Context: an optimization exercise on an open-source flow, tuned for small area and a short achievable clock period. The choices shown serve that exercise and are no tape-out recipe. Function was checked by simulation only, so behaviour that the tests miss may differ from the original. Some runs may be left out. An edit can pass the tests and still lose a function that they never use.

### flow/config.mk
export PLATFORM = sky130hd
export DESIGN_NAME = conv1d
export DESIGN_NICKNAME = conv1d
export VERILOG_FILES = /design/flow/design.v
export SDC_FILE = /design/flow/constraint.sdc
export NUM_CORES = 4
export LEC_CHECK = 0
export CAP_MARGIN = 70
export CORE_MARGIN = 2
export CORE_UTILIZATION = 65
export PLACE_DENSITY = 0.75
export SETUP_SLACK_MARGIN = 5
export SLEW_MARGIN = 70
export SYNTH_HIERARCHICAL = 1
export SYNTH_MINIMUM_KEEP_SIZE = 0
### flow/constraint.sdc
create_clock -name core_clock -period 10.0 [get_ports {clk}]
set_input_delay 2.0000 -clock core_clock [delete_from_list [all_inputs] [get_ports {clk}]]
set_output_delay 2.0000 -clock core_clock [all_outputs]
set_load 0.01 [all_outputs]
### flow/design.v
`timescale 1ns/1ps
module CSA_3_2 (
    input a,
    input b,
    input cin,
    output cout,
    output sum
);
  assign sum = a ^ b ^ cin;
  assign cout = (a & b) | (cin & (a | b));
endmodule
module BOOTH_ENC (
    input [2:0] g,
    output neg,
    output one,
    output two
);
  assign neg = g[2];
  assign one = g[1] ^ g[0];
  assign two = (g[2] & ~g[1] & ~g[0]) | (~g[2] & g[1] & g[0]);
endmodule
module C42_4_2 (
    input x1,
    input x2,
    input x3,
    input x4,
    input cin,
    output sum,
    output carry,
    output cout
);
  wire a = x1 ^ x2;
  wire d = a ^ x3 ^ x4;
  assign cout = a ? x3 : x1;
  assign sum = d ^ cin;
  assign carry = d ? cin : x4;
endmodule
module C42N_4_2 (
    input x1,
    input x2,
    input x3,
    input x4,
    output sum,
    output carry,
    output cout
);
  wire a = x1 ^ x2;
  assign cout = a ? x3 : x1;
  assign sum = a ^ x3 ^ x4;
  assign carry = (a ^ x3) & x4;
endmodule
module HA_2_2 (
    input a,
    input b,
    output cout,
    output sum
);
  assign sum = a ^ b;
  assign cout = a & b;
endmodule
module CPA_32 (
    input [31:0] a,
    input [31:0] b,
    output [31:0] s
);
  wire [31:0] p0 = a ^ b;
  wire [31:0] g0 = a & b;
  wire G0 = g0[1] | (p0[1] & g0[0]);
  wire G1 = g0[2] | (p0[2] & g0[1]);
  wire P1 = p0[2] & p0[1];
  wire G2 = g0[3] | (p0[3] & g0[2]);
  wire P2 = p0[3] & p0[2];
  wire G3 = g0[4] | (p0[4] & g0[3]);
  wire P3 = p0[4] & p0[3];
  wire G4 = g0[5] | (p0[5] & g0[4]);
  wire P4 = p0[5] & p0[4];
  wire G5 = g0[6] | (p0[6] & g0[5]);
  wire P5 = p0[6] & p0[5];
  wire G6 = g0[7] | (p0[7] & g0[6]);
  wire P6 = p0[7] & p0[6];
  wire G7 = g0[8] | (p0[8] & g0[7]);
  wire P7 = p0[8] & p0[7];
  wire G8 = g0[9] | (p0[9] & g0[8]);
  wire P8 = p0[9] & p0[8];
  wire G9 = g0[10] | (p0[10] & g0[9]);
  wire P9 = p0[10] & p0[9];
  wire G10 = g0[11] | (p0[11] & g0[10]);
  wire P10 = p0[11] & p0[10];
  wire G11 = g0[12] | (p0[12] & g0[11]);
  wire P11 = p0[12] & p0[11];
  wire G12 = g0[13] | (p0[13] & g0[12]);
  wire P12 = p0[13] & p0[12];
  wire G13 = g0[14] | (p0[14] & g0[13]);
  wire P13 = p0[14] & p0[13];
  wire G14 = g0[15] | (p0[15] & g0[14]);
  wire P14 = p0[15] & p0[14];
  wire G15 = g0[16] | (p0[16] & g0[15]);
  wire P15 = p0[16] & p0[15];
  wire G16 = g0[17] | (p0[17] & g0[16]);
  wire P16 = p0[17] & p0[16];
  wire G17 = g0[18] | (p0[18] & g0[17]);
  wire P17 = p0[18] & p0[17];
  wire G18 = g0[19] | (p0[19] & g0[18]);
  wire P18 = p0[19] & p0[18];
  wire G19 = g0[20] | (p0[20] & g0[19]);
  wire P19 = p0[20] & p0[19];
  wire G20 = g0[21] | (p0[21] & g0[20]);
  wire P20 = p0[21] & p0[20];
  wire G21 = g0[22] | (p0[22] & g0[21]);
  wire P21 = p0[22] & p0[21];
  wire G22 = g0[23] | (p0[23] & g0[22]);
  wire P22 = p0[23] & p0[22];
  wire G23 = g0[24] | (p0[24] & g0[23]);
  wire P23 = p0[24] & p0[23];
  wire G24 = g0[25] | (p0[25] & g0[24]);
  wire P24 = p0[25] & p0[24];
  wire G25 = g0[26] | (p0[26] & g0[25]);
  wire P25 = p0[26] & p0[25];
  wire G26 = g0[27] | (p0[27] & g0[26]);
  wire P26 = p0[27] & p0[26];
  wire G27 = g0[28] | (p0[28] & g0[27]);
  wire P27 = p0[28] & p0[27];
  wire G28 = g0[29] | (p0[29] & g0[28]);
  wire P28 = p0[29] & p0[28];
  wire G29 = g0[30] | (p0[30] & g0[29]);
  wire P29 = p0[30] & p0[29];
  wire G30 = g0[31] | (p0[31] & g0[30]);
  wire P30 = p0[31] & p0[30];
  wire G31 = G1 | (P1 & g0[0]);
  wire G32 = G2 | (P2 & G0);
  wire G33 = G3 | (P3 & G1);
  wire P33 = P3 & P1;
  wire G34 = G4 | (P4 & G2);
  wire P34 = P4 & P2;
  wire G35 = G5 | (P5 & G3);
  wire P35 = P5 & P3;
  wire G36 = G6 | (P6 & G4);
  wire P36 = P6 & P4;
  wire G37 = G7 | (P7 & G5);
  wire P37 = P7 & P5;
  wire G38 = G8 | (P8 & G6);
  wire P38 = P8 & P6;
  wire G39 = G9 | (P9 & G7);
  wire P39 = P9 & P7;
  wire G40 = G10 | (P10 & G8);
  wire P40 = P10 & P8;
  wire G41 = G11 | (P11 & G9);
  wire P41 = P11 & P9;
  wire G42 = G12 | (P12 & G10);
  wire P42 = P12 & P10;
  wire G43 = G13 | (P13 & G11);
  wire P43 = P13 & P11;
  wire G44 = G14 | (P14 & G12);
  wire P44 = P14 & P12;
  wire G45 = G15 | (P15 & G13);
  wire P45 = P15 & P13;
  wire G46 = G16 | (P16 & G14);
  wire P46 = P16 & P14;
  wire G47 = G17 | (P17 & G15);
  wire P47 = P17 & P15;
  wire G48 = G18 | (P18 & G16);
  wire P48 = P18 & P16;
  wire G49 = G19 | (P19 & G17);
  wire P49 = P19 & P17;
  wire G50 = G20 | (P20 & G18);
  wire P50 = P20 & P18;
  wire G51 = G21 | (P21 & G19);
  wire P51 = P21 & P19;
  wire G52 = G22 | (P22 & G20);
  wire P52 = P22 & P20;
  wire G53 = G23 | (P23 & G21);
  wire P53 = P23 & P21;
  wire G54 = G24 | (P24 & G22);
  wire P54 = P24 & P22;
  wire G55 = G25 | (P25 & G23);
  wire P55 = P25 & P23;
  wire G56 = G26 | (P26 & G24);
  wire P56 = P26 & P24;
  wire G57 = G27 | (P27 & G25);
  wire P57 = P27 & P25;
  wire G58 = G28 | (P28 & G26);
  wire P58 = P28 & P26;
  wire G59 = G29 | (P29 & G27);
  wire P59 = P29 & P27;
  wire G60 = G30 | (P30 & G28);
  wire P60 = P30 & P28;
  wire G61 = G33 | (P33 & g0[0]);
  wire G62 = G34 | (P34 & G0);
  wire G63 = G35 | (P35 & G31);
  wire G64 = G36 | (P36 & G32);
  wire G65 = G37 | (P37 & G33);
  wire P65 = P37 & P33;
  wire G66 = G38 | (P38 & G34);
  wire P66 = P38 & P34;
  wire G67 = G39 | (P39 & G35);
  wire P67 = P39 & P35;
  wire G68 = G40 | (P40 & G36);
  wire P68 = P40 & P36;
  wire G69 = G41 | (P41 & G37);
  wire P69 = P41 & P37;
  wire G70 = G42 | (P42 & G38);
  wire P70 = P42 & P38;
  wire G71 = G43 | (P43 & G39);
  wire P71 = P43 & P39;
  wire G72 = G44 | (P44 & G40);
  wire P72 = P44 & P40;
  wire G73 = G45 | (P45 & G41);
  wire P73 = P45 & P41;
  wire G74 = G46 | (P46 & G42);
  wire P74 = P46 & P42;
  wire G75 = G47 | (P47 & G43);
  wire P75 = P47 & P43;
  wire G76 = G48 | (P48 & G44);
  wire P76 = P48 & P44;
  wire G77 = G49 | (P49 & G45);
  wire P77 = P49 & P45;
  wire G78 = G50 | (P50 & G46);
  wire P78 = P50 & P46;
  wire G79 = G51 | (P51 & G47);
  wire P79 = P51 & P47;
  wire G80 = G52 | (P52 & G48);
  wire P80 = P52 & P48;
  wire G81 = G53 | (P53 & G49);
  wire P81 = P53 & P49;
  wire G82 = G54 | (P54 & G50);
  wire P82 = P54 & P50;
  wire G83 = G55 | (P55 & G51);
  wire P83 = P55 & P51;
  wire G84 = G56 | (P56 & G52);
  wire P84 = P56 & P52;
  wire G85 = G57 | (P57 & G53);
  wire P85 = P57 & P53;
  wire G86 = G58 | (P58 & G54);
  wire P86 = P58 & P54;
  wire G87 = G59 | (P59 & G55);
  wire P87 = P59 & P55;
  wire G88 = G60 | (P60 & G56);
  wire P88 = P60 & P56;
  wire G89 = G65 | (P65 & g0[0]);
  wire G90 = G66 | (P66 & G0);
  wire G91 = G67 | (P67 & G31);
  wire G92 = G68 | (P68 & G32);
  wire G93 = G69 | (P69 & G61);
  wire G94 = G70 | (P70 & G62);
  wire G95 = G71 | (P71 & G63);
  wire G96 = G72 | (P72 & G64);
  wire G97 = G73 | (P73 & G65);
  wire P97 = P73 & P65;
  wire G98 = G74 | (P74 & G66);
  wire P98 = P74 & P66;
  wire G99 = G75 | (P75 & G67);
  wire P99 = P75 & P67;
  wire G100 = G76 | (P76 & G68);
  wire P100 = P76 & P68;
  wire G101 = G77 | (P77 & G69);
  wire P101 = P77 & P69;
  wire G102 = G78 | (P78 & G70);
  wire P102 = P78 & P70;
  wire G103 = G79 | (P79 & G71);
  wire P103 = P79 & P71;
  wire G104 = G80 | (P80 & G72);
  wire P104 = P80 & P72;
  wire G105 = G81 | (P81 & G73);
  wire P105 = P81 & P73;
  wire G106 = G82 | (P82 & G74);
  wire P106 = P82 & P74;
  wire G107 = G83 | (P83 & G75);
  wire P107 = P83 & P75;
  wire G108 = G84 | (P84 & G76);
  wire P108 = P84 & P76;
  wire G109 = G85 | (P85 & G77);
  wire P109 = P85 & P77;
  wire G110 = G86 | (P86 & G78);
  wire P110 = P86 & P78;
  wire G111 = G87 | (P87 & G79);
  wire P111 = P87 & P79;
  wire G112 = G88 | (P88 & G80);
  wire P112 = P88 & P80;
  wire G113 = G97 | (P97 & g0[0]);
  wire G114 = G98 | (P98 & G0);
  wire G115 = G99 | (P99 & G31);
  wire G116 = G100 | (P100 & G32);
  wire G117 = G101 | (P101 & G61);
  wire G118 = G102 | (P102 & G62);
  wire G119 = G103 | (P103 & G63);
  wire G120 = G104 | (P104 & G64);
  wire G121 = G105 | (P105 & G89);
  wire G122 = G106 | (P106 & G90);
  wire G123 = G107 | (P107 & G91);
  wire G124 = G108 | (P108 & G92);
  wire G125 = G109 | (P109 & G93);
  wire G126 = G110 | (P110 & G94);
  wire G127 = G111 | (P111 & G95);
  wire G128 = G112 | (P112 & G96);
  assign s[0] = p0[0];
  assign s[1] = p0[1] ^ g0[0];
  assign s[2] = p0[2] ^ G0;
  assign s[3] = p0[3] ^ G31;
  assign s[4] = p0[4] ^ G32;
  assign s[5] = p0[5] ^ G61;
  assign s[6] = p0[6] ^ G62;
  assign s[7] = p0[7] ^ G63;
  assign s[8] = p0[8] ^ G64;
  assign s[9] = p0[9] ^ G89;
  assign s[10] = p0[10] ^ G90;
  assign s[11] = p0[11] ^ G91;
  assign s[12] = p0[12] ^ G92;
  assign s[13] = p0[13] ^ G93;
  assign s[14] = p0[14] ^ G94;
  assign s[15] = p0[15] ^ G95;
  assign s[16] = p0[16] ^ G96;
  assign s[17] = p0[17] ^ G113;
  assign s[18] = p0[18] ^ G114;
  assign s[19] = p0[19] ^ G115;
  assign s[20] = p0[20] ^ G116;
  assign s[21] = p0[21] ^ G117;
  assign s[22] = p0[22] ^ G118;
  assign s[23] = p0[23] ^ G119;
  assign s[24] = p0[24] ^ G120;
  assign s[25] = p0[25] ^ G121;
  assign s[26] = p0[26] ^ G122;
  assign s[27] = p0[27] ^ G123;
  assign s[28] = p0[28] ^ G124;
  assign s[29] = p0[29] ^ G125;
  assign s[30] = p0[30] ^ G126;
  assign s[31] = p0[31] ^ G127;
endmodule
module INC_18 (
    input [17:0] a,
    input c,
    output [17:0] s
);
  wire q0 = a[1] & a[0];
  wire q1 = a[2] & a[1];
  wire q2 = a[3] & a[2];
  wire q3 = a[4] & a[3];
  wire q4 = a[5] & a[4];
  wire q5 = a[6] & a[5];
  wire q6 = a[7] & a[6];
  wire q7 = a[8] & a[7];
  wire q8 = a[9] & a[8];
  wire q9 = a[10] & a[9];
  wire q10 = a[11] & a[10];
  wire q11 = a[12] & a[11];
  wire q12 = a[13] & a[12];
  wire q13 = a[14] & a[13];
  wire q14 = a[15] & a[14];
  wire q15 = a[16] & a[15];
  wire q16 = a[17] & a[16];
  wire q17 = q1 & a[0];
  wire q18 = q2 & q0;
  wire q19 = q3 & q1;
  wire q20 = q4 & q2;
  wire q21 = q5 & q3;
  wire q22 = q6 & q4;
  wire q23 = q7 & q5;
  wire q24 = q8 & q6;
  wire q25 = q9 & q7;
  wire q26 = q10 & q8;
  wire q27 = q11 & q9;
  wire q28 = q12 & q10;
  wire q29 = q13 & q11;
  wire q30 = q14 & q12;
  wire q31 = q15 & q13;
  wire q32 = q16 & q14;
  wire q33 = q19 & a[0];
  wire q34 = q20 & q0;
  wire q35 = q21 & q17;
  wire q36 = q22 & q18;
  wire q37 = q23 & q19;
  wire q38 = q24 & q20;
  wire q39 = q25 & q21;
  wire q40 = q26 & q22;
  wire q41 = q27 & q23;
  wire q42 = q28 & q24;
  wire q43 = q29 & q25;
  wire q44 = q30 & q26;
  wire q45 = q31 & q27;
  wire q46 = q32 & q28;
  wire q47 = q37 & a[0];
  wire q48 = q38 & q0;
  wire q49 = q39 & q17;
  wire q50 = q40 & q18;
  wire q51 = q41 & q33;
  wire q52 = q42 & q34;
  wire q53 = q43 & q35;
  wire q54 = q44 & q36;
  wire q55 = q45 & q37;
  wire q56 = q46 & q38;
  wire q57 = q55 & a[0];
  wire q58 = q56 & q0;
  assign s[0] = a[0] ^ c;
  assign s[1] = a[1] ^ (c & a[0]);
  assign s[2] = a[2] ^ (c & q0);
  assign s[3] = a[3] ^ (c & q17);
  assign s[4] = a[4] ^ (c & q18);
  assign s[5] = a[5] ^ (c & q33);
  assign s[6] = a[6] ^ (c & q34);
  assign s[7] = a[7] ^ (c & q35);
  assign s[8] = a[8] ^ (c & q36);
  assign s[9] = a[9] ^ (c & q47);
  assign s[10] = a[10] ^ (c & q48);
  assign s[11] = a[11] ^ (c & q49);
  assign s[12] = a[12] ^ (c & q50);
  assign s[13] = a[13] ^ (c & q51);
  assign s[14] = a[14] ^ (c & q52);
  assign s[15] = a[15] ^ (c & q53);
  assign s[16] = a[16] ^ (c & q54);
  assign s[17] = a[17] ^ (c & q57);
endmodule
`timescale 1ns/1ps
module conv1d (
    input clk,
    input rst_n,
    input w_valid,
    input [47:0] w_in,
    input [15:0] x,
    input [15:0] b,
    output [31:0] y
);
  wire [16:0] xe = {x, 1'b0};
  wire [7:0] nneg, none, ntwo;
  genvar gi;
  generate for (gi = 0; gi < 8; gi = gi + 1) begin : enc
    BOOTH_ENC u_enc (.g(xe[2*gi+2:2*gi]), .neg(nneg[gi]), .one(none[gi]), .two(ntwo[gi]));
  end endgenerate
  reg [7:0] dneg, done, dtwo;
  always @(posedge clk) begin
    done <= none; dtwo <= ntwo;
  end
  reg [15:0] w0, w1, w2;
  wire [15:0] w2n = w_valid ? w_in[47:32] : w2;
  wire [17:0] bn = {1'b0, ~b[15], b[15:0]} + {3'b000, x[15], 14'd0};
  reg [17:0] br;
  always @(posedge clk or negedge rst_n) begin
    if (!rst_n) begin
      dneg <= 8'd0;
      w0 <= 16'd0; w1 <= 16'd0; w2 <= 16'd0;
      br <= 18'h10000;
    end else begin
      dneg <= nneg;
      if (w_valid) begin
        w0 <= w_in[15:0]; w1 <= w_in[31:16];
      end
      w2 <= w2n;
      br <= bn;
    end
  end
  reg ac0_0;
  reg ac1_0;
  reg ac0_1;
  reg ac1_1;
  reg ac0_2;
  reg ac1_2;
  reg ac0_3;
  reg ac1_3;
  reg ac0_4;
  reg ac1_4;
  reg ac0_5;
  reg ac1_5;
  reg ac0_6;
  reg ac1_6;
  reg ac0_7;
  reg ac1_7;
  reg ac0_8;
  reg ac1_8;
  reg ac0_9;
  reg ac1_9;
  reg ac0_10;
  reg ac1_10;
  reg ac0_11;
  reg ac1_11;
  reg ac0_12;
  reg ac1_12;
  reg ac0_13;
  reg ac1_13;
  reg ac0_14;
  reg ac1_14;
  reg ac0_15;
  reg ac1_15;
  reg ac0_16;
  reg ac1_16;
  reg ac0_17;
  reg ac1_17;
  reg ac0_18;
  reg ac1_18;
  reg ac0_19;
  reg ac1_19;
  reg ac0_20;
  reg ac1_20;
  reg ac0_21;
  reg ac1_21;
  reg ac0_22;
  reg ac1_22;
  reg ac0_23;
  reg ac1_23;
  reg ac0_24;
  reg ac1_24;
  reg ac0_25;
  reg ac1_25;
  reg ac0_26;
  reg ac1_26;
  reg ac0_27;
  reg ac1_27;
  reg ac0_28;
  reg ac1_28;
  reg ac0_29;
  reg ac1_29;
  reg ac0_30;
  reg a20_0;
  reg a21_0;
  reg a20_1;
  reg a21_1;
  reg a20_2;
  reg a21_2;
  reg a20_3;
  reg a21_3;
  reg a20_4;
  reg a21_4;
  reg a20_5;
  reg a21_5;
  reg a20_6;
  reg a21_6;
  reg a20_7;
  reg a21_7;
  reg a20_8;
  reg a21_8;
  reg a20_9;
  reg a21_9;
  reg a20_10;
  reg a21_10;
  reg a20_11;
  reg a21_11;
  reg a20_12;
  reg a21_12;
  reg a20_13;
  reg a21_13;
  reg a20_14;
  reg a21_14;
  reg a20_15;
  reg a21_15;
  reg a20_16;
  reg a21_16;
  reg a20_17;
  reg a21_17;
  reg a20_18;
  reg a21_18;
  reg a20_19;
  reg a21_19;
  reg a20_20;
  reg a21_20;
  reg a20_21;
  reg a21_21;
  reg a20_22;
  reg a21_22;
  reg a20_23;
  reg a21_23;
  reg a20_24;
  reg a21_24;
  reg a20_25;
  reg a21_25;
  reg a20_26;
  reg a21_26;
  reg a20_27;
  reg a21_27;
  reg a20_28;
  reg a21_28;
  reg a20_29;
  reg a21_29;
  reg a20_30;
  reg bc0_0;
  reg bc1_0;
  reg bc0_1;
  reg bc1_1;
  reg bc0_2;
  reg bc1_2;
  reg bc0_3;
  reg bc1_3;
  reg bc0_4;
  reg bc1_4;
  reg bc0_5;
  reg bc1_5;
  reg bc0_6;
  reg bc1_6;
  reg bc0_7;
  reg bc1_7;
  reg bc0_8;
  reg bc1_8;
  reg bc0_9;
  reg bc1_9;
  reg bc0_10;
  reg bc1_10;
  reg bc0_11;
  reg bc1_11;
  reg bc0_12;
  reg bc1_12;
  reg bc0_13;
  reg bc1_13;
  reg bc0_14;
  reg bc1_14;
  reg bc0_15;
  reg bc1_15;
  reg bc0_16;
  reg bc1_16;
  reg bc0_17;
  reg bc1_17;
  reg bc0_18;
  reg bc1_18;
  reg bc0_19;
  reg bc1_19;
  reg bc0_20;
  reg bc1_20;
  reg bc0_21;
  reg bc1_21;
  reg bc0_22;
  reg bc1_22;
  reg bc0_23;
  reg bc1_23;
  reg bc0_24;
  reg bc1_24;
  reg bc0_25;
  reg bc1_25;
  reg bc0_26;
  reg bc1_26;
  reg bc0_27;
  reg bc1_27;
  reg bc0_28;
  reg bc1_28;
  reg bc0_29;
  reg bc1_29;
  reg bc0_30;
  reg bc1_30;
  reg bc0_31;
  reg sc0_0;
  reg sc1_0;
  reg sc2_0;
  reg sc3_0;
  reg sc0_1;
  reg sc1_1;
  reg sc2_1;
  reg sc0_2;
  reg sc1_2;
  reg sc2_2;
  reg sc3_2;
  reg sc4_2;
  reg sc0_3;
  reg sc1_3;
  reg sc2_3;
  reg sc3_3;
  reg sc0_4;
  reg sc1_4;
  reg sc2_4;
  reg sc3_4;
  reg sc4_4;
  reg sc5_4;
  reg sc0_5;
  reg sc1_5;
  reg sc2_5;
  reg sc3_5;
  reg sc4_5;
  reg sc0_6;
  reg sc1_6;
  reg sc2_6;
  reg sc3_6;
  reg sc4_6;
  reg sc5_6;
  reg sc0_7;
  reg sc1_7;
  reg sc2_7;
  reg sc3_7;
  reg sc4_7;
  reg sc5_7;
  reg sc0_8;
  reg sc1_8;
  reg sc2_8;
  reg sc3_8;
  reg sc4_8;
  reg sc5_8;
  reg sc0_9;
  reg sc1_9;
  reg sc2_9;
  reg sc3_9;
  reg sc4_9;
  reg sc5_9;
  reg sc0_10;
  reg sc1_10;
  reg sc2_10;
  reg sc3_10;
  reg sc4_10;
  reg sc5_10;
  reg sc0_11;
  reg sc1_11;
  reg sc2_11;
  reg sc3_11;
  reg sc4_11;
  reg sc5_11;
  reg sc0_12;
  reg sc1_12;
  reg sc2_12;
  reg sc3_12;
  reg sc4_12;
  reg sc5_12;
  reg sc0_13;
  reg sc1_13;
  reg sc2_13;
  reg sc3_13;
  reg sc4_13;
  reg sc5_13;
  reg sc0_14;
  reg sc1_14;
  reg sc2_14;
  reg sc3_14;
  reg sc4_14;
  reg sc5_14;
  reg sc0_15;
  reg sc1_15;
  reg sc2_15;
  reg sc3_15;
  reg sc4_15;
  reg sc5_15;
  reg sc0_16;
  reg sc1_16;
  reg sc2_16;
  reg sc3_16;
  reg sc4_16;
  reg sc5_16;
  reg sc0_17;
  reg sc1_17;
  reg sc2_17;
  reg sc3_17;
  reg sc4_17;
  reg sc5_17;
  reg sc0_18;
  reg sc1_18;
  reg sc2_18;
  reg sc3_18;
  reg sc4_18;
  reg sc5_18;
  reg sc0_19;
  reg sc1_19;
  reg sc2_19;
  reg sc3_19;
  reg sc4_19;
  reg sc5_19;
  reg sc0_20;
  reg sc1_20;
  reg sc2_20;
  reg sc3_20;
  reg sc4_20;
  reg sc5_20;
  reg sc0_21;
  reg sc1_21;
  reg sc2_21;
  reg sc3_21;
  reg sc4_21;
  reg sc5_21;
  reg sc0_22;
  reg sc1_22;
  reg sc2_22;
  reg sc3_22;
  reg sc4_22;
  reg sc5_22;
  reg sc0_23;
  reg sc1_23;
  reg sc2_23;
  reg sc3_23;
  reg sc4_23;
  reg sc5_23;
  reg sc0_24;
  reg sc1_24;
  reg sc2_24;
  reg sc3_24;
  reg sc4_24;
  reg sc5_24;
  reg sc0_25;
  reg sc1_25;
  reg sc2_25;
  reg sc3_25;
  reg sc4_25;
  reg sc5_25;
  reg sc0_26;
  reg sc1_26;
  reg sc2_26;
  reg sc3_26;
  reg sc4_26;
  reg sc0_27;
  reg sc1_27;
  reg sc2_27;
  reg sc3_27;
  reg sc0_28;
  reg sc1_28;
  reg sc2_28;
  reg sc3_28;
  reg sc0_29;
  reg sc1_29;
  reg sc2_29;
  reg sc0_30;
  reg sc1_30;
  reg sc2_30;
  reg sc0_31;
  reg [31:0] yr;
  wire m0_0 = (w0[0] & done[0]) ^ dneg[0];
  wire m0_1 = ((w0[1] & done[0]) | (w0[0] & dtwo[0])) ^ dneg[0];
  wire m0_2 = ((w0[2] & done[0]) | (w0[1] & dtwo[0])) ^ dneg[0];
  wire m0_3 = ((w0[3] & done[0]) | (w0[2] & dtwo[0])) ^ dneg[0];
  wire m0_4 = ((w0[4] & done[0]) | (w0[3] & dtwo[0])) ^ dneg[0];
  wire m0_5 = ((w0[5] & done[0]) | (w0[4] & dtwo[0])) ^ dneg[0];
  wire m0_6 = ((w0[6] & done[0]) | (w0[5] & dtwo[0])) ^ dneg[0];
  wire m0_7 = ((w0[7] & done[0]) | (w0[6] & dtwo[0])) ^ dneg[0];
  wire m0_8 = ((w0[8] & done[0]) | (w0[7] & dtwo[0])) ^ dneg[0];
  wire m0_9 = ((w0[9] & done[0]) | (w0[8] & dtwo[0])) ^ dneg[0];
  wire m0_10 = ((w0[10] & done[0]) | (w0[9] & dtwo[0])) ^ dneg[0];
  wire m0_11 = ((w0[11] & done[0]) | (w0[10] & dtwo[0])) ^ dneg[0];
  wire m0_12 = ((w0[12] & done[0]) | (w0[11] & dtwo[0])) ^ dneg[0];
  wire m0_13 = ((w0[13] & done[0]) | (w0[12] & dtwo[0])) ^ dneg[0];
  wire m0_14 = ((w0[14] & done[0]) | (w0[13] & dtwo[0])) ^ dneg[0];
  wire m0_15 = ((w0[15] & done[0]) | (w0[14] & dtwo[0])) ^ dneg[0];
  wire m0_16 = ~(((w0[15] & done[0]) | (w0[15] & dtwo[0])) ^ dneg[0]);
  wire m0_17 = (w0[0] & done[1]) ^ dneg[1];
  wire m0_18 = ((w0[1] & done[1]) | (w0[0] & dtwo[1])) ^ dneg[1];
  wire m0_19 = ((w0[2] & done[1]) | (w0[1] & dtwo[1])) ^ dneg[1];
  wire m0_20 = ((w0[3] & done[1]) | (w0[2] & dtwo[1])) ^ dneg[1];
  wire m0_21 = ((w0[4] & done[1]) | (w0[3] & dtwo[1])) ^ dneg[1];
  wire m0_22 = ((w0[5] & done[1]) | (w0[4] & dtwo[1])) ^ dneg[1];
  wire m0_23 = ((w0[6] & done[1]) | (w0[5] & dtwo[1])) ^ dneg[1];
  wire m0_24 = ((w0[7] & done[1]) | (w0[6] & dtwo[1])) ^ dneg[1];
  wire m0_25 = ((w0[8] & done[1]) | (w0[7] & dtwo[1])) ^ dneg[1];
  wire m0_26 = ((w0[9] & done[1]) | (w0[8] & dtwo[1])) ^ dneg[1];
  wire m0_27 = ((w0[10] & done[1]) | (w0[9] & dtwo[1])) ^ dneg[1];
  wire m0_28 = ((w0[11] & done[1]) | (w0[10] & dtwo[1])) ^ dneg[1];
  wire m0_29 = ((w0[12] & done[1]) | (w0[11] & dtwo[1])) ^ dneg[1];
  wire m0_30 = ((w0[13] & done[1]) | (w0[12] & dtwo[1])) ^ dneg[1];
  wire m0_31 = ((w0[14] & done[1]) | (w0[13] & dtwo[1])) ^ dneg[1];
  wire m0_32 = ((w0[15] & done[1]) | (w0[14] & dtwo[1])) ^ dneg[1];
  wire m0_33 = ~(((w0[15] & done[1]) | (w0[15] & dtwo[1])) ^ dneg[1]);
  wire m0_34 = (w0[0] & done[2]) ^ dneg[2];
  wire m0_35 = ((w0[1] & done[2]) | (w0[0] & dtwo[2])) ^ dneg[2];
  wire m0_36 = ((w0[2] & done[2]) | (w0[1] & dtwo[2])) ^ dneg[2];
  wire m0_37 = ((w0[3] & done[2]) | (w0[2] & dtwo[2])) ^ dneg[2];
  wire m0_38 = ((w0[4] & done[2]) | (w0[3] & dtwo[2])) ^ dneg[2];
  wire m0_39 = ((w0[5] & done[2]) | (w0[4] & dtwo[2])) ^ dneg[2];
  wire m0_40 = ((w0[6] & done[2]) | (w0[5] & dtwo[2])) ^ dneg[2];
  wire m0_41 = ((w0[7] & done[2]) | (w0[6] & dtwo[2])) ^ dneg[2];
  wire m0_42 = ((w0[8] & done[2]) | (w0[7] & dtwo[2])) ^ dneg[2];
  wire m0_43 = ((w0[9] & done[2]) | (w0[8] & dtwo[2])) ^ dneg[2];
  wire m0_44 = ((w0[10] & done[2]) | (w0[9] & dtwo[2])) ^ dneg[2];
  wire m0_45 = ((w0[11] & done[2]) | (w0[10] & dtwo[2])) ^ dneg[2];
  wire m0_46 = ((w0[12] & done[2]) | (w0[11] & dtwo[2])) ^ dneg[2];
  wire m0_47 = ((w0[13] & done[2]) | (w0[12] & dtwo[2])) ^ dneg[2];
  wire m0_48 = ((w0[14] & done[2]) | (w0[13] & dtwo[2])) ^ dneg[2];
  wire m0_49 = ((w0[15] & done[2]) | (w0[14] & dtwo[2])) ^ dneg[2];
  wire m0_50 = ~(((w0[15] & done[2]) | (w0[15] & dtwo[2])) ^ dneg[2]);
  wire m0_51 = (w0[0] & done[3]) ^ dneg[3];
  wire m0_52 = ((w0[1] & done[3]) | (w0[0] & dtwo[3])) ^ dneg[3];
  wire m0_53 = ((w0[2] & done[3]) | (w0[1] & dtwo[3])) ^ dneg[3];
  wire m0_54 = ((w0[3] & done[3]) | (w0[2] & dtwo[3])) ^ dneg[3];
  wire m0_55 = ((w0[4] & done[3]) | (w0[3] & dtwo[3])) ^ dneg[3];
  wire m0_56 = ((w0[5] & done[3]) | (w0[4] & dtwo[3])) ^ dneg[3];
  wire m0_57 = ((w0[6] & done[3]) | (w0[5] & dtwo[3])) ^ dneg[3];
  wire m0_58 = ((w0[7] & done[3]) | (w0[6] & dtwo[3])) ^ dneg[3];
  wire m0_59 = ((w0[8] & done[3]) | (w0[7] & dtwo[3])) ^ dneg[3];
  wire m0_60 = ((w0[9] & done[3]) | (w0[8] & dtwo[3])) ^ dneg[3];
  wire m0_61 = ((w0[10] & done[3]) | (w0[9] & dtwo[3])) ^ dneg[3];
  wire m0_62 = ((w0[11] & done[3]) | (w0[10] & dtwo[3])) ^ dneg[3];
  wire m0_63 = ((w0[12] & done[3]) | (w0[11] & dtwo[3])) ^ dneg[3];
  wire m0_64 = ((w0[13] & done[3]) | (w0[12] & dtwo[3])) ^ dneg[3];
  wire m0_65 = ((w0[14] & done[3]) | (w0[13] & dtwo[3])) ^ dneg[3];
  wire m0_66 = ((w0[15] & done[3]) | (w0[14] & dtwo[3])) ^ dneg[3];
  wire m0_67 = ~(((w0[15] & done[3]) | (w0[15] & dtwo[3])) ^ dneg[3]);
  wire m0_68 = (w0[0] & done[4]) ^ dneg[4];
  wire m0_69 = ((w0[1] & done[4]) | (w0[0] & dtwo[4])) ^ dneg[4];
  wire m0_70 = ((w0[2] & done[4]) | (w0[1] & dtwo[4])) ^ dneg[4];
  wire m0_71 = ((w0[3] & done[4]) | (w0[2] & dtwo[4])) ^ dneg[4];
  wire m0_72 = ((w0[4] & done[4]) | (w0[3] & dtwo[4])) ^ dneg[4];
  wire m0_73 = ((w0[5] & done[4]) | (w0[4] & dtwo[4])) ^ dneg[4];
  wire m0_74 = ((w0[6] & done[4]) | (w0[5] & dtwo[4])) ^ dneg[4];
  wire m0_75 = ((w0[7] & done[4]) | (w0[6] & dtwo[4])) ^ dneg[4];
  wire m0_76 = ((w0[8] & done[4]) | (w0[7] & dtwo[4])) ^ dneg[4];
  wire m0_77 = ((w0[9] & done[4]) | (w0[8] & dtwo[4])) ^ dneg[4];
  wire m0_78 = ((w0[10] & done[4]) | (w0[9] & dtwo[4])) ^ dneg[4];
  wire m0_79 = ((w0[11] & done[4]) | (w0[10] & dtwo[4])) ^ dneg[4];
  wire m0_80 = ((w0[12] & done[4]) | (w0[11] & dtwo[4])) ^ dneg[4];
  wire m0_81 = ((w0[13] & done[4]) | (w0[12] & dtwo[4])) ^ dneg[4];
  wire m0_82 = ((w0[14] & done[4]) | (w0[13] & dtwo[4])) ^ dneg[4];
  wire m0_83 = ((w0[15] & done[4]) | (w0[14] & dtwo[4])) ^ dneg[4];
  wire m0_84 = ~(((w0[15] & done[4]) | (w0[15] & dtwo[4])) ^ dneg[4]);
  wire m0_85 = (w0[0] & done[5]) ^ dneg[5];
  wire m0_86 = ((w0[1] & done[5]) | (w0[0] & dtwo[5])) ^ dneg[5];
  wire m0_87 = ((w0[2] & done[5]) | (w0[1] & dtwo[5])) ^ dneg[5];
  wire m0_88 = ((w0[3] & done[5]) | (w0[2] & dtwo[5])) ^ dneg[5];
  wire m0_89 = ((w0[4] & done[5]) | (w0[3] & dtwo[5])) ^ dneg[5];
  wire m0_90 = ((w0[5] & done[5]) | (w0[4] & dtwo[5])) ^ dneg[5];
  wire m0_91 = ((w0[6] & done[5]) | (w0[5] & dtwo[5])) ^ dneg[5];
  wire m0_92 = ((w0[7] & done[5]) | (w0[6] & dtwo[5])) ^ dneg[5];
  wire m0_93 = ((w0[8] & done[5]) | (w0[7] & dtwo[5])) ^ dneg[5];
  wire m0_94 = ((w0[9] & done[5]) | (w0[8] & dtwo[5])) ^ dneg[5];
  wire m0_95 = ((w0[10] & done[5]) | (w0[9] & dtwo[5])) ^ dneg[5];
  wire m0_96 = ((w0[11] & done[5]) | (w0[10] & dtwo[5])) ^ dneg[5];
  wire m0_97 = ((w0[12] & done[5]) | (w0[11] & dtwo[5])) ^ dneg[5];
  wire m0_98 = ((w0[13] & done[5]) | (w0[12] & dtwo[5])) ^ dneg[5];
  wire m0_99 = ((w0[14] & done[5]) | (w0[13] & dtwo[5])) ^ dneg[5];
  wire m0_100 = ((w0[15] & done[5]) | (w0[14] & dtwo[5])) ^ dneg[5];
  wire m0_101 = ~(((w0[15] & done[5]) | (w0[15] & dtwo[5])) ^ dneg[5]);
  wire m0_102 = (w0[0] & done[6]) ^ dneg[6];
  wire m0_103 = ((w0[1] & done[6]) | (w0[0] & dtwo[6])) ^ dneg[6];
  wire m0_104 = ((w0[2] & done[6]) | (w0[1] & dtwo[6])) ^ dneg[6];
  wire m0_105 = ((w0[3] & done[6]) | (w0[2] & dtwo[6])) ^ dneg[6];
  wire m0_106 = ((w0[4] & done[6]) | (w0[3] & dtwo[6])) ^ dneg[6];
  wire m0_107 = ((w0[5] & done[6]) | (w0[4] & dtwo[6])) ^ dneg[6];
  wire m0_108 = ((w0[6] & done[6]) | (w0[5] & dtwo[6])) ^ dneg[6];
  wire m0_109 = ((w0[7] & done[6]) | (w0[6] & dtwo[6])) ^ dneg[6];
  wire m0_110 = ((w0[8] & done[6]) | (w0[7] & dtwo[6])) ^ dneg[6];
  wire m0_111 = ((w0[9] & done[6]) | (w0[8] & dtwo[6])) ^ dneg[6];
  wire m0_112 = ((w0[10] & done[6]) | (w0[9] & dtwo[6])) ^ dneg[6];
  wire m0_113 = ((w0[11] & done[6]) | (w0[10] & dtwo[6])) ^ dneg[6];
  wire m0_114 = ((w0[12] & done[6]) | (w0[11] & dtwo[6])) ^ dneg[6];
  wire m0_115 = ((w0[13] & done[6]) | (w0[12] & dtwo[6])) ^ dneg[6];
  wire m0_116 = ((w0[14] & done[6]) | (w0[13] & dtwo[6])) ^ dneg[6];
  wire m0_117 = ((w0[15] & done[6]) | (w0[14] & dtwo[6])) ^ dneg[6];
  wire m0_118 = ~(((w0[15] & done[6]) | (w0[15] & dtwo[6])) ^ dneg[6]);
  wire m0_119 = (w0[0] & done[7]) ^ dneg[7];
  wire m0_120 = ((w0[1] & done[7]) | (w0[0] & dtwo[7])) ^ dneg[7];
  wire m0_121 = ((w0[2] & done[7]) | (w0[1] & dtwo[7])) ^ dneg[7];
  wire m0_122 = ((w0[3] & done[7]) | (w0[2] & dtwo[7])) ^ dneg[7];
  wire m0_123 = ((w0[4] & done[7]) | (w0[3] & dtwo[7])) ^ dneg[7];
  wire m0_124 = ((w0[5] & done[7]) | (w0[4] & dtwo[7])) ^ dneg[7];
  wire m0_125 = ((w0[6] & done[7]) | (w0[5] & dtwo[7])) ^ dneg[7];
  wire m0_126 = ((w0[7] & done[7]) | (w0[6] & dtwo[7])) ^ dneg[7];
  wire m0_127 = ((w0[8] & done[7]) | (w0[7] & dtwo[7])) ^ dneg[7];
  wire m0_128 = ((w0[9] & done[7]) | (w0[8] & dtwo[7])) ^ dneg[7];
  wire m0_129 = ((w0[10] & done[7]) | (w0[9] & dtwo[7])) ^ dneg[7];
  wire m0_130 = ((w0[11] & done[7]) | (w0[10] & dtwo[7])) ^ dneg[7];
  wire m0_131 = ((w0[12] & done[7]) | (w0[11] & dtwo[7])) ^ dneg[7];
  wire m0_132 = ((w0[13] & done[7]) | (w0[12] & dtwo[7])) ^ dneg[7];
  wire m0_133 = ((w0[14] & done[7]) | (w0[13] & dtwo[7])) ^ dneg[7];
  wire m0_134 = ((w0[15] & done[7]) | (w0[14] & dtwo[7])) ^ dneg[7];
  wire m0_135 = ~(((w0[15] & done[7]) | (w0[15] & dtwo[7])) ^ dneg[7]);
  wire m0_136, m0_137;
  HA_2_2 u_m0_136 (.a(br[8]), .b(dneg[4]), .cout(m0_137), .sum(m0_136));
  wire m0_138, m0_139;
  HA_2_2 u_m0_138 (.a(br[9]), .b(m0_24), .cout(m0_139), .sum(m0_138));
  wire m0_140, m0_141;
  CSA_3_2 u_m0_140 (.a(br[10]), .b(dneg[5]), .cin(m0_10), .cout(m0_141), .sum(m0_140));
  wire m0_142, m0_143;
  HA_2_2 u_m0_142 (.a(m0_25), .b(m0_40), .cout(m0_143), .sum(m0_142));
  wire m0_144, m0_145;
  CSA_3_2 u_m0_144 (.a(br[11]), .b(m0_11), .cin(m0_26), .cout(m0_145), .sum(m0_144));
  wire m0_146, m0_147;
  HA_2_2 u_m0_146 (.a(m0_41), .b(m0_56), .cout(m0_147), .sum(m0_146));
  wire m0_148, m0_149;
  CSA_3_2 u_m0_148 (.a(br[12]), .b(dneg[6]), .cin(m0_102), .cout(m0_149), .sum(m0_148));
  wire m0_150, m0_151;
  CSA_3_2 u_m0_150 (.a(m0_12), .b(m0_27), .cin(m0_42), .cout(m0_151), .sum(m0_150));
  wire m0_152, m0_153;
  HA_2_2 u_m0_152 (.a(m0_57), .b(m0_72), .cout(m0_153), .sum(m0_152));
  wire m0_154, m0_155;
  CSA_3_2 u_m0_154 (.a(br[13]), .b(m0_103), .cin(m0_13), .cout(m0_155), .sum(m0_154));
  wire m0_156, m0_157;
  CSA_3_2 u_m0_156 (.a(m0_28), .b(m0_43), .cin(m0_58), .cout(m0_157), .sum(m0_156));
  wire m0_158, m0_159;
  HA_2_2 u_m0_158 (.a(m0_73), .b(m0_88), .cout(m0_159), .sum(m0_158));
  wire m0_160, m0_161;
  CSA_3_2 u_m0_160 (.a(br[14]), .b(m0_104), .cin(m0_119), .cout(m0_161), .sum(m0_160));
  wire m0_162, m0_163;
  CSA_3_2 u_m0_162 (.a(m0_14), .b(m0_29), .cin(m0_44), .cout(m0_163), .sum(m0_162));
  wire m0_164, m0_165;
  CSA_3_2 u_m0_164 (.a(m0_59), .b(m0_74), .cin(m0_89), .cout(m0_165), .sum(m0_164));
  wire m0_166, m0_167;
  CSA_3_2 u_m0_166 (.a(br[15]), .b(m0_105), .cin(m0_120), .cout(m0_167), .sum(m0_166));
  wire m0_168, m0_169;
  CSA_3_2 u_m0_168 (.a(m0_15), .b(m0_30), .cin(m0_45), .cout(m0_169), .sum(m0_168));
  wire m0_170, m0_171;
  CSA_3_2 u_m0_170 (.a(m0_60), .b(m0_75), .cin(m0_90), .cout(m0_171), .sum(m0_170));
  wire m0_172, m0_173;
  CSA_3_2 u_m0_172 (.a(br[16]), .b(m0_106), .cin(m0_121), .cout(m0_173), .sum(m0_172));
  wire m0_174, m0_175;
  CSA_3_2 u_m0_174 (.a(m0_16), .b(m0_31), .cin(m0_46), .cout(m0_175), .sum(m0_174));
  wire m0_176, m0_177;
  CSA_3_2 u_m0_176 (.a(m0_61), .b(m0_76), .cin(m0_91), .cout(m0_177), .sum(m0_176));
  wire m0_178, m0_179;
  CSA_3_2 u_m0_178 (.a(br[17]), .b(m0_107), .cin(m0_122), .cout(m0_179), .sum(m0_178));
  wire m0_180, m0_181;
  CSA_3_2 u_m0_180 (.a(m0_32), .b(m0_47), .cin(m0_62), .cout(m0_181), .sum(m0_180));
  wire m0_182, m0_183;
  HA_2_2 u_m0_182 (.a(m0_77), .b(m0_92), .cout(m0_183), .sum(m0_182));
  wire m0_184, m0_185;
  CSA_3_2 u_m0_184 (.a(m0_108), .b(m0_123), .cin(m0_33), .cout(m0_185), .sum(m0_184));
  wire m0_186, m0_187;
  CSA_3_2 u_m0_186 (.a(m0_48), .b(m0_63), .cin(m0_78), .cout(m0_187), .sum(m0_186));
  wire m0_188, m0_189;
  CSA_3_2 u_m0_188 (.a(m0_109), .b(m0_124), .cin(m0_49), .cout(m0_189), .sum(m0_188));
  wire m0_190, m0_191;
  HA_2_2 u_m0_190 (.a(m0_110), .b(m0_125), .cout(m0_191), .sum(m0_190));
  wire m0_192, m0_193;
  HA_2_2 u_m0_192 (.a(br[4]), .b(dneg[2]), .cout(m0_193), .sum(m0_192));
  wire m0_194, m0_195;
  HA_2_2 u_m0_194 (.a(br[5]), .b(m0_20), .cout(m0_195), .sum(m0_194));
  wire m0_196, m0_197;
  CSA_3_2 u_m0_196 (.a(br[6]), .b(dneg[3]), .cin(m0_21), .cout(m0_197), .sum(m0_196));
  wire m0_198, m0_199;
  HA_2_2 u_m0_198 (.a(m0_36), .b(m0_51), .cout(m0_199), .sum(m0_198));
  wire m0_200, m0_201;
  CSA_3_2 u_m0_200 (.a(br[7]), .b(m0_22), .cin(m0_37), .cout(m0_201), .sum(m0_200));
  wire m0_202, m0_203;
  HA_2_2 u_m0_202 (.a(m0_52), .b(m0_7), .cout(m0_203), .sum(m0_202));
  wire m0_204, m0_205;
  CSA_3_2 u_m0_204 (.a(m0_136), .b(m0_23), .cin(m0_38), .cout(m0_205), .sum(m0_204));
  wire m0_206, m0_207;
  CSA_3_2 u_m0_206 (.a(m0_53), .b(m0_68), .cin(m0_8), .cout(m0_207), .sum(m0_206));
  wire m0_208, m0_209;
  CSA_3_2 u_m0_208 (.a(m0_137), .b(m0_39), .cin(m0_54), .cout(m0_209), .sum(m0_208));
  wire m0_210, m0_211;
  CSA_3_2 u_m0_210 (.a(m0_69), .b(m0_9), .cin(m0_138), .cout(m0_211), .sum(m0_210));
  wire m0_212, m0_213;
  CSA_3_2 u_m0_212 (.a(m0_55), .b(m0_70), .cin(m0_85), .cout(m0_213), .sum(m0_212));
  wire m0_214, m0_215;
  CSA_3_2 u_m0_214 (.a(m0_139), .b(m0_142), .cin(m0_140), .cout(m0_215), .sum(m0_214));
  wire m0_216, m0_217;
  CSA_3_2 u_m0_216 (.a(m0_71), .b(m0_86), .cin(m0_143), .cout(m0_217), .sum(m0_216));
  wire m0_218, m0_219;
  CSA_3_2 u_m0_218 (.a(m0_146), .b(m0_141), .cin(m0_144), .cout(m0_219), .sum(m0_218));
  wire m0_220, m0_221;
  CSA_3_2 u_m0_220 (.a(m0_87), .b(m0_147), .cin(m0_152), .cout(m0_221), .sum(m0_220));
  wire m0_222, m0_223;
  CSA_3_2 u_m0_222 (.a(m0_145), .b(m0_148), .cin(m0_150), .cout(m0_223), .sum(m0_222));
  wire m0_224, m0_225;
  CSA_3_2 u_m0_224 (.a(m0_153), .b(m0_158), .cin(m0_149), .cout(m0_225), .sum(m0_224));
  wire m0_226, m0_227;
  CSA_3_2 u_m0_226 (.a(m0_151), .b(m0_154), .cin(m0_156), .cout(m0_227), .sum(m0_226));
  wire m0_228, m0_229;
  CSA_3_2 u_m0_228 (.a(m0_159), .b(m0_155), .cin(m0_157), .cout(m0_229), .sum(m0_228));
  wire m0_230, m0_231;
  CSA_3_2 u_m0_230 (.a(m0_160), .b(m0_162), .cin(m0_164), .cout(m0_231), .sum(m0_230));
  wire m0_232, m0_233;
  CSA_3_2 u_m0_232 (.a(m0_161), .b(m0_163), .cin(m0_165), .cout(m0_233), .sum(m0_232));
  wire m0_234, m0_235;
  CSA_3_2 u_m0_234 (.a(m0_166), .b(m0_168), .cin(m0_170), .cout(m0_235), .sum(m0_234));
  wire m0_236, m0_237;
  CSA_3_2 u_m0_236 (.a(m0_167), .b(m0_169), .cin(m0_171), .cout(m0_237), .sum(m0_236));
  wire m0_238, m0_239;
  CSA_3_2 u_m0_238 (.a(m0_172), .b(m0_174), .cin(m0_176), .cout(m0_239), .sum(m0_238));
  wire m0_240, m0_241;
  CSA_3_2 u_m0_240 (.a(m0_182), .b(m0_173), .cin(m0_175), .cout(m0_241), .sum(m0_240));
  wire m0_242, m0_243;
  CSA_3_2 u_m0_242 (.a(m0_177), .b(m0_178), .cin(m0_180), .cout(m0_243), .sum(m0_242));
  wire m0_244, m0_245;
  CSA_3_2 u_m0_244 (.a(m0_93), .b(m0_183), .cin(m0_179), .cout(m0_245), .sum(m0_244));
  wire m0_246, m0_247;
  CSA_3_2 u_m0_246 (.a(m0_181), .b(m0_184), .cin(m0_186), .cout(m0_247), .sum(m0_246));
  wire m0_248, m0_249;
  CSA_3_2 u_m0_248 (.a(m0_64), .b(m0_79), .cin(m0_94), .cout(m0_249), .sum(m0_248));
  wire m0_250, m0_251;
  CSA_3_2 u_m0_250 (.a(m0_185), .b(m0_187), .cin(m0_188), .cout(m0_251), .sum(m0_250));
  wire m0_252, m0_253;
  CSA_3_2 u_m0_252 (.a(m0_50), .b(m0_65), .cin(m0_80), .cout(m0_253), .sum(m0_252));
  wire m0_254, m0_255;
  CSA_3_2 u_m0_254 (.a(m0_95), .b(m0_190), .cin(m0_189), .cout(m0_255), .sum(m0_254));
  wire m0_256, m0_257;
  CSA_3_2 u_m0_256 (.a(m0_111), .b(m0_126), .cin(m0_66), .cout(m0_257), .sum(m0_256));
  wire m0_258, m0_259;
  CSA_3_2 u_m0_258 (.a(m0_81), .b(m0_96), .cin(m0_191), .cout(m0_259), .sum(m0_258));
  wire m0_260, m0_261;
  CSA_3_2 u_m0_260 (.a(m0_112), .b(m0_127), .cin(m0_67), .cout(m0_261), .sum(m0_260));
  wire m0_262, m0_263;
  HA_2_2 u_m0_262 (.a(m0_82), .b(m0_97), .cout(m0_263), .sum(m0_262));
  wire m0_264, m0_265;
  CSA_3_2 u_m0_264 (.a(m0_113), .b(m0_128), .cin(m0_83), .cout(m0_265), .sum(m0_264));
  wire m0_266, m0_267;
  HA_2_2 u_m0_266 (.a(m0_114), .b(m0_129), .cout(m0_267), .sum(m0_266));
  wire m0_268, m0_269;
  HA_2_2 u_m0_268 (.a(br[2]), .b(dneg[1]), .cout(m0_269), .sum(m0_268));
  wire m0_270, m0_271;
  HA_2_2 u_m0_270 (.a(br[3]), .b(m0_18), .cout(m0_271), .sum(m0_270));
  wire m0_272, m0_273;
  CSA_3_2 u_m0_272 (.a(m0_192), .b(m0_19), .cin(m0_34), .cout(m0_273), .sum(m0_272));
  wire m0_274, m0_275;
  CSA_3_2 u_m0_274 (.a(m0_193), .b(m0_35), .cin(m0_5), .cout(m0_275), .sum(m0_274));
  wire m0_276, m0_277;
  CSA_3_2 u_m0_276 (.a(m0_6), .b(m0_195), .cin(m0_198), .cout(m0_277), .sum(m0_276));
  wire m0_278, m0_279;
  CSA_3_2 u_m0_278 (.a(m0_199), .b(m0_202), .cin(m0_197), .cout(m0_279), .sum(m0_278));
  wire m0_280, m0_281;
  CSA_3_2 u_m0_280 (.a(m0_203), .b(m0_201), .cin(m0_204), .cout(m0_281), .sum(m0_280));
  wire m0_282, m0_283;
  CSA_3_2 u_m0_282 (.a(m0_205), .b(m0_207), .cin(m0_208), .cout(m0_283), .sum(m0_282));
  wire m0_284, m0_285;
  CSA_3_2 u_m0_284 (.a(m0_209), .b(m0_212), .cin(m0_211), .cout(m0_285), .sum(m0_284));
  wire m0_286, m0_287;
  CSA_3_2 u_m0_286 (.a(m0_213), .b(m0_216), .cin(m0_215), .cout(m0_287), .sum(m0_286));
  wire m0_288, m0_289;
  CSA_3_2 u_m0_288 (.a(m0_217), .b(m0_220), .cin(m0_219), .cout(m0_289), .sum(m0_288));
  wire m0_290, m0_291;
  CSA_3_2 u_m0_290 (.a(m0_221), .b(m0_223), .cin(m0_224), .cout(m0_291), .sum(m0_290));
  wire m0_292, m0_293;
  CSA_3_2 u_m0_292 (.a(m0_225), .b(m0_227), .cin(m0_228), .cout(m0_293), .sum(m0_292));
  wire m0_294, m0_295;
  CSA_3_2 u_m0_294 (.a(m0_229), .b(m0_231), .cin(m0_232), .cout(m0_295), .sum(m0_294));
  wire m0_296, m0_297;
  CSA_3_2 u_m0_296 (.a(m0_233), .b(m0_235), .cin(m0_236), .cout(m0_297), .sum(m0_296));
  wire m0_298, m0_299;
  CSA_3_2 u_m0_298 (.a(m0_237), .b(m0_239), .cin(m0_240), .cout(m0_299), .sum(m0_298));
  wire m0_300, m0_301;
  CSA_3_2 u_m0_300 (.a(m0_241), .b(m0_243), .cin(m0_244), .cout(m0_301), .sum(m0_300));
  wire m0_302, m0_303;
  CSA_3_2 u_m0_302 (.a(m0_248), .b(m0_245), .cin(m0_247), .cout(m0_303), .sum(m0_302));
  wire m0_304, m0_305;
  CSA_3_2 u_m0_304 (.a(m0_249), .b(m0_252), .cin(m0_251), .cout(m0_305), .sum(m0_304));
  wire m0_306, m0_307;
  CSA_3_2 u_m0_306 (.a(m0_253), .b(m0_256), .cin(m0_258), .cout(m0_307), .sum(m0_306));
  wire m0_308, m0_309;
  CSA_3_2 u_m0_308 (.a(m0_262), .b(m0_257), .cin(m0_260), .cout(m0_309), .sum(m0_308));
  wire m0_310, m0_311;
  CSA_3_2 u_m0_310 (.a(m0_98), .b(m0_263), .cin(m0_261), .cout(m0_311), .sum(m0_310));
  wire m0_312, m0_313;
  CSA_3_2 u_m0_312 (.a(m0_84), .b(m0_99), .cin(m0_266), .cout(m0_313), .sum(m0_312));
  wire m0_314, m0_315;
  CSA_3_2 u_m0_314 (.a(m0_100), .b(m0_115), .cin(m0_130), .cout(m0_315), .sum(m0_314));
  wire m0_316, m0_317;
  HA_2_2 u_m0_316 (.a(m0_101), .b(m0_116), .cout(m0_317), .sum(m0_316));
  wire m0_318, m0_319;
  HA_2_2 u_m0_318 (.a(br[0]), .b(dneg[0]), .cout(m0_319), .sum(m0_318));
  wire m0_320, m0_321;
  HA_2_2 u_m0_320 (.a(br[1]), .b(m0_1), .cout(m0_321), .sum(m0_320));
  wire m0_322, m0_323;
  CSA_3_2 u_m0_322 (.a(m0_268), .b(m0_17), .cin(m0_2), .cout(m0_323), .sum(m0_322));
  wire m0_324, m0_325;
  CSA_3_2 u_m0_324 (.a(m0_269), .b(m0_3), .cin(m0_270), .cout(m0_325), .sum(m0_324));
  wire m0_326, m0_327;
  CSA_3_2 u_m0_326 (.a(m0_4), .b(m0_271), .cin(m0_272), .cout(m0_327), .sum(m0_326));
  wire m0_328, m0_329;
  CSA_3_2 u_m0_328 (.a(m0_194), .b(m0_273), .cin(m0_274), .cout(m0_329), .sum(m0_328));
  wire m0_330, m0_331;
  CSA_3_2 u_m0_330 (.a(m0_275), .b(m0_196), .cin(m0_276), .cout(m0_331), .sum(m0_330));
  wire m0_332, m0_333;
  CSA_3_2 u_m0_332 (.a(m0_200), .b(m0_277), .cin(m0_278), .cout(m0_333), .sum(m0_332));
  wire m0_334, m0_335;
  CSA_3_2 u_m0_334 (.a(m0_206), .b(m0_279), .cin(m0_280), .cout(m0_335), .sum(m0_334));
  wire m0_336, m0_337;
  CSA_3_2 u_m0_336 (.a(m0_210), .b(m0_281), .cin(m0_282), .cout(m0_337), .sum(m0_336));
  wire m0_338, m0_339;
  CSA_3_2 u_m0_338 (.a(m0_283), .b(m0_214), .cin(m0_284), .cout(m0_339), .sum(m0_338));
  wire m0_340, m0_341;
  CSA_3_2 u_m0_340 (.a(m0_218), .b(m0_285), .cin(m0_286), .cout(m0_341), .sum(m0_340));
  wire m0_342, m0_343;
  CSA_3_2 u_m0_342 (.a(m0_222), .b(m0_287), .cin(m0_288), .cout(m0_343), .sum(m0_342));
  wire m0_344, m0_345;
  CSA_3_2 u_m0_344 (.a(m0_226), .b(m0_289), .cin(m0_290), .cout(m0_345), .sum(m0_344));
  wire m0_346, m0_347;
  CSA_3_2 u_m0_346 (.a(m0_230), .b(m0_291), .cin(m0_292), .cout(m0_347), .sum(m0_346));
  wire m0_348, m0_349;
  CSA_3_2 u_m0_348 (.a(m0_234), .b(m0_293), .cin(m0_294), .cout(m0_349), .sum(m0_348));
  wire m0_350, m0_351;
  CSA_3_2 u_m0_350 (.a(m0_238), .b(m0_295), .cin(m0_296), .cout(m0_351), .sum(m0_350));
  wire m0_352, m0_353;
  CSA_3_2 u_m0_352 (.a(m0_242), .b(m0_297), .cin(m0_298), .cout(m0_353), .sum(m0_352));
  wire m0_354, m0_355;
  CSA_3_2 u_m0_354 (.a(m0_246), .b(m0_299), .cin(m0_300), .cout(m0_355), .sum(m0_354));
  wire m0_356, m0_357;
  CSA_3_2 u_m0_356 (.a(m0_250), .b(m0_301), .cin(m0_302), .cout(m0_357), .sum(m0_356));
  wire m0_358, m0_359;
  CSA_3_2 u_m0_358 (.a(m0_254), .b(m0_303), .cin(m0_304), .cout(m0_359), .sum(m0_358));
  wire m0_360, m0_361;
  CSA_3_2 u_m0_360 (.a(m0_255), .b(m0_306), .cin(m0_305), .cout(m0_361), .sum(m0_360));
  wire m0_362, m0_363;
  CSA_3_2 u_m0_362 (.a(m0_259), .b(m0_308), .cin(m0_307), .cout(m0_363), .sum(m0_362));
  wire m0_364, m0_365;
  CSA_3_2 u_m0_364 (.a(m0_264), .b(m0_309), .cin(m0_310), .cout(m0_365), .sum(m0_364));
  wire m0_366, m0_367;
  CSA_3_2 u_m0_366 (.a(m0_265), .b(m0_312), .cin(m0_311), .cout(m0_367), .sum(m0_366));
  wire m0_368, m0_369;
  CSA_3_2 u_m0_368 (.a(m0_267), .b(m0_314), .cin(m0_313), .cout(m0_369), .sum(m0_368));
  wire m0_370, m0_371;
  CSA_3_2 u_m0_370 (.a(m0_131), .b(m0_316), .cin(m0_315), .cout(m0_371), .sum(m0_370));
  wire m0_372, m0_373;
  CSA_3_2 u_m0_372 (.a(m0_117), .b(m0_132), .cin(m0_317), .cout(m0_373), .sum(m0_372));
  wire m0_374, m0_375;
  HA_2_2 u_m0_374 (.a(m0_118), .b(m0_133), .cout(m0_375), .sum(m0_374));
  wire m1_0 = (w1[0] & done[0]) ^ dneg[0];
  wire m1_1 = ((w1[1] & done[0]) | (w1[0] & dtwo[0])) ^ dneg[0];
  wire m1_2 = ((w1[2] & done[0]) | (w1[1] & dtwo[0])) ^ dneg[0];
  wire m1_3 = ((w1[3] & done[0]) | (w1[2] & dtwo[0])) ^ dneg[0];
  wire m1_4 = ((w1[4] & done[0]) | (w1[3] & dtwo[0])) ^ dneg[0];
  wire m1_5 = ((w1[5] & done[0]) | (w1[4] & dtwo[0])) ^ dneg[0];
  wire m1_6 = ((w1[6] & done[0]) | (w1[5] & dtwo[0])) ^ dneg[0];
  wire m1_7 = ((w1[7] & done[0]) | (w1[6] & dtwo[0])) ^ dneg[0];
  wire m1_8 = ((w1[8] & done[0]) | (w1[7] & dtwo[0])) ^ dneg[0];
  wire m1_9 = ((w1[9] & done[0]) | (w1[8] & dtwo[0])) ^ dneg[0];
  wire m1_10 = ((w1[10] & done[0]) | (w1[9] & dtwo[0])) ^ dneg[0];
  wire m1_11 = ((w1[11] & done[0]) | (w1[10] & dtwo[0])) ^ dneg[0];
  wire m1_12 = ((w1[12] & done[0]) | (w1[11] & dtwo[0])) ^ dneg[0];
  wire m1_13 = ((w1[13] & done[0]) | (w1[12] & dtwo[0])) ^ dneg[0];
  wire m1_14 = ((w1[14] & done[0]) | (w1[13] & dtwo[0])) ^ dneg[0];
  wire m1_15 = ((w1[15] & done[0]) | (w1[14] & dtwo[0])) ^ dneg[0];
  wire m1_16 = ~(((w1[15] & done[0]) | (w1[15] & dtwo[0])) ^ dneg[0]);
  wire m1_17 = (w1[0] & done[1]) ^ dneg[1];
  wire m1_18 = ((w1[1] & done[1]) | (w1[0] & dtwo[1])) ^ dneg[1];
  wire m1_19 = ((w1[2] & done[1]) | (w1[1] & dtwo[1])) ^ dneg[1];
  wire m1_20 = ((w1[3] & done[1]) | (w1[2] & dtwo[1])) ^ dneg[1];
  wire m1_21 = ((w1[4] & done[1]) | (w1[3] & dtwo[1])) ^ dneg[1];
  wire m1_22 = ((w1[5] & done[1]) | (w1[4] & dtwo[1])) ^ dneg[1];
  wire m1_23 = ((w1[6] & done[1]) | (w1[5] & dtwo[1])) ^ dneg[1];
  wire m1_24 = ((w1[7] & done[1]) | (w1[6] & dtwo[1])) ^ dneg[1];
  wire m1_25 = ((w1[8] & done[1]) | (w1[7] & dtwo[1])) ^ dneg[1];
  wire m1_26 = ((w1[9] & done[1]) | (w1[8] & dtwo[1])) ^ dneg[1];
  wire m1_27 = ((w1[10] & done[1]) | (w1[9] & dtwo[1])) ^ dneg[1];
  wire m1_28 = ((w1[11] & done[1]) | (w1[10] & dtwo[1])) ^ dneg[1];
  wire m1_29 = ((w1[12] & done[1]) | (w1[11] & dtwo[1])) ^ dneg[1];
  wire m1_30 = ((w1[13] & done[1]) | (w1[12] & dtwo[1])) ^ dneg[1];
  wire m1_31 = ((w1[14] & done[1]) | (w1[13] & dtwo[1])) ^ dneg[1];
  wire m1_32 = ((w1[15] & done[1]) | (w1[14] & dtwo[1])) ^ dneg[1];
  wire m1_33 = ~(((w1[15] & done[1]) | (w1[15] & dtwo[1])) ^ dneg[1]);
  wire m1_34 = (w1[0] & done[2]) ^ dneg[2];
  wire m1_35 = ((w1[1] & done[2]) | (w1[0] & dtwo[2])) ^ dneg[2];
  wire m1_36 = ((w1[2] & done[2]) | (w1[1] & dtwo[2])) ^ dneg[2];
  wire m1_37 = ((w1[3] & done[2]) | (w1[2] & dtwo[2])) ^ dneg[2];
  wire m1_38 = ((w1[4] & done[2]) | (w1[3] & dtwo[2])) ^ dneg[2];
  wire m1_39 = ((w1[5] & done[2]) | (w1[4] & dtwo[2])) ^ dneg[2];
  wire m1_40 = ((w1[6] & done[2]) | (w1[5] & dtwo[2])) ^ dneg[2];
  wire m1_41 = ((w1[7] & done[2]) | (w1[6] & dtwo[2])) ^ dneg[2];
  wire m1_42 = ((w1[8] & done[2]) | (w1[7] & dtwo[2])) ^ dneg[2];
  wire m1_43 = ((w1[9] & done[2]) | (w1[8] & dtwo[2])) ^ dneg[2];
  wire m1_44 = ((w1[10] & done[2]) | (w1[9] & dtwo[2])) ^ dneg[2];
  wire m1_45 = ((w1[11] & done[2]) | (w1[10] & dtwo[2])) ^ dneg[2];
  wire m1_46 = ((w1[12] & done[2]) | (w1[11] & dtwo[2])) ^ dneg[2];
  wire m1_47 = ((w1[13] & done[2]) | (w1[12] & dtwo[2])) ^ dneg[2];
  wire m1_48 = ((w1[14] & done[2]) | (w1[13] & dtwo[2])) ^ dneg[2];
  wire m1_49 = ((w1[15] & done[2]) | (w1[14] & dtwo[2])) ^ dneg[2];
  wire m1_50 = ~(((w1[15] & done[2]) | (w1[15] & dtwo[2])) ^ dneg[2]);
  wire m1_51 = (w1[0] & done[3]) ^ dneg[3];
  wire m1_52 = ((w1[1] & done[3]) | (w1[0] & dtwo[3])) ^ dneg[3];
  wire m1_53 = ((w1[2] & done[3]) | (w1[1] & dtwo[3])) ^ dneg[3];
  wire m1_54 = ((w1[3] & done[3]) | (w1[2] & dtwo[3])) ^ dneg[3];
  wire m1_55 = ((w1[4] & done[3]) | (w1[3] & dtwo[3])) ^ dneg[3];
  wire m1_56 = ((w1[5] & done[3]) | (w1[4] & dtwo[3])) ^ dneg[3];
  wire m1_57 = ((w1[6] & done[3]) | (w1[5] & dtwo[3])) ^ dneg[3];
  wire m1_58 = ((w1[7] & done[3]) | (w1[6] & dtwo[3])) ^ dneg[3];
  wire m1_59 = ((w1[8] & done[3]) | (w1[7] & dtwo[3])) ^ dneg[3];
  wire m1_60 = ((w1[9] & done[3]) | (w1[8] & dtwo[3])) ^ dneg[3];
  wire m1_61 = ((w1[10] & done[3]) | (w1[9] & dtwo[3])) ^ dneg[3];
  wire m1_62 = ((w1[11] & done[3]) | (w1[10] & dtwo[3])) ^ dneg[3];
  wire m1_63 = ((w1[12] & done[3]) | (w1[11] & dtwo[3])) ^ dneg[3];
  wire m1_64 = ((w1[13] & done[3]) | (w1[12] & dtwo[3])) ^ dneg[3];
  wire m1_65 = ((w1[14] & done[3]) | (w1[13] & dtwo[3])) ^ dneg[3];
  wire m1_66 = ((w1[15] & done[3]) | (w1[14] & dtwo[3])) ^ dneg[3];
  wire m1_67 = ~(((w1[15] & done[3]) | (w1[15] & dtwo[3])) ^ dneg[3]);
  wire m1_68 = (w1[0] & done[4]) ^ dneg[4];
  wire m1_69 = ((w1[1] & done[4]) | (w1[0] & dtwo[4])) ^ dneg[4];
  wire m1_70 = ((w1[2] & done[4]) | (w1[1] & dtwo[4])) ^ dneg[4];
  wire m1_71 = ((w1[3] & done[4]) | (w1[2] & dtwo[4])) ^ dneg[4];
  wire m1_72 = ((w1[4] & done[4]) | (w1[3] & dtwo[4])) ^ dneg[4];
  wire m1_73 = ((w1[5] & done[4]) | (w1[4] & dtwo[4])) ^ dneg[4];
  wire m1_74 = ((w1[6] & done[4]) | (w1[5] & dtwo[4])) ^ dneg[4];
  wire m1_75 = ((w1[7] & done[4]) | (w1[6] & dtwo[4])) ^ dneg[4];
  wire m1_76 = ((w1[8] & done[4]) | (w1[7] & dtwo[4])) ^ dneg[4];
  wire m1_77 = ((w1[9] & done[4]) | (w1[8] & dtwo[4])) ^ dneg[4];
  wire m1_78 = ((w1[10] & done[4]) | (w1[9] & dtwo[4])) ^ dneg[4];
  wire m1_79 = ((w1[11] & done[4]) | (w1[10] & dtwo[4])) ^ dneg[4];
  wire m1_80 = ((w1[12] & done[4]) | (w1[11] & dtwo[4])) ^ dneg[4];
  wire m1_81 = ((w1[13] & done[4]) | (w1[12] & dtwo[4])) ^ dneg[4];
  wire m1_82 = ((w1[14] & done[4]) | (w1[13] & dtwo[4])) ^ dneg[4];
  wire m1_83 = ((w1[15] & done[4]) | (w1[14] & dtwo[4])) ^ dneg[4];
  wire m1_84 = ~(((w1[15] & done[4]) | (w1[15] & dtwo[4])) ^ dneg[4]);
  wire m1_85 = (w1[0] & done[5]) ^ dneg[5];
  wire m1_86 = ((w1[1] & done[5]) | (w1[0] & dtwo[5])) ^ dneg[5];
  wire m1_87 = ((w1[2] & done[5]) | (w1[1] & dtwo[5])) ^ dneg[5];
  wire m1_88 = ((w1[3] & done[5]) | (w1[2] & dtwo[5])) ^ dneg[5];
  wire m1_89 = ((w1[4] & done[5]) | (w1[3] & dtwo[5])) ^ dneg[5];
  wire m1_90 = ((w1[5] & done[5]) | (w1[4] & dtwo[5])) ^ dneg[5];
  wire m1_91 = ((w1[6] & done[5]) | (w1[5] & dtwo[5])) ^ dneg[5];
  wire m1_92 = ((w1[7] & done[5]) | (w1[6] & dtwo[5])) ^ dneg[5];
  wire m1_93 = ((w1[8] & done[5]) | (w1[7] & dtwo[5])) ^ dneg[5];
  wire m1_94 = ((w1[9] & done[5]) | (w1[8] & dtwo[5])) ^ dneg[5];
  wire m1_95 = ((w1[10] & done[5]) | (w1[9] & dtwo[5])) ^ dneg[5];
  wire m1_96 = ((w1[11] & done[5]) | (w1[10] & dtwo[5])) ^ dneg[5];
  wire m1_97 = ((w1[12] & done[5]) | (w1[11] & dtwo[5])) ^ dneg[5];
  wire m1_98 = ((w1[13] & done[5]) | (w1[12] & dtwo[5])) ^ dneg[5];
  wire m1_99 = ((w1[14] & done[5]) | (w1[13] & dtwo[5])) ^ dneg[5];
  wire m1_100 = ((w1[15] & done[5]) | (w1[14] & dtwo[5])) ^ dneg[5];
  wire m1_101 = ~(((w1[15] & done[5]) | (w1[15] & dtwo[5])) ^ dneg[5]);
  wire m1_102 = (w1[0] & done[6]) ^ dneg[6];
  wire m1_103 = ((w1[1] & done[6]) | (w1[0] & dtwo[6])) ^ dneg[6];
  wire m1_104 = ((w1[2] & done[6]) | (w1[1] & dtwo[6])) ^ dneg[6];
  wire m1_105 = ((w1[3] & done[6]) | (w1[2] & dtwo[6])) ^ dneg[6];
  wire m1_106 = ((w1[4] & done[6]) | (w1[3] & dtwo[6])) ^ dneg[6];
  wire m1_107 = ((w1[5] & done[6]) | (w1[4] & dtwo[6])) ^ dneg[6];
  wire m1_108 = ((w1[6] & done[6]) | (w1[5] & dtwo[6])) ^ dneg[6];
  wire m1_109 = ((w1[7] & done[6]) | (w1[6] & dtwo[6])) ^ dneg[6];
  wire m1_110 = ((w1[8] & done[6]) | (w1[7] & dtwo[6])) ^ dneg[6];
  wire m1_111 = ((w1[9] & done[6]) | (w1[8] & dtwo[6])) ^ dneg[6];
  wire m1_112 = ((w1[10] & done[6]) | (w1[9] & dtwo[6])) ^ dneg[6];
  wire m1_113 = ((w1[11] & done[6]) | (w1[10] & dtwo[6])) ^ dneg[6];
  wire m1_114 = ((w1[12] & done[6]) | (w1[11] & dtwo[6])) ^ dneg[6];
  wire m1_115 = ((w1[13] & done[6]) | (w1[12] & dtwo[6])) ^ dneg[6];
  wire m1_116 = ((w1[14] & done[6]) | (w1[13] & dtwo[6])) ^ dneg[6];
  wire m1_117 = ((w1[15] & done[6]) | (w1[14] & dtwo[6])) ^ dneg[6];
  wire m1_118 = ~(((w1[15] & done[6]) | (w1[15] & dtwo[6])) ^ dneg[6]);
  wire m1_119 = (w1[0] & done[7]) ^ dneg[7];
  wire m1_120 = ((w1[1] & done[7]) | (w1[0] & dtwo[7])) ^ dneg[7];
  wire m1_121 = ((w1[2] & done[7]) | (w1[1] & dtwo[7])) ^ dneg[7];
  wire m1_122 = ((w1[3] & done[7]) | (w1[2] & dtwo[7])) ^ dneg[7];
  wire m1_123 = ((w1[4] & done[7]) | (w1[3] & dtwo[7])) ^ dneg[7];
  wire m1_124 = ((w1[5] & done[7]) | (w1[4] & dtwo[7])) ^ dneg[7];
  wire m1_125 = ((w1[6] & done[7]) | (w1[5] & dtwo[7])) ^ dneg[7];
  wire m1_126 = ((w1[7] & done[7]) | (w1[6] & dtwo[7])) ^ dneg[7];
  wire m1_127 = ((w1[8] & done[7]) | (w1[7] & dtwo[7])) ^ dneg[7];
  wire m1_128 = ((w1[9] & done[7]) | (w1[8] & dtwo[7])) ^ dneg[7];
  wire m1_129 = ((w1[10] & done[7]) | (w1[9] & dtwo[7])) ^ dneg[7];
  wire m1_130 = ((w1[11] & done[7]) | (w1[10] & dtwo[7])) ^ dneg[7];
  wire m1_131 = ((w1[12] & done[7]) | (w1[11] & dtwo[7])) ^ dneg[7];
  wire m1_132 = ((w1[13] & done[7]) | (w1[12] & dtwo[7])) ^ dneg[7];
  wire m1_133 = ((w1[14] & done[7]) | (w1[13] & dtwo[7])) ^ dneg[7];
  wire m1_134 = ((w1[15] & done[7]) | (w1[14] & dtwo[7])) ^ dneg[7];
  wire m1_135 = ~(((w1[15] & done[7]) | (w1[15] & dtwo[7])) ^ dneg[7]);
  wire m1_136, m1_137;
  HA_2_2 u_m1_136 (.a(a20_12), .b(a21_12), .cout(m1_137), .sum(m1_136));
  wire m1_138, m1_139;
  HA_2_2 u_m1_138 (.a(a20_13), .b(a21_13), .cout(m1_139), .sum(m1_138));
  wire m1_140, m1_141;
  CSA_3_2 u_m1_140 (.a(a20_14), .b(a21_14), .cin(dneg[7]), .cout(m1_141), .sum(m1_140));
  wire m1_142, m1_143;
  HA_2_2 u_m1_142 (.a(m1_104), .b(m1_119), .cout(m1_143), .sum(m1_142));
  wire m1_144, m1_145;
  CSA_3_2 u_m1_144 (.a(a20_15), .b(a21_15), .cin(m1_105), .cout(m1_145), .sum(m1_144));
  wire m1_146, m1_147;
  HA_2_2 u_m1_146 (.a(m1_120), .b(m1_15), .cout(m1_147), .sum(m1_146));
  wire m1_148, m1_149;
  CSA_3_2 u_m1_148 (.a(a20_16), .b(a21_16), .cin(m1_106), .cout(m1_149), .sum(m1_148));
  wire m1_150, m1_151;
  HA_2_2 u_m1_150 (.a(m1_121), .b(m1_16), .cout(m1_151), .sum(m1_150));
  wire m1_152, m1_153;
  CSA_3_2 u_m1_152 (.a(a20_17), .b(a21_17), .cin(m1_107), .cout(m1_153), .sum(m1_152));
  wire m1_154, m1_155;
  HA_2_2 u_m1_154 (.a(a20_18), .b(a21_18), .cout(m1_155), .sum(m1_154));
  wire m1_156, m1_157;
  HA_2_2 u_m1_156 (.a(a20_6), .b(a21_6), .cout(m1_157), .sum(m1_156));
  wire m1_158, m1_159;
  HA_2_2 u_m1_158 (.a(a20_7), .b(a21_7), .cout(m1_159), .sum(m1_158));
  wire m1_160, m1_161;
  CSA_3_2 u_m1_160 (.a(a20_8), .b(a21_8), .cin(dneg[4]), .cout(m1_161), .sum(m1_160));
  wire m1_162, m1_163;
  HA_2_2 u_m1_162 (.a(m1_23), .b(m1_38), .cout(m1_163), .sum(m1_162));
  wire m1_164, m1_165;
  CSA_3_2 u_m1_164 (.a(a20_9), .b(a21_9), .cin(m1_24), .cout(m1_165), .sum(m1_164));
  wire m1_166, m1_167;
  HA_2_2 u_m1_166 (.a(m1_39), .b(m1_54), .cout(m1_167), .sum(m1_166));
  wire m1_168, m1_169;
  CSA_3_2 u_m1_168 (.a(a20_10), .b(a21_10), .cin(dneg[5]), .cout(m1_169), .sum(m1_168));
  wire m1_170, m1_171;
  CSA_3_2 u_m1_170 (.a(m1_10), .b(m1_25), .cin(m1_40), .cout(m1_171), .sum(m1_170));
  wire m1_172, m1_173;
  HA_2_2 u_m1_172 (.a(m1_55), .b(m1_70), .cout(m1_173), .sum(m1_172));
  wire m1_174, m1_175;
  CSA_3_2 u_m1_174 (.a(a20_11), .b(a21_11), .cin(m1_11), .cout(m1_175), .sum(m1_174));
  wire m1_176, m1_177;
  CSA_3_2 u_m1_176 (.a(m1_26), .b(m1_41), .cin(m1_56), .cout(m1_177), .sum(m1_176));
  wire m1_178, m1_179;
  HA_2_2 u_m1_178 (.a(m1_71), .b(m1_86), .cout(m1_179), .sum(m1_178));
  wire m1_180, m1_181;
  CSA_3_2 u_m1_180 (.a(dneg[6]), .b(m1_136), .cin(m1_102), .cout(m1_181), .sum(m1_180));
  wire m1_182, m1_183;
  CSA_3_2 u_m1_182 (.a(m1_12), .b(m1_27), .cin(m1_42), .cout(m1_183), .sum(m1_182));
  wire m1_184, m1_185;
  CSA_3_2 u_m1_184 (.a(m1_57), .b(m1_72), .cin(m1_87), .cout(m1_185), .sum(m1_184));
  wire m1_186, m1_187;
  CSA_3_2 u_m1_186 (.a(m1_137), .b(m1_138), .cin(m1_103), .cout(m1_187), .sum(m1_186));
  wire m1_188, m1_189;
  CSA_3_2 u_m1_188 (.a(m1_13), .b(m1_28), .cin(m1_43), .cout(m1_189), .sum(m1_188));
  wire m1_190, m1_191;
  CSA_3_2 u_m1_190 (.a(m1_58), .b(m1_73), .cin(m1_88), .cout(m1_191), .sum(m1_190));
  wire m1_192, m1_193;
  CSA_3_2 u_m1_192 (.a(m1_139), .b(m1_140), .cin(m1_14), .cout(m1_193), .sum(m1_192));
  wire m1_194, m1_195;
  CSA_3_2 u_m1_194 (.a(m1_29), .b(m1_44), .cin(m1_59), .cout(m1_195), .sum(m1_194));
  wire m1_196, m1_197;
  CSA_3_2 u_m1_196 (.a(m1_74), .b(m1_89), .cin(m1_142), .cout(m1_197), .sum(m1_196));
  wire m1_198, m1_199;
  CSA_3_2 u_m1_198 (.a(m1_141), .b(m1_30), .cin(m1_45), .cout(m1_199), .sum(m1_198));
  wire m1_200, m1_201;
  CSA_3_2 u_m1_200 (.a(m1_60), .b(m1_75), .cin(m1_90), .cout(m1_201), .sum(m1_200));
  wire m1_202, m1_203;
  CSA_3_2 u_m1_202 (.a(m1_143), .b(m1_146), .cin(m1_144), .cout(m1_203), .sum(m1_202));
  wire m1_204, m1_205;
  CSA_3_2 u_m1_204 (.a(m1_31), .b(m1_46), .cin(m1_61), .cout(m1_205), .sum(m1_204));
  wire m1_206, m1_207;
  CSA_3_2 u_m1_206 (.a(m1_76), .b(m1_91), .cin(m1_147), .cout(m1_207), .sum(m1_206));
  wire m1_208, m1_209;
  CSA_3_2 u_m1_208 (.a(m1_150), .b(m1_145), .cin(m1_148), .cout(m1_209), .sum(m1_208));
  wire m1_210, m1_211;
  CSA_3_2 u_m1_210 (.a(m1_122), .b(m1_32), .cin(m1_47), .cout(m1_211), .sum(m1_210));
  wire m1_212, m1_213;
  CSA_3_2 u_m1_212 (.a(m1_62), .b(m1_77), .cin(m1_92), .cout(m1_213), .sum(m1_212));
  wire m1_214, m1_215;
  CSA_3_2 u_m1_214 (.a(m1_151), .b(m1_149), .cin(m1_152), .cout(m1_215), .sum(m1_214));
  wire m1_216, m1_217;
  CSA_3_2 u_m1_216 (.a(m1_154), .b(m1_108), .cin(m1_123), .cout(m1_217), .sum(m1_216));
  wire m1_218, m1_219;
  CSA_3_2 u_m1_218 (.a(m1_33), .b(m1_48), .cin(m1_63), .cout(m1_219), .sum(m1_218));
  wire m1_220, m1_221;
  CSA_3_2 u_m1_220 (.a(m1_78), .b(m1_93), .cin(m1_153), .cout(m1_221), .sum(m1_220));
  wire m1_222, m1_223;
  CSA_3_2 u_m1_222 (.a(a20_19), .b(a21_19), .cin(m1_155), .cout(m1_223), .sum(m1_222));
  wire m1_224, m1_225;
  CSA_3_2 u_m1_224 (.a(m1_109), .b(m1_124), .cin(m1_49), .cout(m1_225), .sum(m1_224));
  wire m1_226, m1_227;
  CSA_3_2 u_m1_226 (.a(m1_64), .b(m1_79), .cin(m1_94), .cout(m1_227), .sum(m1_226));
  wire m1_228, m1_229;
  CSA_3_2 u_m1_228 (.a(a20_20), .b(a21_20), .cin(m1_110), .cout(m1_229), .sum(m1_228));
  wire m1_230, m1_231;
  CSA_3_2 u_m1_230 (.a(m1_125), .b(m1_50), .cin(m1_65), .cout(m1_231), .sum(m1_230));
  wire m1_232, m1_233;
  HA_2_2 u_m1_232 (.a(m1_80), .b(m1_95), .cout(m1_233), .sum(m1_232));
  wire m1_234, m1_235;
  CSA_3_2 u_m1_234 (.a(a20_21), .b(a21_21), .cin(m1_111), .cout(m1_235), .sum(m1_234));
  wire m1_236, m1_237;
  CSA_3_2 u_m1_236 (.a(m1_126), .b(m1_66), .cin(m1_81), .cout(m1_237), .sum(m1_236));
  wire m1_238, m1_239;
  CSA_3_2 u_m1_238 (.a(a20_22), .b(a21_22), .cin(m1_112), .cout(m1_239), .sum(m1_238));
  wire m1_240, m1_241;
  HA_2_2 u_m1_240 (.a(m1_127), .b(m1_67), .cout(m1_241), .sum(m1_240));
  wire m1_242, m1_243;
  CSA_3_2 u_m1_242 (.a(a20_23), .b(a21_23), .cin(m1_113), .cout(m1_243), .sum(m1_242));
  wire m1_244, m1_245;
  HA_2_2 u_m1_244 (.a(a20_24), .b(a21_24), .cout(m1_245), .sum(m1_244));
  wire m1_246, m1_247;
  HA_2_2 u_m1_246 (.a(a20_2), .b(a21_2), .cout(m1_247), .sum(m1_246));
  wire m1_248, m1_249;
  HA_2_2 u_m1_248 (.a(a20_3), .b(a21_3), .cout(m1_249), .sum(m1_248));
  wire m1_250, m1_251;
  CSA_3_2 u_m1_250 (.a(a20_4), .b(a21_4), .cin(dneg[2]), .cout(m1_251), .sum(m1_250));
  wire m1_252, m1_253;
  HA_2_2 u_m1_252 (.a(m1_19), .b(m1_34), .cout(m1_253), .sum(m1_252));
  wire m1_254, m1_255;
  CSA_3_2 u_m1_254 (.a(a20_5), .b(a21_5), .cin(m1_20), .cout(m1_255), .sum(m1_254));
  wire m1_256, m1_257;
  HA_2_2 u_m1_256 (.a(m1_35), .b(m1_5), .cout(m1_257), .sum(m1_256));
  wire m1_258, m1_259;
  CSA_3_2 u_m1_258 (.a(dneg[3]), .b(m1_156), .cin(m1_21), .cout(m1_259), .sum(m1_258));
  wire m1_260, m1_261;
  CSA_3_2 u_m1_260 (.a(m1_36), .b(m1_51), .cin(m1_6), .cout(m1_261), .sum(m1_260));
  wire m1_262, m1_263;
  CSA_3_2 u_m1_262 (.a(m1_157), .b(m1_158), .cin(m1_22), .cout(m1_263), .sum(m1_262));
  wire m1_264, m1_265;
  CSA_3_2 u_m1_264 (.a(m1_37), .b(m1_52), .cin(m1_7), .cout(m1_265), .sum(m1_264));
  wire m1_266, m1_267;
  CSA_3_2 u_m1_266 (.a(m1_159), .b(m1_160), .cin(m1_53), .cout(m1_267), .sum(m1_266));
  wire m1_268, m1_269;
  CSA_3_2 u_m1_268 (.a(m1_68), .b(m1_8), .cin(m1_162), .cout(m1_269), .sum(m1_268));
  wire m1_270, m1_271;
  CSA_3_2 u_m1_270 (.a(m1_161), .b(m1_69), .cin(m1_9), .cout(m1_271), .sum(m1_270));
  wire m1_272, m1_273;
  CSA_3_2 u_m1_272 (.a(m1_163), .b(m1_166), .cin(m1_164), .cout(m1_273), .sum(m1_272));
  wire m1_274, m1_275;
  CSA_3_2 u_m1_274 (.a(m1_168), .b(m1_85), .cin(m1_167), .cout(m1_275), .sum(m1_274));
  wire m1_276, m1_277;
  CSA_3_2 u_m1_276 (.a(m1_172), .b(m1_165), .cin(m1_170), .cout(m1_277), .sum(m1_276));
  wire m1_278, m1_279;
  CSA_3_2 u_m1_278 (.a(m1_169), .b(m1_173), .cin(m1_178), .cout(m1_279), .sum(m1_278));
  wire m1_280, m1_281;
  CSA_3_2 u_m1_280 (.a(m1_171), .b(m1_174), .cin(m1_176), .cout(m1_281), .sum(m1_280));
  wire m1_282, m1_283;
  CSA_3_2 u_m1_282 (.a(m1_179), .b(m1_175), .cin(m1_177), .cout(m1_283), .sum(m1_282));
  wire m1_284, m1_285;
  CSA_3_2 u_m1_284 (.a(m1_180), .b(m1_182), .cin(m1_184), .cout(m1_285), .sum(m1_284));
  wire m1_286, m1_287;
  CSA_3_2 u_m1_286 (.a(m1_181), .b(m1_183), .cin(m1_185), .cout(m1_287), .sum(m1_286));
  wire m1_288, m1_289;
  CSA_3_2 u_m1_288 (.a(m1_186), .b(m1_188), .cin(m1_190), .cout(m1_289), .sum(m1_288));
  wire m1_290, m1_291;
  CSA_3_2 u_m1_290 (.a(m1_187), .b(m1_189), .cin(m1_191), .cout(m1_291), .sum(m1_290));
  wire m1_292, m1_293;
  CSA_3_2 u_m1_292 (.a(m1_192), .b(m1_194), .cin(m1_196), .cout(m1_293), .sum(m1_292));
  wire m1_294, m1_295;
  CSA_3_2 u_m1_294 (.a(m1_193), .b(m1_195), .cin(m1_198), .cout(m1_295), .sum(m1_294));
  wire m1_296, m1_297;
  CSA_3_2 u_m1_296 (.a(m1_200), .b(m1_197), .cin(m1_202), .cout(m1_297), .sum(m1_296));
  wire m1_298, m1_299;
  CSA_3_2 u_m1_298 (.a(m1_199), .b(m1_201), .cin(m1_204), .cout(m1_299), .sum(m1_298));
  wire m1_300, m1_301;
  CSA_3_2 u_m1_300 (.a(m1_206), .b(m1_203), .cin(m1_208), .cout(m1_301), .sum(m1_300));
  wire m1_302, m1_303;
  CSA_3_2 u_m1_302 (.a(m1_205), .b(m1_210), .cin(m1_212), .cout(m1_303), .sum(m1_302));
  wire m1_304, m1_305;
  CSA_3_2 u_m1_304 (.a(m1_207), .b(m1_209), .cin(m1_214), .cout(m1_305), .sum(m1_304));
  wire m1_306, m1_307;
  CSA_3_2 u_m1_306 (.a(m1_211), .b(m1_213), .cin(m1_216), .cout(m1_307), .sum(m1_306));
  wire m1_308, m1_309;
  CSA_3_2 u_m1_308 (.a(m1_218), .b(m1_215), .cin(m1_220), .cout(m1_309), .sum(m1_308));
  wire m1_310, m1_311;
  CSA_3_2 u_m1_310 (.a(m1_222), .b(m1_217), .cin(m1_219), .cout(m1_311), .sum(m1_310));
  wire m1_312, m1_313;
  CSA_3_2 u_m1_312 (.a(m1_224), .b(m1_226), .cin(m1_221), .cout(m1_313), .sum(m1_312));
  wire m1_314, m1_315;
  CSA_3_2 u_m1_314 (.a(m1_223), .b(m1_232), .cin(m1_225), .cout(m1_315), .sum(m1_314));
  wire m1_316, m1_317;
  CSA_3_2 u_m1_316 (.a(m1_227), .b(m1_228), .cin(m1_230), .cout(m1_317), .sum(m1_316));
  wire m1_318, m1_319;
  CSA_3_2 u_m1_318 (.a(m1_96), .b(m1_233), .cin(m1_229), .cout(m1_319), .sum(m1_318));
  wire m1_320, m1_321;
  CSA_3_2 u_m1_320 (.a(m1_231), .b(m1_234), .cin(m1_236), .cout(m1_321), .sum(m1_320));
  wire m1_322, m1_323;
  CSA_3_2 u_m1_322 (.a(m1_82), .b(m1_97), .cin(m1_240), .cout(m1_323), .sum(m1_322));
  wire m1_324, m1_325;
  CSA_3_2 u_m1_324 (.a(m1_235), .b(m1_237), .cin(m1_238), .cout(m1_325), .sum(m1_324));
  wire m1_326, m1_327;
  CSA_3_2 u_m1_326 (.a(m1_128), .b(m1_83), .cin(m1_98), .cout(m1_327), .sum(m1_326));
  wire m1_328, m1_329;
  CSA_3_2 u_m1_328 (.a(m1_241), .b(m1_239), .cin(m1_242), .cout(m1_329), .sum(m1_328));
  wire m1_330, m1_331;
  CSA_3_2 u_m1_330 (.a(m1_244), .b(m1_114), .cin(m1_129), .cout(m1_331), .sum(m1_330));
  wire m1_332, m1_333;
  CSA_3_2 u_m1_332 (.a(m1_84), .b(m1_99), .cin(m1_243), .cout(m1_333), .sum(m1_332));
  wire m1_334, m1_335;
  CSA_3_2 u_m1_334 (.a(a20_25), .b(a21_25), .cin(m1_245), .cout(m1_335), .sum(m1_334));
  wire m1_336, m1_337;
  CSA_3_2 u_m1_336 (.a(m1_100), .b(m1_115), .cin(m1_130), .cout(m1_337), .sum(m1_336));
  wire m1_338, m1_339;
  CSA_3_2 u_m1_338 (.a(a20_26), .b(a21_26), .cin(m1_101), .cout(m1_339), .sum(m1_338));
  wire m1_340, m1_341;
  HA_2_2 u_m1_340 (.a(m1_116), .b(m1_131), .cout(m1_341), .sum(m1_340));
  wire m1_342, m1_343;
  CSA_3_2 u_m1_342 (.a(a20_27), .b(a21_27), .cin(m1_117), .cout(m1_343), .sum(m1_342));
  wire m1_344, m1_345;
  HA_2_2 u_m1_344 (.a(a20_28), .b(a21_28), .cout(m1_345), .sum(m1_344));
  wire m1_346, m1_347;
  HA_2_2 u_m1_346 (.a(a20_0), .b(a21_0), .cout(m1_347), .sum(m1_346));
  wire m1_348, m1_349;
  HA_2_2 u_m1_348 (.a(a20_1), .b(a21_1), .cout(m1_349), .sum(m1_348));
  wire m1_350, m1_351;
  CSA_3_2 u_m1_350 (.a(dneg[1]), .b(m1_246), .cin(m1_17), .cout(m1_351), .sum(m1_350));
  wire m1_352, m1_353;
  CSA_3_2 u_m1_352 (.a(m1_247), .b(m1_248), .cin(m1_18), .cout(m1_353), .sum(m1_352));
  wire m1_354, m1_355;
  CSA_3_2 u_m1_354 (.a(m1_249), .b(m1_250), .cin(m1_4), .cout(m1_355), .sum(m1_354));
  wire m1_356, m1_357;
  CSA_3_2 u_m1_356 (.a(m1_251), .b(m1_253), .cin(m1_256), .cout(m1_357), .sum(m1_356));
  wire m1_358, m1_359;
  CSA_3_2 u_m1_358 (.a(m1_257), .b(m1_255), .cin(m1_258), .cout(m1_359), .sum(m1_358));
  wire m1_360, m1_361;
  CSA_3_2 u_m1_360 (.a(m1_259), .b(m1_261), .cin(m1_262), .cout(m1_361), .sum(m1_360));
  wire m1_362, m1_363;
  CSA_3_2 u_m1_362 (.a(m1_263), .b(m1_265), .cin(m1_266), .cout(m1_363), .sum(m1_362));
  wire m1_364, m1_365;
  CSA_3_2 u_m1_364 (.a(m1_267), .b(m1_270), .cin(m1_269), .cout(m1_365), .sum(m1_364));
  wire m1_366, m1_367;
  CSA_3_2 u_m1_366 (.a(m1_271), .b(m1_274), .cin(m1_273), .cout(m1_367), .sum(m1_366));
  wire m1_368, m1_369;
  CSA_3_2 u_m1_368 (.a(m1_275), .b(m1_278), .cin(m1_277), .cout(m1_369), .sum(m1_368));
  wire m1_370, m1_371;
  CSA_3_2 u_m1_370 (.a(m1_279), .b(m1_281), .cin(m1_282), .cout(m1_371), .sum(m1_370));
  wire m1_372, m1_373;
  CSA_3_2 u_m1_372 (.a(m1_283), .b(m1_285), .cin(m1_286), .cout(m1_373), .sum(m1_372));
  wire m1_374, m1_375;
  CSA_3_2 u_m1_374 (.a(m1_287), .b(m1_289), .cin(m1_290), .cout(m1_375), .sum(m1_374));
  wire m1_376, m1_377;
  CSA_3_2 u_m1_376 (.a(m1_291), .b(m1_294), .cin(m1_293), .cout(m1_377), .sum(m1_376));
  wire m1_378, m1_379;
  CSA_3_2 u_m1_378 (.a(m1_295), .b(m1_298), .cin(m1_297), .cout(m1_379), .sum(m1_378));
  wire m1_380, m1_381;
  CSA_3_2 u_m1_380 (.a(m1_299), .b(m1_302), .cin(m1_301), .cout(m1_381), .sum(m1_380));
  wire m1_382, m1_383;
  CSA_3_2 u_m1_382 (.a(m1_303), .b(m1_306), .cin(m1_305), .cout(m1_383), .sum(m1_382));
  wire m1_384, m1_385;
  CSA_3_2 u_m1_384 (.a(m1_307), .b(m1_310), .cin(m1_309), .cout(m1_385), .sum(m1_384));
  wire m1_386, m1_387;
  CSA_3_2 u_m1_386 (.a(m1_311), .b(m1_314), .cin(m1_316), .cout(m1_387), .sum(m1_386));
  wire m1_388, m1_389;
  CSA_3_2 u_m1_388 (.a(m1_315), .b(m1_317), .cin(m1_318), .cout(m1_389), .sum(m1_388));
  wire m1_390, m1_391;
  CSA_3_2 u_m1_390 (.a(m1_322), .b(m1_319), .cin(m1_321), .cout(m1_391), .sum(m1_390));
  wire m1_392, m1_393;
  CSA_3_2 u_m1_392 (.a(m1_326), .b(m1_323), .cin(m1_325), .cout(m1_393), .sum(m1_392));
  wire m1_394, m1_395;
  CSA_3_2 u_m1_394 (.a(m1_327), .b(m1_330), .cin(m1_329), .cout(m1_395), .sum(m1_394));
  wire m1_396, m1_397;
  CSA_3_2 u_m1_396 (.a(m1_334), .b(m1_331), .cin(m1_336), .cout(m1_397), .sum(m1_396));
  wire m1_398, m1_399;
  CSA_3_2 u_m1_398 (.a(m1_335), .b(m1_340), .cin(m1_337), .cout(m1_399), .sum(m1_398));
  wire m1_400, m1_401;
  CSA_3_2 u_m1_400 (.a(m1_132), .b(m1_341), .cin(m1_339), .cout(m1_401), .sum(m1_400));
  wire m1_402, m1_403;
  CSA_3_2 u_m1_402 (.a(m1_344), .b(m1_118), .cin(m1_133), .cout(m1_403), .sum(m1_402));
  wire m1_404, m1_405;
  CSA_3_2 u_m1_404 (.a(a20_29), .b(a21_29), .cin(m1_345), .cout(m1_405), .sum(m1_404));
  wire m1_406, m1_407;
  HA_2_2 u_m1_406 (.a(dneg[0]), .b(m1_346), .cout(m1_407), .sum(m1_406));
  wire m1_408, m1_409;
  CSA_3_2 u_m1_408 (.a(m1_347), .b(m1_348), .cin(m1_1), .cout(m1_409), .sum(m1_408));
  wire m1_410, m1_411;
  CSA_3_2 u_m1_410 (.a(m1_349), .b(m1_2), .cin(m1_350), .cout(m1_411), .sum(m1_410));
  wire m1_412, m1_413;
  CSA_3_2 u_m1_412 (.a(m1_3), .b(m1_351), .cin(m1_352), .cout(m1_413), .sum(m1_412));
  wire m1_414, m1_415;
  CSA_3_2 u_m1_414 (.a(m1_252), .b(m1_353), .cin(m1_354), .cout(m1_415), .sum(m1_414));
  wire m1_416, m1_417;
  CSA_3_2 u_m1_416 (.a(m1_355), .b(m1_254), .cin(m1_356), .cout(m1_417), .sum(m1_416));
  wire m1_418, m1_419;
  CSA_3_2 u_m1_418 (.a(m1_260), .b(m1_357), .cin(m1_358), .cout(m1_419), .sum(m1_418));
  wire m1_420, m1_421;
  CSA_3_2 u_m1_420 (.a(m1_264), .b(m1_359), .cin(m1_360), .cout(m1_421), .sum(m1_420));
  wire m1_422, m1_423;
  CSA_3_2 u_m1_422 (.a(m1_268), .b(m1_361), .cin(m1_362), .cout(m1_423), .sum(m1_422));
  wire m1_424, m1_425;
  CSA_3_2 u_m1_424 (.a(m1_363), .b(m1_272), .cin(m1_364), .cout(m1_425), .sum(m1_424));
  wire m1_426, m1_427;
  CSA_3_2 u_m1_426 (.a(m1_276), .b(m1_365), .cin(m1_366), .cout(m1_427), .sum(m1_426));
  wire m1_428, m1_429;
  CSA_3_2 u_m1_428 (.a(m1_280), .b(m1_367), .cin(m1_368), .cout(m1_429), .sum(m1_428));
  wire m1_430, m1_431;
  CSA_3_2 u_m1_430 (.a(m1_284), .b(m1_369), .cin(m1_370), .cout(m1_431), .sum(m1_430));
  wire m1_432, m1_433;
  CSA_3_2 u_m1_432 (.a(m1_288), .b(m1_371), .cin(m1_372), .cout(m1_433), .sum(m1_432));
  wire m1_434, m1_435;
  CSA_3_2 u_m1_434 (.a(m1_292), .b(m1_373), .cin(m1_374), .cout(m1_435), .sum(m1_434));
  wire m1_436, m1_437;
  CSA_3_2 u_m1_436 (.a(m1_375), .b(m1_296), .cin(m1_376), .cout(m1_437), .sum(m1_436));
  wire m1_438, m1_439;
  CSA_3_2 u_m1_438 (.a(m1_300), .b(m1_377), .cin(m1_378), .cout(m1_439), .sum(m1_438));
  wire m1_440, m1_441;
  CSA_3_2 u_m1_440 (.a(m1_304), .b(m1_379), .cin(m1_380), .cout(m1_441), .sum(m1_440));
  wire m1_442, m1_443;
  CSA_3_2 u_m1_442 (.a(m1_308), .b(m1_381), .cin(m1_382), .cout(m1_443), .sum(m1_442));
  wire m1_444, m1_445;
  CSA_3_2 u_m1_444 (.a(m1_312), .b(m1_383), .cin(m1_384), .cout(m1_445), .sum(m1_444));
  wire m1_446, m1_447;
  CSA_3_2 u_m1_446 (.a(m1_313), .b(m1_386), .cin(m1_385), .cout(m1_447), .sum(m1_446));
  wire m1_448, m1_449;
  CSA_3_2 u_m1_448 (.a(m1_320), .b(m1_387), .cin(m1_388), .cout(m1_449), .sum(m1_448));
  wire m1_450, m1_451;
  CSA_3_2 u_m1_450 (.a(m1_324), .b(m1_389), .cin(m1_390), .cout(m1_451), .sum(m1_450));
  wire m1_452, m1_453;
  CSA_3_2 u_m1_452 (.a(m1_328), .b(m1_391), .cin(m1_392), .cout(m1_453), .sum(m1_452));
  wire m1_454, m1_455;
  CSA_3_2 u_m1_454 (.a(m1_332), .b(m1_393), .cin(m1_394), .cout(m1_455), .sum(m1_454));
  wire m1_456, m1_457;
  CSA_3_2 u_m1_456 (.a(m1_333), .b(m1_396), .cin(m1_395), .cout(m1_457), .sum(m1_456));
  wire m1_458, m1_459;
  CSA_3_2 u_m1_458 (.a(m1_338), .b(m1_397), .cin(m1_398), .cout(m1_459), .sum(m1_458));
  wire m1_460, m1_461;
  CSA_3_2 u_m1_460 (.a(m1_342), .b(m1_399), .cin(m1_400), .cout(m1_461), .sum(m1_460));
  wire m1_462, m1_463;
  CSA_3_2 u_m1_462 (.a(m1_343), .b(m1_402), .cin(m1_401), .cout(m1_463), .sum(m1_462));
  wire m1_464, m1_465;
  CSA_3_2 u_m1_464 (.a(m1_134), .b(m1_404), .cin(m1_403), .cout(m1_465), .sum(m1_464));
  wire m1_466, m1_467;
  CSA_3_2 u_m1_466 (.a(a20_30), .b(m1_135), .cin(m1_405), .cout(m1_467), .sum(m1_466));
  wire m2_0 = (w2n[0] & none[0]) ^ nneg[0];
  wire m2_1 = ((w2n[1] & none[0]) | (w2n[0] & ntwo[0])) ^ nneg[0];
  wire m2_2 = ((w2n[2] & none[0]) | (w2n[1] & ntwo[0])) ^ nneg[0];
  wire m2_3 = ((w2n[3] & none[0]) | (w2n[2] & ntwo[0])) ^ nneg[0];
  wire m2_4 = ((w2n[4] & none[0]) | (w2n[3] & ntwo[0])) ^ nneg[0];
  wire m2_5 = ((w2n[5] & none[0]) | (w2n[4] & ntwo[0])) ^ nneg[0];
  wire m2_6 = ((w2n[6] & none[0]) | (w2n[5] & ntwo[0])) ^ nneg[0];
  wire m2_7 = ((w2n[7] & none[0]) | (w2n[6] & ntwo[0])) ^ nneg[0];
  wire m2_8 = ((w2n[8] & none[0]) | (w2n[7] & ntwo[0])) ^ nneg[0];
  wire m2_9 = ((w2n[9] & none[0]) | (w2n[8] & ntwo[0])) ^ nneg[0];
  wire m2_10 = ((w2n[10] & none[0]) | (w2n[9] & ntwo[0])) ^ nneg[0];
  wire m2_11 = ((w2n[11] & none[0]) | (w2n[10] & ntwo[0])) ^ nneg[0];
  wire m2_12 = ((w2n[12] & none[0]) | (w2n[11] & ntwo[0])) ^ nneg[0];
  wire m2_13 = ((w2n[13] & none[0]) | (w2n[12] & ntwo[0])) ^ nneg[0];
  wire m2_14 = ((w2n[14] & none[0]) | (w2n[13] & ntwo[0])) ^ nneg[0];
  wire m2_15 = ((w2n[15] & none[0]) | (w2n[14] & ntwo[0])) ^ nneg[0];
  wire m2_16 = ~(((w2n[15] & none[0]) | (w2n[15] & ntwo[0])) ^ nneg[0]);
  wire m2_17 = (w2n[0] & none[1]) ^ nneg[1];
  wire m2_18 = ((w2n[1] & none[1]) | (w2n[0] & ntwo[1])) ^ nneg[1];
  wire m2_19 = ((w2n[2] & none[1]) | (w2n[1] & ntwo[1])) ^ nneg[1];
  wire m2_20 = ((w2n[3] & none[1]) | (w2n[2] & ntwo[1])) ^ nneg[1];
  wire m2_21 = ((w2n[4] & none[1]) | (w2n[3] & ntwo[1])) ^ nneg[1];
  wire m2_22 = ((w2n[5] & none[1]) | (w2n[4] & ntwo[1])) ^ nneg[1];
  wire m2_23 = ((w2n[6] & none[1]) | (w2n[5] & ntwo[1])) ^ nneg[1];
  wire m2_24 = ((w2n[7] & none[1]) | (w2n[6] & ntwo[1])) ^ nneg[1];
  wire m2_25 = ((w2n[8] & none[1]) | (w2n[7] & ntwo[1])) ^ nneg[1];
  wire m2_26 = ((w2n[9] & none[1]) | (w2n[8] & ntwo[1])) ^ nneg[1];
  wire m2_27 = ((w2n[10] & none[1]) | (w2n[9] & ntwo[1])) ^ nneg[1];
  wire m2_28 = ((w2n[11] & none[1]) | (w2n[10] & ntwo[1])) ^ nneg[1];
  wire m2_29 = ((w2n[12] & none[1]) | (w2n[11] & ntwo[1])) ^ nneg[1];
  wire m2_30 = ((w2n[13] & none[1]) | (w2n[12] & ntwo[1])) ^ nneg[1];
  wire m2_31 = ((w2n[14] & none[1]) | (w2n[13] & ntwo[1])) ^ nneg[1];
  wire m2_32 = ((w2n[15] & none[1]) | (w2n[14] & ntwo[1])) ^ nneg[1];
  wire m2_33 = ~(((w2n[15] & none[1]) | (w2n[15] & ntwo[1])) ^ nneg[1]);
  wire m2_34 = (w2n[0] & none[2]) ^ nneg[2];
  wire m2_35 = ((w2n[1] & none[2]) | (w2n[0] & ntwo[2])) ^ nneg[2];
  wire m2_36 = ((w2n[2] & none[2]) | (w2n[1] & ntwo[2])) ^ nneg[2];
  wire m2_37 = ((w2n[3] & none[2]) | (w2n[2] & ntwo[2])) ^ nneg[2];
  wire m2_38 = ((w2n[4] & none[2]) | (w2n[3] & ntwo[2])) ^ nneg[2];
  wire m2_39 = ((w2n[5] & none[2]) | (w2n[4] & ntwo[2])) ^ nneg[2];
  wire m2_40 = ((w2n[6] & none[2]) | (w2n[5] & ntwo[2])) ^ nneg[2];
  wire m2_41 = ((w2n[7] & none[2]) | (w2n[6] & ntwo[2])) ^ nneg[2];
  wire m2_42 = ((w2n[8] & none[2]) | (w2n[7] & ntwo[2])) ^ nneg[2];
  wire m2_43 = ((w2n[9] & none[2]) | (w2n[8] & ntwo[2])) ^ nneg[2];
  wire m2_44 = ((w2n[10] & none[2]) | (w2n[9] & ntwo[2])) ^ nneg[2];
  wire m2_45 = ((w2n[11] & none[2]) | (w2n[10] & ntwo[2])) ^ nneg[2];
  wire m2_46 = ((w2n[12] & none[2]) | (w2n[11] & ntwo[2])) ^ nneg[2];
  wire m2_47 = ((w2n[13] & none[2]) | (w2n[12] & ntwo[2])) ^ nneg[2];
  wire m2_48 = ((w2n[14] & none[2]) | (w2n[13] & ntwo[2])) ^ nneg[2];
  wire m2_49 = ((w2n[15] & none[2]) | (w2n[14] & ntwo[2])) ^ nneg[2];
  wire m2_50 = ~(((w2n[15] & none[2]) | (w2n[15] & ntwo[2])) ^ nneg[2]);
  wire m2_51 = (w2n[0] & none[3]) ^ nneg[3];
  wire m2_52 = ((w2n[1] & none[3]) | (w2n[0] & ntwo[3])) ^ nneg[3];
  wire m2_53 = ((w2n[2] & none[3]) | (w2n[1] & ntwo[3])) ^ nneg[3];
  wire m2_54 = ((w2n[3] & none[3]) | (w2n[2] & ntwo[3])) ^ nneg[3];
  wire m2_55 = ((w2n[4] & none[3]) | (w2n[3] & ntwo[3])) ^ nneg[3];
  wire m2_56 = ((w2n[5] & none[3]) | (w2n[4] & ntwo[3])) ^ nneg[3];
  wire m2_57 = ((w2n[6] & none[3]) | (w2n[5] & ntwo[3])) ^ nneg[3];
  wire m2_58 = ((w2n[7] & none[3]) | (w2n[6] & ntwo[3])) ^ nneg[3];
  wire m2_59 = ((w2n[8] & none[3]) | (w2n[7] & ntwo[3])) ^ nneg[3];
  wire m2_60 = ((w2n[9] & none[3]) | (w2n[8] & ntwo[3])) ^ nneg[3];
  wire m2_61 = ((w2n[10] & none[3]) | (w2n[9] & ntwo[3])) ^ nneg[3];
  wire m2_62 = ((w2n[11] & none[3]) | (w2n[10] & ntwo[3])) ^ nneg[3];
  wire m2_63 = ((w2n[12] & none[3]) | (w2n[11] & ntwo[3])) ^ nneg[3];
  wire m2_64 = ((w2n[13] & none[3]) | (w2n[12] & ntwo[3])) ^ nneg[3];
  wire m2_65 = ((w2n[14] & none[3]) | (w2n[13] & ntwo[3])) ^ nneg[3];
  wire m2_66 = ((w2n[15] & none[3]) | (w2n[14] & ntwo[3])) ^ nneg[3];
  wire m2_67 = ~(((w2n[15] & none[3]) | (w2n[15] & ntwo[3])) ^ nneg[3]);
  wire m2_68 = (w2n[0] & none[4]) ^ nneg[4];
  wire m2_69 = ((w2n[1] & none[4]) | (w2n[0] & ntwo[4])) ^ nneg[4];
  wire m2_70 = ((w2n[2] & none[4]) | (w2n[1] & ntwo[4])) ^ nneg[4];
  wire m2_71 = ((w2n[3] & none[4]) | (w2n[2] & ntwo[4])) ^ nneg[4];
  wire m2_72 = ((w2n[4] & none[4]) | (w2n[3] & ntwo[4])) ^ nneg[4];
  wire m2_73 = ((w2n[5] & none[4]) | (w2n[4] & ntwo[4])) ^ nneg[4];
  wire m2_74 = ((w2n[6] & none[4]) | (w2n[5] & ntwo[4])) ^ nneg[4];
  wire m2_75 = ((w2n[7] & none[4]) | (w2n[6] & ntwo[4])) ^ nneg[4];
  wire m2_76 = ((w2n[8] & none[4]) | (w2n[7] & ntwo[4])) ^ nneg[4];
  wire m2_77 = ((w2n[9] & none[4]) | (w2n[8] & ntwo[4])) ^ nneg[4];
  wire m2_78 = ((w2n[10] & none[4]) | (w2n[9] & ntwo[4])) ^ nneg[4];
  wire m2_79 = ((w2n[11] & none[4]) | (w2n[10] & ntwo[4])) ^ nneg[4];
  wire m2_80 = ((w2n[12] & none[4]) | (w2n[11] & ntwo[4])) ^ nneg[4];
  wire m2_81 = ((w2n[13] & none[4]) | (w2n[12] & ntwo[4])) ^ nneg[4];
  wire m2_82 = ((w2n[14] & none[4]) | (w2n[13] & ntwo[4])) ^ nneg[4];
  wire m2_83 = ((w2n[15] & none[4]) | (w2n[14] & ntwo[4])) ^ nneg[4];
  wire m2_84 = ~(((w2n[15] & none[4]) | (w2n[15] & ntwo[4])) ^ nneg[4]);
  wire m2_85 = (w2n[0] & none[5]) ^ nneg[5];
  wire m2_86 = ((w2n[1] & none[5]) | (w2n[0] & ntwo[5])) ^ nneg[5];
  wire m2_87 = ((w2n[2] & none[5]) | (w2n[1] & ntwo[5])) ^ nneg[5];
  wire m2_88 = ((w2n[3] & none[5]) | (w2n[2] & ntwo[5])) ^ nneg[5];
  wire m2_89 = ((w2n[4] & none[5]) | (w2n[3] & ntwo[5])) ^ nneg[5];
  wire m2_90 = ((w2n[5] & none[5]) | (w2n[4] & ntwo[5])) ^ nneg[5];
  wire m2_91 = ((w2n[6] & none[5]) | (w2n[5] & ntwo[5])) ^ nneg[5];
  wire m2_92 = ((w2n[7] & none[5]) | (w2n[6] & ntwo[5])) ^ nneg[5];
  wire m2_93 = ((w2n[8] & none[5]) | (w2n[7] & ntwo[5])) ^ nneg[5];
  wire m2_94 = ((w2n[9] & none[5]) | (w2n[8] & ntwo[5])) ^ nneg[5];
  wire m2_95 = ((w2n[10] & none[5]) | (w2n[9] & ntwo[5])) ^ nneg[5];
  wire m2_96 = ((w2n[11] & none[5]) | (w2n[10] & ntwo[5])) ^ nneg[5];
  wire m2_97 = ((w2n[12] & none[5]) | (w2n[11] & ntwo[5])) ^ nneg[5];
  wire m2_98 = ((w2n[13] & none[5]) | (w2n[12] & ntwo[5])) ^ nneg[5];
  wire m2_99 = ((w2n[14] & none[5]) | (w2n[13] & ntwo[5])) ^ nneg[5];
  wire m2_100 = ((w2n[15] & none[5]) | (w2n[14] & ntwo[5])) ^ nneg[5];
  wire m2_101 = ~(((w2n[15] & none[5]) | (w2n[15] & ntwo[5])) ^ nneg[5]);
  wire m2_102 = (w2n[0] & none[6]) ^ nneg[6];
  wire m2_103 = ((w2n[1] & none[6]) | (w2n[0] & ntwo[6])) ^ nneg[6];
  wire m2_104 = ((w2n[2] & none[6]) | (w2n[1] & ntwo[6])) ^ nneg[6];
  wire m2_105 = ((w2n[3] & none[6]) | (w2n[2] & ntwo[6])) ^ nneg[6];
  wire m2_106 = ((w2n[4] & none[6]) | (w2n[3] & ntwo[6])) ^ nneg[6];
  wire m2_107 = ((w2n[5] & none[6]) | (w2n[4] & ntwo[6])) ^ nneg[6];
  wire m2_108 = ((w2n[6] & none[6]) | (w2n[5] & ntwo[6])) ^ nneg[6];
  wire m2_109 = ((w2n[7] & none[6]) | (w2n[6] & ntwo[6])) ^ nneg[6];
  wire m2_110 = ((w2n[8] & none[6]) | (w2n[7] & ntwo[6])) ^ nneg[6];
  wire m2_111 = ((w2n[9] & none[6]) | (w2n[8] & ntwo[6])) ^ nneg[6];
  wire m2_112 = ((w2n[10] & none[6]) | (w2n[9] & ntwo[6])) ^ nneg[6];
  wire m2_113 = ((w2n[11] & none[6]) | (w2n[10] & ntwo[6])) ^ nneg[6];
  wire m2_114 = ((w2n[12] & none[6]) | (w2n[11] & ntwo[6])) ^ nneg[6];
  wire m2_115 = ((w2n[13] & none[6]) | (w2n[12] & ntwo[6])) ^ nneg[6];
  wire m2_116 = ((w2n[14] & none[6]) | (w2n[13] & ntwo[6])) ^ nneg[6];
  wire m2_117 = ((w2n[15] & none[6]) | (w2n[14] & ntwo[6])) ^ nneg[6];
  wire m2_118 = ~(((w2n[15] & none[6]) | (w2n[15] & ntwo[6])) ^ nneg[6]);
  wire m2_119 = (w2n[0] & none[7]) ^ nneg[7];
  wire m2_120 = ((w2n[1] & none[7]) | (w2n[0] & ntwo[7])) ^ nneg[7];
  wire m2_121 = ((w2n[2] & none[7]) | (w2n[1] & ntwo[7])) ^ nneg[7];
  wire m2_122 = ((w2n[3] & none[7]) | (w2n[2] & ntwo[7])) ^ nneg[7];
  wire m2_123 = ((w2n[4] & none[7]) | (w2n[3] & ntwo[7])) ^ nneg[7];
  wire m2_124 = ((w2n[5] & none[7]) | (w2n[4] & ntwo[7])) ^ nneg[7];
  wire m2_125 = ((w2n[6] & none[7]) | (w2n[5] & ntwo[7])) ^ nneg[7];
  wire m2_126 = ((w2n[7] & none[7]) | (w2n[6] & ntwo[7])) ^ nneg[7];
  wire m2_127 = ((w2n[8] & none[7]) | (w2n[7] & ntwo[7])) ^ nneg[7];
  wire m2_128 = ((w2n[9] & none[7]) | (w2n[8] & ntwo[7])) ^ nneg[7];
  wire m2_129 = ((w2n[10] & none[7]) | (w2n[9] & ntwo[7])) ^ nneg[7];
  wire m2_130 = ((w2n[11] & none[7]) | (w2n[10] & ntwo[7])) ^ nneg[7];
  wire m2_131 = ((w2n[12] & none[7]) | (w2n[11] & ntwo[7])) ^ nneg[7];
  wire m2_132 = ((w2n[13] & none[7]) | (w2n[12] & ntwo[7])) ^ nneg[7];
  wire m2_133 = ((w2n[14] & none[7]) | (w2n[13] & ntwo[7])) ^ nneg[7];
  wire m2_134 = ((w2n[15] & none[7]) | (w2n[14] & ntwo[7])) ^ nneg[7];
  wire m2_135 = ~(((w2n[15] & none[7]) | (w2n[15] & ntwo[7])) ^ nneg[7]);
  wire m2_136, m2_137;
  HA_2_2 u_m2_136 (.a(bc0_12), .b(bc1_12), .cout(m2_137), .sum(m2_136));
  wire m2_138, m2_139;
  HA_2_2 u_m2_138 (.a(bc0_13), .b(bc1_13), .cout(m2_139), .sum(m2_138));
  wire m2_140, m2_141;
  CSA_3_2 u_m2_140 (.a(bc0_14), .b(bc1_14), .cin(nneg[7]), .cout(m2_141), .sum(m2_140));
  wire m2_142, m2_143;
  HA_2_2 u_m2_142 (.a(m2_104), .b(m2_119), .cout(m2_143), .sum(m2_142));
  wire m2_144, m2_145;
  CSA_3_2 u_m2_144 (.a(bc0_15), .b(bc1_15), .cin(m2_105), .cout(m2_145), .sum(m2_144));
  wire m2_146, m2_147;
  HA_2_2 u_m2_146 (.a(m2_120), .b(m2_15), .cout(m2_147), .sum(m2_146));
  wire m2_148, m2_149;
  CSA_3_2 u_m2_148 (.a(bc0_16), .b(bc1_16), .cin(m2_106), .cout(m2_149), .sum(m2_148));
  wire m2_150, m2_151;
  HA_2_2 u_m2_150 (.a(m2_121), .b(m2_16), .cout(m2_151), .sum(m2_150));
  wire m2_152, m2_153;
  CSA_3_2 u_m2_152 (.a(bc0_17), .b(bc1_17), .cin(m2_107), .cout(m2_153), .sum(m2_152));
  wire m2_154, m2_155;
  HA_2_2 u_m2_154 (.a(bc0_18), .b(bc1_18), .cout(m2_155), .sum(m2_154));
  wire m2_156, m2_157;
  HA_2_2 u_m2_156 (.a(bc0_6), .b(bc1_6), .cout(m2_157), .sum(m2_156));
  wire m2_158, m2_159;
  HA_2_2 u_m2_158 (.a(bc0_7), .b(bc1_7), .cout(m2_159), .sum(m2_158));
  wire m2_160, m2_161;
  CSA_3_2 u_m2_160 (.a(bc0_8), .b(bc1_8), .cin(nneg[4]), .cout(m2_161), .sum(m2_160));
  wire m2_162, m2_163;
  HA_2_2 u_m2_162 (.a(m2_23), .b(m2_38), .cout(m2_163), .sum(m2_162));
  wire m2_164, m2_165;
  CSA_3_2 u_m2_164 (.a(bc0_9), .b(bc1_9), .cin(m2_24), .cout(m2_165), .sum(m2_164));
  wire m2_166, m2_167;
  HA_2_2 u_m2_166 (.a(m2_39), .b(m2_54), .cout(m2_167), .sum(m2_166));
  wire m2_168, m2_169;
  CSA_3_2 u_m2_168 (.a(bc0_10), .b(bc1_10), .cin(nneg[5]), .cout(m2_169), .sum(m2_168));
  wire m2_170, m2_171;
  CSA_3_2 u_m2_170 (.a(m2_10), .b(m2_25), .cin(m2_40), .cout(m2_171), .sum(m2_170));
  wire m2_172, m2_173;
  HA_2_2 u_m2_172 (.a(m2_55), .b(m2_70), .cout(m2_173), .sum(m2_172));
  wire m2_174, m2_175;
  CSA_3_2 u_m2_174 (.a(bc0_11), .b(bc1_11), .cin(m2_11), .cout(m2_175), .sum(m2_174));
  wire m2_176, m2_177;
  CSA_3_2 u_m2_176 (.a(m2_26), .b(m2_41), .cin(m2_56), .cout(m2_177), .sum(m2_176));
  wire m2_178, m2_179;
  HA_2_2 u_m2_178 (.a(m2_71), .b(m2_86), .cout(m2_179), .sum(m2_178));
  wire m2_180, m2_181;
  CSA_3_2 u_m2_180 (.a(m2_136), .b(nneg[6]), .cin(m2_102), .cout(m2_181), .sum(m2_180));
  wire m2_182, m2_183;
  CSA_3_2 u_m2_182 (.a(m2_12), .b(m2_27), .cin(m2_42), .cout(m2_183), .sum(m2_182));
  wire m2_184, m2_185;
  CSA_3_2 u_m2_184 (.a(m2_57), .b(m2_72), .cin(m2_87), .cout(m2_185), .sum(m2_184));
  wire m2_186, m2_187;
  CSA_3_2 u_m2_186 (.a(m2_137), .b(m2_138), .cin(m2_103), .cout(m2_187), .sum(m2_186));
  wire m2_188, m2_189;
  CSA_3_2 u_m2_188 (.a(m2_13), .b(m2_28), .cin(m2_43), .cout(m2_189), .sum(m2_188));
  wire m2_190, m2_191;
  CSA_3_2 u_m2_190 (.a(m2_58), .b(m2_73), .cin(m2_88), .cout(m2_191), .sum(m2_190));
  wire m2_192, m2_193;
  CSA_3_2 u_m2_192 (.a(m2_139), .b(m2_140), .cin(m2_14), .cout(m2_193), .sum(m2_192));
  wire m2_194, m2_195;
  CSA_3_2 u_m2_194 (.a(m2_29), .b(m2_44), .cin(m2_59), .cout(m2_195), .sum(m2_194));
  wire m2_196, m2_197;
  CSA_3_2 u_m2_196 (.a(m2_74), .b(m2_89), .cin(m2_142), .cout(m2_197), .sum(m2_196));
  wire m2_198, m2_199;
  CSA_3_2 u_m2_198 (.a(m2_141), .b(m2_30), .cin(m2_45), .cout(m2_199), .sum(m2_198));
  wire m2_200, m2_201;
  CSA_3_2 u_m2_200 (.a(m2_60), .b(m2_75), .cin(m2_90), .cout(m2_201), .sum(m2_200));
  wire m2_202, m2_203;
  CSA_3_2 u_m2_202 (.a(m2_143), .b(m2_146), .cin(m2_144), .cout(m2_203), .sum(m2_202));
  wire m2_204, m2_205;
  CSA_3_2 u_m2_204 (.a(m2_31), .b(m2_46), .cin(m2_61), .cout(m2_205), .sum(m2_204));
  wire m2_206, m2_207;
  CSA_3_2 u_m2_206 (.a(m2_76), .b(m2_91), .cin(m2_147), .cout(m2_207), .sum(m2_206));
  wire m2_208, m2_209;
  CSA_3_2 u_m2_208 (.a(m2_150), .b(m2_145), .cin(m2_148), .cout(m2_209), .sum(m2_208));
  wire m2_210, m2_211;
  CSA_3_2 u_m2_210 (.a(m2_122), .b(m2_32), .cin(m2_47), .cout(m2_211), .sum(m2_210));
  wire m2_212, m2_213;
  CSA_3_2 u_m2_212 (.a(m2_62), .b(m2_77), .cin(m2_92), .cout(m2_213), .sum(m2_212));
  wire m2_214, m2_215;
  CSA_3_2 u_m2_214 (.a(m2_151), .b(m2_149), .cin(m2_152), .cout(m2_215), .sum(m2_214));
  wire m2_216, m2_217;
  CSA_3_2 u_m2_216 (.a(m2_154), .b(m2_108), .cin(m2_123), .cout(m2_217), .sum(m2_216));
  wire m2_218, m2_219;
  CSA_3_2 u_m2_218 (.a(m2_33), .b(m2_48), .cin(m2_63), .cout(m2_219), .sum(m2_218));
  wire m2_220, m2_221;
  CSA_3_2 u_m2_220 (.a(m2_78), .b(m2_93), .cin(m2_153), .cout(m2_221), .sum(m2_220));
  wire m2_222, m2_223;
  CSA_3_2 u_m2_222 (.a(bc0_19), .b(bc1_19), .cin(m2_155), .cout(m2_223), .sum(m2_222));
  wire m2_224, m2_225;
  CSA_3_2 u_m2_224 (.a(m2_109), .b(m2_124), .cin(m2_49), .cout(m2_225), .sum(m2_224));
  wire m2_226, m2_227;
  CSA_3_2 u_m2_226 (.a(m2_64), .b(m2_79), .cin(m2_94), .cout(m2_227), .sum(m2_226));
  wire m2_228, m2_229;
  CSA_3_2 u_m2_228 (.a(bc0_20), .b(bc1_20), .cin(m2_110), .cout(m2_229), .sum(m2_228));
  wire m2_230, m2_231;
  CSA_3_2 u_m2_230 (.a(m2_125), .b(m2_50), .cin(m2_65), .cout(m2_231), .sum(m2_230));
  wire m2_232, m2_233;
  HA_2_2 u_m2_232 (.a(m2_80), .b(m2_95), .cout(m2_233), .sum(m2_232));
  wire m2_234, m2_235;
  CSA_3_2 u_m2_234 (.a(bc0_21), .b(bc1_21), .cin(m2_111), .cout(m2_235), .sum(m2_234));
  wire m2_236, m2_237;
  CSA_3_2 u_m2_236 (.a(m2_126), .b(m2_66), .cin(m2_81), .cout(m2_237), .sum(m2_236));
  wire m2_238, m2_239;
  CSA_3_2 u_m2_238 (.a(bc0_22), .b(bc1_22), .cin(m2_112), .cout(m2_239), .sum(m2_238));
  wire m2_240, m2_241;
  HA_2_2 u_m2_240 (.a(m2_127), .b(m2_67), .cout(m2_241), .sum(m2_240));
  wire m2_242, m2_243;
  CSA_3_2 u_m2_242 (.a(bc0_23), .b(bc1_23), .cin(m2_113), .cout(m2_243), .sum(m2_242));
  wire m2_244, m2_245;
  HA_2_2 u_m2_244 (.a(bc0_24), .b(bc1_24), .cout(m2_245), .sum(m2_244));
  wire m3_0, m3_1;
  HA_2_2 u_m3_0 (.a(sc0_2), .b(sc1_2), .cout(m3_1), .sum(m3_0));
  wire m3_2, m3_3;
  HA_2_2 u_m3_2 (.a(sc0_3), .b(sc1_3), .cout(m3_3), .sum(m3_2));
  wire m3_4, m3_5;
  CSA_3_2 u_m3_4 (.a(sc0_4), .b(sc1_4), .cin(sc2_4), .cout(m3_5), .sum(m3_4));
  wire m3_6, m3_7;
  HA_2_2 u_m3_6 (.a(sc3_4), .b(sc4_4), .cout(m3_7), .sum(m3_6));
  wire m3_8, m3_9;
  CSA_3_2 u_m3_8 (.a(sc0_5), .b(sc1_5), .cin(sc2_5), .cout(m3_9), .sum(m3_8));
  wire m3_10, m3_11;
  HA_2_2 u_m3_10 (.a(sc3_5), .b(sc4_5), .cout(m3_11), .sum(m3_10));
  wire m3_12, m3_13;
  CSA_3_2 u_m3_12 (.a(sc0_6), .b(sc1_6), .cin(sc2_6), .cout(m3_13), .sum(m3_12));
  wire m3_14, m3_15;
  CSA_3_2 u_m3_14 (.a(sc3_6), .b(sc4_6), .cin(sc5_6), .cout(m3_15), .sum(m3_14));
  wire m3_16, m3_17;
  CSA_3_2 u_m3_16 (.a(sc0_7), .b(sc1_7), .cin(sc2_7), .cout(m3_17), .sum(m3_16));
  wire m3_18, m3_19;
  CSA_3_2 u_m3_18 (.a(sc3_7), .b(sc4_7), .cin(sc5_7), .cout(m3_19), .sum(m3_18));
  wire m3_20, m3_21;
  CSA_3_2 u_m3_20 (.a(sc0_8), .b(sc1_8), .cin(sc2_8), .cout(m3_21), .sum(m3_20));
  wire m3_22, m3_23;
  CSA_3_2 u_m3_22 (.a(sc3_8), .b(sc4_8), .cin(sc5_8), .cout(m3_23), .sum(m3_22));
  wire m3_24, m3_25;
  CSA_3_2 u_m3_24 (.a(sc0_9), .b(sc1_9), .cin(sc2_9), .cout(m3_25), .sum(m3_24));
  wire m3_26, m3_27;
  CSA_3_2 u_m3_26 (.a(sc3_9), .b(sc4_9), .cin(sc5_9), .cout(m3_27), .sum(m3_26));
  wire m3_28, m3_29;
  CSA_3_2 u_m3_28 (.a(sc0_10), .b(sc1_10), .cin(sc2_10), .cout(m3_29), .sum(m3_28));
  wire m3_30, m3_31;
  CSA_3_2 u_m3_30 (.a(sc3_10), .b(sc4_10), .cin(sc5_10), .cout(m3_31), .sum(m3_30));
  wire m3_32, m3_33;
  CSA_3_2 u_m3_32 (.a(sc0_11), .b(sc1_11), .cin(sc2_11), .cout(m3_33), .sum(m3_32));
  wire m3_34, m3_35;
  CSA_3_2 u_m3_34 (.a(sc3_11), .b(sc4_11), .cin(sc5_11), .cout(m3_35), .sum(m3_34));
  wire m3_36, m3_37;
  CSA_3_2 u_m3_36 (.a(sc0_12), .b(sc1_12), .cin(sc2_12), .cout(m3_37), .sum(m3_36));
  wire m3_38, m3_39;
  CSA_3_2 u_m3_38 (.a(sc3_12), .b(sc4_12), .cin(sc5_12), .cout(m3_39), .sum(m3_38));
  wire m3_40, m3_41;
  CSA_3_2 u_m3_40 (.a(sc0_13), .b(sc1_13), .cin(sc2_13), .cout(m3_41), .sum(m3_40));
  wire m3_42, m3_43;
  CSA_3_2 u_m3_42 (.a(sc3_13), .b(sc4_13), .cin(sc5_13), .cout(m3_43), .sum(m3_42));
  wire m3_44, m3_45;
  CSA_3_2 u_m3_44 (.a(sc0_14), .b(sc1_14), .cin(sc2_14), .cout(m3_45), .sum(m3_44));
  wire m3_46, m3_47;
  CSA_3_2 u_m3_46 (.a(sc3_14), .b(sc4_14), .cin(sc5_14), .cout(m3_47), .sum(m3_46));
  wire m3_48, m3_49;
  CSA_3_2 u_m3_48 (.a(sc0_15), .b(sc1_15), .cin(sc2_15), .cout(m3_49), .sum(m3_48));
  wire m3_50, m3_51;
  CSA_3_2 u_m3_50 (.a(sc3_15), .b(sc4_15), .cin(sc5_15), .cout(m3_51), .sum(m3_50));
  wire m3_52, m3_53;
  CSA_3_2 u_m3_52 (.a(sc0_16), .b(sc1_16), .cin(sc2_16), .cout(m3_53), .sum(m3_52));
  wire m3_54, m3_55;
  CSA_3_2 u_m3_54 (.a(sc3_16), .b(sc4_16), .cin(sc5_16), .cout(m3_55), .sum(m3_54));
  wire m3_56, m3_57;
  CSA_3_2 u_m3_56 (.a(sc0_17), .b(sc1_17), .cin(sc2_17), .cout(m3_57), .sum(m3_56));
  wire m3_58, m3_59;
  CSA_3_2 u_m3_58 (.a(sc3_17), .b(sc4_17), .cin(sc5_17), .cout(m3_59), .sum(m3_58));
  wire m3_60, m3_61;
  CSA_3_2 u_m3_60 (.a(sc0_18), .b(sc1_18), .cin(sc2_18), .cout(m3_61), .sum(m3_60));
  wire m3_62, m3_63;
  CSA_3_2 u_m3_62 (.a(sc3_18), .b(sc4_18), .cin(sc5_18), .cout(m3_63), .sum(m3_62));
  wire m3_64, m3_65;
  CSA_3_2 u_m3_64 (.a(sc0_19), .b(sc1_19), .cin(sc2_19), .cout(m3_65), .sum(m3_64));
  wire m3_66, m3_67;
  CSA_3_2 u_m3_66 (.a(sc3_19), .b(sc4_19), .cin(sc5_19), .cout(m3_67), .sum(m3_66));
  wire m3_68, m3_69;
  CSA_3_2 u_m3_68 (.a(sc0_20), .b(sc1_20), .cin(sc2_20), .cout(m3_69), .sum(m3_68));
  wire m3_70, m3_71;
  CSA_3_2 u_m3_70 (.a(sc3_20), .b(sc4_20), .cin(sc5_20), .cout(m3_71), .sum(m3_70));
  wire m3_72, m3_73;
  CSA_3_2 u_m3_72 (.a(sc0_21), .b(sc1_21), .cin(sc2_21), .cout(m3_73), .sum(m3_72));
  wire m3_74, m3_75;
  CSA_3_2 u_m3_74 (.a(sc3_21), .b(sc4_21), .cin(sc5_21), .cout(m3_75), .sum(m3_74));
  wire m3_76, m3_77;
  CSA_3_2 u_m3_76 (.a(sc0_22), .b(sc1_22), .cin(sc2_22), .cout(m3_77), .sum(m3_76));
  wire m3_78, m3_79;
  CSA_3_2 u_m3_78 (.a(sc3_22), .b(sc4_22), .cin(sc5_22), .cout(m3_79), .sum(m3_78));
  wire m3_80, m3_81;
  CSA_3_2 u_m3_80 (.a(sc0_23), .b(sc1_23), .cin(sc2_23), .cout(m3_81), .sum(m3_80));
  wire m3_82, m3_83;
  CSA_3_2 u_m3_82 (.a(sc3_23), .b(sc4_23), .cin(sc5_23), .cout(m3_83), .sum(m3_82));
  wire m3_84, m3_85;
  CSA_3_2 u_m3_84 (.a(sc0_24), .b(sc1_24), .cin(sc2_24), .cout(m3_85), .sum(m3_84));
  wire m3_86, m3_87;
  CSA_3_2 u_m3_86 (.a(sc3_24), .b(sc4_24), .cin(sc5_24), .cout(m3_87), .sum(m3_86));
  wire m3_88, m3_89;
  CSA_3_2 u_m3_88 (.a(sc0_25), .b(sc1_25), .cin(sc2_25), .cout(m3_89), .sum(m3_88));
  wire m3_90, m3_91;
  CSA_3_2 u_m3_90 (.a(sc3_25), .b(sc4_25), .cin(sc5_25), .cout(m3_91), .sum(m3_90));
  wire m3_92, m3_93;
  CSA_3_2 u_m3_92 (.a(sc0_26), .b(sc1_26), .cin(sc2_26), .cout(m3_93), .sum(m3_92));
  wire m3_94, m3_95;
  HA_2_2 u_m3_94 (.a(sc3_26), .b(sc4_26), .cout(m3_95), .sum(m3_94));
  wire m3_96, m3_97;
  CSA_3_2 u_m3_96 (.a(sc0_27), .b(sc1_27), .cin(sc2_27), .cout(m3_97), .sum(m3_96));
  wire m3_98, m3_99;
  HA_2_2 u_m3_98 (.a(sc0_28), .b(sc1_28), .cout(m3_99), .sum(m3_98));
  wire m3_100, m3_101;
  HA_2_2 u_m3_100 (.a(sc0_0), .b(sc1_0), .cout(m3_101), .sum(m3_100));
  wire m3_102, m3_103;
  HA_2_2 u_m3_102 (.a(sc0_1), .b(sc1_1), .cout(m3_103), .sum(m3_102));
  wire m3_104, m3_105;
  CSA_3_2 u_m3_104 (.a(sc2_2), .b(sc3_2), .cin(sc4_2), .cout(m3_105), .sum(m3_104));
  wire m3_106, m3_107;
  CSA_3_2 u_m3_106 (.a(sc2_3), .b(sc3_3), .cin(m3_1), .cout(m3_107), .sum(m3_106));
  wire m3_108, m3_109;
  CSA_3_2 u_m3_108 (.a(sc5_4), .b(m3_3), .cin(m3_6), .cout(m3_109), .sum(m3_108));
  wire m3_110, m3_111;
  CSA_3_2 u_m3_110 (.a(m3_7), .b(m3_10), .cin(m3_5), .cout(m3_111), .sum(m3_110));
  wire m3_112, m3_113;
  CSA_3_2 u_m3_112 (.a(m3_11), .b(m3_9), .cin(m3_12), .cout(m3_113), .sum(m3_112));
  wire m3_114, m3_115;
  CSA_3_2 u_m3_114 (.a(m3_13), .b(m3_15), .cin(m3_16), .cout(m3_115), .sum(m3_114));
  wire m3_116, m3_117;
  CSA_3_2 u_m3_116 (.a(m3_17), .b(m3_19), .cin(m3_20), .cout(m3_117), .sum(m3_116));
  wire m3_118, m3_119;
  CSA_3_2 u_m3_118 (.a(m3_21), .b(m3_23), .cin(m3_24), .cout(m3_119), .sum(m3_118));
  wire m3_120, m3_121;
  CSA_3_2 u_m3_120 (.a(m3_25), .b(m3_27), .cin(m3_28), .cout(m3_121), .sum(m3_120));
  wire m3_122, m3_123;
  CSA_3_2 u_m3_122 (.a(m3_29), .b(m3_31), .cin(m3_32), .cout(m3_123), .sum(m3_122));
  wire m3_124, m3_125;
  CSA_3_2 u_m3_124 (.a(m3_33), .b(m3_35), .cin(m3_36), .cout(m3_125), .sum(m3_124));
  wire m3_126, m3_127;
  CSA_3_2 u_m3_126 (.a(m3_37), .b(m3_39), .cin(m3_40), .cout(m3_127), .sum(m3_126));
  wire m3_128, m3_129;
  CSA_3_2 u_m3_128 (.a(m3_41), .b(m3_43), .cin(m3_44), .cout(m3_129), .sum(m3_128));
  wire m3_130, m3_131;
  CSA_3_2 u_m3_130 (.a(m3_45), .b(m3_47), .cin(m3_48), .cout(m3_131), .sum(m3_130));
  wire m3_132, m3_133;
  CSA_3_2 u_m3_132 (.a(m3_49), .b(m3_51), .cin(m3_52), .cout(m3_133), .sum(m3_132));
  wire m3_134, m3_135;
  CSA_3_2 u_m3_134 (.a(m3_53), .b(m3_55), .cin(m3_56), .cout(m3_135), .sum(m3_134));
  wire m3_136, m3_137;
  CSA_3_2 u_m3_136 (.a(m3_57), .b(m3_59), .cin(m3_60), .cout(m3_137), .sum(m3_136));
  wire m3_138, m3_139;
  CSA_3_2 u_m3_138 (.a(m3_61), .b(m3_63), .cin(m3_64), .cout(m3_139), .sum(m3_138));
  wire m3_140, m3_141;
  CSA_3_2 u_m3_140 (.a(m3_65), .b(m3_67), .cin(m3_68), .cout(m3_141), .sum(m3_140));
  wire m3_142, m3_143;
  CSA_3_2 u_m3_142 (.a(m3_69), .b(m3_71), .cin(m3_72), .cout(m3_143), .sum(m3_142));
  wire m3_144, m3_145;
  CSA_3_2 u_m3_144 (.a(m3_73), .b(m3_75), .cin(m3_76), .cout(m3_145), .sum(m3_144));
  wire m3_146, m3_147;
  CSA_3_2 u_m3_146 (.a(m3_77), .b(m3_79), .cin(m3_80), .cout(m3_147), .sum(m3_146));
  wire m3_148, m3_149;
  CSA_3_2 u_m3_148 (.a(m3_81), .b(m3_83), .cin(m3_84), .cout(m3_149), .sum(m3_148));
  wire m3_150, m3_151;
  CSA_3_2 u_m3_150 (.a(m3_85), .b(m3_87), .cin(m3_88), .cout(m3_151), .sum(m3_150));
  wire m3_152, m3_153;
  CSA_3_2 u_m3_152 (.a(m3_94), .b(m3_89), .cin(m3_91), .cout(m3_153), .sum(m3_152));
  wire m3_154, m3_155;
  CSA_3_2 u_m3_154 (.a(sc3_27), .b(m3_95), .cin(m3_93), .cout(m3_155), .sum(m3_154));
  wire m3_156, m3_157;
  CSA_3_2 u_m3_156 (.a(sc2_28), .b(sc3_28), .cin(m3_98), .cout(m3_157), .sum(m3_156));
  wire m3_158, m3_159;
  CSA_3_2 u_m3_158 (.a(sc0_29), .b(sc1_29), .cin(sc2_29), .cout(m3_159), .sum(m3_158));
  wire m3_160, m3_161;
  HA_2_2 u_m3_160 (.a(sc0_30), .b(sc1_30), .cout(m3_161), .sum(m3_160));
  wire m3_162, m3_163;
  HA_2_2 u_m3_162 (.a(sc2_0), .b(sc3_0), .cout(m3_163), .sum(m3_162));
  wire m3_164, m3_165;
  CSA_3_2 u_m3_164 (.a(sc2_1), .b(m3_101), .cin(m3_102), .cout(m3_165), .sum(m3_164));
  wire m3_166, m3_167;
  CSA_3_2 u_m3_166 (.a(m3_103), .b(m3_0), .cin(m3_104), .cout(m3_167), .sum(m3_166));
  wire m3_168, m3_169;
  CSA_3_2 u_m3_168 (.a(m3_2), .b(m3_105), .cin(m3_106), .cout(m3_169), .sum(m3_168));
  wire m3_170, m3_171;
  CSA_3_2 u_m3_170 (.a(m3_4), .b(m3_107), .cin(m3_108), .cout(m3_171), .sum(m3_170));
  wire m3_172, m3_173;
  CSA_3_2 u_m3_172 (.a(m3_8), .b(m3_109), .cin(m3_110), .cout(m3_173), .sum(m3_172));
  wire m3_174, m3_175;
  CSA_3_2 u_m3_174 (.a(m3_14), .b(m3_111), .cin(m3_112), .cout(m3_175), .sum(m3_174));
  wire m3_176, m3_177;
  CSA_3_2 u_m3_176 (.a(m3_18), .b(m3_113), .cin(m3_114), .cout(m3_177), .sum(m3_176));
  wire m3_178, m3_179;
  CSA_3_2 u_m3_178 (.a(m3_22), .b(m3_115), .cin(m3_116), .cout(m3_179), .sum(m3_178));
  wire m3_180, m3_181;
  CSA_3_2 u_m3_180 (.a(m3_26), .b(m3_117), .cin(m3_118), .cout(m3_181), .sum(m3_180));
  wire m3_182, m3_183;
  CSA_3_2 u_m3_182 (.a(m3_30), .b(m3_119), .cin(m3_120), .cout(m3_183), .sum(m3_182));
  wire m3_184, m3_185;
  CSA_3_2 u_m3_184 (.a(m3_34), .b(m3_121), .cin(m3_122), .cout(m3_185), .sum(m3_184));
  wire m3_186, m3_187;
  CSA_3_2 u_m3_186 (.a(m3_38), .b(m3_123), .cin(m3_124), .cout(m3_187), .sum(m3_186));
  wire m3_188, m3_189;
  CSA_3_2 u_m3_188 (.a(m3_42), .b(m3_125), .cin(m3_126), .cout(m3_189), .sum(m3_188));
  wire m3_190, m3_191;
  CSA_3_2 u_m3_190 (.a(m3_46), .b(m3_127), .cin(m3_128), .cout(m3_191), .sum(m3_190));
  wire m3_192, m3_193;
  CSA_3_2 u_m3_192 (.a(m3_50), .b(m3_129), .cin(m3_130), .cout(m3_193), .sum(m3_192));
  wire m3_194, m3_195;
  CSA_3_2 u_m3_194 (.a(m3_54), .b(m3_131), .cin(m3_132), .cout(m3_195), .sum(m3_194));
  wire m3_196, m3_197;
  CSA_3_2 u_m3_196 (.a(m3_58), .b(m3_133), .cin(m3_134), .cout(m3_197), .sum(m3_196));
  wire m3_198, m3_199;
  CSA_3_2 u_m3_198 (.a(m3_62), .b(m3_135), .cin(m3_136), .cout(m3_199), .sum(m3_198));
  wire m3_200, m3_201;
  CSA_3_2 u_m3_200 (.a(m3_66), .b(m3_137), .cin(m3_138), .cout(m3_201), .sum(m3_200));
  wire m3_202, m3_203;
  CSA_3_2 u_m3_202 (.a(m3_70), .b(m3_139), .cin(m3_140), .cout(m3_203), .sum(m3_202));
  wire m3_204, m3_205;
  CSA_3_2 u_m3_204 (.a(m3_74), .b(m3_141), .cin(m3_142), .cout(m3_205), .sum(m3_204));
  wire m3_206, m3_207;
  CSA_3_2 u_m3_206 (.a(m3_78), .b(m3_143), .cin(m3_144), .cout(m3_207), .sum(m3_206));
  wire m3_208, m3_209;
  CSA_3_2 u_m3_208 (.a(m3_82), .b(m3_145), .cin(m3_146), .cout(m3_209), .sum(m3_208));
  wire m3_210, m3_211;
  CSA_3_2 u_m3_210 (.a(m3_86), .b(m3_147), .cin(m3_148), .cout(m3_211), .sum(m3_210));
  wire m3_212, m3_213;
  CSA_3_2 u_m3_212 (.a(m3_90), .b(m3_149), .cin(m3_150), .cout(m3_213), .sum(m3_212));
  wire m3_214, m3_215;
  CSA_3_2 u_m3_214 (.a(m3_92), .b(m3_151), .cin(m3_152), .cout(m3_215), .sum(m3_214));
  wire m3_216, m3_217;
  CSA_3_2 u_m3_216 (.a(m3_96), .b(m3_153), .cin(m3_154), .cout(m3_217), .sum(m3_216));
  wire m3_218, m3_219;
  CSA_3_2 u_m3_218 (.a(m3_97), .b(m3_156), .cin(m3_155), .cout(m3_219), .sum(m3_218));
  wire m3_220, m3_221;
  CSA_3_2 u_m3_220 (.a(m3_99), .b(m3_158), .cin(m3_157), .cout(m3_221), .sum(m3_220));
  wire m3_222, m3_223;
  CSA_3_2 u_m3_222 (.a(sc2_30), .b(m3_160), .cin(m3_159), .cout(m3_223), .sum(m3_222));
  wire m3_224, m3_225;
  HA_2_2 u_m3_224 (.a(sc0_31), .b(m3_161), .cout(m3_225), .sum(m3_224));
  wire [31:0] m3_226 = {m3_224, m3_222, m3_220, m3_217, m3_215, m3_214, m3_211, m3_209, m3_207, m3_205, m3_203, m3_201, m3_199, m3_197, m3_195, m3_193, m3_191, m3_189, m3_187, m3_185, m3_183, m3_181, m3_179, m3_177, m3_175, m3_173, m3_171, m3_169, m3_167, m3_165, m3_163, m3_100};
  wire [31:0] m3_227 = {m3_223, m3_221, m3_219, m3_218, m3_216, m3_213, m3_212, m3_210, m3_208, m3_206, m3_204, m3_202, m3_200, m3_198, m3_196, m3_194, m3_192, m3_190, m3_188, m3_186, m3_184, m3_182, m3_180, m3_178, m3_176, m3_174, m3_172, m3_170, m3_168, m3_166, m3_164, m3_162};
  wire [31:0] y_s;
  CPA_32 u_cpa_y (.a(m3_226), .b(m3_227), .s(y_s));
  always @(posedge clk or negedge rst_n) begin
    if (!rst_n) begin
      ac0_0 <= 1'b0;
      ac1_0 <= 1'b0;
      ac0_1 <= 1'b0;
      ac1_1 <= 1'b0;
      ac0_2 <= 1'b0;
      ac1_2 <= 1'b0;
      ac0_3 <= 1'b0;
      ac1_3 <= 1'b0;
      ac0_4 <= 1'b0;
      ac1_4 <= 1'b0;
      ac0_5 <= 1'b0;
      ac1_5 <= 1'b0;
      ac0_6 <= 1'b0;
      ac1_6 <= 1'b0;
      ac0_7 <= 1'b0;
      ac1_7 <= 1'b0;
      ac0_8 <= 1'b0;
      ac1_8 <= 1'b0;
      ac0_9 <= 1'b0;
      ac1_9 <= 1'b0;
      ac0_10 <= 1'b0;
      ac1_10 <= 1'b0;
      ac0_11 <= 1'b0;
      ac1_11 <= 1'b0;
      ac0_12 <= 1'b0;
      ac1_12 <= 1'b0;
      ac0_13 <= 1'b0;
      ac1_13 <= 1'b0;
      ac0_14 <= 1'b0;
      ac1_14 <= 1'b0;
      ac0_15 <= 1'b0;
      ac1_15 <= 1'b0;
      ac0_16 <= 1'b0;
      ac1_16 <= 1'b0;
      ac0_17 <= 1'b1;
      ac1_17 <= 1'b0;
      ac0_18 <= 1'b1;
      ac1_18 <= 1'b0;
      ac0_19 <= 1'b0;
      ac1_19 <= 1'b0;
      ac0_20 <= 1'b1;
      ac1_20 <= 1'b0;
      ac0_21 <= 1'b0;
      ac1_21 <= 1'b0;
      ac0_22 <= 1'b1;
      ac1_22 <= 1'b0;
      ac0_23 <= 1'b0;
      ac1_23 <= 1'b0;
      ac0_24 <= 1'b1;
      ac1_24 <= 1'b0;
      ac0_25 <= 1'b0;
      ac1_25 <= 1'b0;
      ac0_26 <= 1'b1;
      ac1_26 <= 1'b0;
      ac0_27 <= 1'b0;
      ac1_27 <= 1'b0;
      ac0_28 <= 1'b1;
      ac1_28 <= 1'b0;
      ac0_29 <= 1'b0;
      ac1_29 <= 1'b0;
      ac0_30 <= 1'b1;
      a20_0 <= 1'b0;
      a21_0 <= 1'b0;
      a20_1 <= 1'b0;
      a21_1 <= 1'b0;
      a20_2 <= 1'b0;
      a21_2 <= 1'b0;
      a20_3 <= 1'b0;
      a21_3 <= 1'b0;
      a20_4 <= 1'b0;
      a21_4 <= 1'b0;
      a20_5 <= 1'b0;
      a21_5 <= 1'b0;
      a20_6 <= 1'b0;
      a21_6 <= 1'b0;
      a20_7 <= 1'b0;
      a21_7 <= 1'b0;
      a20_8 <= 1'b0;
      a21_8 <= 1'b0;
      a20_9 <= 1'b0;
      a21_9 <= 1'b0;
      a20_10 <= 1'b0;
      a21_10 <= 1'b0;
      a20_11 <= 1'b0;
      a21_11 <= 1'b0;
      a20_12 <= 1'b0;
      a21_12 <= 1'b0;
      a20_13 <= 1'b0;
      a21_13 <= 1'b0;
      a20_14 <= 1'b0;
      a21_14 <= 1'b0;
      a20_15 <= 1'b0;
      a21_15 <= 1'b0;
      a20_16 <= 1'b0;
      a21_16 <= 1'b0;
      a20_17 <= 1'b1;
      a21_17 <= 1'b0;
      a20_18 <= 1'b1;
      a21_18 <= 1'b0;
      a20_19 <= 1'b0;
      a21_19 <= 1'b0;
      a20_20 <= 1'b1;
      a21_20 <= 1'b0;
      a20_21 <= 1'b0;
      a21_21 <= 1'b0;
      a20_22 <= 1'b1;
      a21_22 <= 1'b0;
      a20_23 <= 1'b0;
      a21_23 <= 1'b0;
      a20_24 <= 1'b1;
      a21_24 <= 1'b0;
      a20_25 <= 1'b0;
      a21_25 <= 1'b0;
      a20_26 <= 1'b1;
      a21_26 <= 1'b0;
      a20_27 <= 1'b0;
      a21_27 <= 1'b0;
      a20_28 <= 1'b1;
      a21_28 <= 1'b0;
      a20_29 <= 1'b0;
      a21_29 <= 1'b0;
      a20_30 <= 1'b1;
      bc0_0 <= 1'b0;
      bc1_0 <= 1'b0;
      bc0_1 <= 1'b0;
      bc1_1 <= 1'b0;
      bc0_2 <= 1'b0;
      bc1_2 <= 1'b0;
      bc0_3 <= 1'b0;
      bc1_3 <= 1'b0;
      bc0_4 <= 1'b0;
      bc1_4 <= 1'b0;
      bc0_5 <= 1'b0;
      bc1_5 <= 1'b0;
      bc0_6 <= 1'b0;
      bc1_6 <= 1'b0;
      bc0_7 <= 1'b0;
      bc1_7 <= 1'b0;
      bc0_8 <= 1'b0;
      bc1_8 <= 1'b0;
      bc0_9 <= 1'b0;
      bc1_9 <= 1'b0;
      bc0_10 <= 1'b0;
      bc1_10 <= 1'b0;
      bc0_11 <= 1'b0;
      bc1_11 <= 1'b0;
      bc0_12 <= 1'b0;
      bc1_12 <= 1'b0;
      bc0_13 <= 1'b0;
      bc1_13 <= 1'b0;
      bc0_14 <= 1'b0;
      bc1_14 <= 1'b0;
      bc0_15 <= 1'b0;
      bc1_15 <= 1'b0;
      bc0_16 <= 1'b1;
      bc1_16 <= 1'b0;
      bc0_17 <= 1'b1;
      bc1_17 <= 1'b0;
      bc0_18 <= 1'b0;
      bc1_18 <= 1'b0;
      bc0_19 <= 1'b1;
      bc1_19 <= 1'b0;
      bc0_20 <= 1'b0;
      bc1_20 <= 1'b0;
      bc0_21 <= 1'b1;
      bc1_21 <= 1'b0;
      bc0_22 <= 1'b0;
      bc1_22 <= 1'b0;
      bc0_23 <= 1'b1;
      bc1_23 <= 1'b0;
      bc0_24 <= 1'b0;
      bc1_24 <= 1'b0;
      bc0_25 <= 1'b1;
      bc1_25 <= 1'b0;
      bc0_26 <= 1'b0;
      bc1_26 <= 1'b0;
      bc0_27 <= 1'b1;
      bc1_27 <= 1'b0;
      bc0_28 <= 1'b0;
      bc1_28 <= 1'b0;
      bc0_29 <= 1'b1;
      bc1_29 <= 1'b0;
      bc0_30 <= 1'b0;
      bc1_30 <= 1'b0;
      bc0_31 <= 1'b1;
      sc0_0 <= 1'b0;
      sc1_0 <= 1'b0;
      sc2_0 <= 1'b0;
      sc3_0 <= 1'b0;
      sc0_1 <= 1'b0;
      sc1_1 <= 1'b0;
      sc2_1 <= 1'b0;
      sc0_2 <= 1'b0;
      sc1_2 <= 1'b0;
      sc2_2 <= 1'b0;
      sc3_2 <= 1'b0;
      sc4_2 <= 1'b0;
      sc0_3 <= 1'b0;
      sc1_3 <= 1'b0;
      sc2_3 <= 1'b0;
      sc3_3 <= 1'b0;
      sc0_4 <= 1'b0;
      sc1_4 <= 1'b0;
      sc2_4 <= 1'b0;
      sc3_4 <= 1'b0;
      sc4_4 <= 1'b0;
      sc5_4 <= 1'b0;
      sc0_5 <= 1'b0;
      sc1_5 <= 1'b0;
      sc2_5 <= 1'b0;
      sc3_5 <= 1'b0;
      sc4_5 <= 1'b0;
      sc0_6 <= 1'b0;
      sc1_6 <= 1'b0;
      sc2_6 <= 1'b0;
      sc3_6 <= 1'b0;
      sc4_6 <= 1'b0;
      sc5_6 <= 1'b0;
      sc0_7 <= 1'b0;
      sc1_7 <= 1'b0;
      sc2_7 <= 1'b0;
      sc3_7 <= 1'b0;
      sc4_7 <= 1'b0;
      sc5_7 <= 1'b0;
      sc0_8 <= 1'b0;
      sc1_8 <= 1'b0;
      sc2_8 <= 1'b0;
      sc3_8 <= 1'b0;
      sc4_8 <= 1'b0;
      sc5_8 <= 1'b0;
      sc0_9 <= 1'b0;
      sc1_9 <= 1'b0;
      sc2_9 <= 1'b0;
      sc3_9 <= 1'b0;
      sc4_9 <= 1'b0;
      sc5_9 <= 1'b0;
      sc0_10 <= 1'b0;
      sc1_10 <= 1'b0;
      sc2_10 <= 1'b0;
      sc3_10 <= 1'b0;
      sc4_10 <= 1'b0;
      sc5_10 <= 1'b0;
      sc0_11 <= 1'b0;
      sc1_11 <= 1'b0;
      sc2_11 <= 1'b0;
      sc3_11 <= 1'b0;
      sc4_11 <= 1'b0;
      sc5_11 <= 1'b0;
      sc0_12 <= 1'b0;
      sc1_12 <= 1'b0;
      sc2_12 <= 1'b0;
      sc3_12 <= 1'b0;
      sc4_12 <= 1'b0;
      sc5_12 <= 1'b0;
      sc0_13 <= 1'b0;
      sc1_13 <= 1'b0;
      sc2_13 <= 1'b0;
      sc3_13 <= 1'b0;
      sc4_13 <= 1'b0;
      sc5_13 <= 1'b0;
      sc0_14 <= 1'b0;
      sc1_14 <= 1'b0;
      sc2_14 <= 1'b0;
      sc3_14 <= 1'b0;
      sc4_14 <= 1'b0;
      sc5_14 <= 1'b0;
      sc0_15 <= 1'b0;
      sc1_15 <= 1'b0;
      sc2_15 <= 1'b0;
      sc3_15 <= 1'b0;
      sc4_15 <= 1'b0;
      sc5_15 <= 1'b0;
      sc0_16 <= 1'b0;
      sc1_16 <= 1'b0;
      sc2_16 <= 1'b0;
      sc3_16 <= 1'b0;
      sc4_16 <= 1'b0;
      sc5_16 <= 1'b0;
      sc0_17 <= 1'b0;
      sc1_17 <= 1'b0;
      sc2_17 <= 1'b0;
      sc3_17 <= 1'b0;
      sc4_17 <= 1'b0;
      sc5_17 <= 1'b0;
      sc0_18 <= 1'b0;
      sc1_18 <= 1'b0;
      sc2_18 <= 1'b0;
      sc3_18 <= 1'b0;
      sc4_18 <= 1'b0;
      sc5_18 <= 1'b0;
      sc0_19 <= 1'b0;
      sc1_19 <= 1'b0;
      sc2_19 <= 1'b0;
      sc3_19 <= 1'b0;
      sc4_19 <= 1'b0;
      sc5_19 <= 1'b0;
      sc0_20 <= 1'b0;
      sc1_20 <= 1'b0;
      sc2_20 <= 1'b0;
      sc3_20 <= 1'b0;
      sc4_20 <= 1'b0;
      sc5_20 <= 1'b0;
      sc0_21 <= 1'b0;
      sc1_21 <= 1'b0;
      sc2_21 <= 1'b0;
      sc3_21 <= 1'b0;
      sc4_21 <= 1'b0;
      sc5_21 <= 1'b0;
      sc0_22 <= 1'b0;
      sc1_22 <= 1'b0;
      sc2_22 <= 1'b0;
      sc3_22 <= 1'b0;
      sc4_22 <= 1'b0;
      sc5_22 <= 1'b0;
      sc0_23 <= 1'b0;
      sc1_23 <= 1'b0;
      sc2_23 <= 1'b0;
      sc3_23 <= 1'b0;
      sc4_23 <= 1'b0;
      sc5_23 <= 1'b0;
      sc0_24 <= 1'b0;
      sc1_24 <= 1'b0;
      sc2_24 <= 1'b0;
      sc3_24 <= 1'b0;
      sc4_24 <= 1'b0;
      sc5_24 <= 1'b0;
      sc0_25 <= 1'b0;
      sc1_25 <= 1'b0;
      sc2_25 <= 1'b0;
      sc3_25 <= 1'b0;
      sc4_25 <= 1'b0;
      sc5_25 <= 1'b0;
      sc0_26 <= 1'b0;
      sc1_26 <= 1'b0;
      sc2_26 <= 1'b0;
      sc3_26 <= 1'b0;
      sc4_26 <= 1'b0;
      sc0_27 <= 1'b0;
      sc1_27 <= 1'b0;
      sc2_27 <= 1'b0;
      sc3_27 <= 1'b0;
      sc0_28 <= 1'b0;
      sc1_28 <= 1'b0;
      sc2_28 <= 1'b0;
      sc3_28 <= 1'b0;
      sc0_29 <= 1'b0;
      sc1_29 <= 1'b0;
      sc2_29 <= 1'b0;
      sc0_30 <= 1'b0;
      sc1_30 <= 1'b0;
      sc2_30 <= 1'b0;
      sc0_31 <= 1'b0;
      yr <= 32'd0;
    end else begin
      ac0_0 <= m0_318;
      ac1_0 <= m0_0;
      ac0_1 <= m0_319;
      ac1_1 <= m0_320;
      ac0_2 <= m0_321;
      ac1_2 <= m0_322;
      ac0_3 <= m0_323;
      ac1_3 <= m0_324;
      ac0_4 <= m0_325;
      ac1_4 <= m0_326;
      ac0_5 <= m0_327;
      ac1_5 <= m0_328;
      ac0_6 <= m0_329;
      ac1_6 <= m0_330;
      ac0_7 <= m0_331;
      ac1_7 <= m0_332;
      ac0_8 <= m0_333;
      ac1_8 <= m0_334;
      ac0_9 <= m0_335;
      ac1_9 <= m0_336;
      ac0_10 <= m0_337;
      ac1_10 <= m0_338;
      ac0_11 <= m0_339;
      ac1_11 <= m0_340;
      ac0_12 <= m0_341;
      ac1_12 <= m0_342;
      ac0_13 <= m0_343;
      ac1_13 <= m0_344;
      ac0_14 <= m0_345;
      ac1_14 <= m0_346;
      ac0_15 <= m0_347;
      ac1_15 <= m0_348;
      ac0_16 <= m0_349;
      ac1_16 <= m0_350;
      ac0_17 <= m0_351;
      ac1_17 <= m0_352;
      ac0_18 <= m0_353;
      ac1_18 <= m0_354;
      ac0_19 <= m0_355;
      ac1_19 <= m0_356;
      ac0_20 <= m0_357;
      ac1_20 <= m0_358;
      ac0_21 <= m0_359;
      ac1_21 <= m0_360;
      ac0_22 <= m0_362;
      ac1_22 <= m0_361;
      ac0_23 <= m0_364;
      ac1_23 <= m0_363;
      ac0_24 <= m0_365;
      ac1_24 <= m0_366;
      ac0_25 <= m0_368;
      ac1_25 <= m0_367;
      ac0_26 <= m0_370;
      ac1_26 <= m0_369;
      ac0_27 <= m0_372;
      ac1_27 <= m0_371;
      ac0_28 <= m0_374;
      ac1_28 <= m0_373;
      ac0_29 <= m0_134;
      ac1_29 <= m0_375;
      ac0_30 <= m0_135;
      a20_0 <= ac0_0;
      a21_0 <= ac1_0;
      a20_1 <= ac0_1;
      a21_1 <= ac1_1;
      a20_2 <= ac0_2;
      a21_2 <= ac1_2;
      a20_3 <= ac0_3;
      a21_3 <= ac1_3;
      a20_4 <= ac0_4;
      a21_4 <= ac1_4;
      a20_5 <= ac0_5;
      a21_5 <= ac1_5;
      a20_6 <= ac0_6;
      a21_6 <= ac1_6;
      a20_7 <= ac0_7;
      a21_7 <= ac1_7;
      a20_8 <= ac0_8;
      a21_8 <= ac1_8;
      a20_9 <= ac0_9;
      a21_9 <= ac1_9;
      a20_10 <= ac0_10;
      a21_10 <= ac1_10;
      a20_11 <= ac0_11;
      a21_11 <= ac1_11;
      a20_12 <= ac0_12;
      a21_12 <= ac1_12;
      a20_13 <= ac0_13;
      a21_13 <= ac1_13;
      a20_14 <= ac0_14;
      a21_14 <= ac1_14;
      a20_15 <= ac0_15;
      a21_15 <= ac1_15;
      a20_16 <= ac0_16;
      a21_16 <= ac1_16;
      a20_17 <= ac0_17;
      a21_17 <= ac1_17;
      a20_18 <= ac0_18;
      a21_18 <= ac1_18;
      a20_19 <= ac0_19;
      a21_19 <= ac1_19;
      a20_20 <= ac0_20;
      a21_20 <= ac1_20;
      a20_21 <= ac0_21;
      a21_21 <= ac1_21;
      a20_22 <= ac0_22;
      a21_22 <= ac1_22;
      a20_23 <= ac0_23;
      a21_23 <= ac1_23;
      a20_24 <= ac0_24;
      a21_24 <= ac1_24;
      a20_25 <= ac0_25;
      a21_25 <= ac1_25;
      a20_26 <= ac0_26;
      a21_26 <= ac1_26;
      a20_27 <= ac0_27;
      a21_27 <= ac1_27;
      a20_28 <= ac0_28;
      a21_28 <= ac1_28;
      a20_29 <= ac0_29;
      a21_29 <= ac1_29;
      a20_30 <= ac0_30;
      bc0_0 <= m1_0;
      bc1_0 <= m1_406;
      bc0_1 <= m1_407;
      bc1_1 <= m1_408;
      bc0_2 <= m1_409;
      bc1_2 <= m1_410;
      bc0_3 <= m1_411;
      bc1_3 <= m1_412;
      bc0_4 <= m1_413;
      bc1_4 <= m1_414;
      bc0_5 <= m1_415;
      bc1_5 <= m1_416;
      bc0_6 <= m1_417;
      bc1_6 <= m1_418;
      bc0_7 <= m1_419;
      bc1_7 <= m1_420;
      bc0_8 <= m1_421;
      bc1_8 <= m1_422;
      bc0_9 <= m1_423;
      bc1_9 <= m1_424;
      bc0_10 <= m1_425;
      bc1_10 <= m1_426;
      bc0_11 <= m1_427;
      bc1_11 <= m1_428;
      bc0_12 <= m1_429;
      bc1_12 <= m1_430;
      bc0_13 <= m1_431;
      bc1_13 <= m1_432;
      bc0_14 <= m1_433;
      bc1_14 <= m1_434;
      bc0_15 <= m1_435;
      bc1_15 <= m1_436;
      bc0_16 <= m1_437;
      bc1_16 <= m1_438;
      bc0_17 <= m1_439;
      bc1_17 <= m1_440;
      bc0_18 <= m1_441;
      bc1_18 <= m1_442;
      bc0_19 <= m1_443;
      bc1_19 <= m1_444;
      bc0_20 <= m1_445;
      bc1_20 <= m1_446;
      bc0_21 <= m1_448;
      bc1_21 <= m1_447;
      bc0_22 <= m1_449;
      bc1_22 <= m1_450;
      bc0_23 <= m1_451;
      bc1_23 <= m1_452;
      bc0_24 <= m1_453;
      bc1_24 <= m1_454;
      bc0_25 <= m1_455;
      bc1_25 <= m1_456;
      bc0_26 <= m1_458;
      bc1_26 <= m1_457;
      bc0_27 <= m1_459;
      bc1_27 <= m1_460;
      bc0_28 <= m1_461;
      bc1_28 <= m1_462;
      bc0_29 <= m1_464;
      bc1_29 <= m1_463;
      bc0_30 <= m1_466;
      bc1_30 <= m1_465;
      bc0_31 <= m1_467;
      sc0_0 <= bc0_0;
      sc1_0 <= bc1_0;
      sc2_0 <= nneg[0];
      sc3_0 <= m2_0;
      sc0_1 <= bc0_1;
      sc1_1 <= bc1_1;
      sc2_1 <= m2_1;
      sc0_2 <= bc0_2;
      sc1_2 <= bc1_2;
      sc2_2 <= nneg[1];
      sc3_2 <= m2_17;
      sc4_2 <= m2_2;
      sc0_3 <= bc0_3;
      sc1_3 <= bc1_3;
      sc2_3 <= m2_18;
      sc3_3 <= m2_3;
      sc0_4 <= bc0_4;
      sc1_4 <= bc1_4;
      sc2_4 <= nneg[2];
      sc3_4 <= m2_19;
      sc4_4 <= m2_34;
      sc5_4 <= m2_4;
      sc0_5 <= bc0_5;
      sc1_5 <= bc1_5;
      sc2_5 <= m2_20;
      sc3_5 <= m2_35;
      sc4_5 <= m2_5;
      sc0_6 <= m2_156;
      sc1_6 <= nneg[3];
      sc2_6 <= m2_21;
      sc3_6 <= m2_36;
      sc4_6 <= m2_51;
      sc5_6 <= m2_6;
      sc0_7 <= m2_157;
      sc1_7 <= m2_158;
      sc2_7 <= m2_22;
      sc3_7 <= m2_37;
      sc4_7 <= m2_52;
      sc5_7 <= m2_7;
      sc0_8 <= m2_159;
      sc1_8 <= m2_160;
      sc2_8 <= m2_53;
      sc3_8 <= m2_68;
      sc4_8 <= m2_8;
      sc5_8 <= m2_162;
      sc0_9 <= m2_161;
      sc1_9 <= m2_69;
      sc2_9 <= m2_9;
      sc3_9 <= m2_163;
      sc4_9 <= m2_166;
      sc5_9 <= m2_164;
      sc0_10 <= m2_168;
      sc1_10 <= m2_85;
      sc2_10 <= m2_167;
      sc3_10 <= m2_172;
      sc4_10 <= m2_165;
      sc5_10 <= m2_170;
      sc0_11 <= m2_169;
      sc1_11 <= m2_173;
      sc2_11 <= m2_178;
      sc3_11 <= m2_171;
      sc4_11 <= m2_174;
      sc5_11 <= m2_176;
      sc0_12 <= m2_179;
      sc1_12 <= m2_175;
      sc2_12 <= m2_177;
      sc3_12 <= m2_180;
      sc4_12 <= m2_182;
      sc5_12 <= m2_184;
      sc0_13 <= m2_181;
      sc1_13 <= m2_183;
      sc2_13 <= m2_185;
      sc3_13 <= m2_186;
      sc4_13 <= m2_188;
      sc5_13 <= m2_190;
      sc0_14 <= m2_187;
      sc1_14 <= m2_189;
      sc2_14 <= m2_191;
      sc3_14 <= m2_192;
      sc4_14 <= m2_194;
      sc5_14 <= m2_196;
      sc0_15 <= m2_193;
      sc1_15 <= m2_195;
      sc2_15 <= m2_198;
      sc3_15 <= m2_200;
      sc4_15 <= m2_197;
      sc5_15 <= m2_202;
      sc0_16 <= m2_199;
      sc1_16 <= m2_201;
      sc2_16 <= m2_204;
      sc3_16 <= m2_206;
      sc4_16 <= m2_203;
      sc5_16 <= m2_208;
      sc0_17 <= m2_205;
      sc1_17 <= m2_210;
      sc2_17 <= m2_212;
      sc3_17 <= m2_207;
      sc4_17 <= m2_209;
      sc5_17 <= m2_214;
      sc0_18 <= m2_211;
      sc1_18 <= m2_213;
      sc2_18 <= m2_216;
      sc3_18 <= m2_218;
      sc4_18 <= m2_215;
      sc5_18 <= m2_220;
      sc0_19 <= m2_222;
      sc1_19 <= m2_217;
      sc2_19 <= m2_219;
      sc3_19 <= m2_224;
      sc4_19 <= m2_226;
      sc5_19 <= m2_221;
      sc0_20 <= m2_223;
      sc1_20 <= m2_232;
      sc2_20 <= m2_225;
      sc3_20 <= m2_227;
      sc4_20 <= m2_228;
      sc5_20 <= m2_230;
      sc0_21 <= m2_96;
      sc1_21 <= m2_233;
      sc2_21 <= m2_229;
      sc3_21 <= m2_231;
      sc4_21 <= m2_234;
      sc5_21 <= m2_236;
      sc0_22 <= m2_82;
      sc1_22 <= m2_97;
      sc2_22 <= m2_240;
      sc3_22 <= m2_235;
      sc4_22 <= m2_237;
      sc5_22 <= m2_238;
      sc0_23 <= m2_128;
      sc1_23 <= m2_83;
      sc2_23 <= m2_98;
      sc3_23 <= m2_241;
      sc4_23 <= m2_239;
      sc5_23 <= m2_242;
      sc0_24 <= m2_244;
      sc1_24 <= m2_114;
      sc2_24 <= m2_129;
      sc3_24 <= m2_84;
      sc4_24 <= m2_99;
      sc5_24 <= m2_243;
      sc0_25 <= bc0_25;
      sc1_25 <= bc1_25;
      sc2_25 <= m2_245;
      sc3_25 <= m2_100;
      sc4_25 <= m2_115;
      sc5_25 <= m2_130;
      sc0_26 <= bc0_26;
      sc1_26 <= bc1_26;
      sc2_26 <= m2_101;
      sc3_26 <= m2_116;
      sc4_26 <= m2_131;
      sc0_27 <= bc0_27;
      sc1_27 <= bc1_27;
      sc2_27 <= m2_117;
      sc3_27 <= m2_132;
      sc0_28 <= bc0_28;
      sc1_28 <= bc1_28;
      sc2_28 <= m2_118;
      sc3_28 <= m2_133;
      sc0_29 <= bc0_29;
      sc1_29 <= bc1_29;
      sc2_29 <= m2_134;
      sc0_30 <= bc0_30;
      sc1_30 <= bc1_30;
      sc2_30 <= m2_135;
      sc0_31 <= bc0_31;
      yr <= y_s;
    end
  end
  assign y = yr;
endmodule
### flow/flow/run.sh
#!/bin/bash
# The standard layout (standard.sh, unchanged), with plain buf_1
# cells as the port buffers instead of the delay buffers that ORFS's
# buffer_ports picks by default.  standard.sh's full output goes to
# standard.log; ORFS writes each step's log under orfs/logs/.
export BUFFER_PORTS_ARGS="-buffer_cell sky130_fd_sc_hd__buf_1"
bash standard.sh > standard.log 2>&1
### flow/standard.sh
#!/bin/bash
# synth_recipe.tcl (not shown) runs the flow's synth.tcl, then flattens the netlist and writes it again
# the make line also repeats each setting of config.mk as NAME=value (left out here)
make -C /OpenROAD-flow-scripts/flow DESIGN_CONFIG=/design/flow/config.mk WORK_HOME=/design/flow/orfs CLKGATE_MAP_FILE= SYNTH_SCRIPT=/design/flow/synth_recipe.tcl "${@:-finish}"
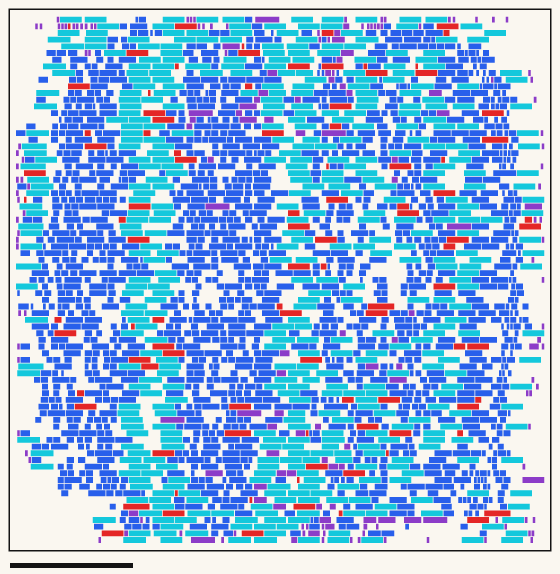
(run_1/cell_classes.png)
Bar = 50 um.
Key: blue = all other logic [cells 1573]; purple = other buffers and delay cells [cells 182]; cyan = flip-flops [cells 469]; red = clock drivers and dummy loads [cells 94]
design area: 33400 sq um
Util after Layout: 72.0%
core area: 46400 sq um
sequential portion of the cell area: 35.2%
Cell Rows: 79

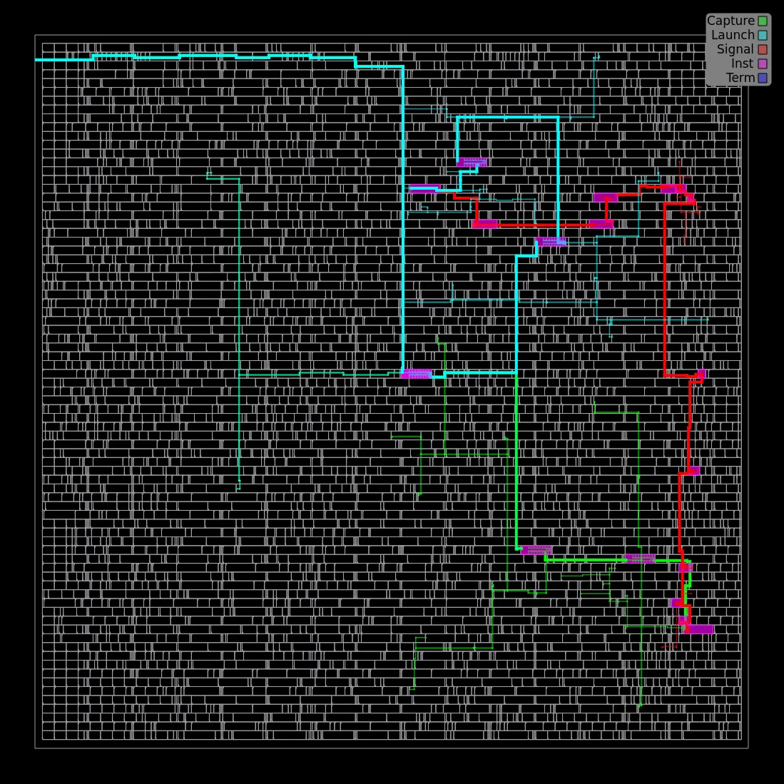
(run_1/final_worst_path.png)
final worst slack: 5.73 ns
setup TNS: 0 ns
Layout Cells excl Fill: 2925
fin crit period: 4.27 ns

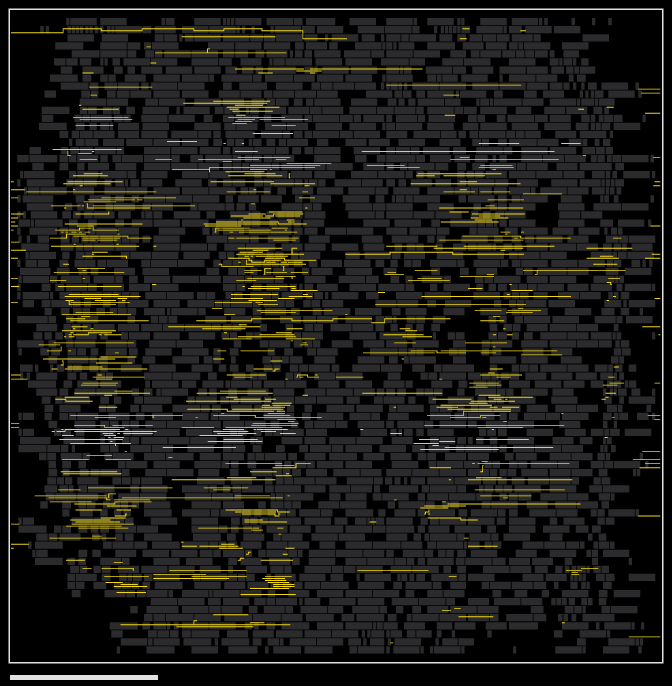
(run_1/met3.png)
Bar = 50 um.
The wires run mostly horizontal. The layer carries 6160 um of wire. The longest straight run is 64.9 um.

==> summary.txt, run 1 <==
Status
  • Status: no timing/DRC/antenna violations

Synthesis
  • Most frequent cell after synthesis: dfrtp_1
  • Post-synth top cells: dfrtp_1 (427), xnor2_1 (399), fa_1 (385), a22oi_1 (340), clkbuf_1 (145)
  • Adder-cell share of the synthesized area: slightly below 30%
  • Mux share of post-synthesis cell area: about 2%
  • Dominant cell type by area after synthesis: dfrtp_1
  • #FFs+latches synth: 469
  • Synth area leaders: dfrtp_1 (35%), fa_1 (25%), xnor2_1 (12%), a22oi_1 (8.4%), ha_1 (4.2%)

Worst setup path
  • CP max stage delay: slightly below 0.6 ns
  • Origin of the worst setup path: sc0_8
  • CP max FO: 6
  • Worst reg2reg startpoint: sc0_8
  • Crit-path slowest cell: fa_1
  • Setup crit end kind: register
  • Worst Setup EP: yr[28]

GRT
  • Initial antenna violation count: 0
  • First-pass GRT wire length: 117000 um

Timing
  • Tcrit/Tclk final: about 43%
  • Fin. Hold Viols: 0

Drt
  • Final wirelength: approximately 75000 um
  • Number of routed nets with antenna violations: 0
  • Via count: ~19000
  • Vias/cell: between 6 and 7
  • Initial DRC Count: 1944

Min path
  • Worst Min Path Start: bc1_30
  • Worst Hold Depth: 0
  • Hold endpoint: sc1_30

Cells and area
  • # diodes: 0
  • Most common cell after layout, fill and taps aside: xnor2_1
  • Most frequent cells in the layout: xnor2_1 (399), dfrtp_1 (390), fa_1 (385), a22oi_1 (340), buf_1 (107)
  • Layout Nets: 2848

CTS
  • Clock H-tree levels: 2
  • Clock Tree Buf Depth: 3
  • Clk sink count: roughly 470

Floorplanning
  • Die Y: around 220 um
  • Die W: about 220 um

Placement
  • Post-DP HPWL: between 40000 and 50000 um
  • DP Cell Count: between 2000 and 3000

Run
  • # Max-Cap Violations: 0
[run 1: Yosys stat by module (local to each module, per instance)]
module,times used,cells inside
BOOTH_ENC,8,5
CPA_32,1,219
CSA_3_2,384,1
HA_2_2,70,1
conv1d,1,1553
[run 1: per-layer routing]
layer	track usage [%]	share of wire, %
met5	0	0
met4	13.9	3.4
met3	5.70	8.3
met2	50.9	49
met1	44.1	40
[run 1: area by class of cell]
cell class              count  area share, %
clock inverters            24          0.904
inverters                   6         0.0675
clock buffers              70           4.28
multi-input cells        1567           53.1
well taps                 607           2.28
flip-flops and latches    469           35.2
repair buffers            182           4.18
[run 1: cells by family (layout without fill, tap and decap cells)]
kind of cell | Yosys count | in the layout
buffers and inverters | 233 | 282
other | 1 | 4
and+or+nand+nor | 97 | 97
xor gates and xnor gates | 446 | 446
muxes | 48 | 48
AOI/OAI and AO/OA | 484 | 484
DFF | 469 | 469
adders and majority gates | 488 | 488
==> run_1/metal_stack.png <==
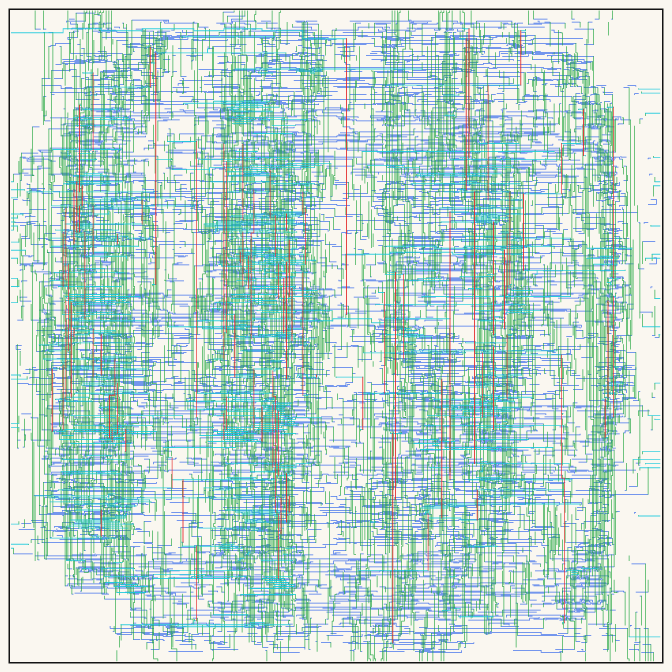

==> run 2, diff against run 1 <==
--- a/flow/design.v
+++ b/flow/design.v
@@ -66,263 +66,203 @@
   wire [31:0] p0 = a ^ b;
   wire [31:0] g0 = a & b;
-  wire G0 = g0[1] | (p0[1] & g0[0]);
-  wire G1 = g0[2] | (p0[2] & g0[1]);
-  wire P1 = p0[2] & p0[1];
-  wire G2 = g0[3] | (p0[3] & g0[2]);
-  wire P2 = p0[3] & p0[2];
-  wire G3 = g0[4] | (p0[4] & g0[3]);
-  wire P3 = p0[4] & p0[3];
-  wire G4 = g0[5] | (p0[5] & g0[4]);
-  wire P4 = p0[5] & p0[4];
-  wire G5 = g0[6] | (p0[6] & g0[5]);
-  wire P5 = p0[6] & p0[5];
-  wire G6 = g0[7] | (p0[7] & g0[6]);
-  wire P6 = p0[7] & p0[6];
-  wire G7 = g0[8] | (p0[8] & g0[7]);
-  wire P7 = p0[8] & p0[7];
-  wire G8 = g0[9] | (p0[9] & g0[8]);
-  wire P8 = p0[9] & p0[8];
-  wire G9 = g0[10] | (p0[10] & g0[9]);
-  wire P9 = p0[10] & p0[9];
-  wire G10 = g0[11] | (p0[11] & g0[10]);
-  wire P10 = p0[11] & p0[10];
-  wire G11 = g0[12] | (p0[12] & g0[11]);
-  wire P11 = p0[12] & p0[11];
-  wire G12 = g0[13] | (p0[13] & g0[12]);
-  wire P12 = p0[13] & p0[12];
-  wire G13 = g0[14] | (p0[14] & g0[13]);
-  wire P13 = p0[14] & p0[13];
-  wire G14 = g0[15] | (p0[15] & g0[14]);
-  wire P14 = p0[15] & p0[14];
-  wire G15 = g0[16] | (p0[16] & g0[15]);
-  wire P15 = p0[16] & p0[15];
-  wire G16 = g0[17] | (p0[17] & g0[16]);
-  wire P16 = p0[17] & p0[16];
-  wire G17 = g0[18] | (p0[18] & g0[17]);
-  wire P17 = p0[18] & p0[17];
-  wire G18 = g0[19] | (p0[19] & g0[18]);
-  wire P18 = p0[19] & p0[18];
-  wire G19 = g0[20] | (p0[20] & g0[19]);
-  wire P19 = p0[20] & p0[19];
-  wire G20 = g0[21] | (p0[21] & g0[20]);
-  wire P20 = p0[21] & p0[20];
-  wire G21 = g0[22] | (p0[22] & g0[21]);
-  wire P21 = p0[22] & p0[21];
-  wire G22 = g0[23] | (p0[23] & g0[22]);
-  wire P22 = p0[23] & p0[22];
-  wire G23 = g0[24] | (p0[24] & g0[23]);
-  wire P23 = p0[24] & p0[23];
-  wire G24 = g0[25] | (p0[25] & g0[24]);
-  wire P24 = p0[25] & p0[24];
-  wire G25 = g0[26] | (p0[26] & g0[25]);
-  wire P25 = p0[26] & p0[25];
-  wire G26 = g0[27] | (p0[27] & g0[26]);
-  wire P26 = p0[27] & p0[26];
-  wire G27 = g0[28] | (p0[28] & g0[27]);
-  wire P27 = p0[28] & p0[27];
-  wire G28 = g0[29] | (p0[29] & g0[28]);
-  wire P28 = p0[29] & p0[28];
-  wire G29 = g0[30] | (p0[30] & g0[29]);
-  wire P29 = p0[30] & p0[29];
-  wire G30 = g0[31] | (p0[31] & g0[30]);
-  wire P30 = p0[31] & p0[30];
-  wire G31 = G1 | (P1 & g0[0]);
-  wire G32 = G2 | (P2 & G0);
-  wire G33 = G3 | (P3 & G1);
-  wire P33 = P3 & P1;
-  wire G34 = G4 | (P4 & G2);
-  wire P34 = P4 & P2;
-  wire G35 = G5 | (P5 & G3);
-  wire P35 = P5 & P3;
-  wire G36 = G6 | (P6 & G4);
-  wire P36 = P6 & P4;
-  wire G37 = G7 | (P7 & G5);
-  wire P37 = P7 & P5;
-  wire G38 = G8 | (P8 & G6);
-  wire P38 = P8 & P6;
-  wire G39 = G9 | (P9 & G7);
-  wire P39 = P9 & P7;
-  wire G40 = G10 | (P10 & G8);
-  wire P40 = P10 & P8;
-  wire G41 = G11 | (P11 & G9);
-  wire P41 = P11 & P9;
-  wire G42 = G12 | (P12 & G10);
-  wire P42 = P12 & P10;
-  wire G43 = G13 | (P13 & G11);
-  wire P43 = P13 & P11;
-  wire G44 = G14 | (P14 & G12);
-  wire P44 = P14 & P12;
-  wire G45 = G15 | (P15 & G13);
-  wire P45 = P15 & P13;
-  wire G46 = G16 | (P16 & G14);
-  wire P46 = P16 & P14;
-  wire G47 = G17 | (P17 & G15);
-  wire P47 = P17 & P15;
-  wire G48 = G18 | (P18 & G16);
-  wire P48 = P18 & P16;
-  wire G49 = G19 | (P19 & G17);
-  wire P49 = P19 & P17;
-  wire G50 = G20 | (P20 & G18);
-  wire P50 = P20 & P18;
-  wire G51 = G21 | (P21 & G19);
-  wire P51 = P21 & P19;
-  wire G52 = G22 | (P22 & G20);
-  wire P52 = P22 & P20;
-  wire G53 = G23 | (P23 & G21);
-  wire P53 = P23 & P21;
-  wire G54 = G24 | (P24 & G22);
-  wire P54 = P24 & P22;
-  wire G55 = G25 | (P25 & G23);
-  wire P55 = P25 & P23;
-  wire G56 = G26 | (P26 & G24);
-  wire P56 = P26 & P24;
-  wire G57 = G27 | (P27 & G25);
-  wire P57 = P27 & P25;
-  wire G58 = G28 | (P28 & G26);
-  wire P58 = P28 & P26;
-  wire G59 = G29 | (P29 & G27);
-  wire P59 = P29 & P27;
-  wire G60 = G30 | (P30 & G28);
-  wire P60 = P30 & P28;
-  wire G61 = G33 | (P33 & g0[0]);
-  wire G62 = G34 | (P34 & G0);
-  wire G63 = G35 | (P35 & G31);
-  wire G64 = G36 | (P36 & G32);
-  wire G65 = G37 | (P37 & G33);
-  wire P65 = P37 & P33;
-  wire G66 = G38 | (P38 & G34);
-  wire P66 = P38 & P34;
-  wire G67 = G39 | (P39 & G35);
-  wire P67 = P39 & P35;
-  wire G68 = G40 | (P40 & G36);
-  wire P68 = P40 & P36;
-  wire G69 = G41 | (P41 & G37);
-  wire P69 = P41 & P37;
-  wire G70 = G42 | (P42 & G38);
-  wire P70 = P42 & P38;
-  wire G71 = G43 | (P43 & G39);
-  wire P71 = P43 & P39;
-  wire G72 = G44 | (P44 & G40);
-  wire P72 = P44 & P40;
-  wire G73 = G45 | (P45 & G41);
-  wire P73 = P45 & P41;
-  wire G74 = G46 | (P46 & G42);
-  wire P74 = P46 & P42;
-  wire G75 = G47 | (P47 & G43);
-  wire P75 = P47 & P43;
-  wire G76 = G48 | (P48 & G44);
-  wire P76 = P48 & P44;
-  wire G77 = G49 | (P49 & G45);
-  wire P77 = P49 & P45;
-  wire G78 = G50 | (P50 & G46);
-  wire P78 = P50 & P46;
-  wire G79 = G51 | (P51 & G47);
-  wire P79 = P51 & P47;
-  wire G80 = G52 | (P52 & G48);
-  wire P80 = P52 & P48;
-  wire G81 = G53 | (P53 & G49);
-  wire P81 = P53 & P49;
-  wire G82 = G54 | (P54 & G50);
-  wire P82 = P54 & P50;
-  wire G83 = G55 | (P55 & G51);
-  wire P83 = P55 & P51;
-  wire G84 = G56 | (P56 & G52);
-  wire P84 = P56 & P52;
-  wire G85 = G57 | (P57 & G53);
-  wire P85 = P57 & P53;
-  wire G86 = G58 | (P58 & G54);
-  wire P86 = P58 & P54;
-  wire G87 = G59 | (P59 & G55);
-  wire P87 = P59 & P55;
-  wire G88 = G60 | (P60 & G56);
-  wire P88 = P60 & P56;
-  wire G89 = G65 | (P65 & g0[0]);
-  wire G90 = G66 | (P66 & G0);
-  wire G91 = G67 | (P67 & G31);
-  wire G92 = G68 | (P68 & G32);
-  wire G93 = G69 | (P69 & G61);
-  wire G94 = G70 | (P70 & G62);
-  wire G95 = G71 | (P71 & G63);
-  wire G96 = G72 | (P72 & G64);
-  wire G97 = G73 | (P73 & G65);
-  wire P97 = P73 & P65;
-  wire G98 = G74 | (P74 & G66);
-  wire P98 = P74 & P66;
-  wire G99 = G75 | (P75 & G67);
-  wire P99 = P75 & P67;
-  wire G100 = G76 | (P76 & G68);
-  wire P100 = P76 & P68;
-  wire G101 = G77 | (P77 & G69);
-  wire P101 = P77 & P69;
-  wire G102 = G78 | (P78 & G70);
-  wire P102 = P78 & P70;
-  wire G103 = G79 | (P79 & G71);
-  wire P103 = P79 & P71;
-  wire G104 = G80 | (P80 & G72);
-  wire P104 = P80 & P72;
-  wire G105 = G81 | (P81 & G73);
-  wire P105 = P81 & P73;
-  wire G106 = G82 | (P82 & G74);
-  wire P106 = P82 & P74;
-  wire G107 = G83 | (P83 & G75);
-  wire P107 = P83 & P75;
-  wire G108 = G84 | (P84 & G76);
-  wire P108 = P84 & P76;
-  wire G109 = G85 | (P85 & G77);
-  wire P109 = P85 & P77;
-  wire G110 = G86 | (P86 & G78);
-  wire P110 = P86 & P78;
-  wire G111 = G87 | (P87 & G79);
-  wire P111 = P87 & P79;
-  wire G112 = G88 | (P88 & G80);
-  wire P112 = P88 & P80;
-  wire G113 = G97 | (P97 & g0[0]);
-  wire G114 = G98 | (P98 & G0);
-  wire G115 = G99 | (P99 & G31);
-  wire G116 = G100 | (P100 & G32);
-  wire G117 = G101 | (P101 & G61);
-  wire G118 = G102 | (P102 & G62);
-  wire G119 = G103 | (P103 & G63);
-  wire G120 = G104 | (P104 & G64);
-  wire G121 = G105 | (P105 & G89);
-  wire G122 = G106 | (P106 & G90);
-  wire G123 = G107 | (P107 & G91);
-  wire G124 = G108 | (P108 & G92);
-  wire G125 = G109 | (P109 & G93);
-  wire G126 = G110 | (P110 & G94);
-  wire G127 = G111 | (P111 & G95);
-  wire G128 = G112 | (P112 & G96);
+  wire G0;
+  GO_1 u_go0 (.gh(g0[1]), .ph(p0[1]), .gl(g0[0]), .g(G0));
+  wire G1, P1;
+  GP_1 u_gp1 (.gh(g0[3]), .ph(p0[3]), .gl(g0[2]), .pl(p0[2]), .g(G1), .p(P1));
+  wire G2, P2;
+  GP_1 u_gp2 (.gh(g0[5]), .ph(p0[5]), .gl(g0[4]), .pl(p0[4]), .g(G2), .p(P2));
+  wire G3, P3;
+  GP_1 u_gp3 (.gh(g0[7]), .ph(p0[7]), .gl(g0[6]), .pl(p0[6]), .g(G3), .p(P3));
+  wire G4, P4;
+  GP_1 u_gp4 (.gh(g0[9]), .ph(p0[9]), .gl(g0[8]), .pl(p0[8]), .g(G4), .p(P4));
+  wire G5, P5;
+  GP_1 u_gp5 (.gh(g0[11]), .ph(p0[11]), .gl(g0[10]), .pl(p0[10]), .g(G5), .p(P5));
+  wire G6, P6;
+  GP_1 u_gp6 (.gh(g0[13]), .ph(p0[13]), .gl(g0[12]), .pl(p0[12]), .g(G6), .p(P6));
+  wire G7, P7;
+  GP_1 u_gp7 (.gh(g0[15]), .ph(p0[15]), .gl(g0[14]), .pl(p0[14]), .g(G7), .p(P7));
+  wire G8, P8;
+  GP_1 u_gp8 (.gh(g0[17]), .ph(p0[17]), .gl(g0[16]), .pl(p0[16]), .g(G8), .p(P8));
+  wire G9, P9;
+  GP_1 u_gp9 (.gh(g0[19]), .ph(p0[19]), .gl(g0[18]), .pl(p0[18]), .g(G9), .p(P9));
+  wire G10, P10;
+  GP_1 u_gp10 (.gh(g0[21]), .ph(p0[21]), .gl(g0[20]), .pl(p0[20]), .g(G10), .p(P10));
+  wire G11, P11;
+  GP_1 u_gp11 (.gh(g0[23]), .ph(p0[23]), .gl(g0[22]), .pl(p0[22]), .g(G11), .p(P11));
+  wire G12, P12;
+  GP_1 u_gp12 (.gh(g0[25]), .ph(p0[25]), .gl(g0[24]), .pl(p0[24]), .g(G12), .p(P12));
+  wire G13, P13;
+  GP_1 u_gp13 (.gh(g0[27]), .ph(p0[27]), .gl(g0[26]), .pl(p0[26]), .g(G13), .p(P13));
+  wire G14, P14;
+  GP_1 u_gp14 (.gh(g0[29]), .ph(p0[29]), .gl(g0[28]), .pl(p0[28]), .g(G14), .p(P14));
+  wire G15, P15;
+  GP_1 u_gp15 (.gh(g0[31]), .ph(p0[31]), .gl(g0[30]), .pl(p0[30]), .g(G15), .p(P15));
+  wire G16;
+  GO_1 u_go16 (.gh(g0[2]), .ph(p0[2]), .gl(G0), .g(G16));
+  wire G17;
+  GO_1 u_go17 (.gh(G1), .ph(P1), .gl(G0), .g(G17));
+  wire G18, P18;
+  GP_1 u_gp18 (.gh(g0[6]), .ph(p0[6]), .gl(G2), .pl(P2), .g(G18), .p(P18));
+  wire G19, P19;
+  GP_1 u_gp19 (.gh(G3), .ph(P3), .gl(G2), .pl(P2), .g(G19), .p(P19));
+  wire G20, P20;
+  GP_1 u_gp20 (.gh(g0[10]), .ph(p0[10]), .gl(G4), .pl(P4), .g(G20), .p(P20));
+  wire G21, P21;
+  GP_1 u_gp21 (.gh(G5), .ph(P5), .gl(G4), .pl(P4), .g(G21), .p(P21));
+  wire G22, P22;
+  GP_1 u_gp22 (.gh(g0[14]), .ph(p0[14]), .gl(G6), .pl(P6), .g(G22), .p(P22));
+  wire G23, P23;
+  GP_1 u_gp23 (.gh(G7), .ph(P7), .gl(G6), .pl(P6), .g(G23), .p(P23));
+  wire G24, P24;
+  GP_1 u_gp24 (.gh(g0[18]), .ph(p0[18]), .gl(G8), .pl(P8), .g(G24), .p(P24));
+  wire G25, P25;
+  GP_1 u_gp25 (.gh(G9), .ph(P9), .gl(G8), .pl(P8), .g(G25), .p(P25));
+  wire G26, P26;
+  GP_1 u_gp26 (.gh(g0[22]), .ph(p0[22]), .gl(G10), .pl(P10), .g(G26), .p(P26));
+  wire G27, P27;
+  GP_1 u_gp27 (.gh(G11), .ph(P11), .gl(G10), .pl(P10), .g(G27), .p(P27));
+  wire G28, P28;
+  GP_1 u_gp28 (.gh(g0[26]), .ph(p0[26]), .gl(G12), .pl(P12), .g(G28), .p(P28));
+  wire G29, P29;
+  GP_1 u_gp29 (.gh(G13), .ph(P13), .gl(G12), .pl(P12), .g(G29), .p(P29));
+  wire G30, P30;
+  GP_1 u_gp30 (.gh(g0[30]), .ph(p0[30]), .gl(G14), .pl(P14), .g(G30), .p(P30));
+  wire G31, P31;
+  GP_1 u_gp31 (.gh(G15), .ph(P15), .gl(G14), .pl(P14), .g(G31), .p(P31));
+  wire G32;
+  GO_1 u_go32 (.gh(g0[4]), .ph(p0[4]), .gl(G17), .g(G32));
+  wire G33;
+  GO_1 u_go33 (.gh(G2), .ph(P2), .gl(G17), .g(G33));
+  wire G34;
+  GO_1 u_go34 (.gh(G18), .ph(P18), .gl(G17), .g(G34));
+  wire G35;
+  GO_1 u_go35 (.gh(G19), .ph(P19), .gl(G17), .g(G35));
+  wire G36, P36;
+  GP_1 u_gp36 (.gh(g0[12]), .ph(p0[12]), .gl(G21), .pl(P21), .g(G36), .p(P36));
+  wire G37, P37;
+  GP_1 u_gp37 (.gh(G6), .ph(P6), .gl(G21), .pl(P21), .g(G37), .p(P37));
+  wire G38, P38;
+  GP_1 u_gp38 (.gh(G22), .ph(P22), .gl(G21), .pl(P21), .g(G38), .p(P38));
+  wire G39, P39;
+  GP_1 u_gp39 (.gh(G23), .ph(P23), .gl(G21), .pl(P21), .g(G39), .p(P39));
+  wire G40, P40;
+  GP_1 u_gp40 (.gh(g0[20]), .ph(p0[20]), .gl(G25), .pl(P25), .g(G40), .p(P40));
+  wire G41, P41;
+  GP_1 u_gp41 (.gh(G10), .ph(P10), .gl(G25), .pl(P25), .g(G41), .p(P41));
+  wire G42, P42;
+  GP_1 u_gp42 (.gh(G26), .ph(P26), .gl(G25), .pl(P25), .g(G42), .p(P42));
+  wire G43, P43;
+  GP_1 u_gp43 (.gh(G27), .ph(P27), .gl(G25), .pl(P25), .g(G43), .p(P43));
+  wire G44, P44;
+  GP_1 u_gp44 (.gh(g0[28]), .ph(p0[28]), .gl(G29), .pl(P29), .g(G44), .p(P44));
+  wire G45, P45;
+  GP_1 u_gp45 (.gh(G14), .ph(P14), .gl(G29), .pl(P29), .g(G45), .p(P45));
+  wire G46, P46;
+  GP_1 u_gp46 (.gh(G30), .ph(P30), .gl(G29), .pl(P29), .g(G46), .p(P46));
+  wire G47, P47;
+  GP_1 u_gp47 (.gh(G31), .ph(P31), .gl(G29), .pl(P29), .g(G47), .p(P47));
+  wire G48;
+  GO_1 u_go48 (.gh(g0[8]), .ph(p0[8]), .gl(G35), .g(G48));
+  wire G49;
+  GO_1 u_go49 (.gh(G4), .ph(P4), .gl(G35), .g(G49));
+  wire G50;
+  GO_1 u_go50 (.gh(G20), .ph(P20), .gl(G35), .g(G50));
+  wire G51;
+  GO_1 u_go51 (.gh(G21), .ph(P21), .gl(G35), .g(G51));
+  wire G52;
+  GO_1 u_go52 (.gh(G36), .ph(P36), .gl(G35), .g(G52));
+  wire G53;
+  GO_1 u_go53 (.gh(G37), .ph(P37), .gl(G35), .g(G53));
+  wire G54;
+  GO_1 u_go54 (.gh(G38), .ph(P38), .gl(G35), .g(G54));
+  wire G55;
+  GO_1 u_go55 (.gh(G39), .ph(P39), .gl(G35), .g(G55));
+  wire G56, P56;
+  GP_1 u_gp56 (.gh(g0[24]), .ph(p0[24]), .gl(G43), .pl(P43), .g(G56), .p(P56));
+  wire G57, P57;
+  GP_1 u_gp57 (.gh(G12), .ph(P12), .gl(G43), .pl(P43), .g(G57), .p(P57));
+  wire G58, P58;
+  GP_1 u_gp58 (.gh(G28), .ph(P28), .gl(G43), .pl(P43), .g(G58), .p(P58));
+  wire G59, P59;
+  GP_1 u_gp59 (.gh(G29), .ph(P29), .gl(G43), .pl(P43), .g(G59), .p(P59));
+  wire G60, P60;
+  GP_1 u_gp60 (.gh(G44), .ph(P44), .gl(G43), .pl(P43), .g(G60), .p(P60));
+  wire G61, P61;
+  GP_1 u_gp61 (.gh(G45), .ph(P45), .gl(G43), .pl(P43), .g(G61), .p(P61));
+  wire G62, P62;
+  GP_1 u_gp62 (.gh(G46), .ph(P46), .gl(G43), .pl(P43), .g(G62), .p(P62));
+  wire G63, P63;
+  GP_1 u_gp63 (.gh(G47), .ph(P47), .gl(G43), .pl(P43), .g(G63), .p(P63));
+  wire G64;
+  GO_1 u_go64 (.gh(g0[16]), .ph(p0[16]), .gl(G55), .g(G64));
+  wire G65;
+  GO_1 u_go65 (.gh(G8), .ph(P8), .gl(G55), .g(G65));
+  wire G66;
+  GO_1 u_go66 (.gh(G24), .ph(P24), .gl(G55), .g(G66));
+  wire G67;
+  GO_1 u_go67 (.gh(G25), .ph(P25), .gl(G55), .g(G67));
+  wire G68;
+  GO_1 u_go68 (.gh(G40), .ph(P40), .gl(G55), .g(G68));
+  wire G69;
+  GO_1 u_go69 (.gh(G41), .ph(P41), .gl(G55), .g(G69));
+  wire G70;
+  GO_1 u_go70 (.gh(G42), .ph(P42), .gl(G55), .g(G70));
+  wire G71;
+  GO_1 u_go71 (.gh(G43), .ph(P43), .gl(G55), .g(G71));
+  wire G72;
+  GO_1 u_go72 (.gh(G56), .ph(P56), .gl(G55), .g(G72));
+  wire G73;
+  GO_1 u_go73 (.gh(G57), .ph(P57), .gl(G55), .g(G73));
+  wire G74;
+  GO_1 u_go74 (.gh(G58), .ph(P58), .gl(G55), .g(G74));
+  wire G75;
+  GO_1 u_go75 (.gh(G59), .ph(P59), .gl(G55), .g(G75));
+  wire G76;
+  GO_1 u_go76 (.gh(G60), .ph(P60), .gl(G55), .g(G76));
+  wire G77;
+  GO_1 u_go77 (.gh(G61), .ph(P61), .gl(G55), .g(G77));
+  wire G78;
+  GO_1 u_go78 (.gh(G62), .ph(P62), .gl(G55), .g(G78));
+  wire G79;
+  GO_1 u_go79 (.gh(G63), .ph(P63), .gl(G55), .g(G79));
   assign s[0] = p0[0];
   assign s[1] = p0[1] ^ g0[0];
   assign s[2] = p0[2] ^ G0;
-  assign s[3] = p0[3] ^ G31;
-  assign s[4] = p0[4] ^ G32;
-  assign s[5] = p0[5] ^ G61;
-  assign s[6] = p0[6] ^ G62;
-  assign s[7] = p0[7] ^ G63;
-  assign s[8] = p0[8] ^ G64;
-  assign s[9] = p0[9] ^ G89;
-  assign s[10] = p0[10] ^ G90;
-  assign s[11] = p0[11] ^ G91;
-  assign s[12] = p0[12] ^ G92;
-  assign s[13] = p0[13] ^ G93;
-  assign s[14] = p0[14] ^ G94;
-  assign s[15] = p0[15] ^ G95;
-  assign s[16] = p0[16] ^ G96;
-  assign s[17] = p0[17] ^ G113;
-  assign s[18] = p0[18] ^ G114;
-  assign s[19] = p0[19] ^ G115;
-  assign s[20] = p0[20] ^ G116;
-  assign s[21] = p0[21] ^ G117;
-  assign s[22] = p0[22] ^ G118;
-  assign s[23] = p0[23] ^ G119;
-  assign s[24] = p0[24] ^ G120;
-  assign s[25] = p0[25] ^ G121;
-  assign s[26] = p0[26] ^ G122;
-  assign s[27] = p0[27] ^ G123;
-  assign s[28] = p0[28] ^ G124;
-  assign s[29] = p0[29] ^ G125;
-  assign s[30] = p0[30] ^ G126;
-  assign s[31] = p0[31] ^ G127;
+  assign s[3] = p0[3] ^ G16;
+  assign s[4] = p0[4] ^ G17;
+  assign s[5] = p0[5] ^ G32;
+  assign s[6] = p0[6] ^ G33;
+  assign s[7] = p0[7] ^ G34;
+  assign s[8] = p0[8] ^ G35;
+  assign s[9] = p0[9] ^ G48;
+  assign s[10] = p0[10] ^ G49;
+  assign s[11] = p0[11] ^ G50;
+  assign s[12] = p0[12] ^ G51;
+  assign s[13] = p0[13] ^ G52;
+  assign s[14] = p0[14] ^ G53;
+  assign s[15] = p0[15] ^ G54;
+  assign s[16] = p0[16] ^ G55;
+  assign s[17] = p0[17] ^ G64;
+  assign s[18] = p0[18] ^ G65;
+  assign s[19] = p0[19] ^ G66;
+  assign s[20] = p0[20] ^ G67;
+  assign s[21] = p0[21] ^ G68;
+  assign s[22] = p0[22] ^ G69;
+  assign s[23] = p0[23] ^ G70;
+  assign s[24] = p0[24] ^ G71;
+  assign s[25] = p0[25] ^ G72;
+  assign s[26] = p0[26] ^ G73;
+  assign s[27] = p0[27] ^ G74;
+  assign s[28] = p0[28] ^ G75;
+  assign s[29] = p0[29] ^ G76;
+  assign s[30] = p0[30] ^ G77;
+  assign s[31] = p0[31] ^ G78;
+endmodule
+module GP_1 (input gh, input ph, input gl, input pl, output g, output p);
+  assign g = gh | (ph & gl);
+  assign p = ph & pl;
+endmodule
+module GO_1 (input gh, input ph, input gl, output g);
+  assign g = gh | (ph & gl);
 endmodule
 module INC_18 (
--- a/flow/config.mk
+++ b/flow/config.mk
@@ -6,10 +6,12 @@
 export NUM_CORES = 4
 export LEC_CHECK = 0
-export CAP_MARGIN = 70
+export CAP_MARGIN = 75
 export CORE_MARGIN = 2
 export CORE_UTILIZATION = 65
+export CTS_CLUSTER_DIAMETER = 100
+export CTS_CLUSTER_SIZE = 30
 export PLACE_DENSITY = 0.75
 export SETUP_SLACK_MARGIN = 5
-export SLEW_MARGIN = 70
+export SLEW_MARGIN = 75
 export SYNTH_HIERARCHICAL = 1
 export SYNTH_MINIMUM_KEEP_SIZE = 0
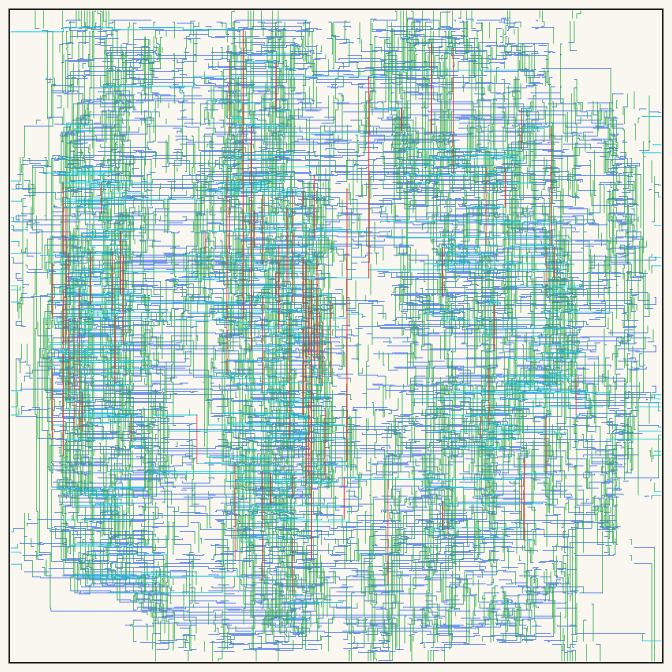
(run_2/metal_stack.png)
Key: blue = met1 [wire length 29.1 mm]; cyan = met3 [wire length 5740 um]; red = met4 [wire length 2030 um]; green = met2 [wire length 34.3 mm]

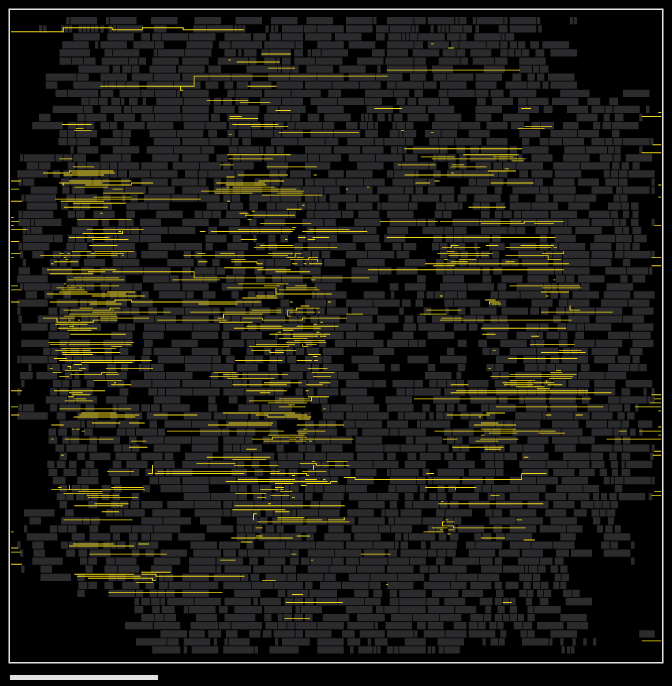
(run_2/met3.png)
Bar = 50 um.
The wires run mostly horizontal. The layer carries 5740 um of wire. The layer holds 8.1% of the routed length. The longest straight run is 65.6 um. 244 nets have wire on it.

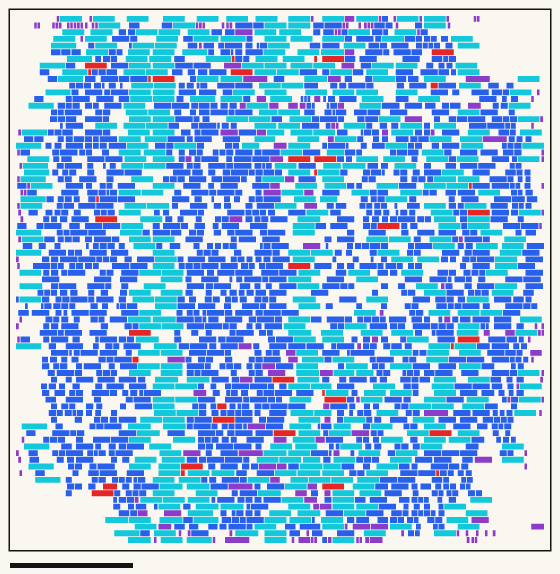
(run_2/cell_classes.png)
Bar = 50 um.
Key: cyan = flip-flops [cells 469]; blue = all other logic [cells 1541]; purple = other buffers and delay cells [cells 193]; red = clock drivers and dummy loads [cells 36]
Util after Layout: 70.1%
design area: 32400 sq um
core area: 46300 sq um

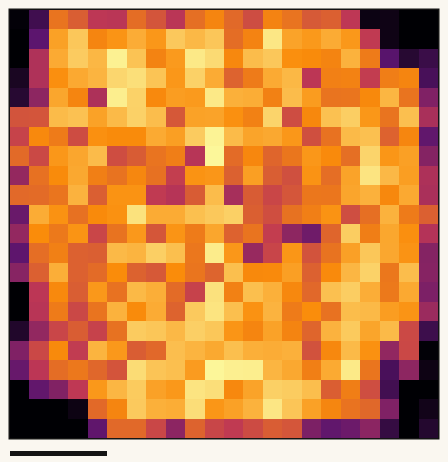
(run_2/density.png)
Bar = 50 um. 22 x 22 tiles, from black (low) to pale yellow (high), 0 to 100% covered.
The fullest tile reaches 98%. The mean over all tiles is 66%. 43% of the tiles are over 75% full. 4.5% of the tiles are nearly empty.
Initial Util: 65.5%

==> run 2 against run 1 <==
Still clean. Clock-buffer cell count down 39. Clock skew shrank 0.0024 ns. Synthesized cell count down 1.6%. First-iteration DRC count grew 0.41%.
==> summary.txt, run 2 <==
Worst setup path
  • CP max stage delay: 0.52 ns (-0.06 ns)
  • Worst reg2reg startpoint: dneg[2]
  • Origin of the worst setup path: dneg[2]

Floorplanning
  • Cell Rows: 79 (unchanged)
  • Die Y: 220 um (-0.15%)

GRT
  • Initial antenna violation count: 0 (unchanged)
  • Met1 usage: 43.8% (-0.32 points)
  • Met2 Use GR: 49.3% (-1.6 points)

Min path
  • Hold endpoint: a21_22

Placement
  • DP Cell Count: 2809 (-0.53%)

Cells and area
  • Most frequent cells in the layout: dfrtp_1 (389), xnor2_1 (384), fa_1 (384), a22oi_1 (340), buf_1 (106)
  • Layout Cells excl Fill: 2846 (-2.7%)
  • Layout Nets: 2795 (-1.9%)

Timing
  • Setup TNS: 0 ns (unchanged)
  • Tcrit/Tclk final: 38.4% (-4.3 points)
  • Final worst slack: 6.16 ns (+0.427 ns)
  • Fin. Hold Viols: 0 (unchanged)

Drt
  • Metal2 WL: 34300 um (-5.3%)
  • Routed wl met3: 5740 um (-6.7%)
  • Number of routed nets with antenna violations: 0 (unchanged)
  • Met1 wire length: 29100 um (-1.7%)
  • Via count: 18118 (-4.8%)
  • Final wirelength: 71200 um (-4.5%)

CTS
  • Clock Tree Buf Depth: 3 (unchanged)
  • Clock H-tree levels: 1 (-1)

Synthesis
  • #FFs+latches synth: 469 (unchanged)
  • Synth area leaders: dfrtp_1 (35%), fa_1 (25%), xnor2_1 (11%), a22oi_1 (8.4%), ha_1 (4.3%)
  • Most frequent cell after synthesis: dfrtp_1
  • Dominant cell type by area after synthesis: dfrtp_1

Status
  • Status: no timing/DRC/antenna violations
## run 2: changes by cell type after synthesis, sizes merged, moves of 15 or more
cell,before,now
and2,2,45
xor2,47,62
a21oi,30,0
o21ai,40,24
a21o,14,75
nand2,53,32
xnor2,399,384
## run 2: layout make-up
| cell class | instances | area (sq um) |
|---|---|---|
| Multi-Input combinational cell | 1538 | 17600 |
| Fill cell | 3091 | 13800 |
| Sequential cell | 469 | 11800 |
| Timing Repair Buffer | 193 | 1600 |
| Tap cell | 607 | 759 |
| Clock buffer | 31 | 563 |
| Clock inverter | 5 | 48.8 |
| Inverter | 3 | 11.3 |
## run 2: metrics by stage
| step | hold slack [ns] | utilization, % |
|---|---|---|
| finish | 0.344 | 70.1 |
| global route | 0.355 | 70.1 |
| CTS | 0.350 | 70.0 |
| detailed placement | 0.335 | 68.7 |
| global placement | 0.331 | 66.6 |
| floorplan | 0.331 | - |
==> run_2/final_worst_path.png <==
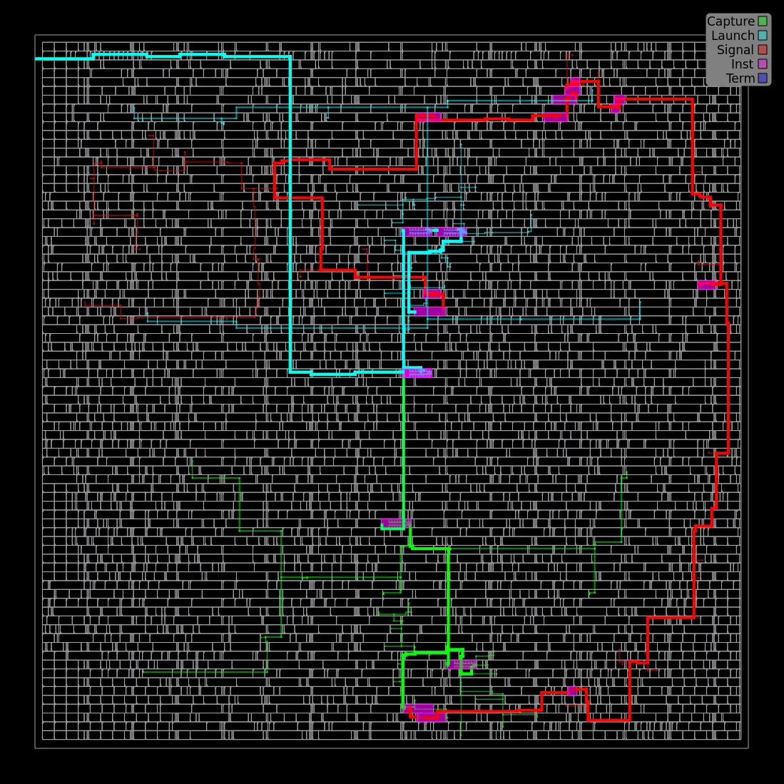

==> run 3, diff against run 2 <==
--- a/flow/design.v
+++ b/flow/design.v
@@ -1721,5 +1721,5 @@
   wire m2_135 = ~(((w2n[15] & none[7]) | (w2n[15] & ntwo[7])) ^ nneg[7]);
   wire m2_136, m2_137;
-  HA_2_2 u_m2_136 (.a(bc0_12), .b(bc1_12), .cout(m2_137), .sum(m2_136));
+  HA_2_2 u_m2_136 (.a(nneg[6]), .b(bc0_12), .cout(m2_137), .sum(m2_136));
   wire m2_138, m2_139;
   HA_2_2 u_m2_138 (.a(bc0_13), .b(bc1_13), .cout(m2_139), .sum(m2_138));
@@ -1741,9 +1741,9 @@
   HA_2_2 u_m2_154 (.a(bc0_18), .b(bc1_18), .cout(m2_155), .sum(m2_154));
   wire m2_156, m2_157;
-  HA_2_2 u_m2_156 (.a(bc0_6), .b(bc1_6), .cout(m2_157), .sum(m2_156));
+  HA_2_2 u_m2_156 (.a(nneg[3]), .b(bc0_6), .cout(m2_157), .sum(m2_156));
   wire m2_158, m2_159;
   HA_2_2 u_m2_158 (.a(bc0_7), .b(bc1_7), .cout(m2_159), .sum(m2_158));
   wire m2_160, m2_161;
-  CSA_3_2 u_m2_160 (.a(bc0_8), .b(bc1_8), .cin(nneg[4]), .cout(m2_161), .sum(m2_160));
+  CSA_3_2 u_m2_160 (.a(nneg[4]), .b(bc0_8), .cin(bc1_8), .cout(m2_161), .sum(m2_160));
   wire m2_162, m2_163;
   HA_2_2 u_m2_162 (.a(m2_23), .b(m2_38), .cout(m2_163), .sum(m2_162));
@@ -1753,5 +1753,5 @@
   HA_2_2 u_m2_166 (.a(m2_39), .b(m2_54), .cout(m2_167), .sum(m2_166));
   wire m2_168, m2_169;
-  CSA_3_2 u_m2_168 (.a(bc0_10), .b(bc1_10), .cin(nneg[5]), .cout(m2_169), .sum(m2_168));
+  CSA_3_2 u_m2_168 (.a(nneg[5]), .b(bc0_10), .cin(bc1_10), .cout(m2_169), .sum(m2_168));
   wire m2_170, m2_171;
   CSA_3_2 u_m2_170 (.a(m2_10), .b(m2_25), .cin(m2_40), .cout(m2_171), .sum(m2_170));
@@ -1765,5 +1765,5 @@
   HA_2_2 u_m2_178 (.a(m2_71), .b(m2_86), .cout(m2_179), .sum(m2_178));
   wire m2_180, m2_181;
-  CSA_3_2 u_m2_180 (.a(m2_136), .b(nneg[6]), .cin(m2_102), .cout(m2_181), .sum(m2_180));
+  CSA_3_2 u_m2_180 (.a(bc1_12), .b(m2_136), .cin(m2_102), .cout(m2_181), .sum(m2_180));
   wire m2_182, m2_183;
   CSA_3_2 u_m2_182 (.a(m2_12), .b(m2_27), .cin(m2_42), .cout(m2_183), .sum(m2_182));
@@ -2601,14 +2601,14 @@
       bc1_30 <= m1_465;
       bc0_31 <= m1_467;
-      sc0_0 <= bc0_0;
-      sc1_0 <= bc1_0;
-      sc2_0 <= nneg[0];
+      sc0_0 <= nneg[0];
+      sc1_0 <= bc0_0;
+      sc2_0 <= bc1_0;
       sc3_0 <= m2_0;
       sc0_1 <= bc0_1;
       sc1_1 <= bc1_1;
       sc2_1 <= m2_1;
-      sc0_2 <= bc0_2;
-      sc1_2 <= bc1_2;
-      sc2_2 <= nneg[1];
+      sc0_2 <= nneg[1];
+      sc1_2 <= bc0_2;
+      sc2_2 <= bc1_2;
       sc3_2 <= m2_17;
       sc4_2 <= m2_2;
@@ -2617,7 +2617,7 @@
       sc2_3 <= m2_18;
       sc3_3 <= m2_3;
-      sc0_4 <= bc0_4;
-      sc1_4 <= bc1_4;
-      sc2_4 <= nneg[2];
+      sc0_4 <= nneg[2];
+      sc1_4 <= bc0_4;
+      sc2_4 <= bc1_4;
       sc3_4 <= m2_19;
       sc4_4 <= m2_34;
@@ -2628,6 +2628,6 @@
       sc3_5 <= m2_35;
       sc4_5 <= m2_5;
-      sc0_6 <= m2_156;
-      sc1_6 <= nneg[3];
+      sc0_6 <= bc1_6;
+      sc1_6 <= m2_156;
       sc2_6 <= m2_21;
       sc3_6 <= m2_36;
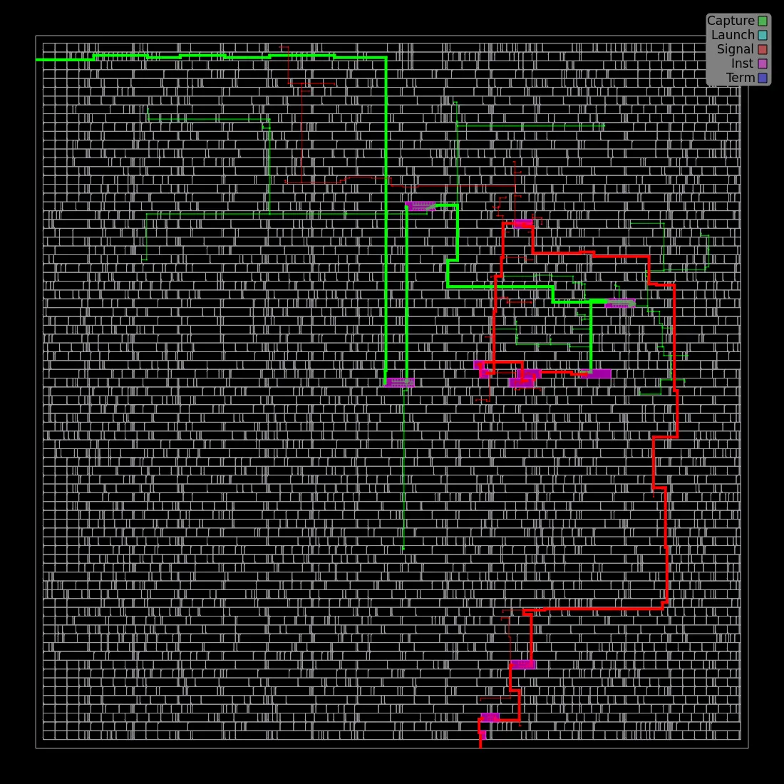
(run_3/final_worst_path.png)
Util after Layout: 69.8%
final worst slack: 6.20 ns
fin crit period: 3.80 ns

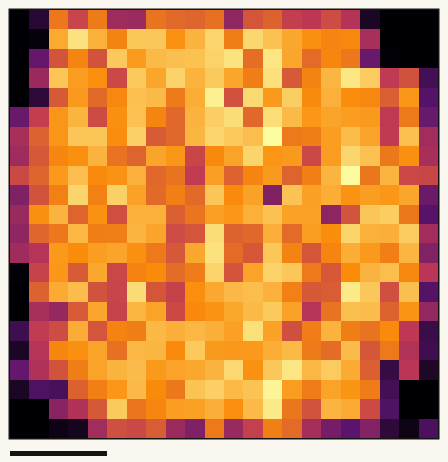
(run_3/density.png)
Bar = 50 um. 22 x 22 tiles, from black (low) to pale yellow (high), 0 to 100% covered.
46% of the tiles are over 75% full. The mean over all tiles is 65%. 5.4% of the tiles are nearly empty. The fullest tile reaches 99%.
Initial Util: 65.5%

==> run 3 against run 2 <==
Die area barely moved. Non-clock buffer count shrank 5. Via count is 0.12% higher. Flip-flop and latch count is 1 higher. Critical path depth decreased by 3. Final cell count fell by 0.25%. Wire length is 2.6% lower. Clock skew is 0.0061 ns lower. Highest routed layer unchanged.
==> summary.txt, run 3 <==
Status
  • Status: no timing/DRC/antenna violations

CTS
  • Clock Tree Buf Depth: 3 (unchanged)

Cells and area
  • Register area: 11800 sq um (+0.18%)
  • # fillers: 3148 (+1.8%)
  • Most frequent cells in the layout: dfrtp_1 (389), xnor2_1 (384), fa_1 (384), a22oi_1 (340), buf_1 (108)
  • Area of the multi-input gates: 17600 sq um (about the same)

Timing
  • WHS: 0.352 ns (+0.00738 ns)
  • Setup TNS: 0 ns (unchanged)

Floorplanning
  • Die Y: 220 um (about the same)
  • Cell Rows: 79 (unchanged)

Min path
  • Hold endpoint: a21_14

Synthesis
  • #FFs+latches synth: 470 (+0.21%)
  • Most frequent cell after synthesis: dfrtp_1
  • Dominant cell type by area after synthesis: dfrtp_1

Worst setup path
  • Origin of the worst setup path: w_valid
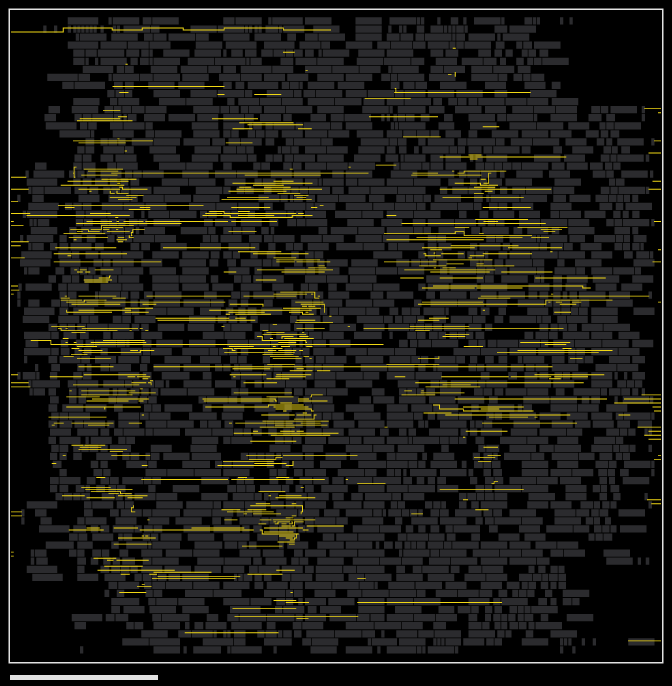
(run_3/met3.png)
Bar = 50 um.
The wires run mostly horizontal. The layer holds 8.7% of the routed length. The longest straight run is 134 um.
grt met3 use: 5.02%
final wirelength: 69400 um
via count: 18140

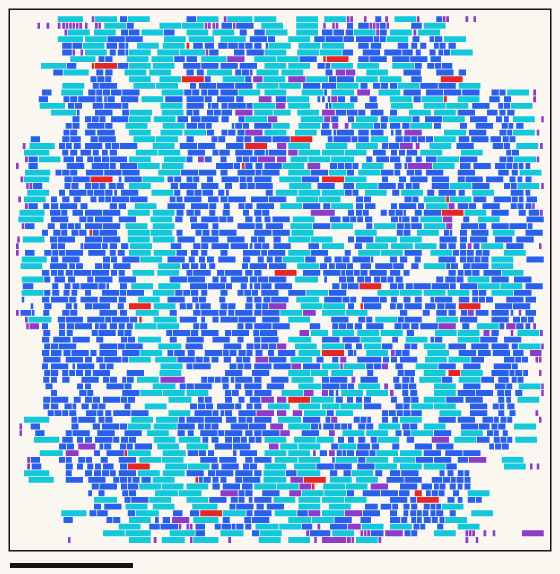
(run_3/cell_classes.png)
Bar = 50 um.
design area: 32300 sq um
sequential portion of the cell area: 36.7%

run 3: cell types whose count changed after synthesis:
cell	change
buf_1	+1
buf_2	-1
clkbuf_1	-1
clkbuf_2	+1
dfrtp_1	+1
run 3: cells by family after synthesis:
| family | synth area share (%) |
|---|---|
| compound gates | 11.8 |
| xor+xnor | 13.0 |
| fa+ha+maj | 29.6 |
| buf+inv | 3.47 |
| flops | 38.6 |
| mux | 1.97 |
| other cells | 0.0124 |
| simple gates | 1.49 |
run 3: final cells by class:
type / count / share of cell area [%]
Timing Repair Buffer: 188 / 4.60
Multi-Input combinational cell: 1538 / 54.6
Clock buffer: 32 / 1.65
Clock inverter: 1 / 0.0271
Sequential cell: 470 / 36.7
Inverter: 3 / 0.0349
Tap cell: 607 / 2.35
run 3: per-layer routing:
| metal | wire [um] | vias to the layer above | global-route usage (%) |
|---|---|---|---|
| li1 | - | 7472 | - |
| met1 | 28000 | 9496 | 41.5 |
| met2 | 33500 | 974 | 48.3 |
| met3 | 6040 | 198 | 5.02 |
| met4 | 1840 | 0 | 9.84 |
| met5 | 0 | - | 0 |
==> run_3/metal_stack.png <==
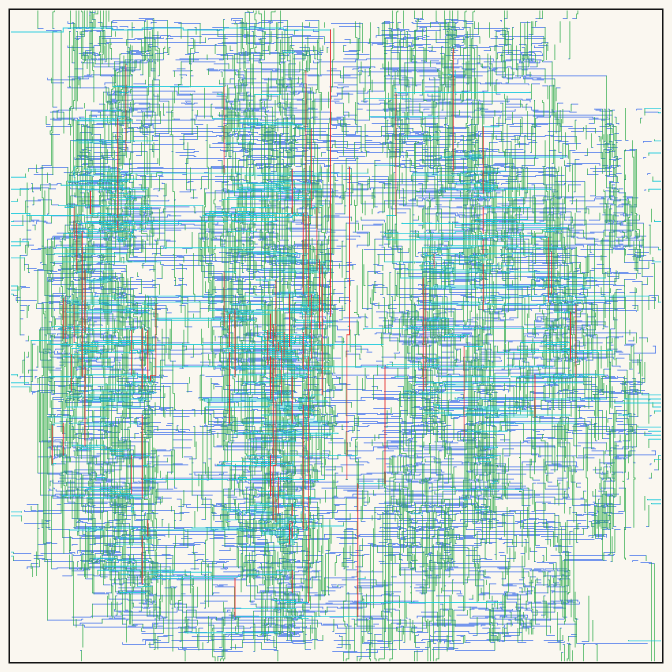

==> run 4, diff against run 3 <==
--- a/flow/config.mk
+++ b/flow/config.mk
@@ -6,5 +6,5 @@
 export NUM_CORES = 4
 export LEC_CHECK = 0
-export CAP_MARGIN = 75
+export CAP_MARGIN = 60
 export CORE_MARGIN = 2
 export CORE_UTILIZATION = 65
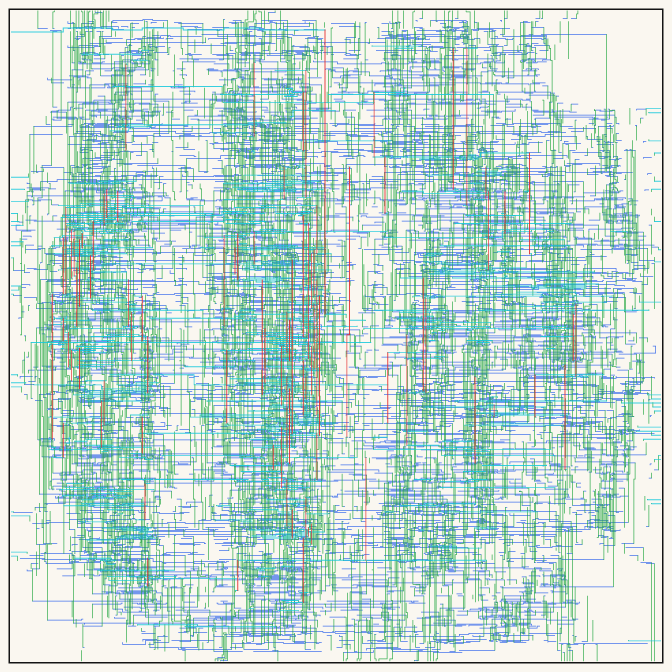
(run_4/metal_stack.png)
Key: cyan = met3 [wire length 6040 um]; blue = met1 [wire length 27.8 mm]; red = met4 [wire length 1970 um]; green = met2 [wire length 33.8 mm]
Wirelength per Cell: 24.5 um
gr usage total: 30.0%

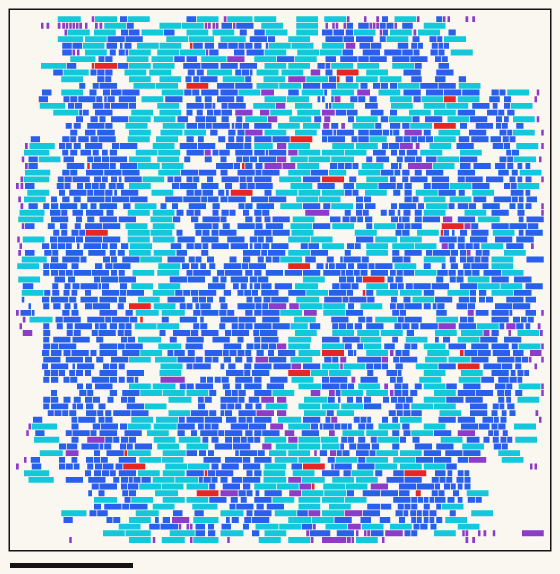
(run_4/cell_classes.png)
Bar = 50 um.
Key: red = clock drivers and dummy loads [cells 33]; purple = other buffers and delay cells [cells 188]; blue = all other logic [cells 1541]; cyan = flip-flops [cells 470]
sequential portion of the cell area: 36.7%
Util after Layout: 69.8%
design area: 32300 sq um

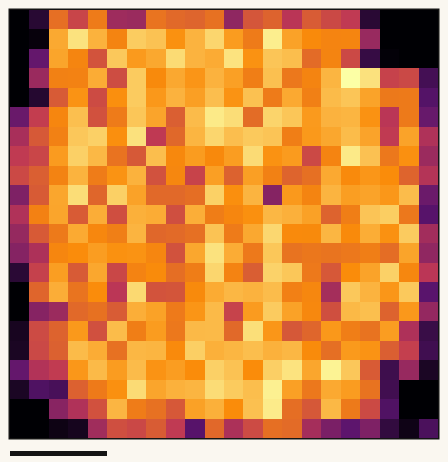
(run_4/density.png)
Bar = 50 um. 22 x 22 tiles, from black (low) to pale yellow (high), 0 to 100% covered.
44% of the tiles are over 75% full. The mean over all tiles is 65%. 5.2% of the tiles are nearly empty.

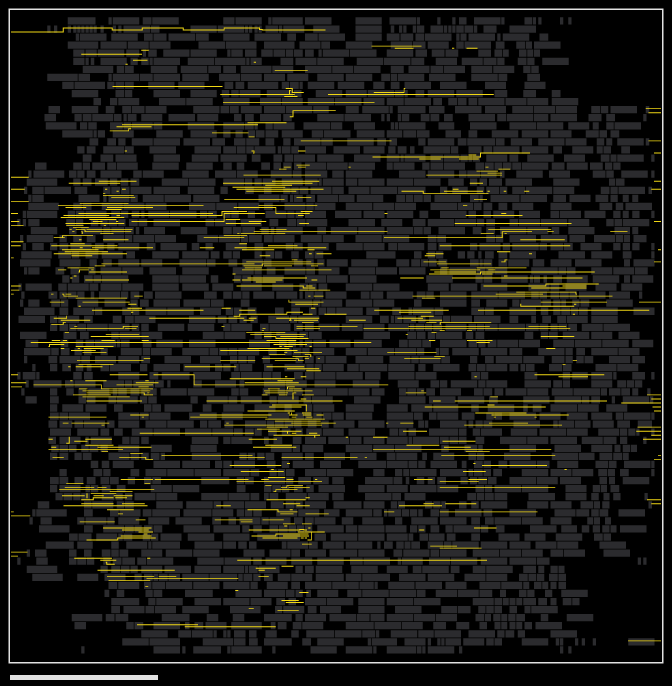
(run_4/met3.png)
Bar = 50 um.
The layer holds 8.7% of the routed length. 248 nets have wire on it.
grt met3 use: 5.41%
final wirelength: 69600 um

==> run 4 against run 3 <==
Fmax shrank 0.73%. Still clean. Critical path type unchanged. Largest cell class unchanged. Utilization barely moved. Setup slack worse by 0.028 ns. Die area is the same.
==> summary.txt, run 4 <==
Placement
  • Port buffer count: ~110
  • Post-DP HPWL: slightly below 50000 um

Worst setup path
  • Origin of the worst setup path: w_valid

Synthesis
  • #FFs+latches synth: 470 (unchanged)
  • Ys async rst share: a little over nine tenths
  • Area of the mapped netlist: roughly 30000 sq um
  • Most frequent cell after synthesis: dfrtp_1

Drt
  • Met1 wire length: 27800 um (-0.61%)
  • Routed wl met3: 6040 um (unchanged)
  • Via count: 18222 (+0.45%)
  • Metal2 WL: 33800 um (+0.93%)

Status
  • Status: no timing/DRC/antenna violations

Floorplanning
  • Initial Util: 65.5% (unchanged)
  • Die Y: 220 um (unchanged)

CTS
  • Clock Tree Buf Depth: 3 (unchanged)

Timing
  • WHS: 0.354 ns (+0.00220 ns)
  • Fin crit period: 3.82 ns (+0.0278 ns)

GRT
  • Met1 usage: 41.9% (+0.36 points)
  • Busiest grt layer: met2
  • Met2 Use GR: 48.3% (about the same)

Cells and area
  • # fillers: 3147 (-0.032%)
  • Most frequent cells in the layout: dfrtp_1 (389), xnor2_1 (384), fa_1 (384), a22oi_1 (340), buf_1 (108)

Min path
  • Hold endpoint: a21_23
==> run 4: cell counts after synthesis <==
Identical to the previous run, type by type.
==> run 4: logic make-up (layout without fill, tap and decap cells) <==
group | after synthesis | count (layout) | synth area share [%]
compound gates | 467 | 467 | 11.8
xor+xnor | 447 | 447 | 13.0
other cells | 1 | 4 | 0.0124
simple gates | 85 | 85 | 1.49
mux | 48 | 48 | 1.97
buf+inv | 226 | 224 | 3.47
flops | 470 | 470 | 38.6
fa+ha+maj | 487 | 487 | 29.6
==> run 4: cell type report <==
type	count	area, sq um	area share [%]
Multi-Input combinational cell	1538	17600	54.6
Sequential cell	470	11800	36.7
Timing Repair Buffer	188	1490	4.61
Tap cell	607	759	2.35
Clock buffer	31	531	1.64
Clock inverter	2	11.3	0.0349
Inverter	3	11.3	0.0349
==> run_4/final_worst_path.png <==
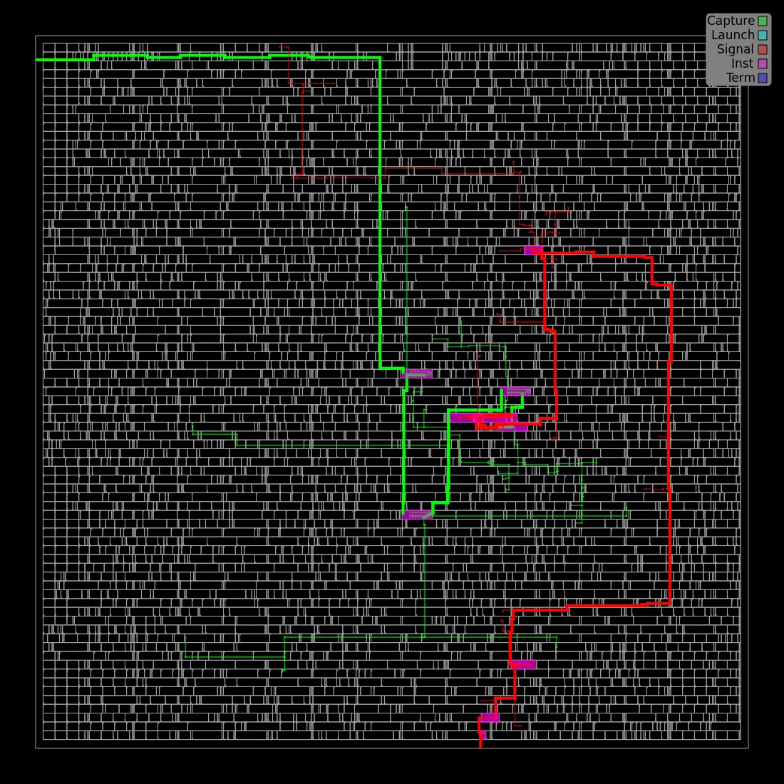

==> run 5, diff against run 4 <==
--- a/flow/config.mk
+++ b/flow/config.mk
@@ -6,5 +6,5 @@
 export NUM_CORES = 4
 export LEC_CHECK = 0
-export CAP_MARGIN = 60
+export CAP_MARGIN = 65
 export CORE_MARGIN = 2
 export CORE_UTILIZATION = 65
@@ -13,5 +13,5 @@
 export PLACE_DENSITY = 0.75
 export SETUP_SLACK_MARGIN = 5
-export SLEW_MARGIN = 75
+export SLEW_MARGIN = 65
 export SYNTH_HIERARCHICAL = 1
 export SYNTH_MINIMUM_KEEP_SIZE = 0
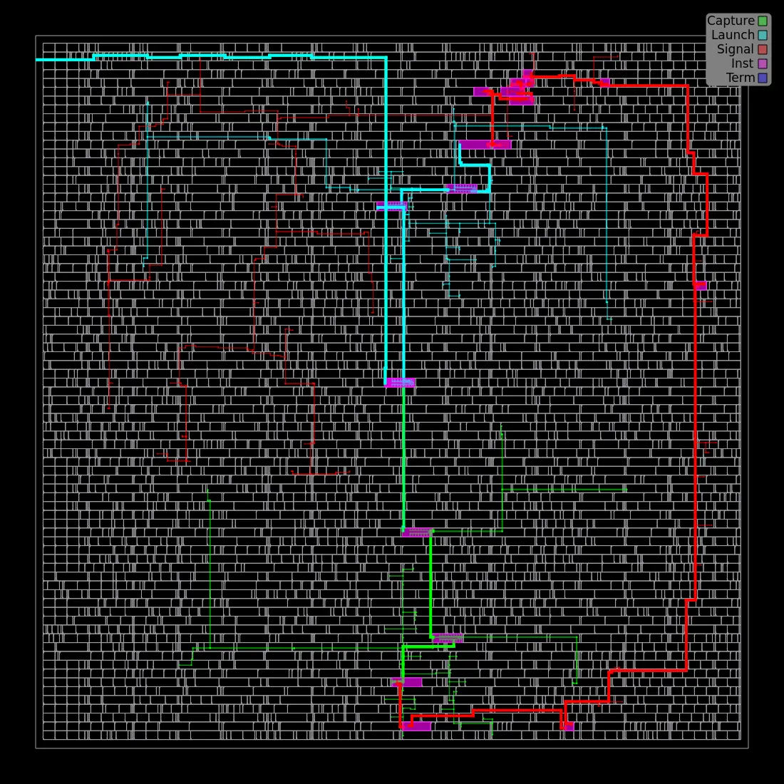
(run_5/final_worst_path.png)
final worst slack: 6.04 ns
Layout Cells excl Fill: 2824
fin crit period: 3.96 ns

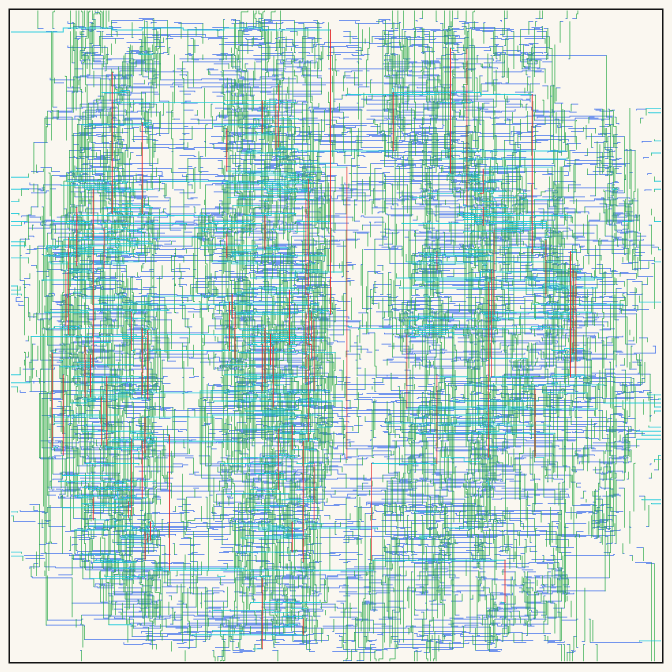
(run_5/metal_stack.png)
Key: green = met2 [wire length 33.8 mm]; red = met4 [wire length 1810 um]; cyan = met3 [wire length 5670 um]; blue = met1 [wire length 28.2 mm]
via count: 18039
final wirelength: 69400 um

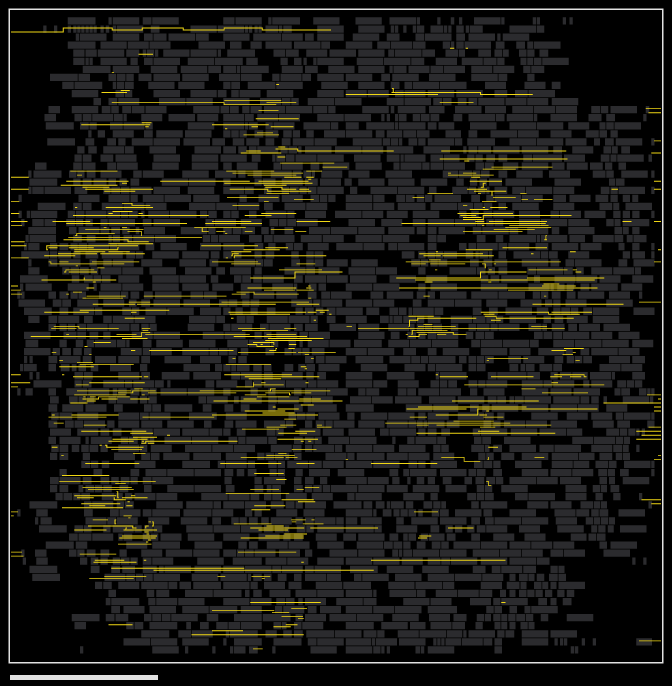
(run_5/met3.png)
Bar = 50 um.
The layer carries 5670 um of wire. The wires run mostly horizontal. 234 nets have wire on it.

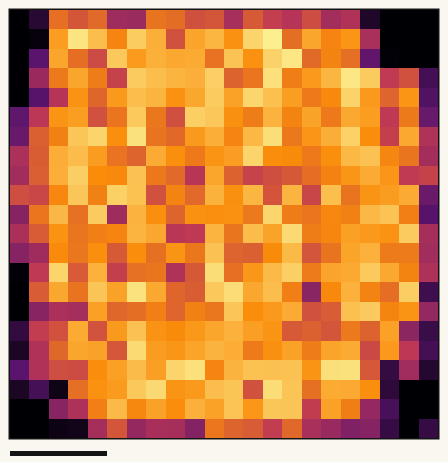
(run_5/density.png)
Bar = 50 um. 22 x 22 tiles, from black (low) to pale yellow (high), 0 to 100% covered.
The mean over all tiles is 64%. The fullest tile reaches 97%. 45% of the tiles are over 75% full. 5.6% of the tiles are nearly empty.
Util after Layout: 68.9%

==> run 5 against run 4 <==
Utilization fell by 0.86 points. Sequential share of layout area rose by 0.23 points. Synthesized cell count stayed put. Fmax down 3.4%. Clock-buffer cell count rose by 1. Still clean on timing, DRC and antenna. Highest routed layer unchanged. Critical path depth rose by 3. Largest cell class unchanged. Die area stayed put. Flip-flop and latch count stayed put. Non-clock buffer count fell by 15.
==> summary.txt, run 5 <==
Status
  • Status: no timing/DRC/antenna violations

Cells and area
  • Area of the multi-input gates: 17600 sq um (-0.13%)
  • Top class by area: multi-input gates
  • Design area: 31900 sq um (-1.2%)
  • # fillers: 3206 (+1.9%)
  • Non-Clock Buffer Area Fraction: 3.68% (-0.92 points)
  • # clk buffers: 32 (+3.2%)
  • #MultiIn Comb: 1538 (unchanged)
  • Register area: 11800 sq um (-0.61%)
  • Area fraction of clock buffers and clock inverters: 1.73% (+0.056 points)
  • Multi-input logic portion of the cell area: 55.3% (+0.61 points)
  • Most frequent cells in the layout: dfrtp_1 (389), xnor2_1 (384), fa_1 (384), a22oi_1 (340), buf_1 (108)
  • Sequential portion of the cell area: 36.9% (+0.23 points)
  • Logic inverters: 3 (unchanged)

Drt
  • Wirelength per Cell: 24.6 um (+0.24%)

Synthesis
  • Post-synth EDFFs: 0
  • Ys async rst share: 96.6% (unchanged)
  • Simple-gate share of the synthesized area: 1.49% (unchanged)
  • Largest family of logic cells by synthesized area: adder cells
  • Compound-Gate Fraction of Synth Area: 11.8% (unchanged)
  • #FFs+latches synth: 470 (unchanged)
  • Most frequent cell after synthesis: dfrtp_1
  • Adder-cell share of the synthesized area: 29.6% (unchanged)
  • Area of the mapped netlist: 30300 sq um (unchanged)

GRT
  • Gr usage total: 29.9% (-0.097 points)

Worst setup path
  • Origin of the worst setup path: dneg[1]

CTS
  • Clock Tree Buf Depth: 3 (unchanged)

Floorplanning
  • Initial Util: 65.5% (unchanged)

Placement
  • Port buffer count: 114 (unchanged)

Min path
  • Hold endpoint: a21_23

Timing
  • WHS: 0.348 ns (-0.00613 ns)
-- run 5: changes by cell type in the layout (fill, tap and decap cells not counted), sizes merged --
cell    delta
buf       -15
clkbuf     +1
inv        -1
-- run 5: Yosys stat by module (local to each module, per instance) --
| module | area [sq um] | flip-flops and latches |
|---|---|---|
| HA_2_2 | 12.5 | 0 |
| BOOTH_ENC | 38.8 | 0 |
| CPA_32 | 682 | 0 |
| GO_1 | 7.51 | 0 |
| conv1d | 19900 | 470 |
| CSA_3_2 | 20.0 | 0 |
| GP_1 | 13.8 | 0 |
-- run 5: per-layer routing --
layer	global-route usage (%)	share of wire, %	vias up
met1	41.7	41	9489
met5	0	0	-
met3	4.68	8.2	182
li1	-	-	7435
met4	10.4	2.6	0
met2	48.5	49	933
==> run_5/cell_classes.png <==
Bar = 50 um.
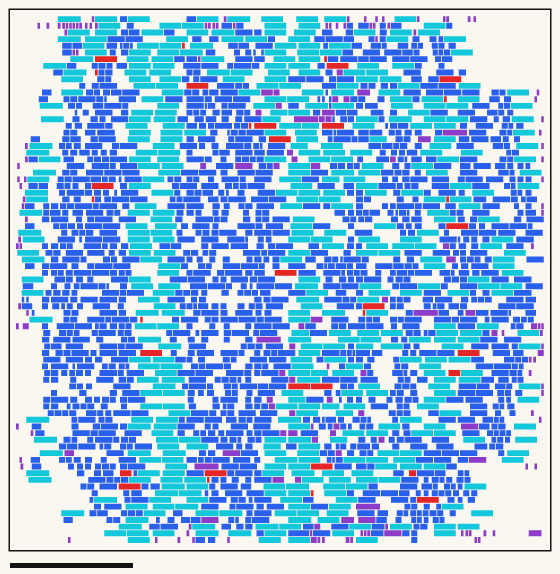

==> run 6, diff against run 5 <==
--- a/flow/config.mk
+++ b/flow/config.mk
@@ -6,5 +6,5 @@
 export NUM_CORES = 4
 export LEC_CHECK = 0
-export CAP_MARGIN = 65
+export CAP_MARGIN = 80
 export CORE_MARGIN = 2
 export CORE_UTILIZATION = 65
@@ -13,5 +13,5 @@
 export PLACE_DENSITY = 0.75
 export SETUP_SLACK_MARGIN = 5
-export SLEW_MARGIN = 65
+export SLEW_MARGIN = 80
 export SYNTH_HIERARCHICAL = 1
 export SYNTH_MINIMUM_KEEP_SIZE = 0
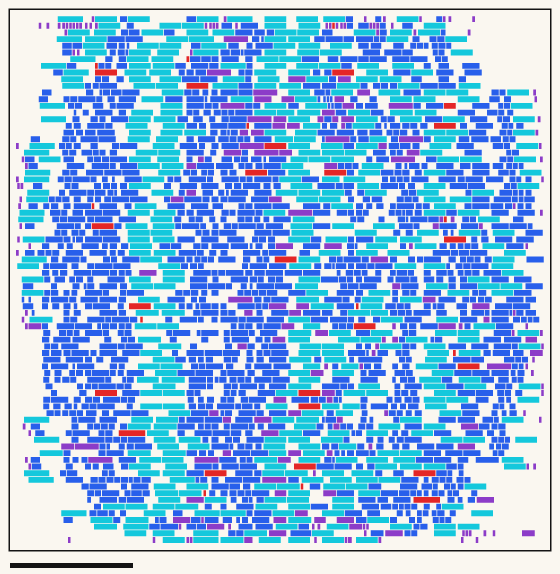
(run_6/cell_classes.png)
Bar = 50 um.
Key: red = clock drivers and dummy loads [cells 33]; cyan = flip-flops [cells 470]; blue = all other logic [cells 1541]; purple = other buffers and delay cells [cells 221]
Util after Layout: 71.5%
sequential portion of the cell area: 35.8%
design area: 33100 sq um

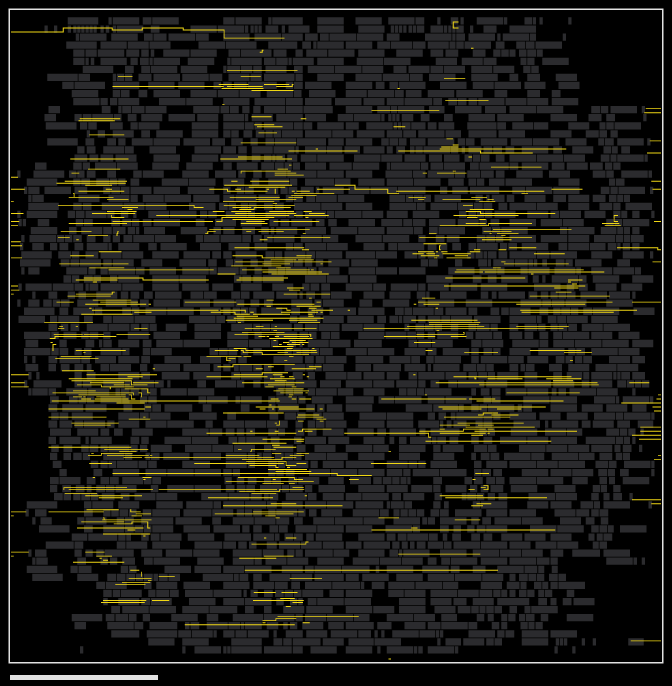
(run_6/met3.png)
Bar = 50 um.
The longest straight run is 85.1 um. The layer holds 8.8% of the routed length. The layer carries 6320 um of wire.
grt met3 use: 4.75%
final wirelength: 71800 um
via count: 18517

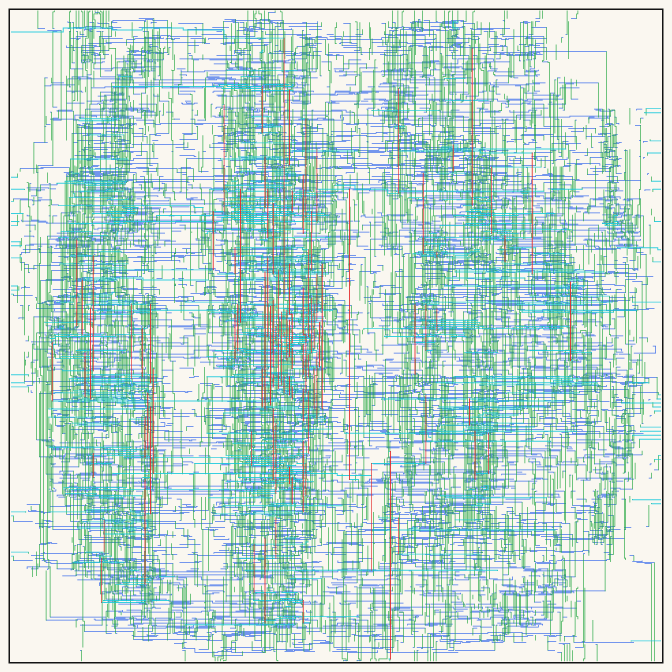
(run_6/metal_stack.png)
Key: red = met4 [wire length 2100 um]; green = met2 [wire length 35.2 mm]; blue = met1 [wire length 28.2 mm]; cyan = met3 [wire length 6320 um]
Wirelength per Cell: 25.0 um
gr usage total: 30.8%

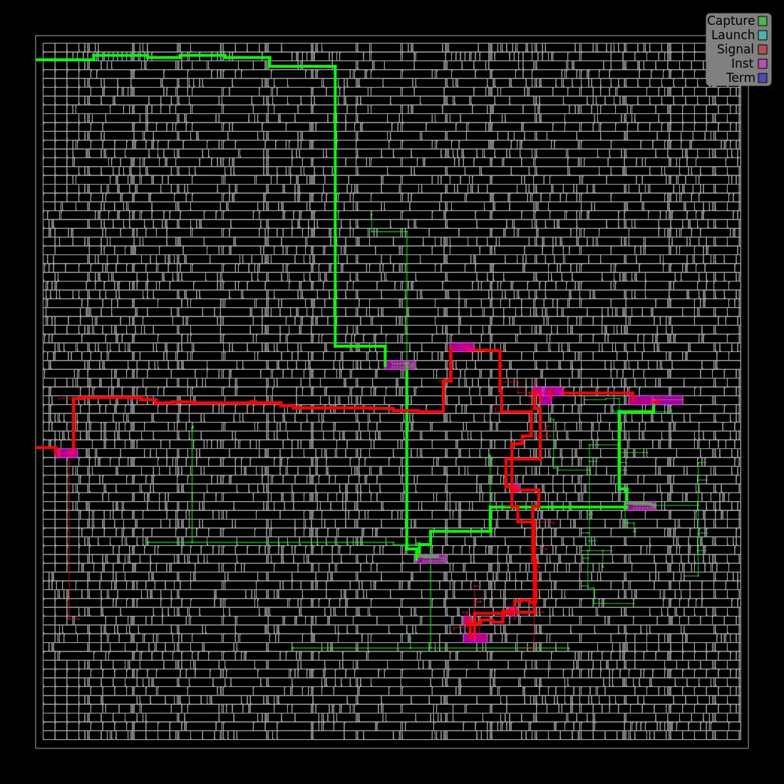
(run_6/final_worst_path.png)
Layout Cells excl Fill: 2873
fin crit period: 3.98 ns
final worst slack: 6.02 ns

==> run 6 against run 5 <==
Global-route usage up 0.86 points. Flip-flop and latch count stayed put. Register-to-register slack gained 0.20 ns.
==> summary.txt, run 6 <==
Status
  • Status: no timing/DRC/antenna violations

Worst setup path
  • WP data arrival: 4.48 ns
  • Origin of the worst setup path: x[15]
  • Worst reg2reg startpoint: dneg[2]

Cells and area
  • Logic inverters: 3 (unchanged)
  • Non-Clock Buffer Area Fraction: 6.53% (+2.8 points)
  • Register area: 11800 sq um (+0.66%)
  • Non-CTS buffers: approximately 220
  • # clk buffers: 31 (-3.1%)
  • #MultiIn Comb: 1538 (unchanged)
  • # fillers: 3028 (-5.6%)
  • Area of the multi-input gates: 17700 sq um (+0.50%)
  • Most frequent cells in the layout: dfrtp_1 (389), fa_1 (384), xnor2_1 (377), a22oi_1 (340), buf_1 (107)
  • Area fraction of clock buffers and clock inverters: 1.79% (+0.051 points)
  • Multi-input logic portion of the cell area: 53.5% (-1.7 points)
  • Top class by area: multi-input gates

Placement
  • Port buffer count: 114 (unchanged)

Synthesis
  • #FFs+latches synth: 470 (unchanged)
  • Post-synth EDFFs: 0 (unchanged)
  • Ys async rst share: 96.6% (unchanged)
  • Area of the mapped netlist: 30300 sq um (unchanged)
  • Most frequent cell after synthesis: dfrtp_1

Floorplanning
  • Initial Util: 65.5% (unchanged)

Timing
  • WHS: 0.352 ns (+0.00391 ns)

Drt
  • Met1 wire length: 28200 um (+0.14%)
  • Top sig layer: met4
  • Routed wl met3: 6320 um (+11%)
  • Metal2 WL: 35200 um (+4.3%)

GRT
  • Met2 Use GR: 50.0% (+1.5 points)
  • Busiest grt layer: met2
  • Met1 usage: 42.7% (+1.0 points)

CTS
  • Clock Tree Buf Depth: 3 (unchanged)
## run 6: cell counts after synthesis
Identical to the previous run, type by type.
## run 6: final timing paths
kind | end | slack, ns
min | a21_20 | 0.35
max in group asynchronous | w0[4] | 7.26
min in group asynchronous | yr[26] | 1.21
max | sc1_17 | 6.02
min reg2reg | a21_20 | 0.35
max reg2reg | yr[31] | 6.24
## run 6: cells by family (layout without fill, tap and decap cells)
logic type               Yosys count  count (layout)  synth area share (%)
buffers and inverters            226             257                  3.47
other                              1               5                0.0124
flip-flops                       470             470                  38.6
multiplexers                      48              48                  1.97
XOR/XNOR                         447             447                  13.0
AND/OR/NAND/NOR                   85              85                  1.49
adder cells (fa/ha/maj)          487             487                  29.6
AO/OA/AOI/OAI                    467             467                  11.8
==> run_6/density.png <==
Bar = 50 um. 22 x 22 tiles, from black (low) to pale yellow (high), 0 to 100% covered.
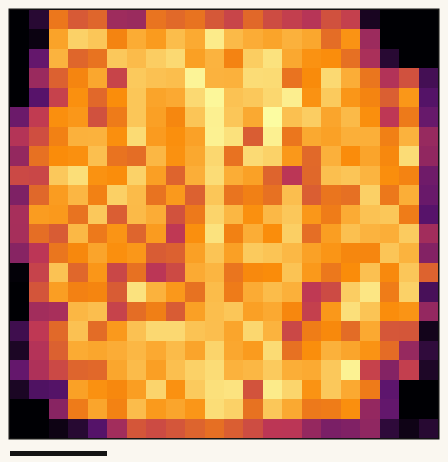

==> run 7, diff against run 6 <==
--- a/flow/config.mk
+++ b/flow/config.mk
@@ -6,5 +6,5 @@
 export NUM_CORES = 4
 export LEC_CHECK = 0
-export CAP_MARGIN = 80
+export CAP_MARGIN = 85
 export CORE_MARGIN = 2
 export CORE_UTILIZATION = 65
@@ -13,5 +13,5 @@
 export PLACE_DENSITY = 0.75
 export SETUP_SLACK_MARGIN = 5
-export SLEW_MARGIN = 80
+export SLEW_MARGIN = 85
 export SYNTH_HIERARCHICAL = 1
 export SYNTH_MINIMUM_KEEP_SIZE = 0
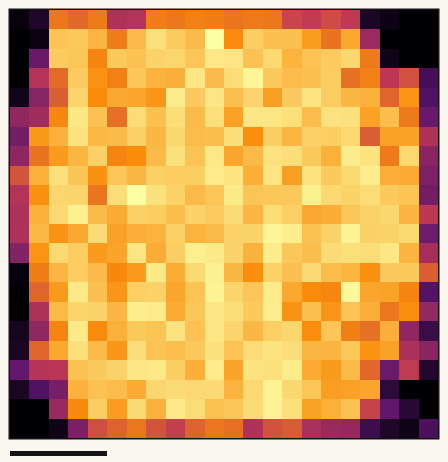
(run_7/density.png)
Bar = 50 um. 22 x 22 tiles, from black (low) to pale yellow (high), 0 to 100% covered.
70% of the tiles are over 75% full. 4.1% of the tiles are nearly empty. The fullest tile reaches 100%. The mean over all tiles is 74%.
Util after Layout: 78.6%

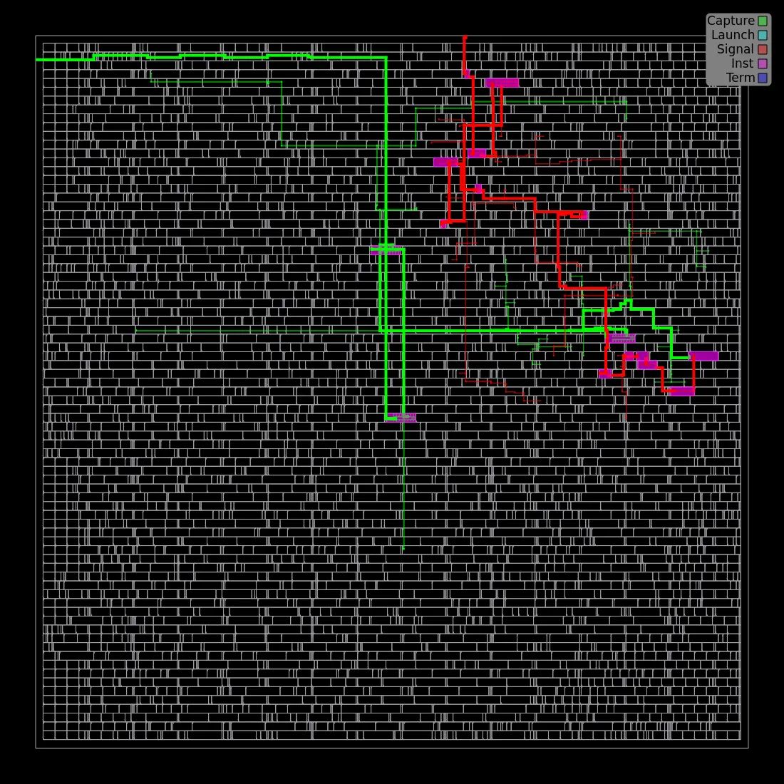
(run_7/final_worst_path.png)
fin crit period: 4.37 ns
Layout Cells excl Fill: 2974
final worst slack: 5.63 ns

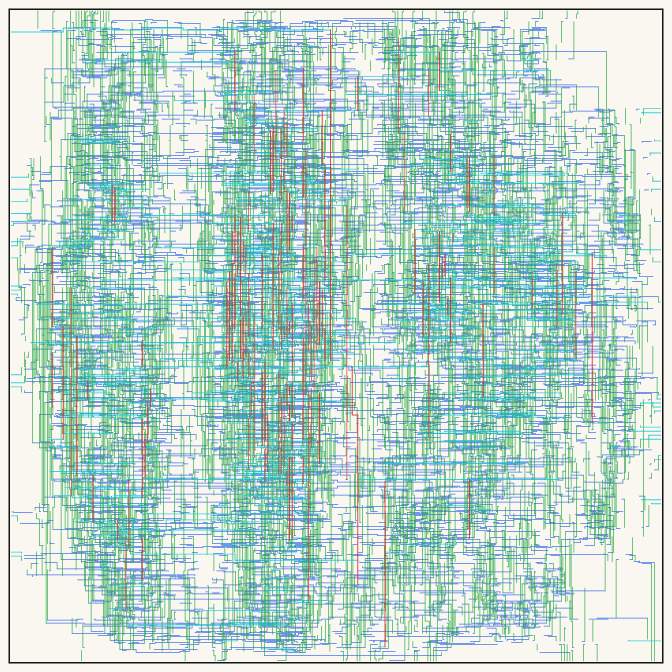
(run_7/metal_stack.png)
Key: blue = met1 [wire length 30.0 mm]; green = met2 [wire length 39.9 mm]; red = met4 [wire length 2820 um]; cyan = met3 [wire length 6880 um]

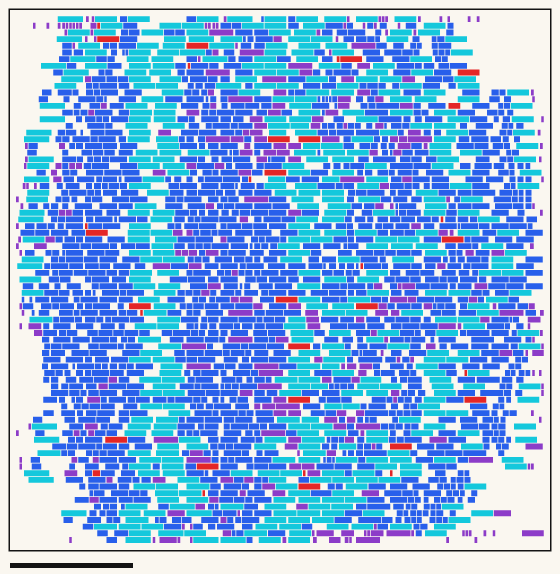
(run_7/cell_classes.png)
Bar = 50 um.
sequential portion of the cell area: 32.6%
design area: 36400 sq um

==> run 7 against run 6 <==
Cell area increased by 9.9%. Highest routed layer unchanged. Die area is the same. Via count up 4.7%. Synthesized cell count is the same. Setup slack lost 0.39 ns. Global-route usage increased by 0.92 points. Sequential share of layout area fell by 3.2 points. Flip-flop and latch count unchanged. Utilization grew 7.1 points. Clock skew rose by 0.012 ns.
==> summary.txt, run 7 <==
Status
  • Status: no timing/DRC/antenna violations

Cells and area
  • Most frequent cells in the layout: dfrtp_1 (389), fa_1 (384), xnor2_1 (220), a22oi_1 (212), xnor2_2 (164)
  • Top class by area: multi-input gates
  • Non-CTS buffers: 323 (+46%)
  • #MultiIn Comb: 1538 (unchanged)
  • # clk buffers: 32 (+3.2%)
  • Share of cells above drive strength 1: roughly 28%
  • Most common cell after layout, fill and taps aside: dfrtp_1
  • Area of the multi-input gates: 19800 sq um (+12%)
  • Register area: 11800 sq um (unchanged)
  • # fillers: 2453 (-19%)
  • Layout Nets: approximately 2900
  • Area fraction of clock buffers and clock inverters: 1.49% (-0.29 points)
  • Multi-input logic portion of the cell area: 54.5% (+0.92 points)
  • Logic inverters: 3 (unchanged)

Worst setup path
  • Setup Crit Path Kind: in2reg
  • Top delay family on crit path: buffers and inverters
  • Origin of the worst setup path: x[1]
  • Worst reg2reg startpoint: w1[4]
  • WP data arrival: 4.89 ns (+0.41 ns)
  • CP max stage delay: 0.54 ns
  • CP startpoint kind: input port

Drt
  • Top sig layer: met4
  • Met1 wire length: 30000 um (+6.4%)
  • Metal2 WL: 39900 um (+13%)
  • Routed wl met3: 6880 um (+8.9%)
  • Final wirelength: 79600 um (+11%)
  • Wirelength per Cell: 26.8 um (+7.0%)
  • Via count: 19385 (+4.7%)

Run
  • # Max-Cap Violations: 0

Floorplanning
  • Initial Util: 65.5% (unchanged)
  • Die area: 48400 sq um

Synthesis
  • #FFs+latches synth: 470 (unchanged)
  • Synth Warn #: 7
  • Area of the mapped netlist: 30300 sq um (unchanged)
  • Predominant post-synthesis flop cell: dfrtp_1
  • Most frequent cell after synthesis: dfrtp_1
  • Post-synth EDFFs: 0 (unchanged)
  • Ys async rst share: 96.6% (unchanged)

GRT
  • Busiest grt layer: met2
  • First-pass GRT wire length: 116000 um
  • Gr ovfl total: 0
  • Met2 Use GR: 52.3% (+2.3 points)
  • Initial antenna violation count: 0
  • Grt met3 use: 5.20% (+0.46 points)
  • Met1 usage: 43.3% (+0.56 points)
  • Gr usage total: 31.7% (+0.92 points)

Placement
  • Placed instance area: roughly 34000 sq um
  • Port buffer count: 114 (unchanged)
  • Place WS: just over 5 ns

CTS
  • Worst skew pair latency: 0.57 ns
  • Clock Tree Buf Depth: 3 (unchanged)

Min path
  • Tightest Hold Check Type: reg2reg

Timing
  • WHS: 0.341 ns (-0.0110 ns)
run 7: cell count changes in the layout (fill, tap and decap cells not counted), sizes merged, moves of 3 or more:
cell | previous run | this run
buf | 208 | 273
clkbuf | 37 | 44
clkdlybuf4s15 | 0 | 5
clkdlybuf4s18 | 0 | 5
clkdlybuf4s25 | 3 | 0
clkdlybuf4s50 | 4 | 27
run 7: cell families after synthesis:
kind of cell / share of synthesized area [%]
other: 0.0124
buffers and inverters: 3.47
AO/OA/AOI/OAI: 11.8
flip-flops: 38.6
AND/OR/NAND/NOR: 1.49
adder cells (fa/ha/maj): 29.6
XOR/XNOR: 13.0
multiplexers: 1.97
run 7: worst paths after layout:
check | to | slack [ns] | cells after the start
min reg2reg | a21_22 | 0.34 | 0
min in group asynchronous | yr[23] | 1.23 | 1
max | sc4_14 | 5.63 | 12
max in group asynchronous | w0[0] | 7.16 | 8
max reg2reg | bc1_18 | 5.97 | 8
min | a21_22 | 0.34 | 0
==> run_7/met3.png <==
Bar = 50 um.
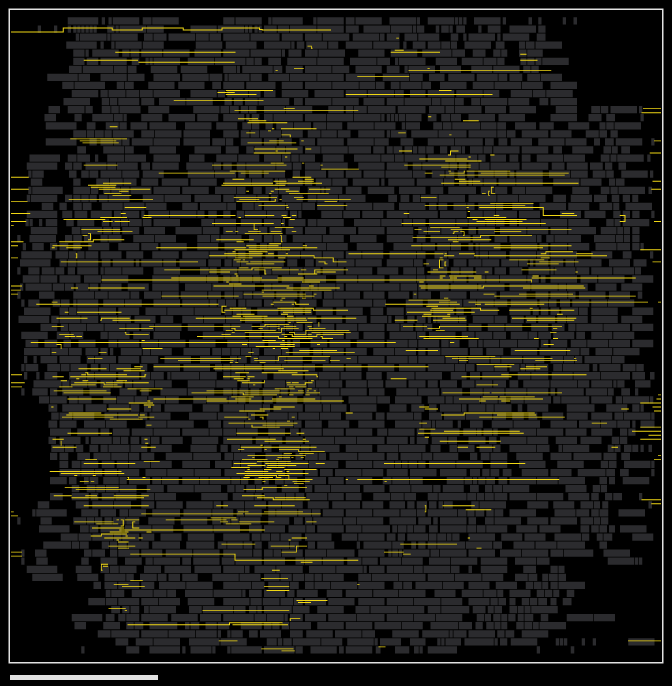

==> run 8, diff against run 7 <==
--- a/flow/config.mk
+++ b/flow/config.mk
@@ -6,12 +6,12 @@
 export NUM_CORES = 4
 export LEC_CHECK = 0
-export CAP_MARGIN = 85
+export CAP_MARGIN = 75
 export CORE_MARGIN = 2
 export CORE_UTILIZATION = 65
-export CTS_CLUSTER_DIAMETER = 100
+export CTS_CLUSTER_DIAMETER = 80
 export CTS_CLUSTER_SIZE = 30
 export PLACE_DENSITY = 0.75
 export SETUP_SLACK_MARGIN = 5
-export SLEW_MARGIN = 85
+export SLEW_MARGIN = 75
 export SYNTH_HIERARCHICAL = 1
 export SYNTH_MINIMUM_KEEP_SIZE = 0
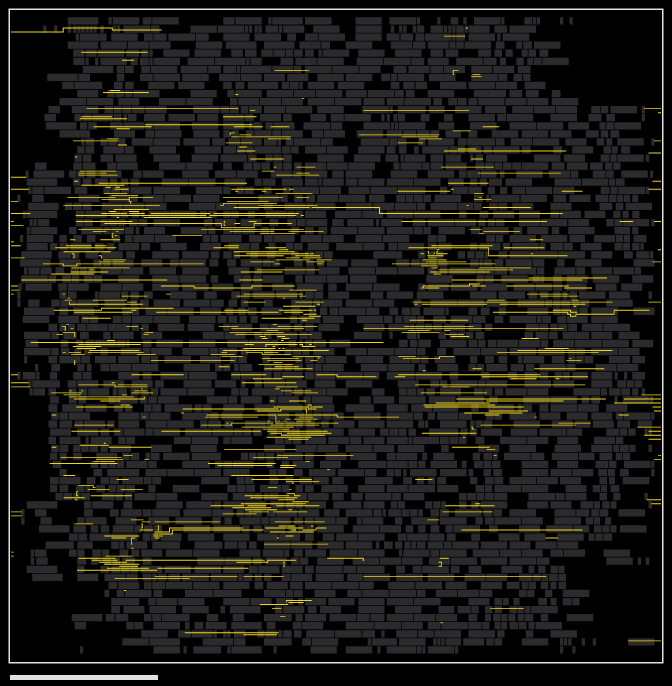
(run_8/met3.png)
Bar = 50 um.
The longest straight run is 119 um. The layer carries 6100 um of wire. The wires run mostly horizontal.
via count: 18161
grt met3 use: 5.38%

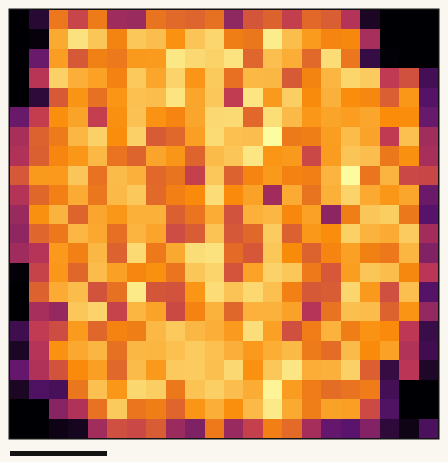
(run_8/density.png)
Bar = 50 um. 22 x 22 tiles, from black (low) to pale yellow (high), 0 to 100% covered.
Util after Layout: 70.7%

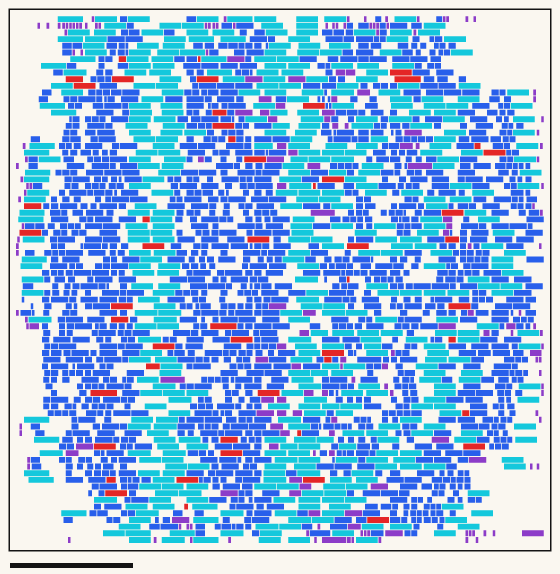
(run_8/cell_classes.png)
Bar = 50 um.
sequential portion of the cell area: 36.2%
design area: 32700 sq um

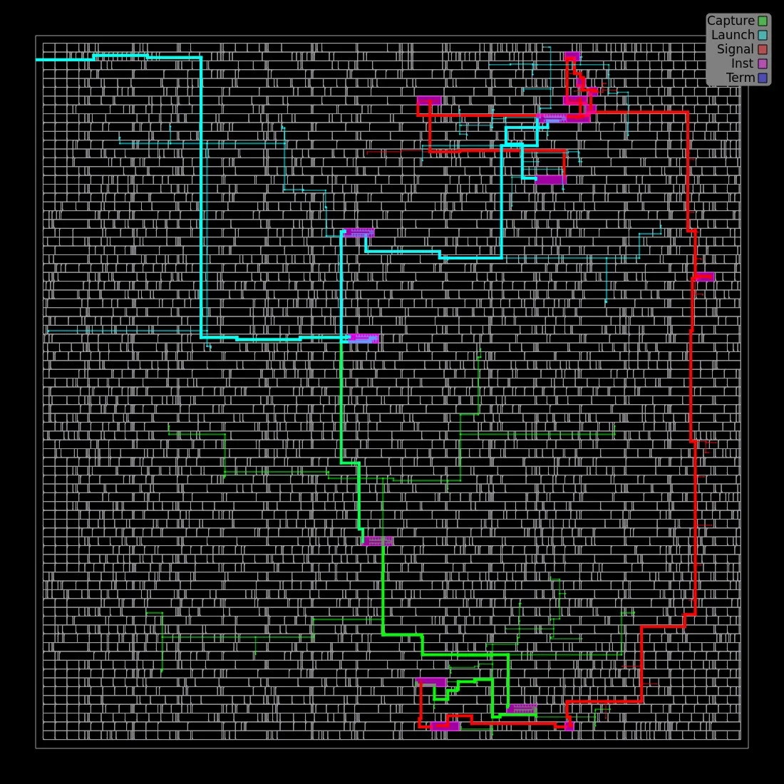
(run_8/final_worst_path.png)
fin crit period: 3.77 ns
Layout Cells excl Fill: 2856
final worst slack: 6.23 ns

==> run 8 against run 7 <==
Still clean. Cell area decreased by 10%. Setup slack improved by 0.60 ns. Flip-flop and latch count unchanged. Sequential share of layout area increased by 3.6 points. Via count decreased by 6.3%. Fmax increased by 16%. Critical endpoint is now yr[31]. Largest cell class unchanged.
==> summary.txt, run 8 <==
Status
  • Status: no timing/DRC/antenna violations

Timing
  • WHS: 0.336 ns (-0.00493 ns)

Synthesis
  • Post-Synth XOR/XNOR Area: 13.0% (unchanged)
  • Compound-Gate Fraction of Synth Area: 11.8% (unchanged)
  • Ys async rst share: 96.6% (unchanged)
  • Synth Warn #: 7 (unchanged)
  • Post-synth EDFFs: 0 (unchanged)
  • Simple-gate share of the synthesized area: 1.49% (unchanged)
  • Predominant post-synthesis flop cell: dfrtp_1
  • Area of the mapped netlist: 30300 sq um (unchanged)
  • Most frequent cell after synthesis: dfrtp_1
  • #FFs+latches synth: 470 (unchanged)
  • Mux share of post-synthesis cell area: 1.97% (unchanged)

Run
  • # Max-Cap Violations: 0 (unchanged)

CTS
  • Clock Tree Buf Depth: 3 (unchanged)

Worst setup path
  • FF-to-FF End: yr[31]
  • FF-to-FF setup slack: 6.23 ns (+0.26 ns)
  • Worst reg2reg startpoint: dneg[2]
  • CP startpoint kind: register
  • R2R depth: 10 (+2)
  • WP data arrival: 4.26 ns (-0.63 ns)

Cells and area
  • # clk buffers: 30 (-6.3%)
  • Layout Nets: 2798 (-4.3%)
  • #MultiIn Comb: 1538 (unchanged)
  • # fillers: 3113 (+27%)
  • Multi-input logic portion of the cell area: 53.9% (-0.55 points)
  • Logic inverters: 3 (unchanged)
  • Top class by area: multi-input gates
  • Most common cell after layout, fill and taps aside: dfrtp_1
  • Register area: 11800 sq um (about the same)
  • Most frequent cells in the layout: dfrtp_1 (389), xnor2_1 (384), fa_1 (384), a22oi_1 (340), buf_1 (108)

GRT
  • Gr ovfl total: 0 (unchanged)
  • Busiest grt layer: met2
  • Met1 usage: 41.7% (-1.6 points)
  • First-pass GRT wire length: 111000 um (-4.5%)
  • Initial antenna violation count: 0 (unchanged)
  • Gr usage total: 30.0% (-1.7 points)

Placement
  • Port buffer count: 114 (unchanged)
  • Place WS: 5.65 ns (+0.480 ns)

Drt
  • Final wirelength: 70000 um (-12%)
  • Wirelength per Cell: 24.5 um (-8.4%)

Floorplanning
  • Die area: 48400 sq um (unchanged)
  • Initial Util: 65.5% (unchanged)

Min path
  • Worst Hold Depth: 0 (unchanged)
## run 8: worst max-delay path by stage
stage	endpoint	start
detailed placement	sc5_15	w_valid
CTS	yr[31]	dneg[2]
global placement	sc5_16	w_valid
finish	yr[31]	dneg[2]
floorplan	sc5_15	w_valid
global route	yr[31]	dneg[2]
## run 8: routing by layer
layer  wire [um]  vias up
li1            -     7484
met1       28000     9501
met2       33800      969
met3        6100      207
met4        2020        0
met5           0        -
## run 8: critical path: stages (launching register included)
cell and delay (ns):
dfrtp_2 0.48, fa_1 0.50, fa_1 0.52, fa_1 0.43, ha_1 0.33, a21o_1 0.20, a21o_1 0.18, a21o_2 0.27
a21o_4 0.31, a21o_1 0.22, xor3_1 0.20

what the ideal ports hide:
The results above use ideal ports. As a check the final layouts listed here were re-extracted and re-timed, cells and wires unchanged. Step 1: set_driving_cell puts a clkbuf_16 on clk and a buf_2 on each other input, an assumption about the parent block. Step 2 moves the port delays by t, midway between the first and last clock arrival at a register: inputs arrive t later, outputs are due t later. That takes back most of the time a late clock gives input paths. Three values: ideal, step 1, step 2; two values: the first two.
run	t, ns	setup slack, ns	hold slack, ns	worst setup path at the end	pins driven straight from the clock port
run 1	0.649	5.729 / 5.729 / 5.621	0.337 / 0.337 / 0.337	input to register	1
run 2	0.614	6.156 / 6.156 / 5.644	0.344 / 0.344 / 0.344	input to register	1
run 3	0.601	6.204 / 6.221 / 5.639	0.352 / 0.352 / 0.352	input to register	1
run 4	0.605	6.176 / 6.198 / 5.609	0.354 / 0.354 / 0.354	input to register	1
run 5	0.597	6.040 / 6.040 / 5.501	0.348 / 0.348 / 0.348	input to register	1
run 6	0.611	6.019 / 6.053 / 5.442	0.352 / 0.352 / 0.352	input to register	1
run 7	0.615	5.631 / 5.664 / 5.049	0.341 / 0.341 / 0.341	input to register	1
run 8	0.647	6.229 / 6.229 / 5.630	0.336 / 0.336 / 0.336	input to register	1
After both steps every run listed still meets setup and hold. For run 8, which loses most, drivers alone change the setup slack by 0.000 ns; drivers and shift together by -0.599 ns.
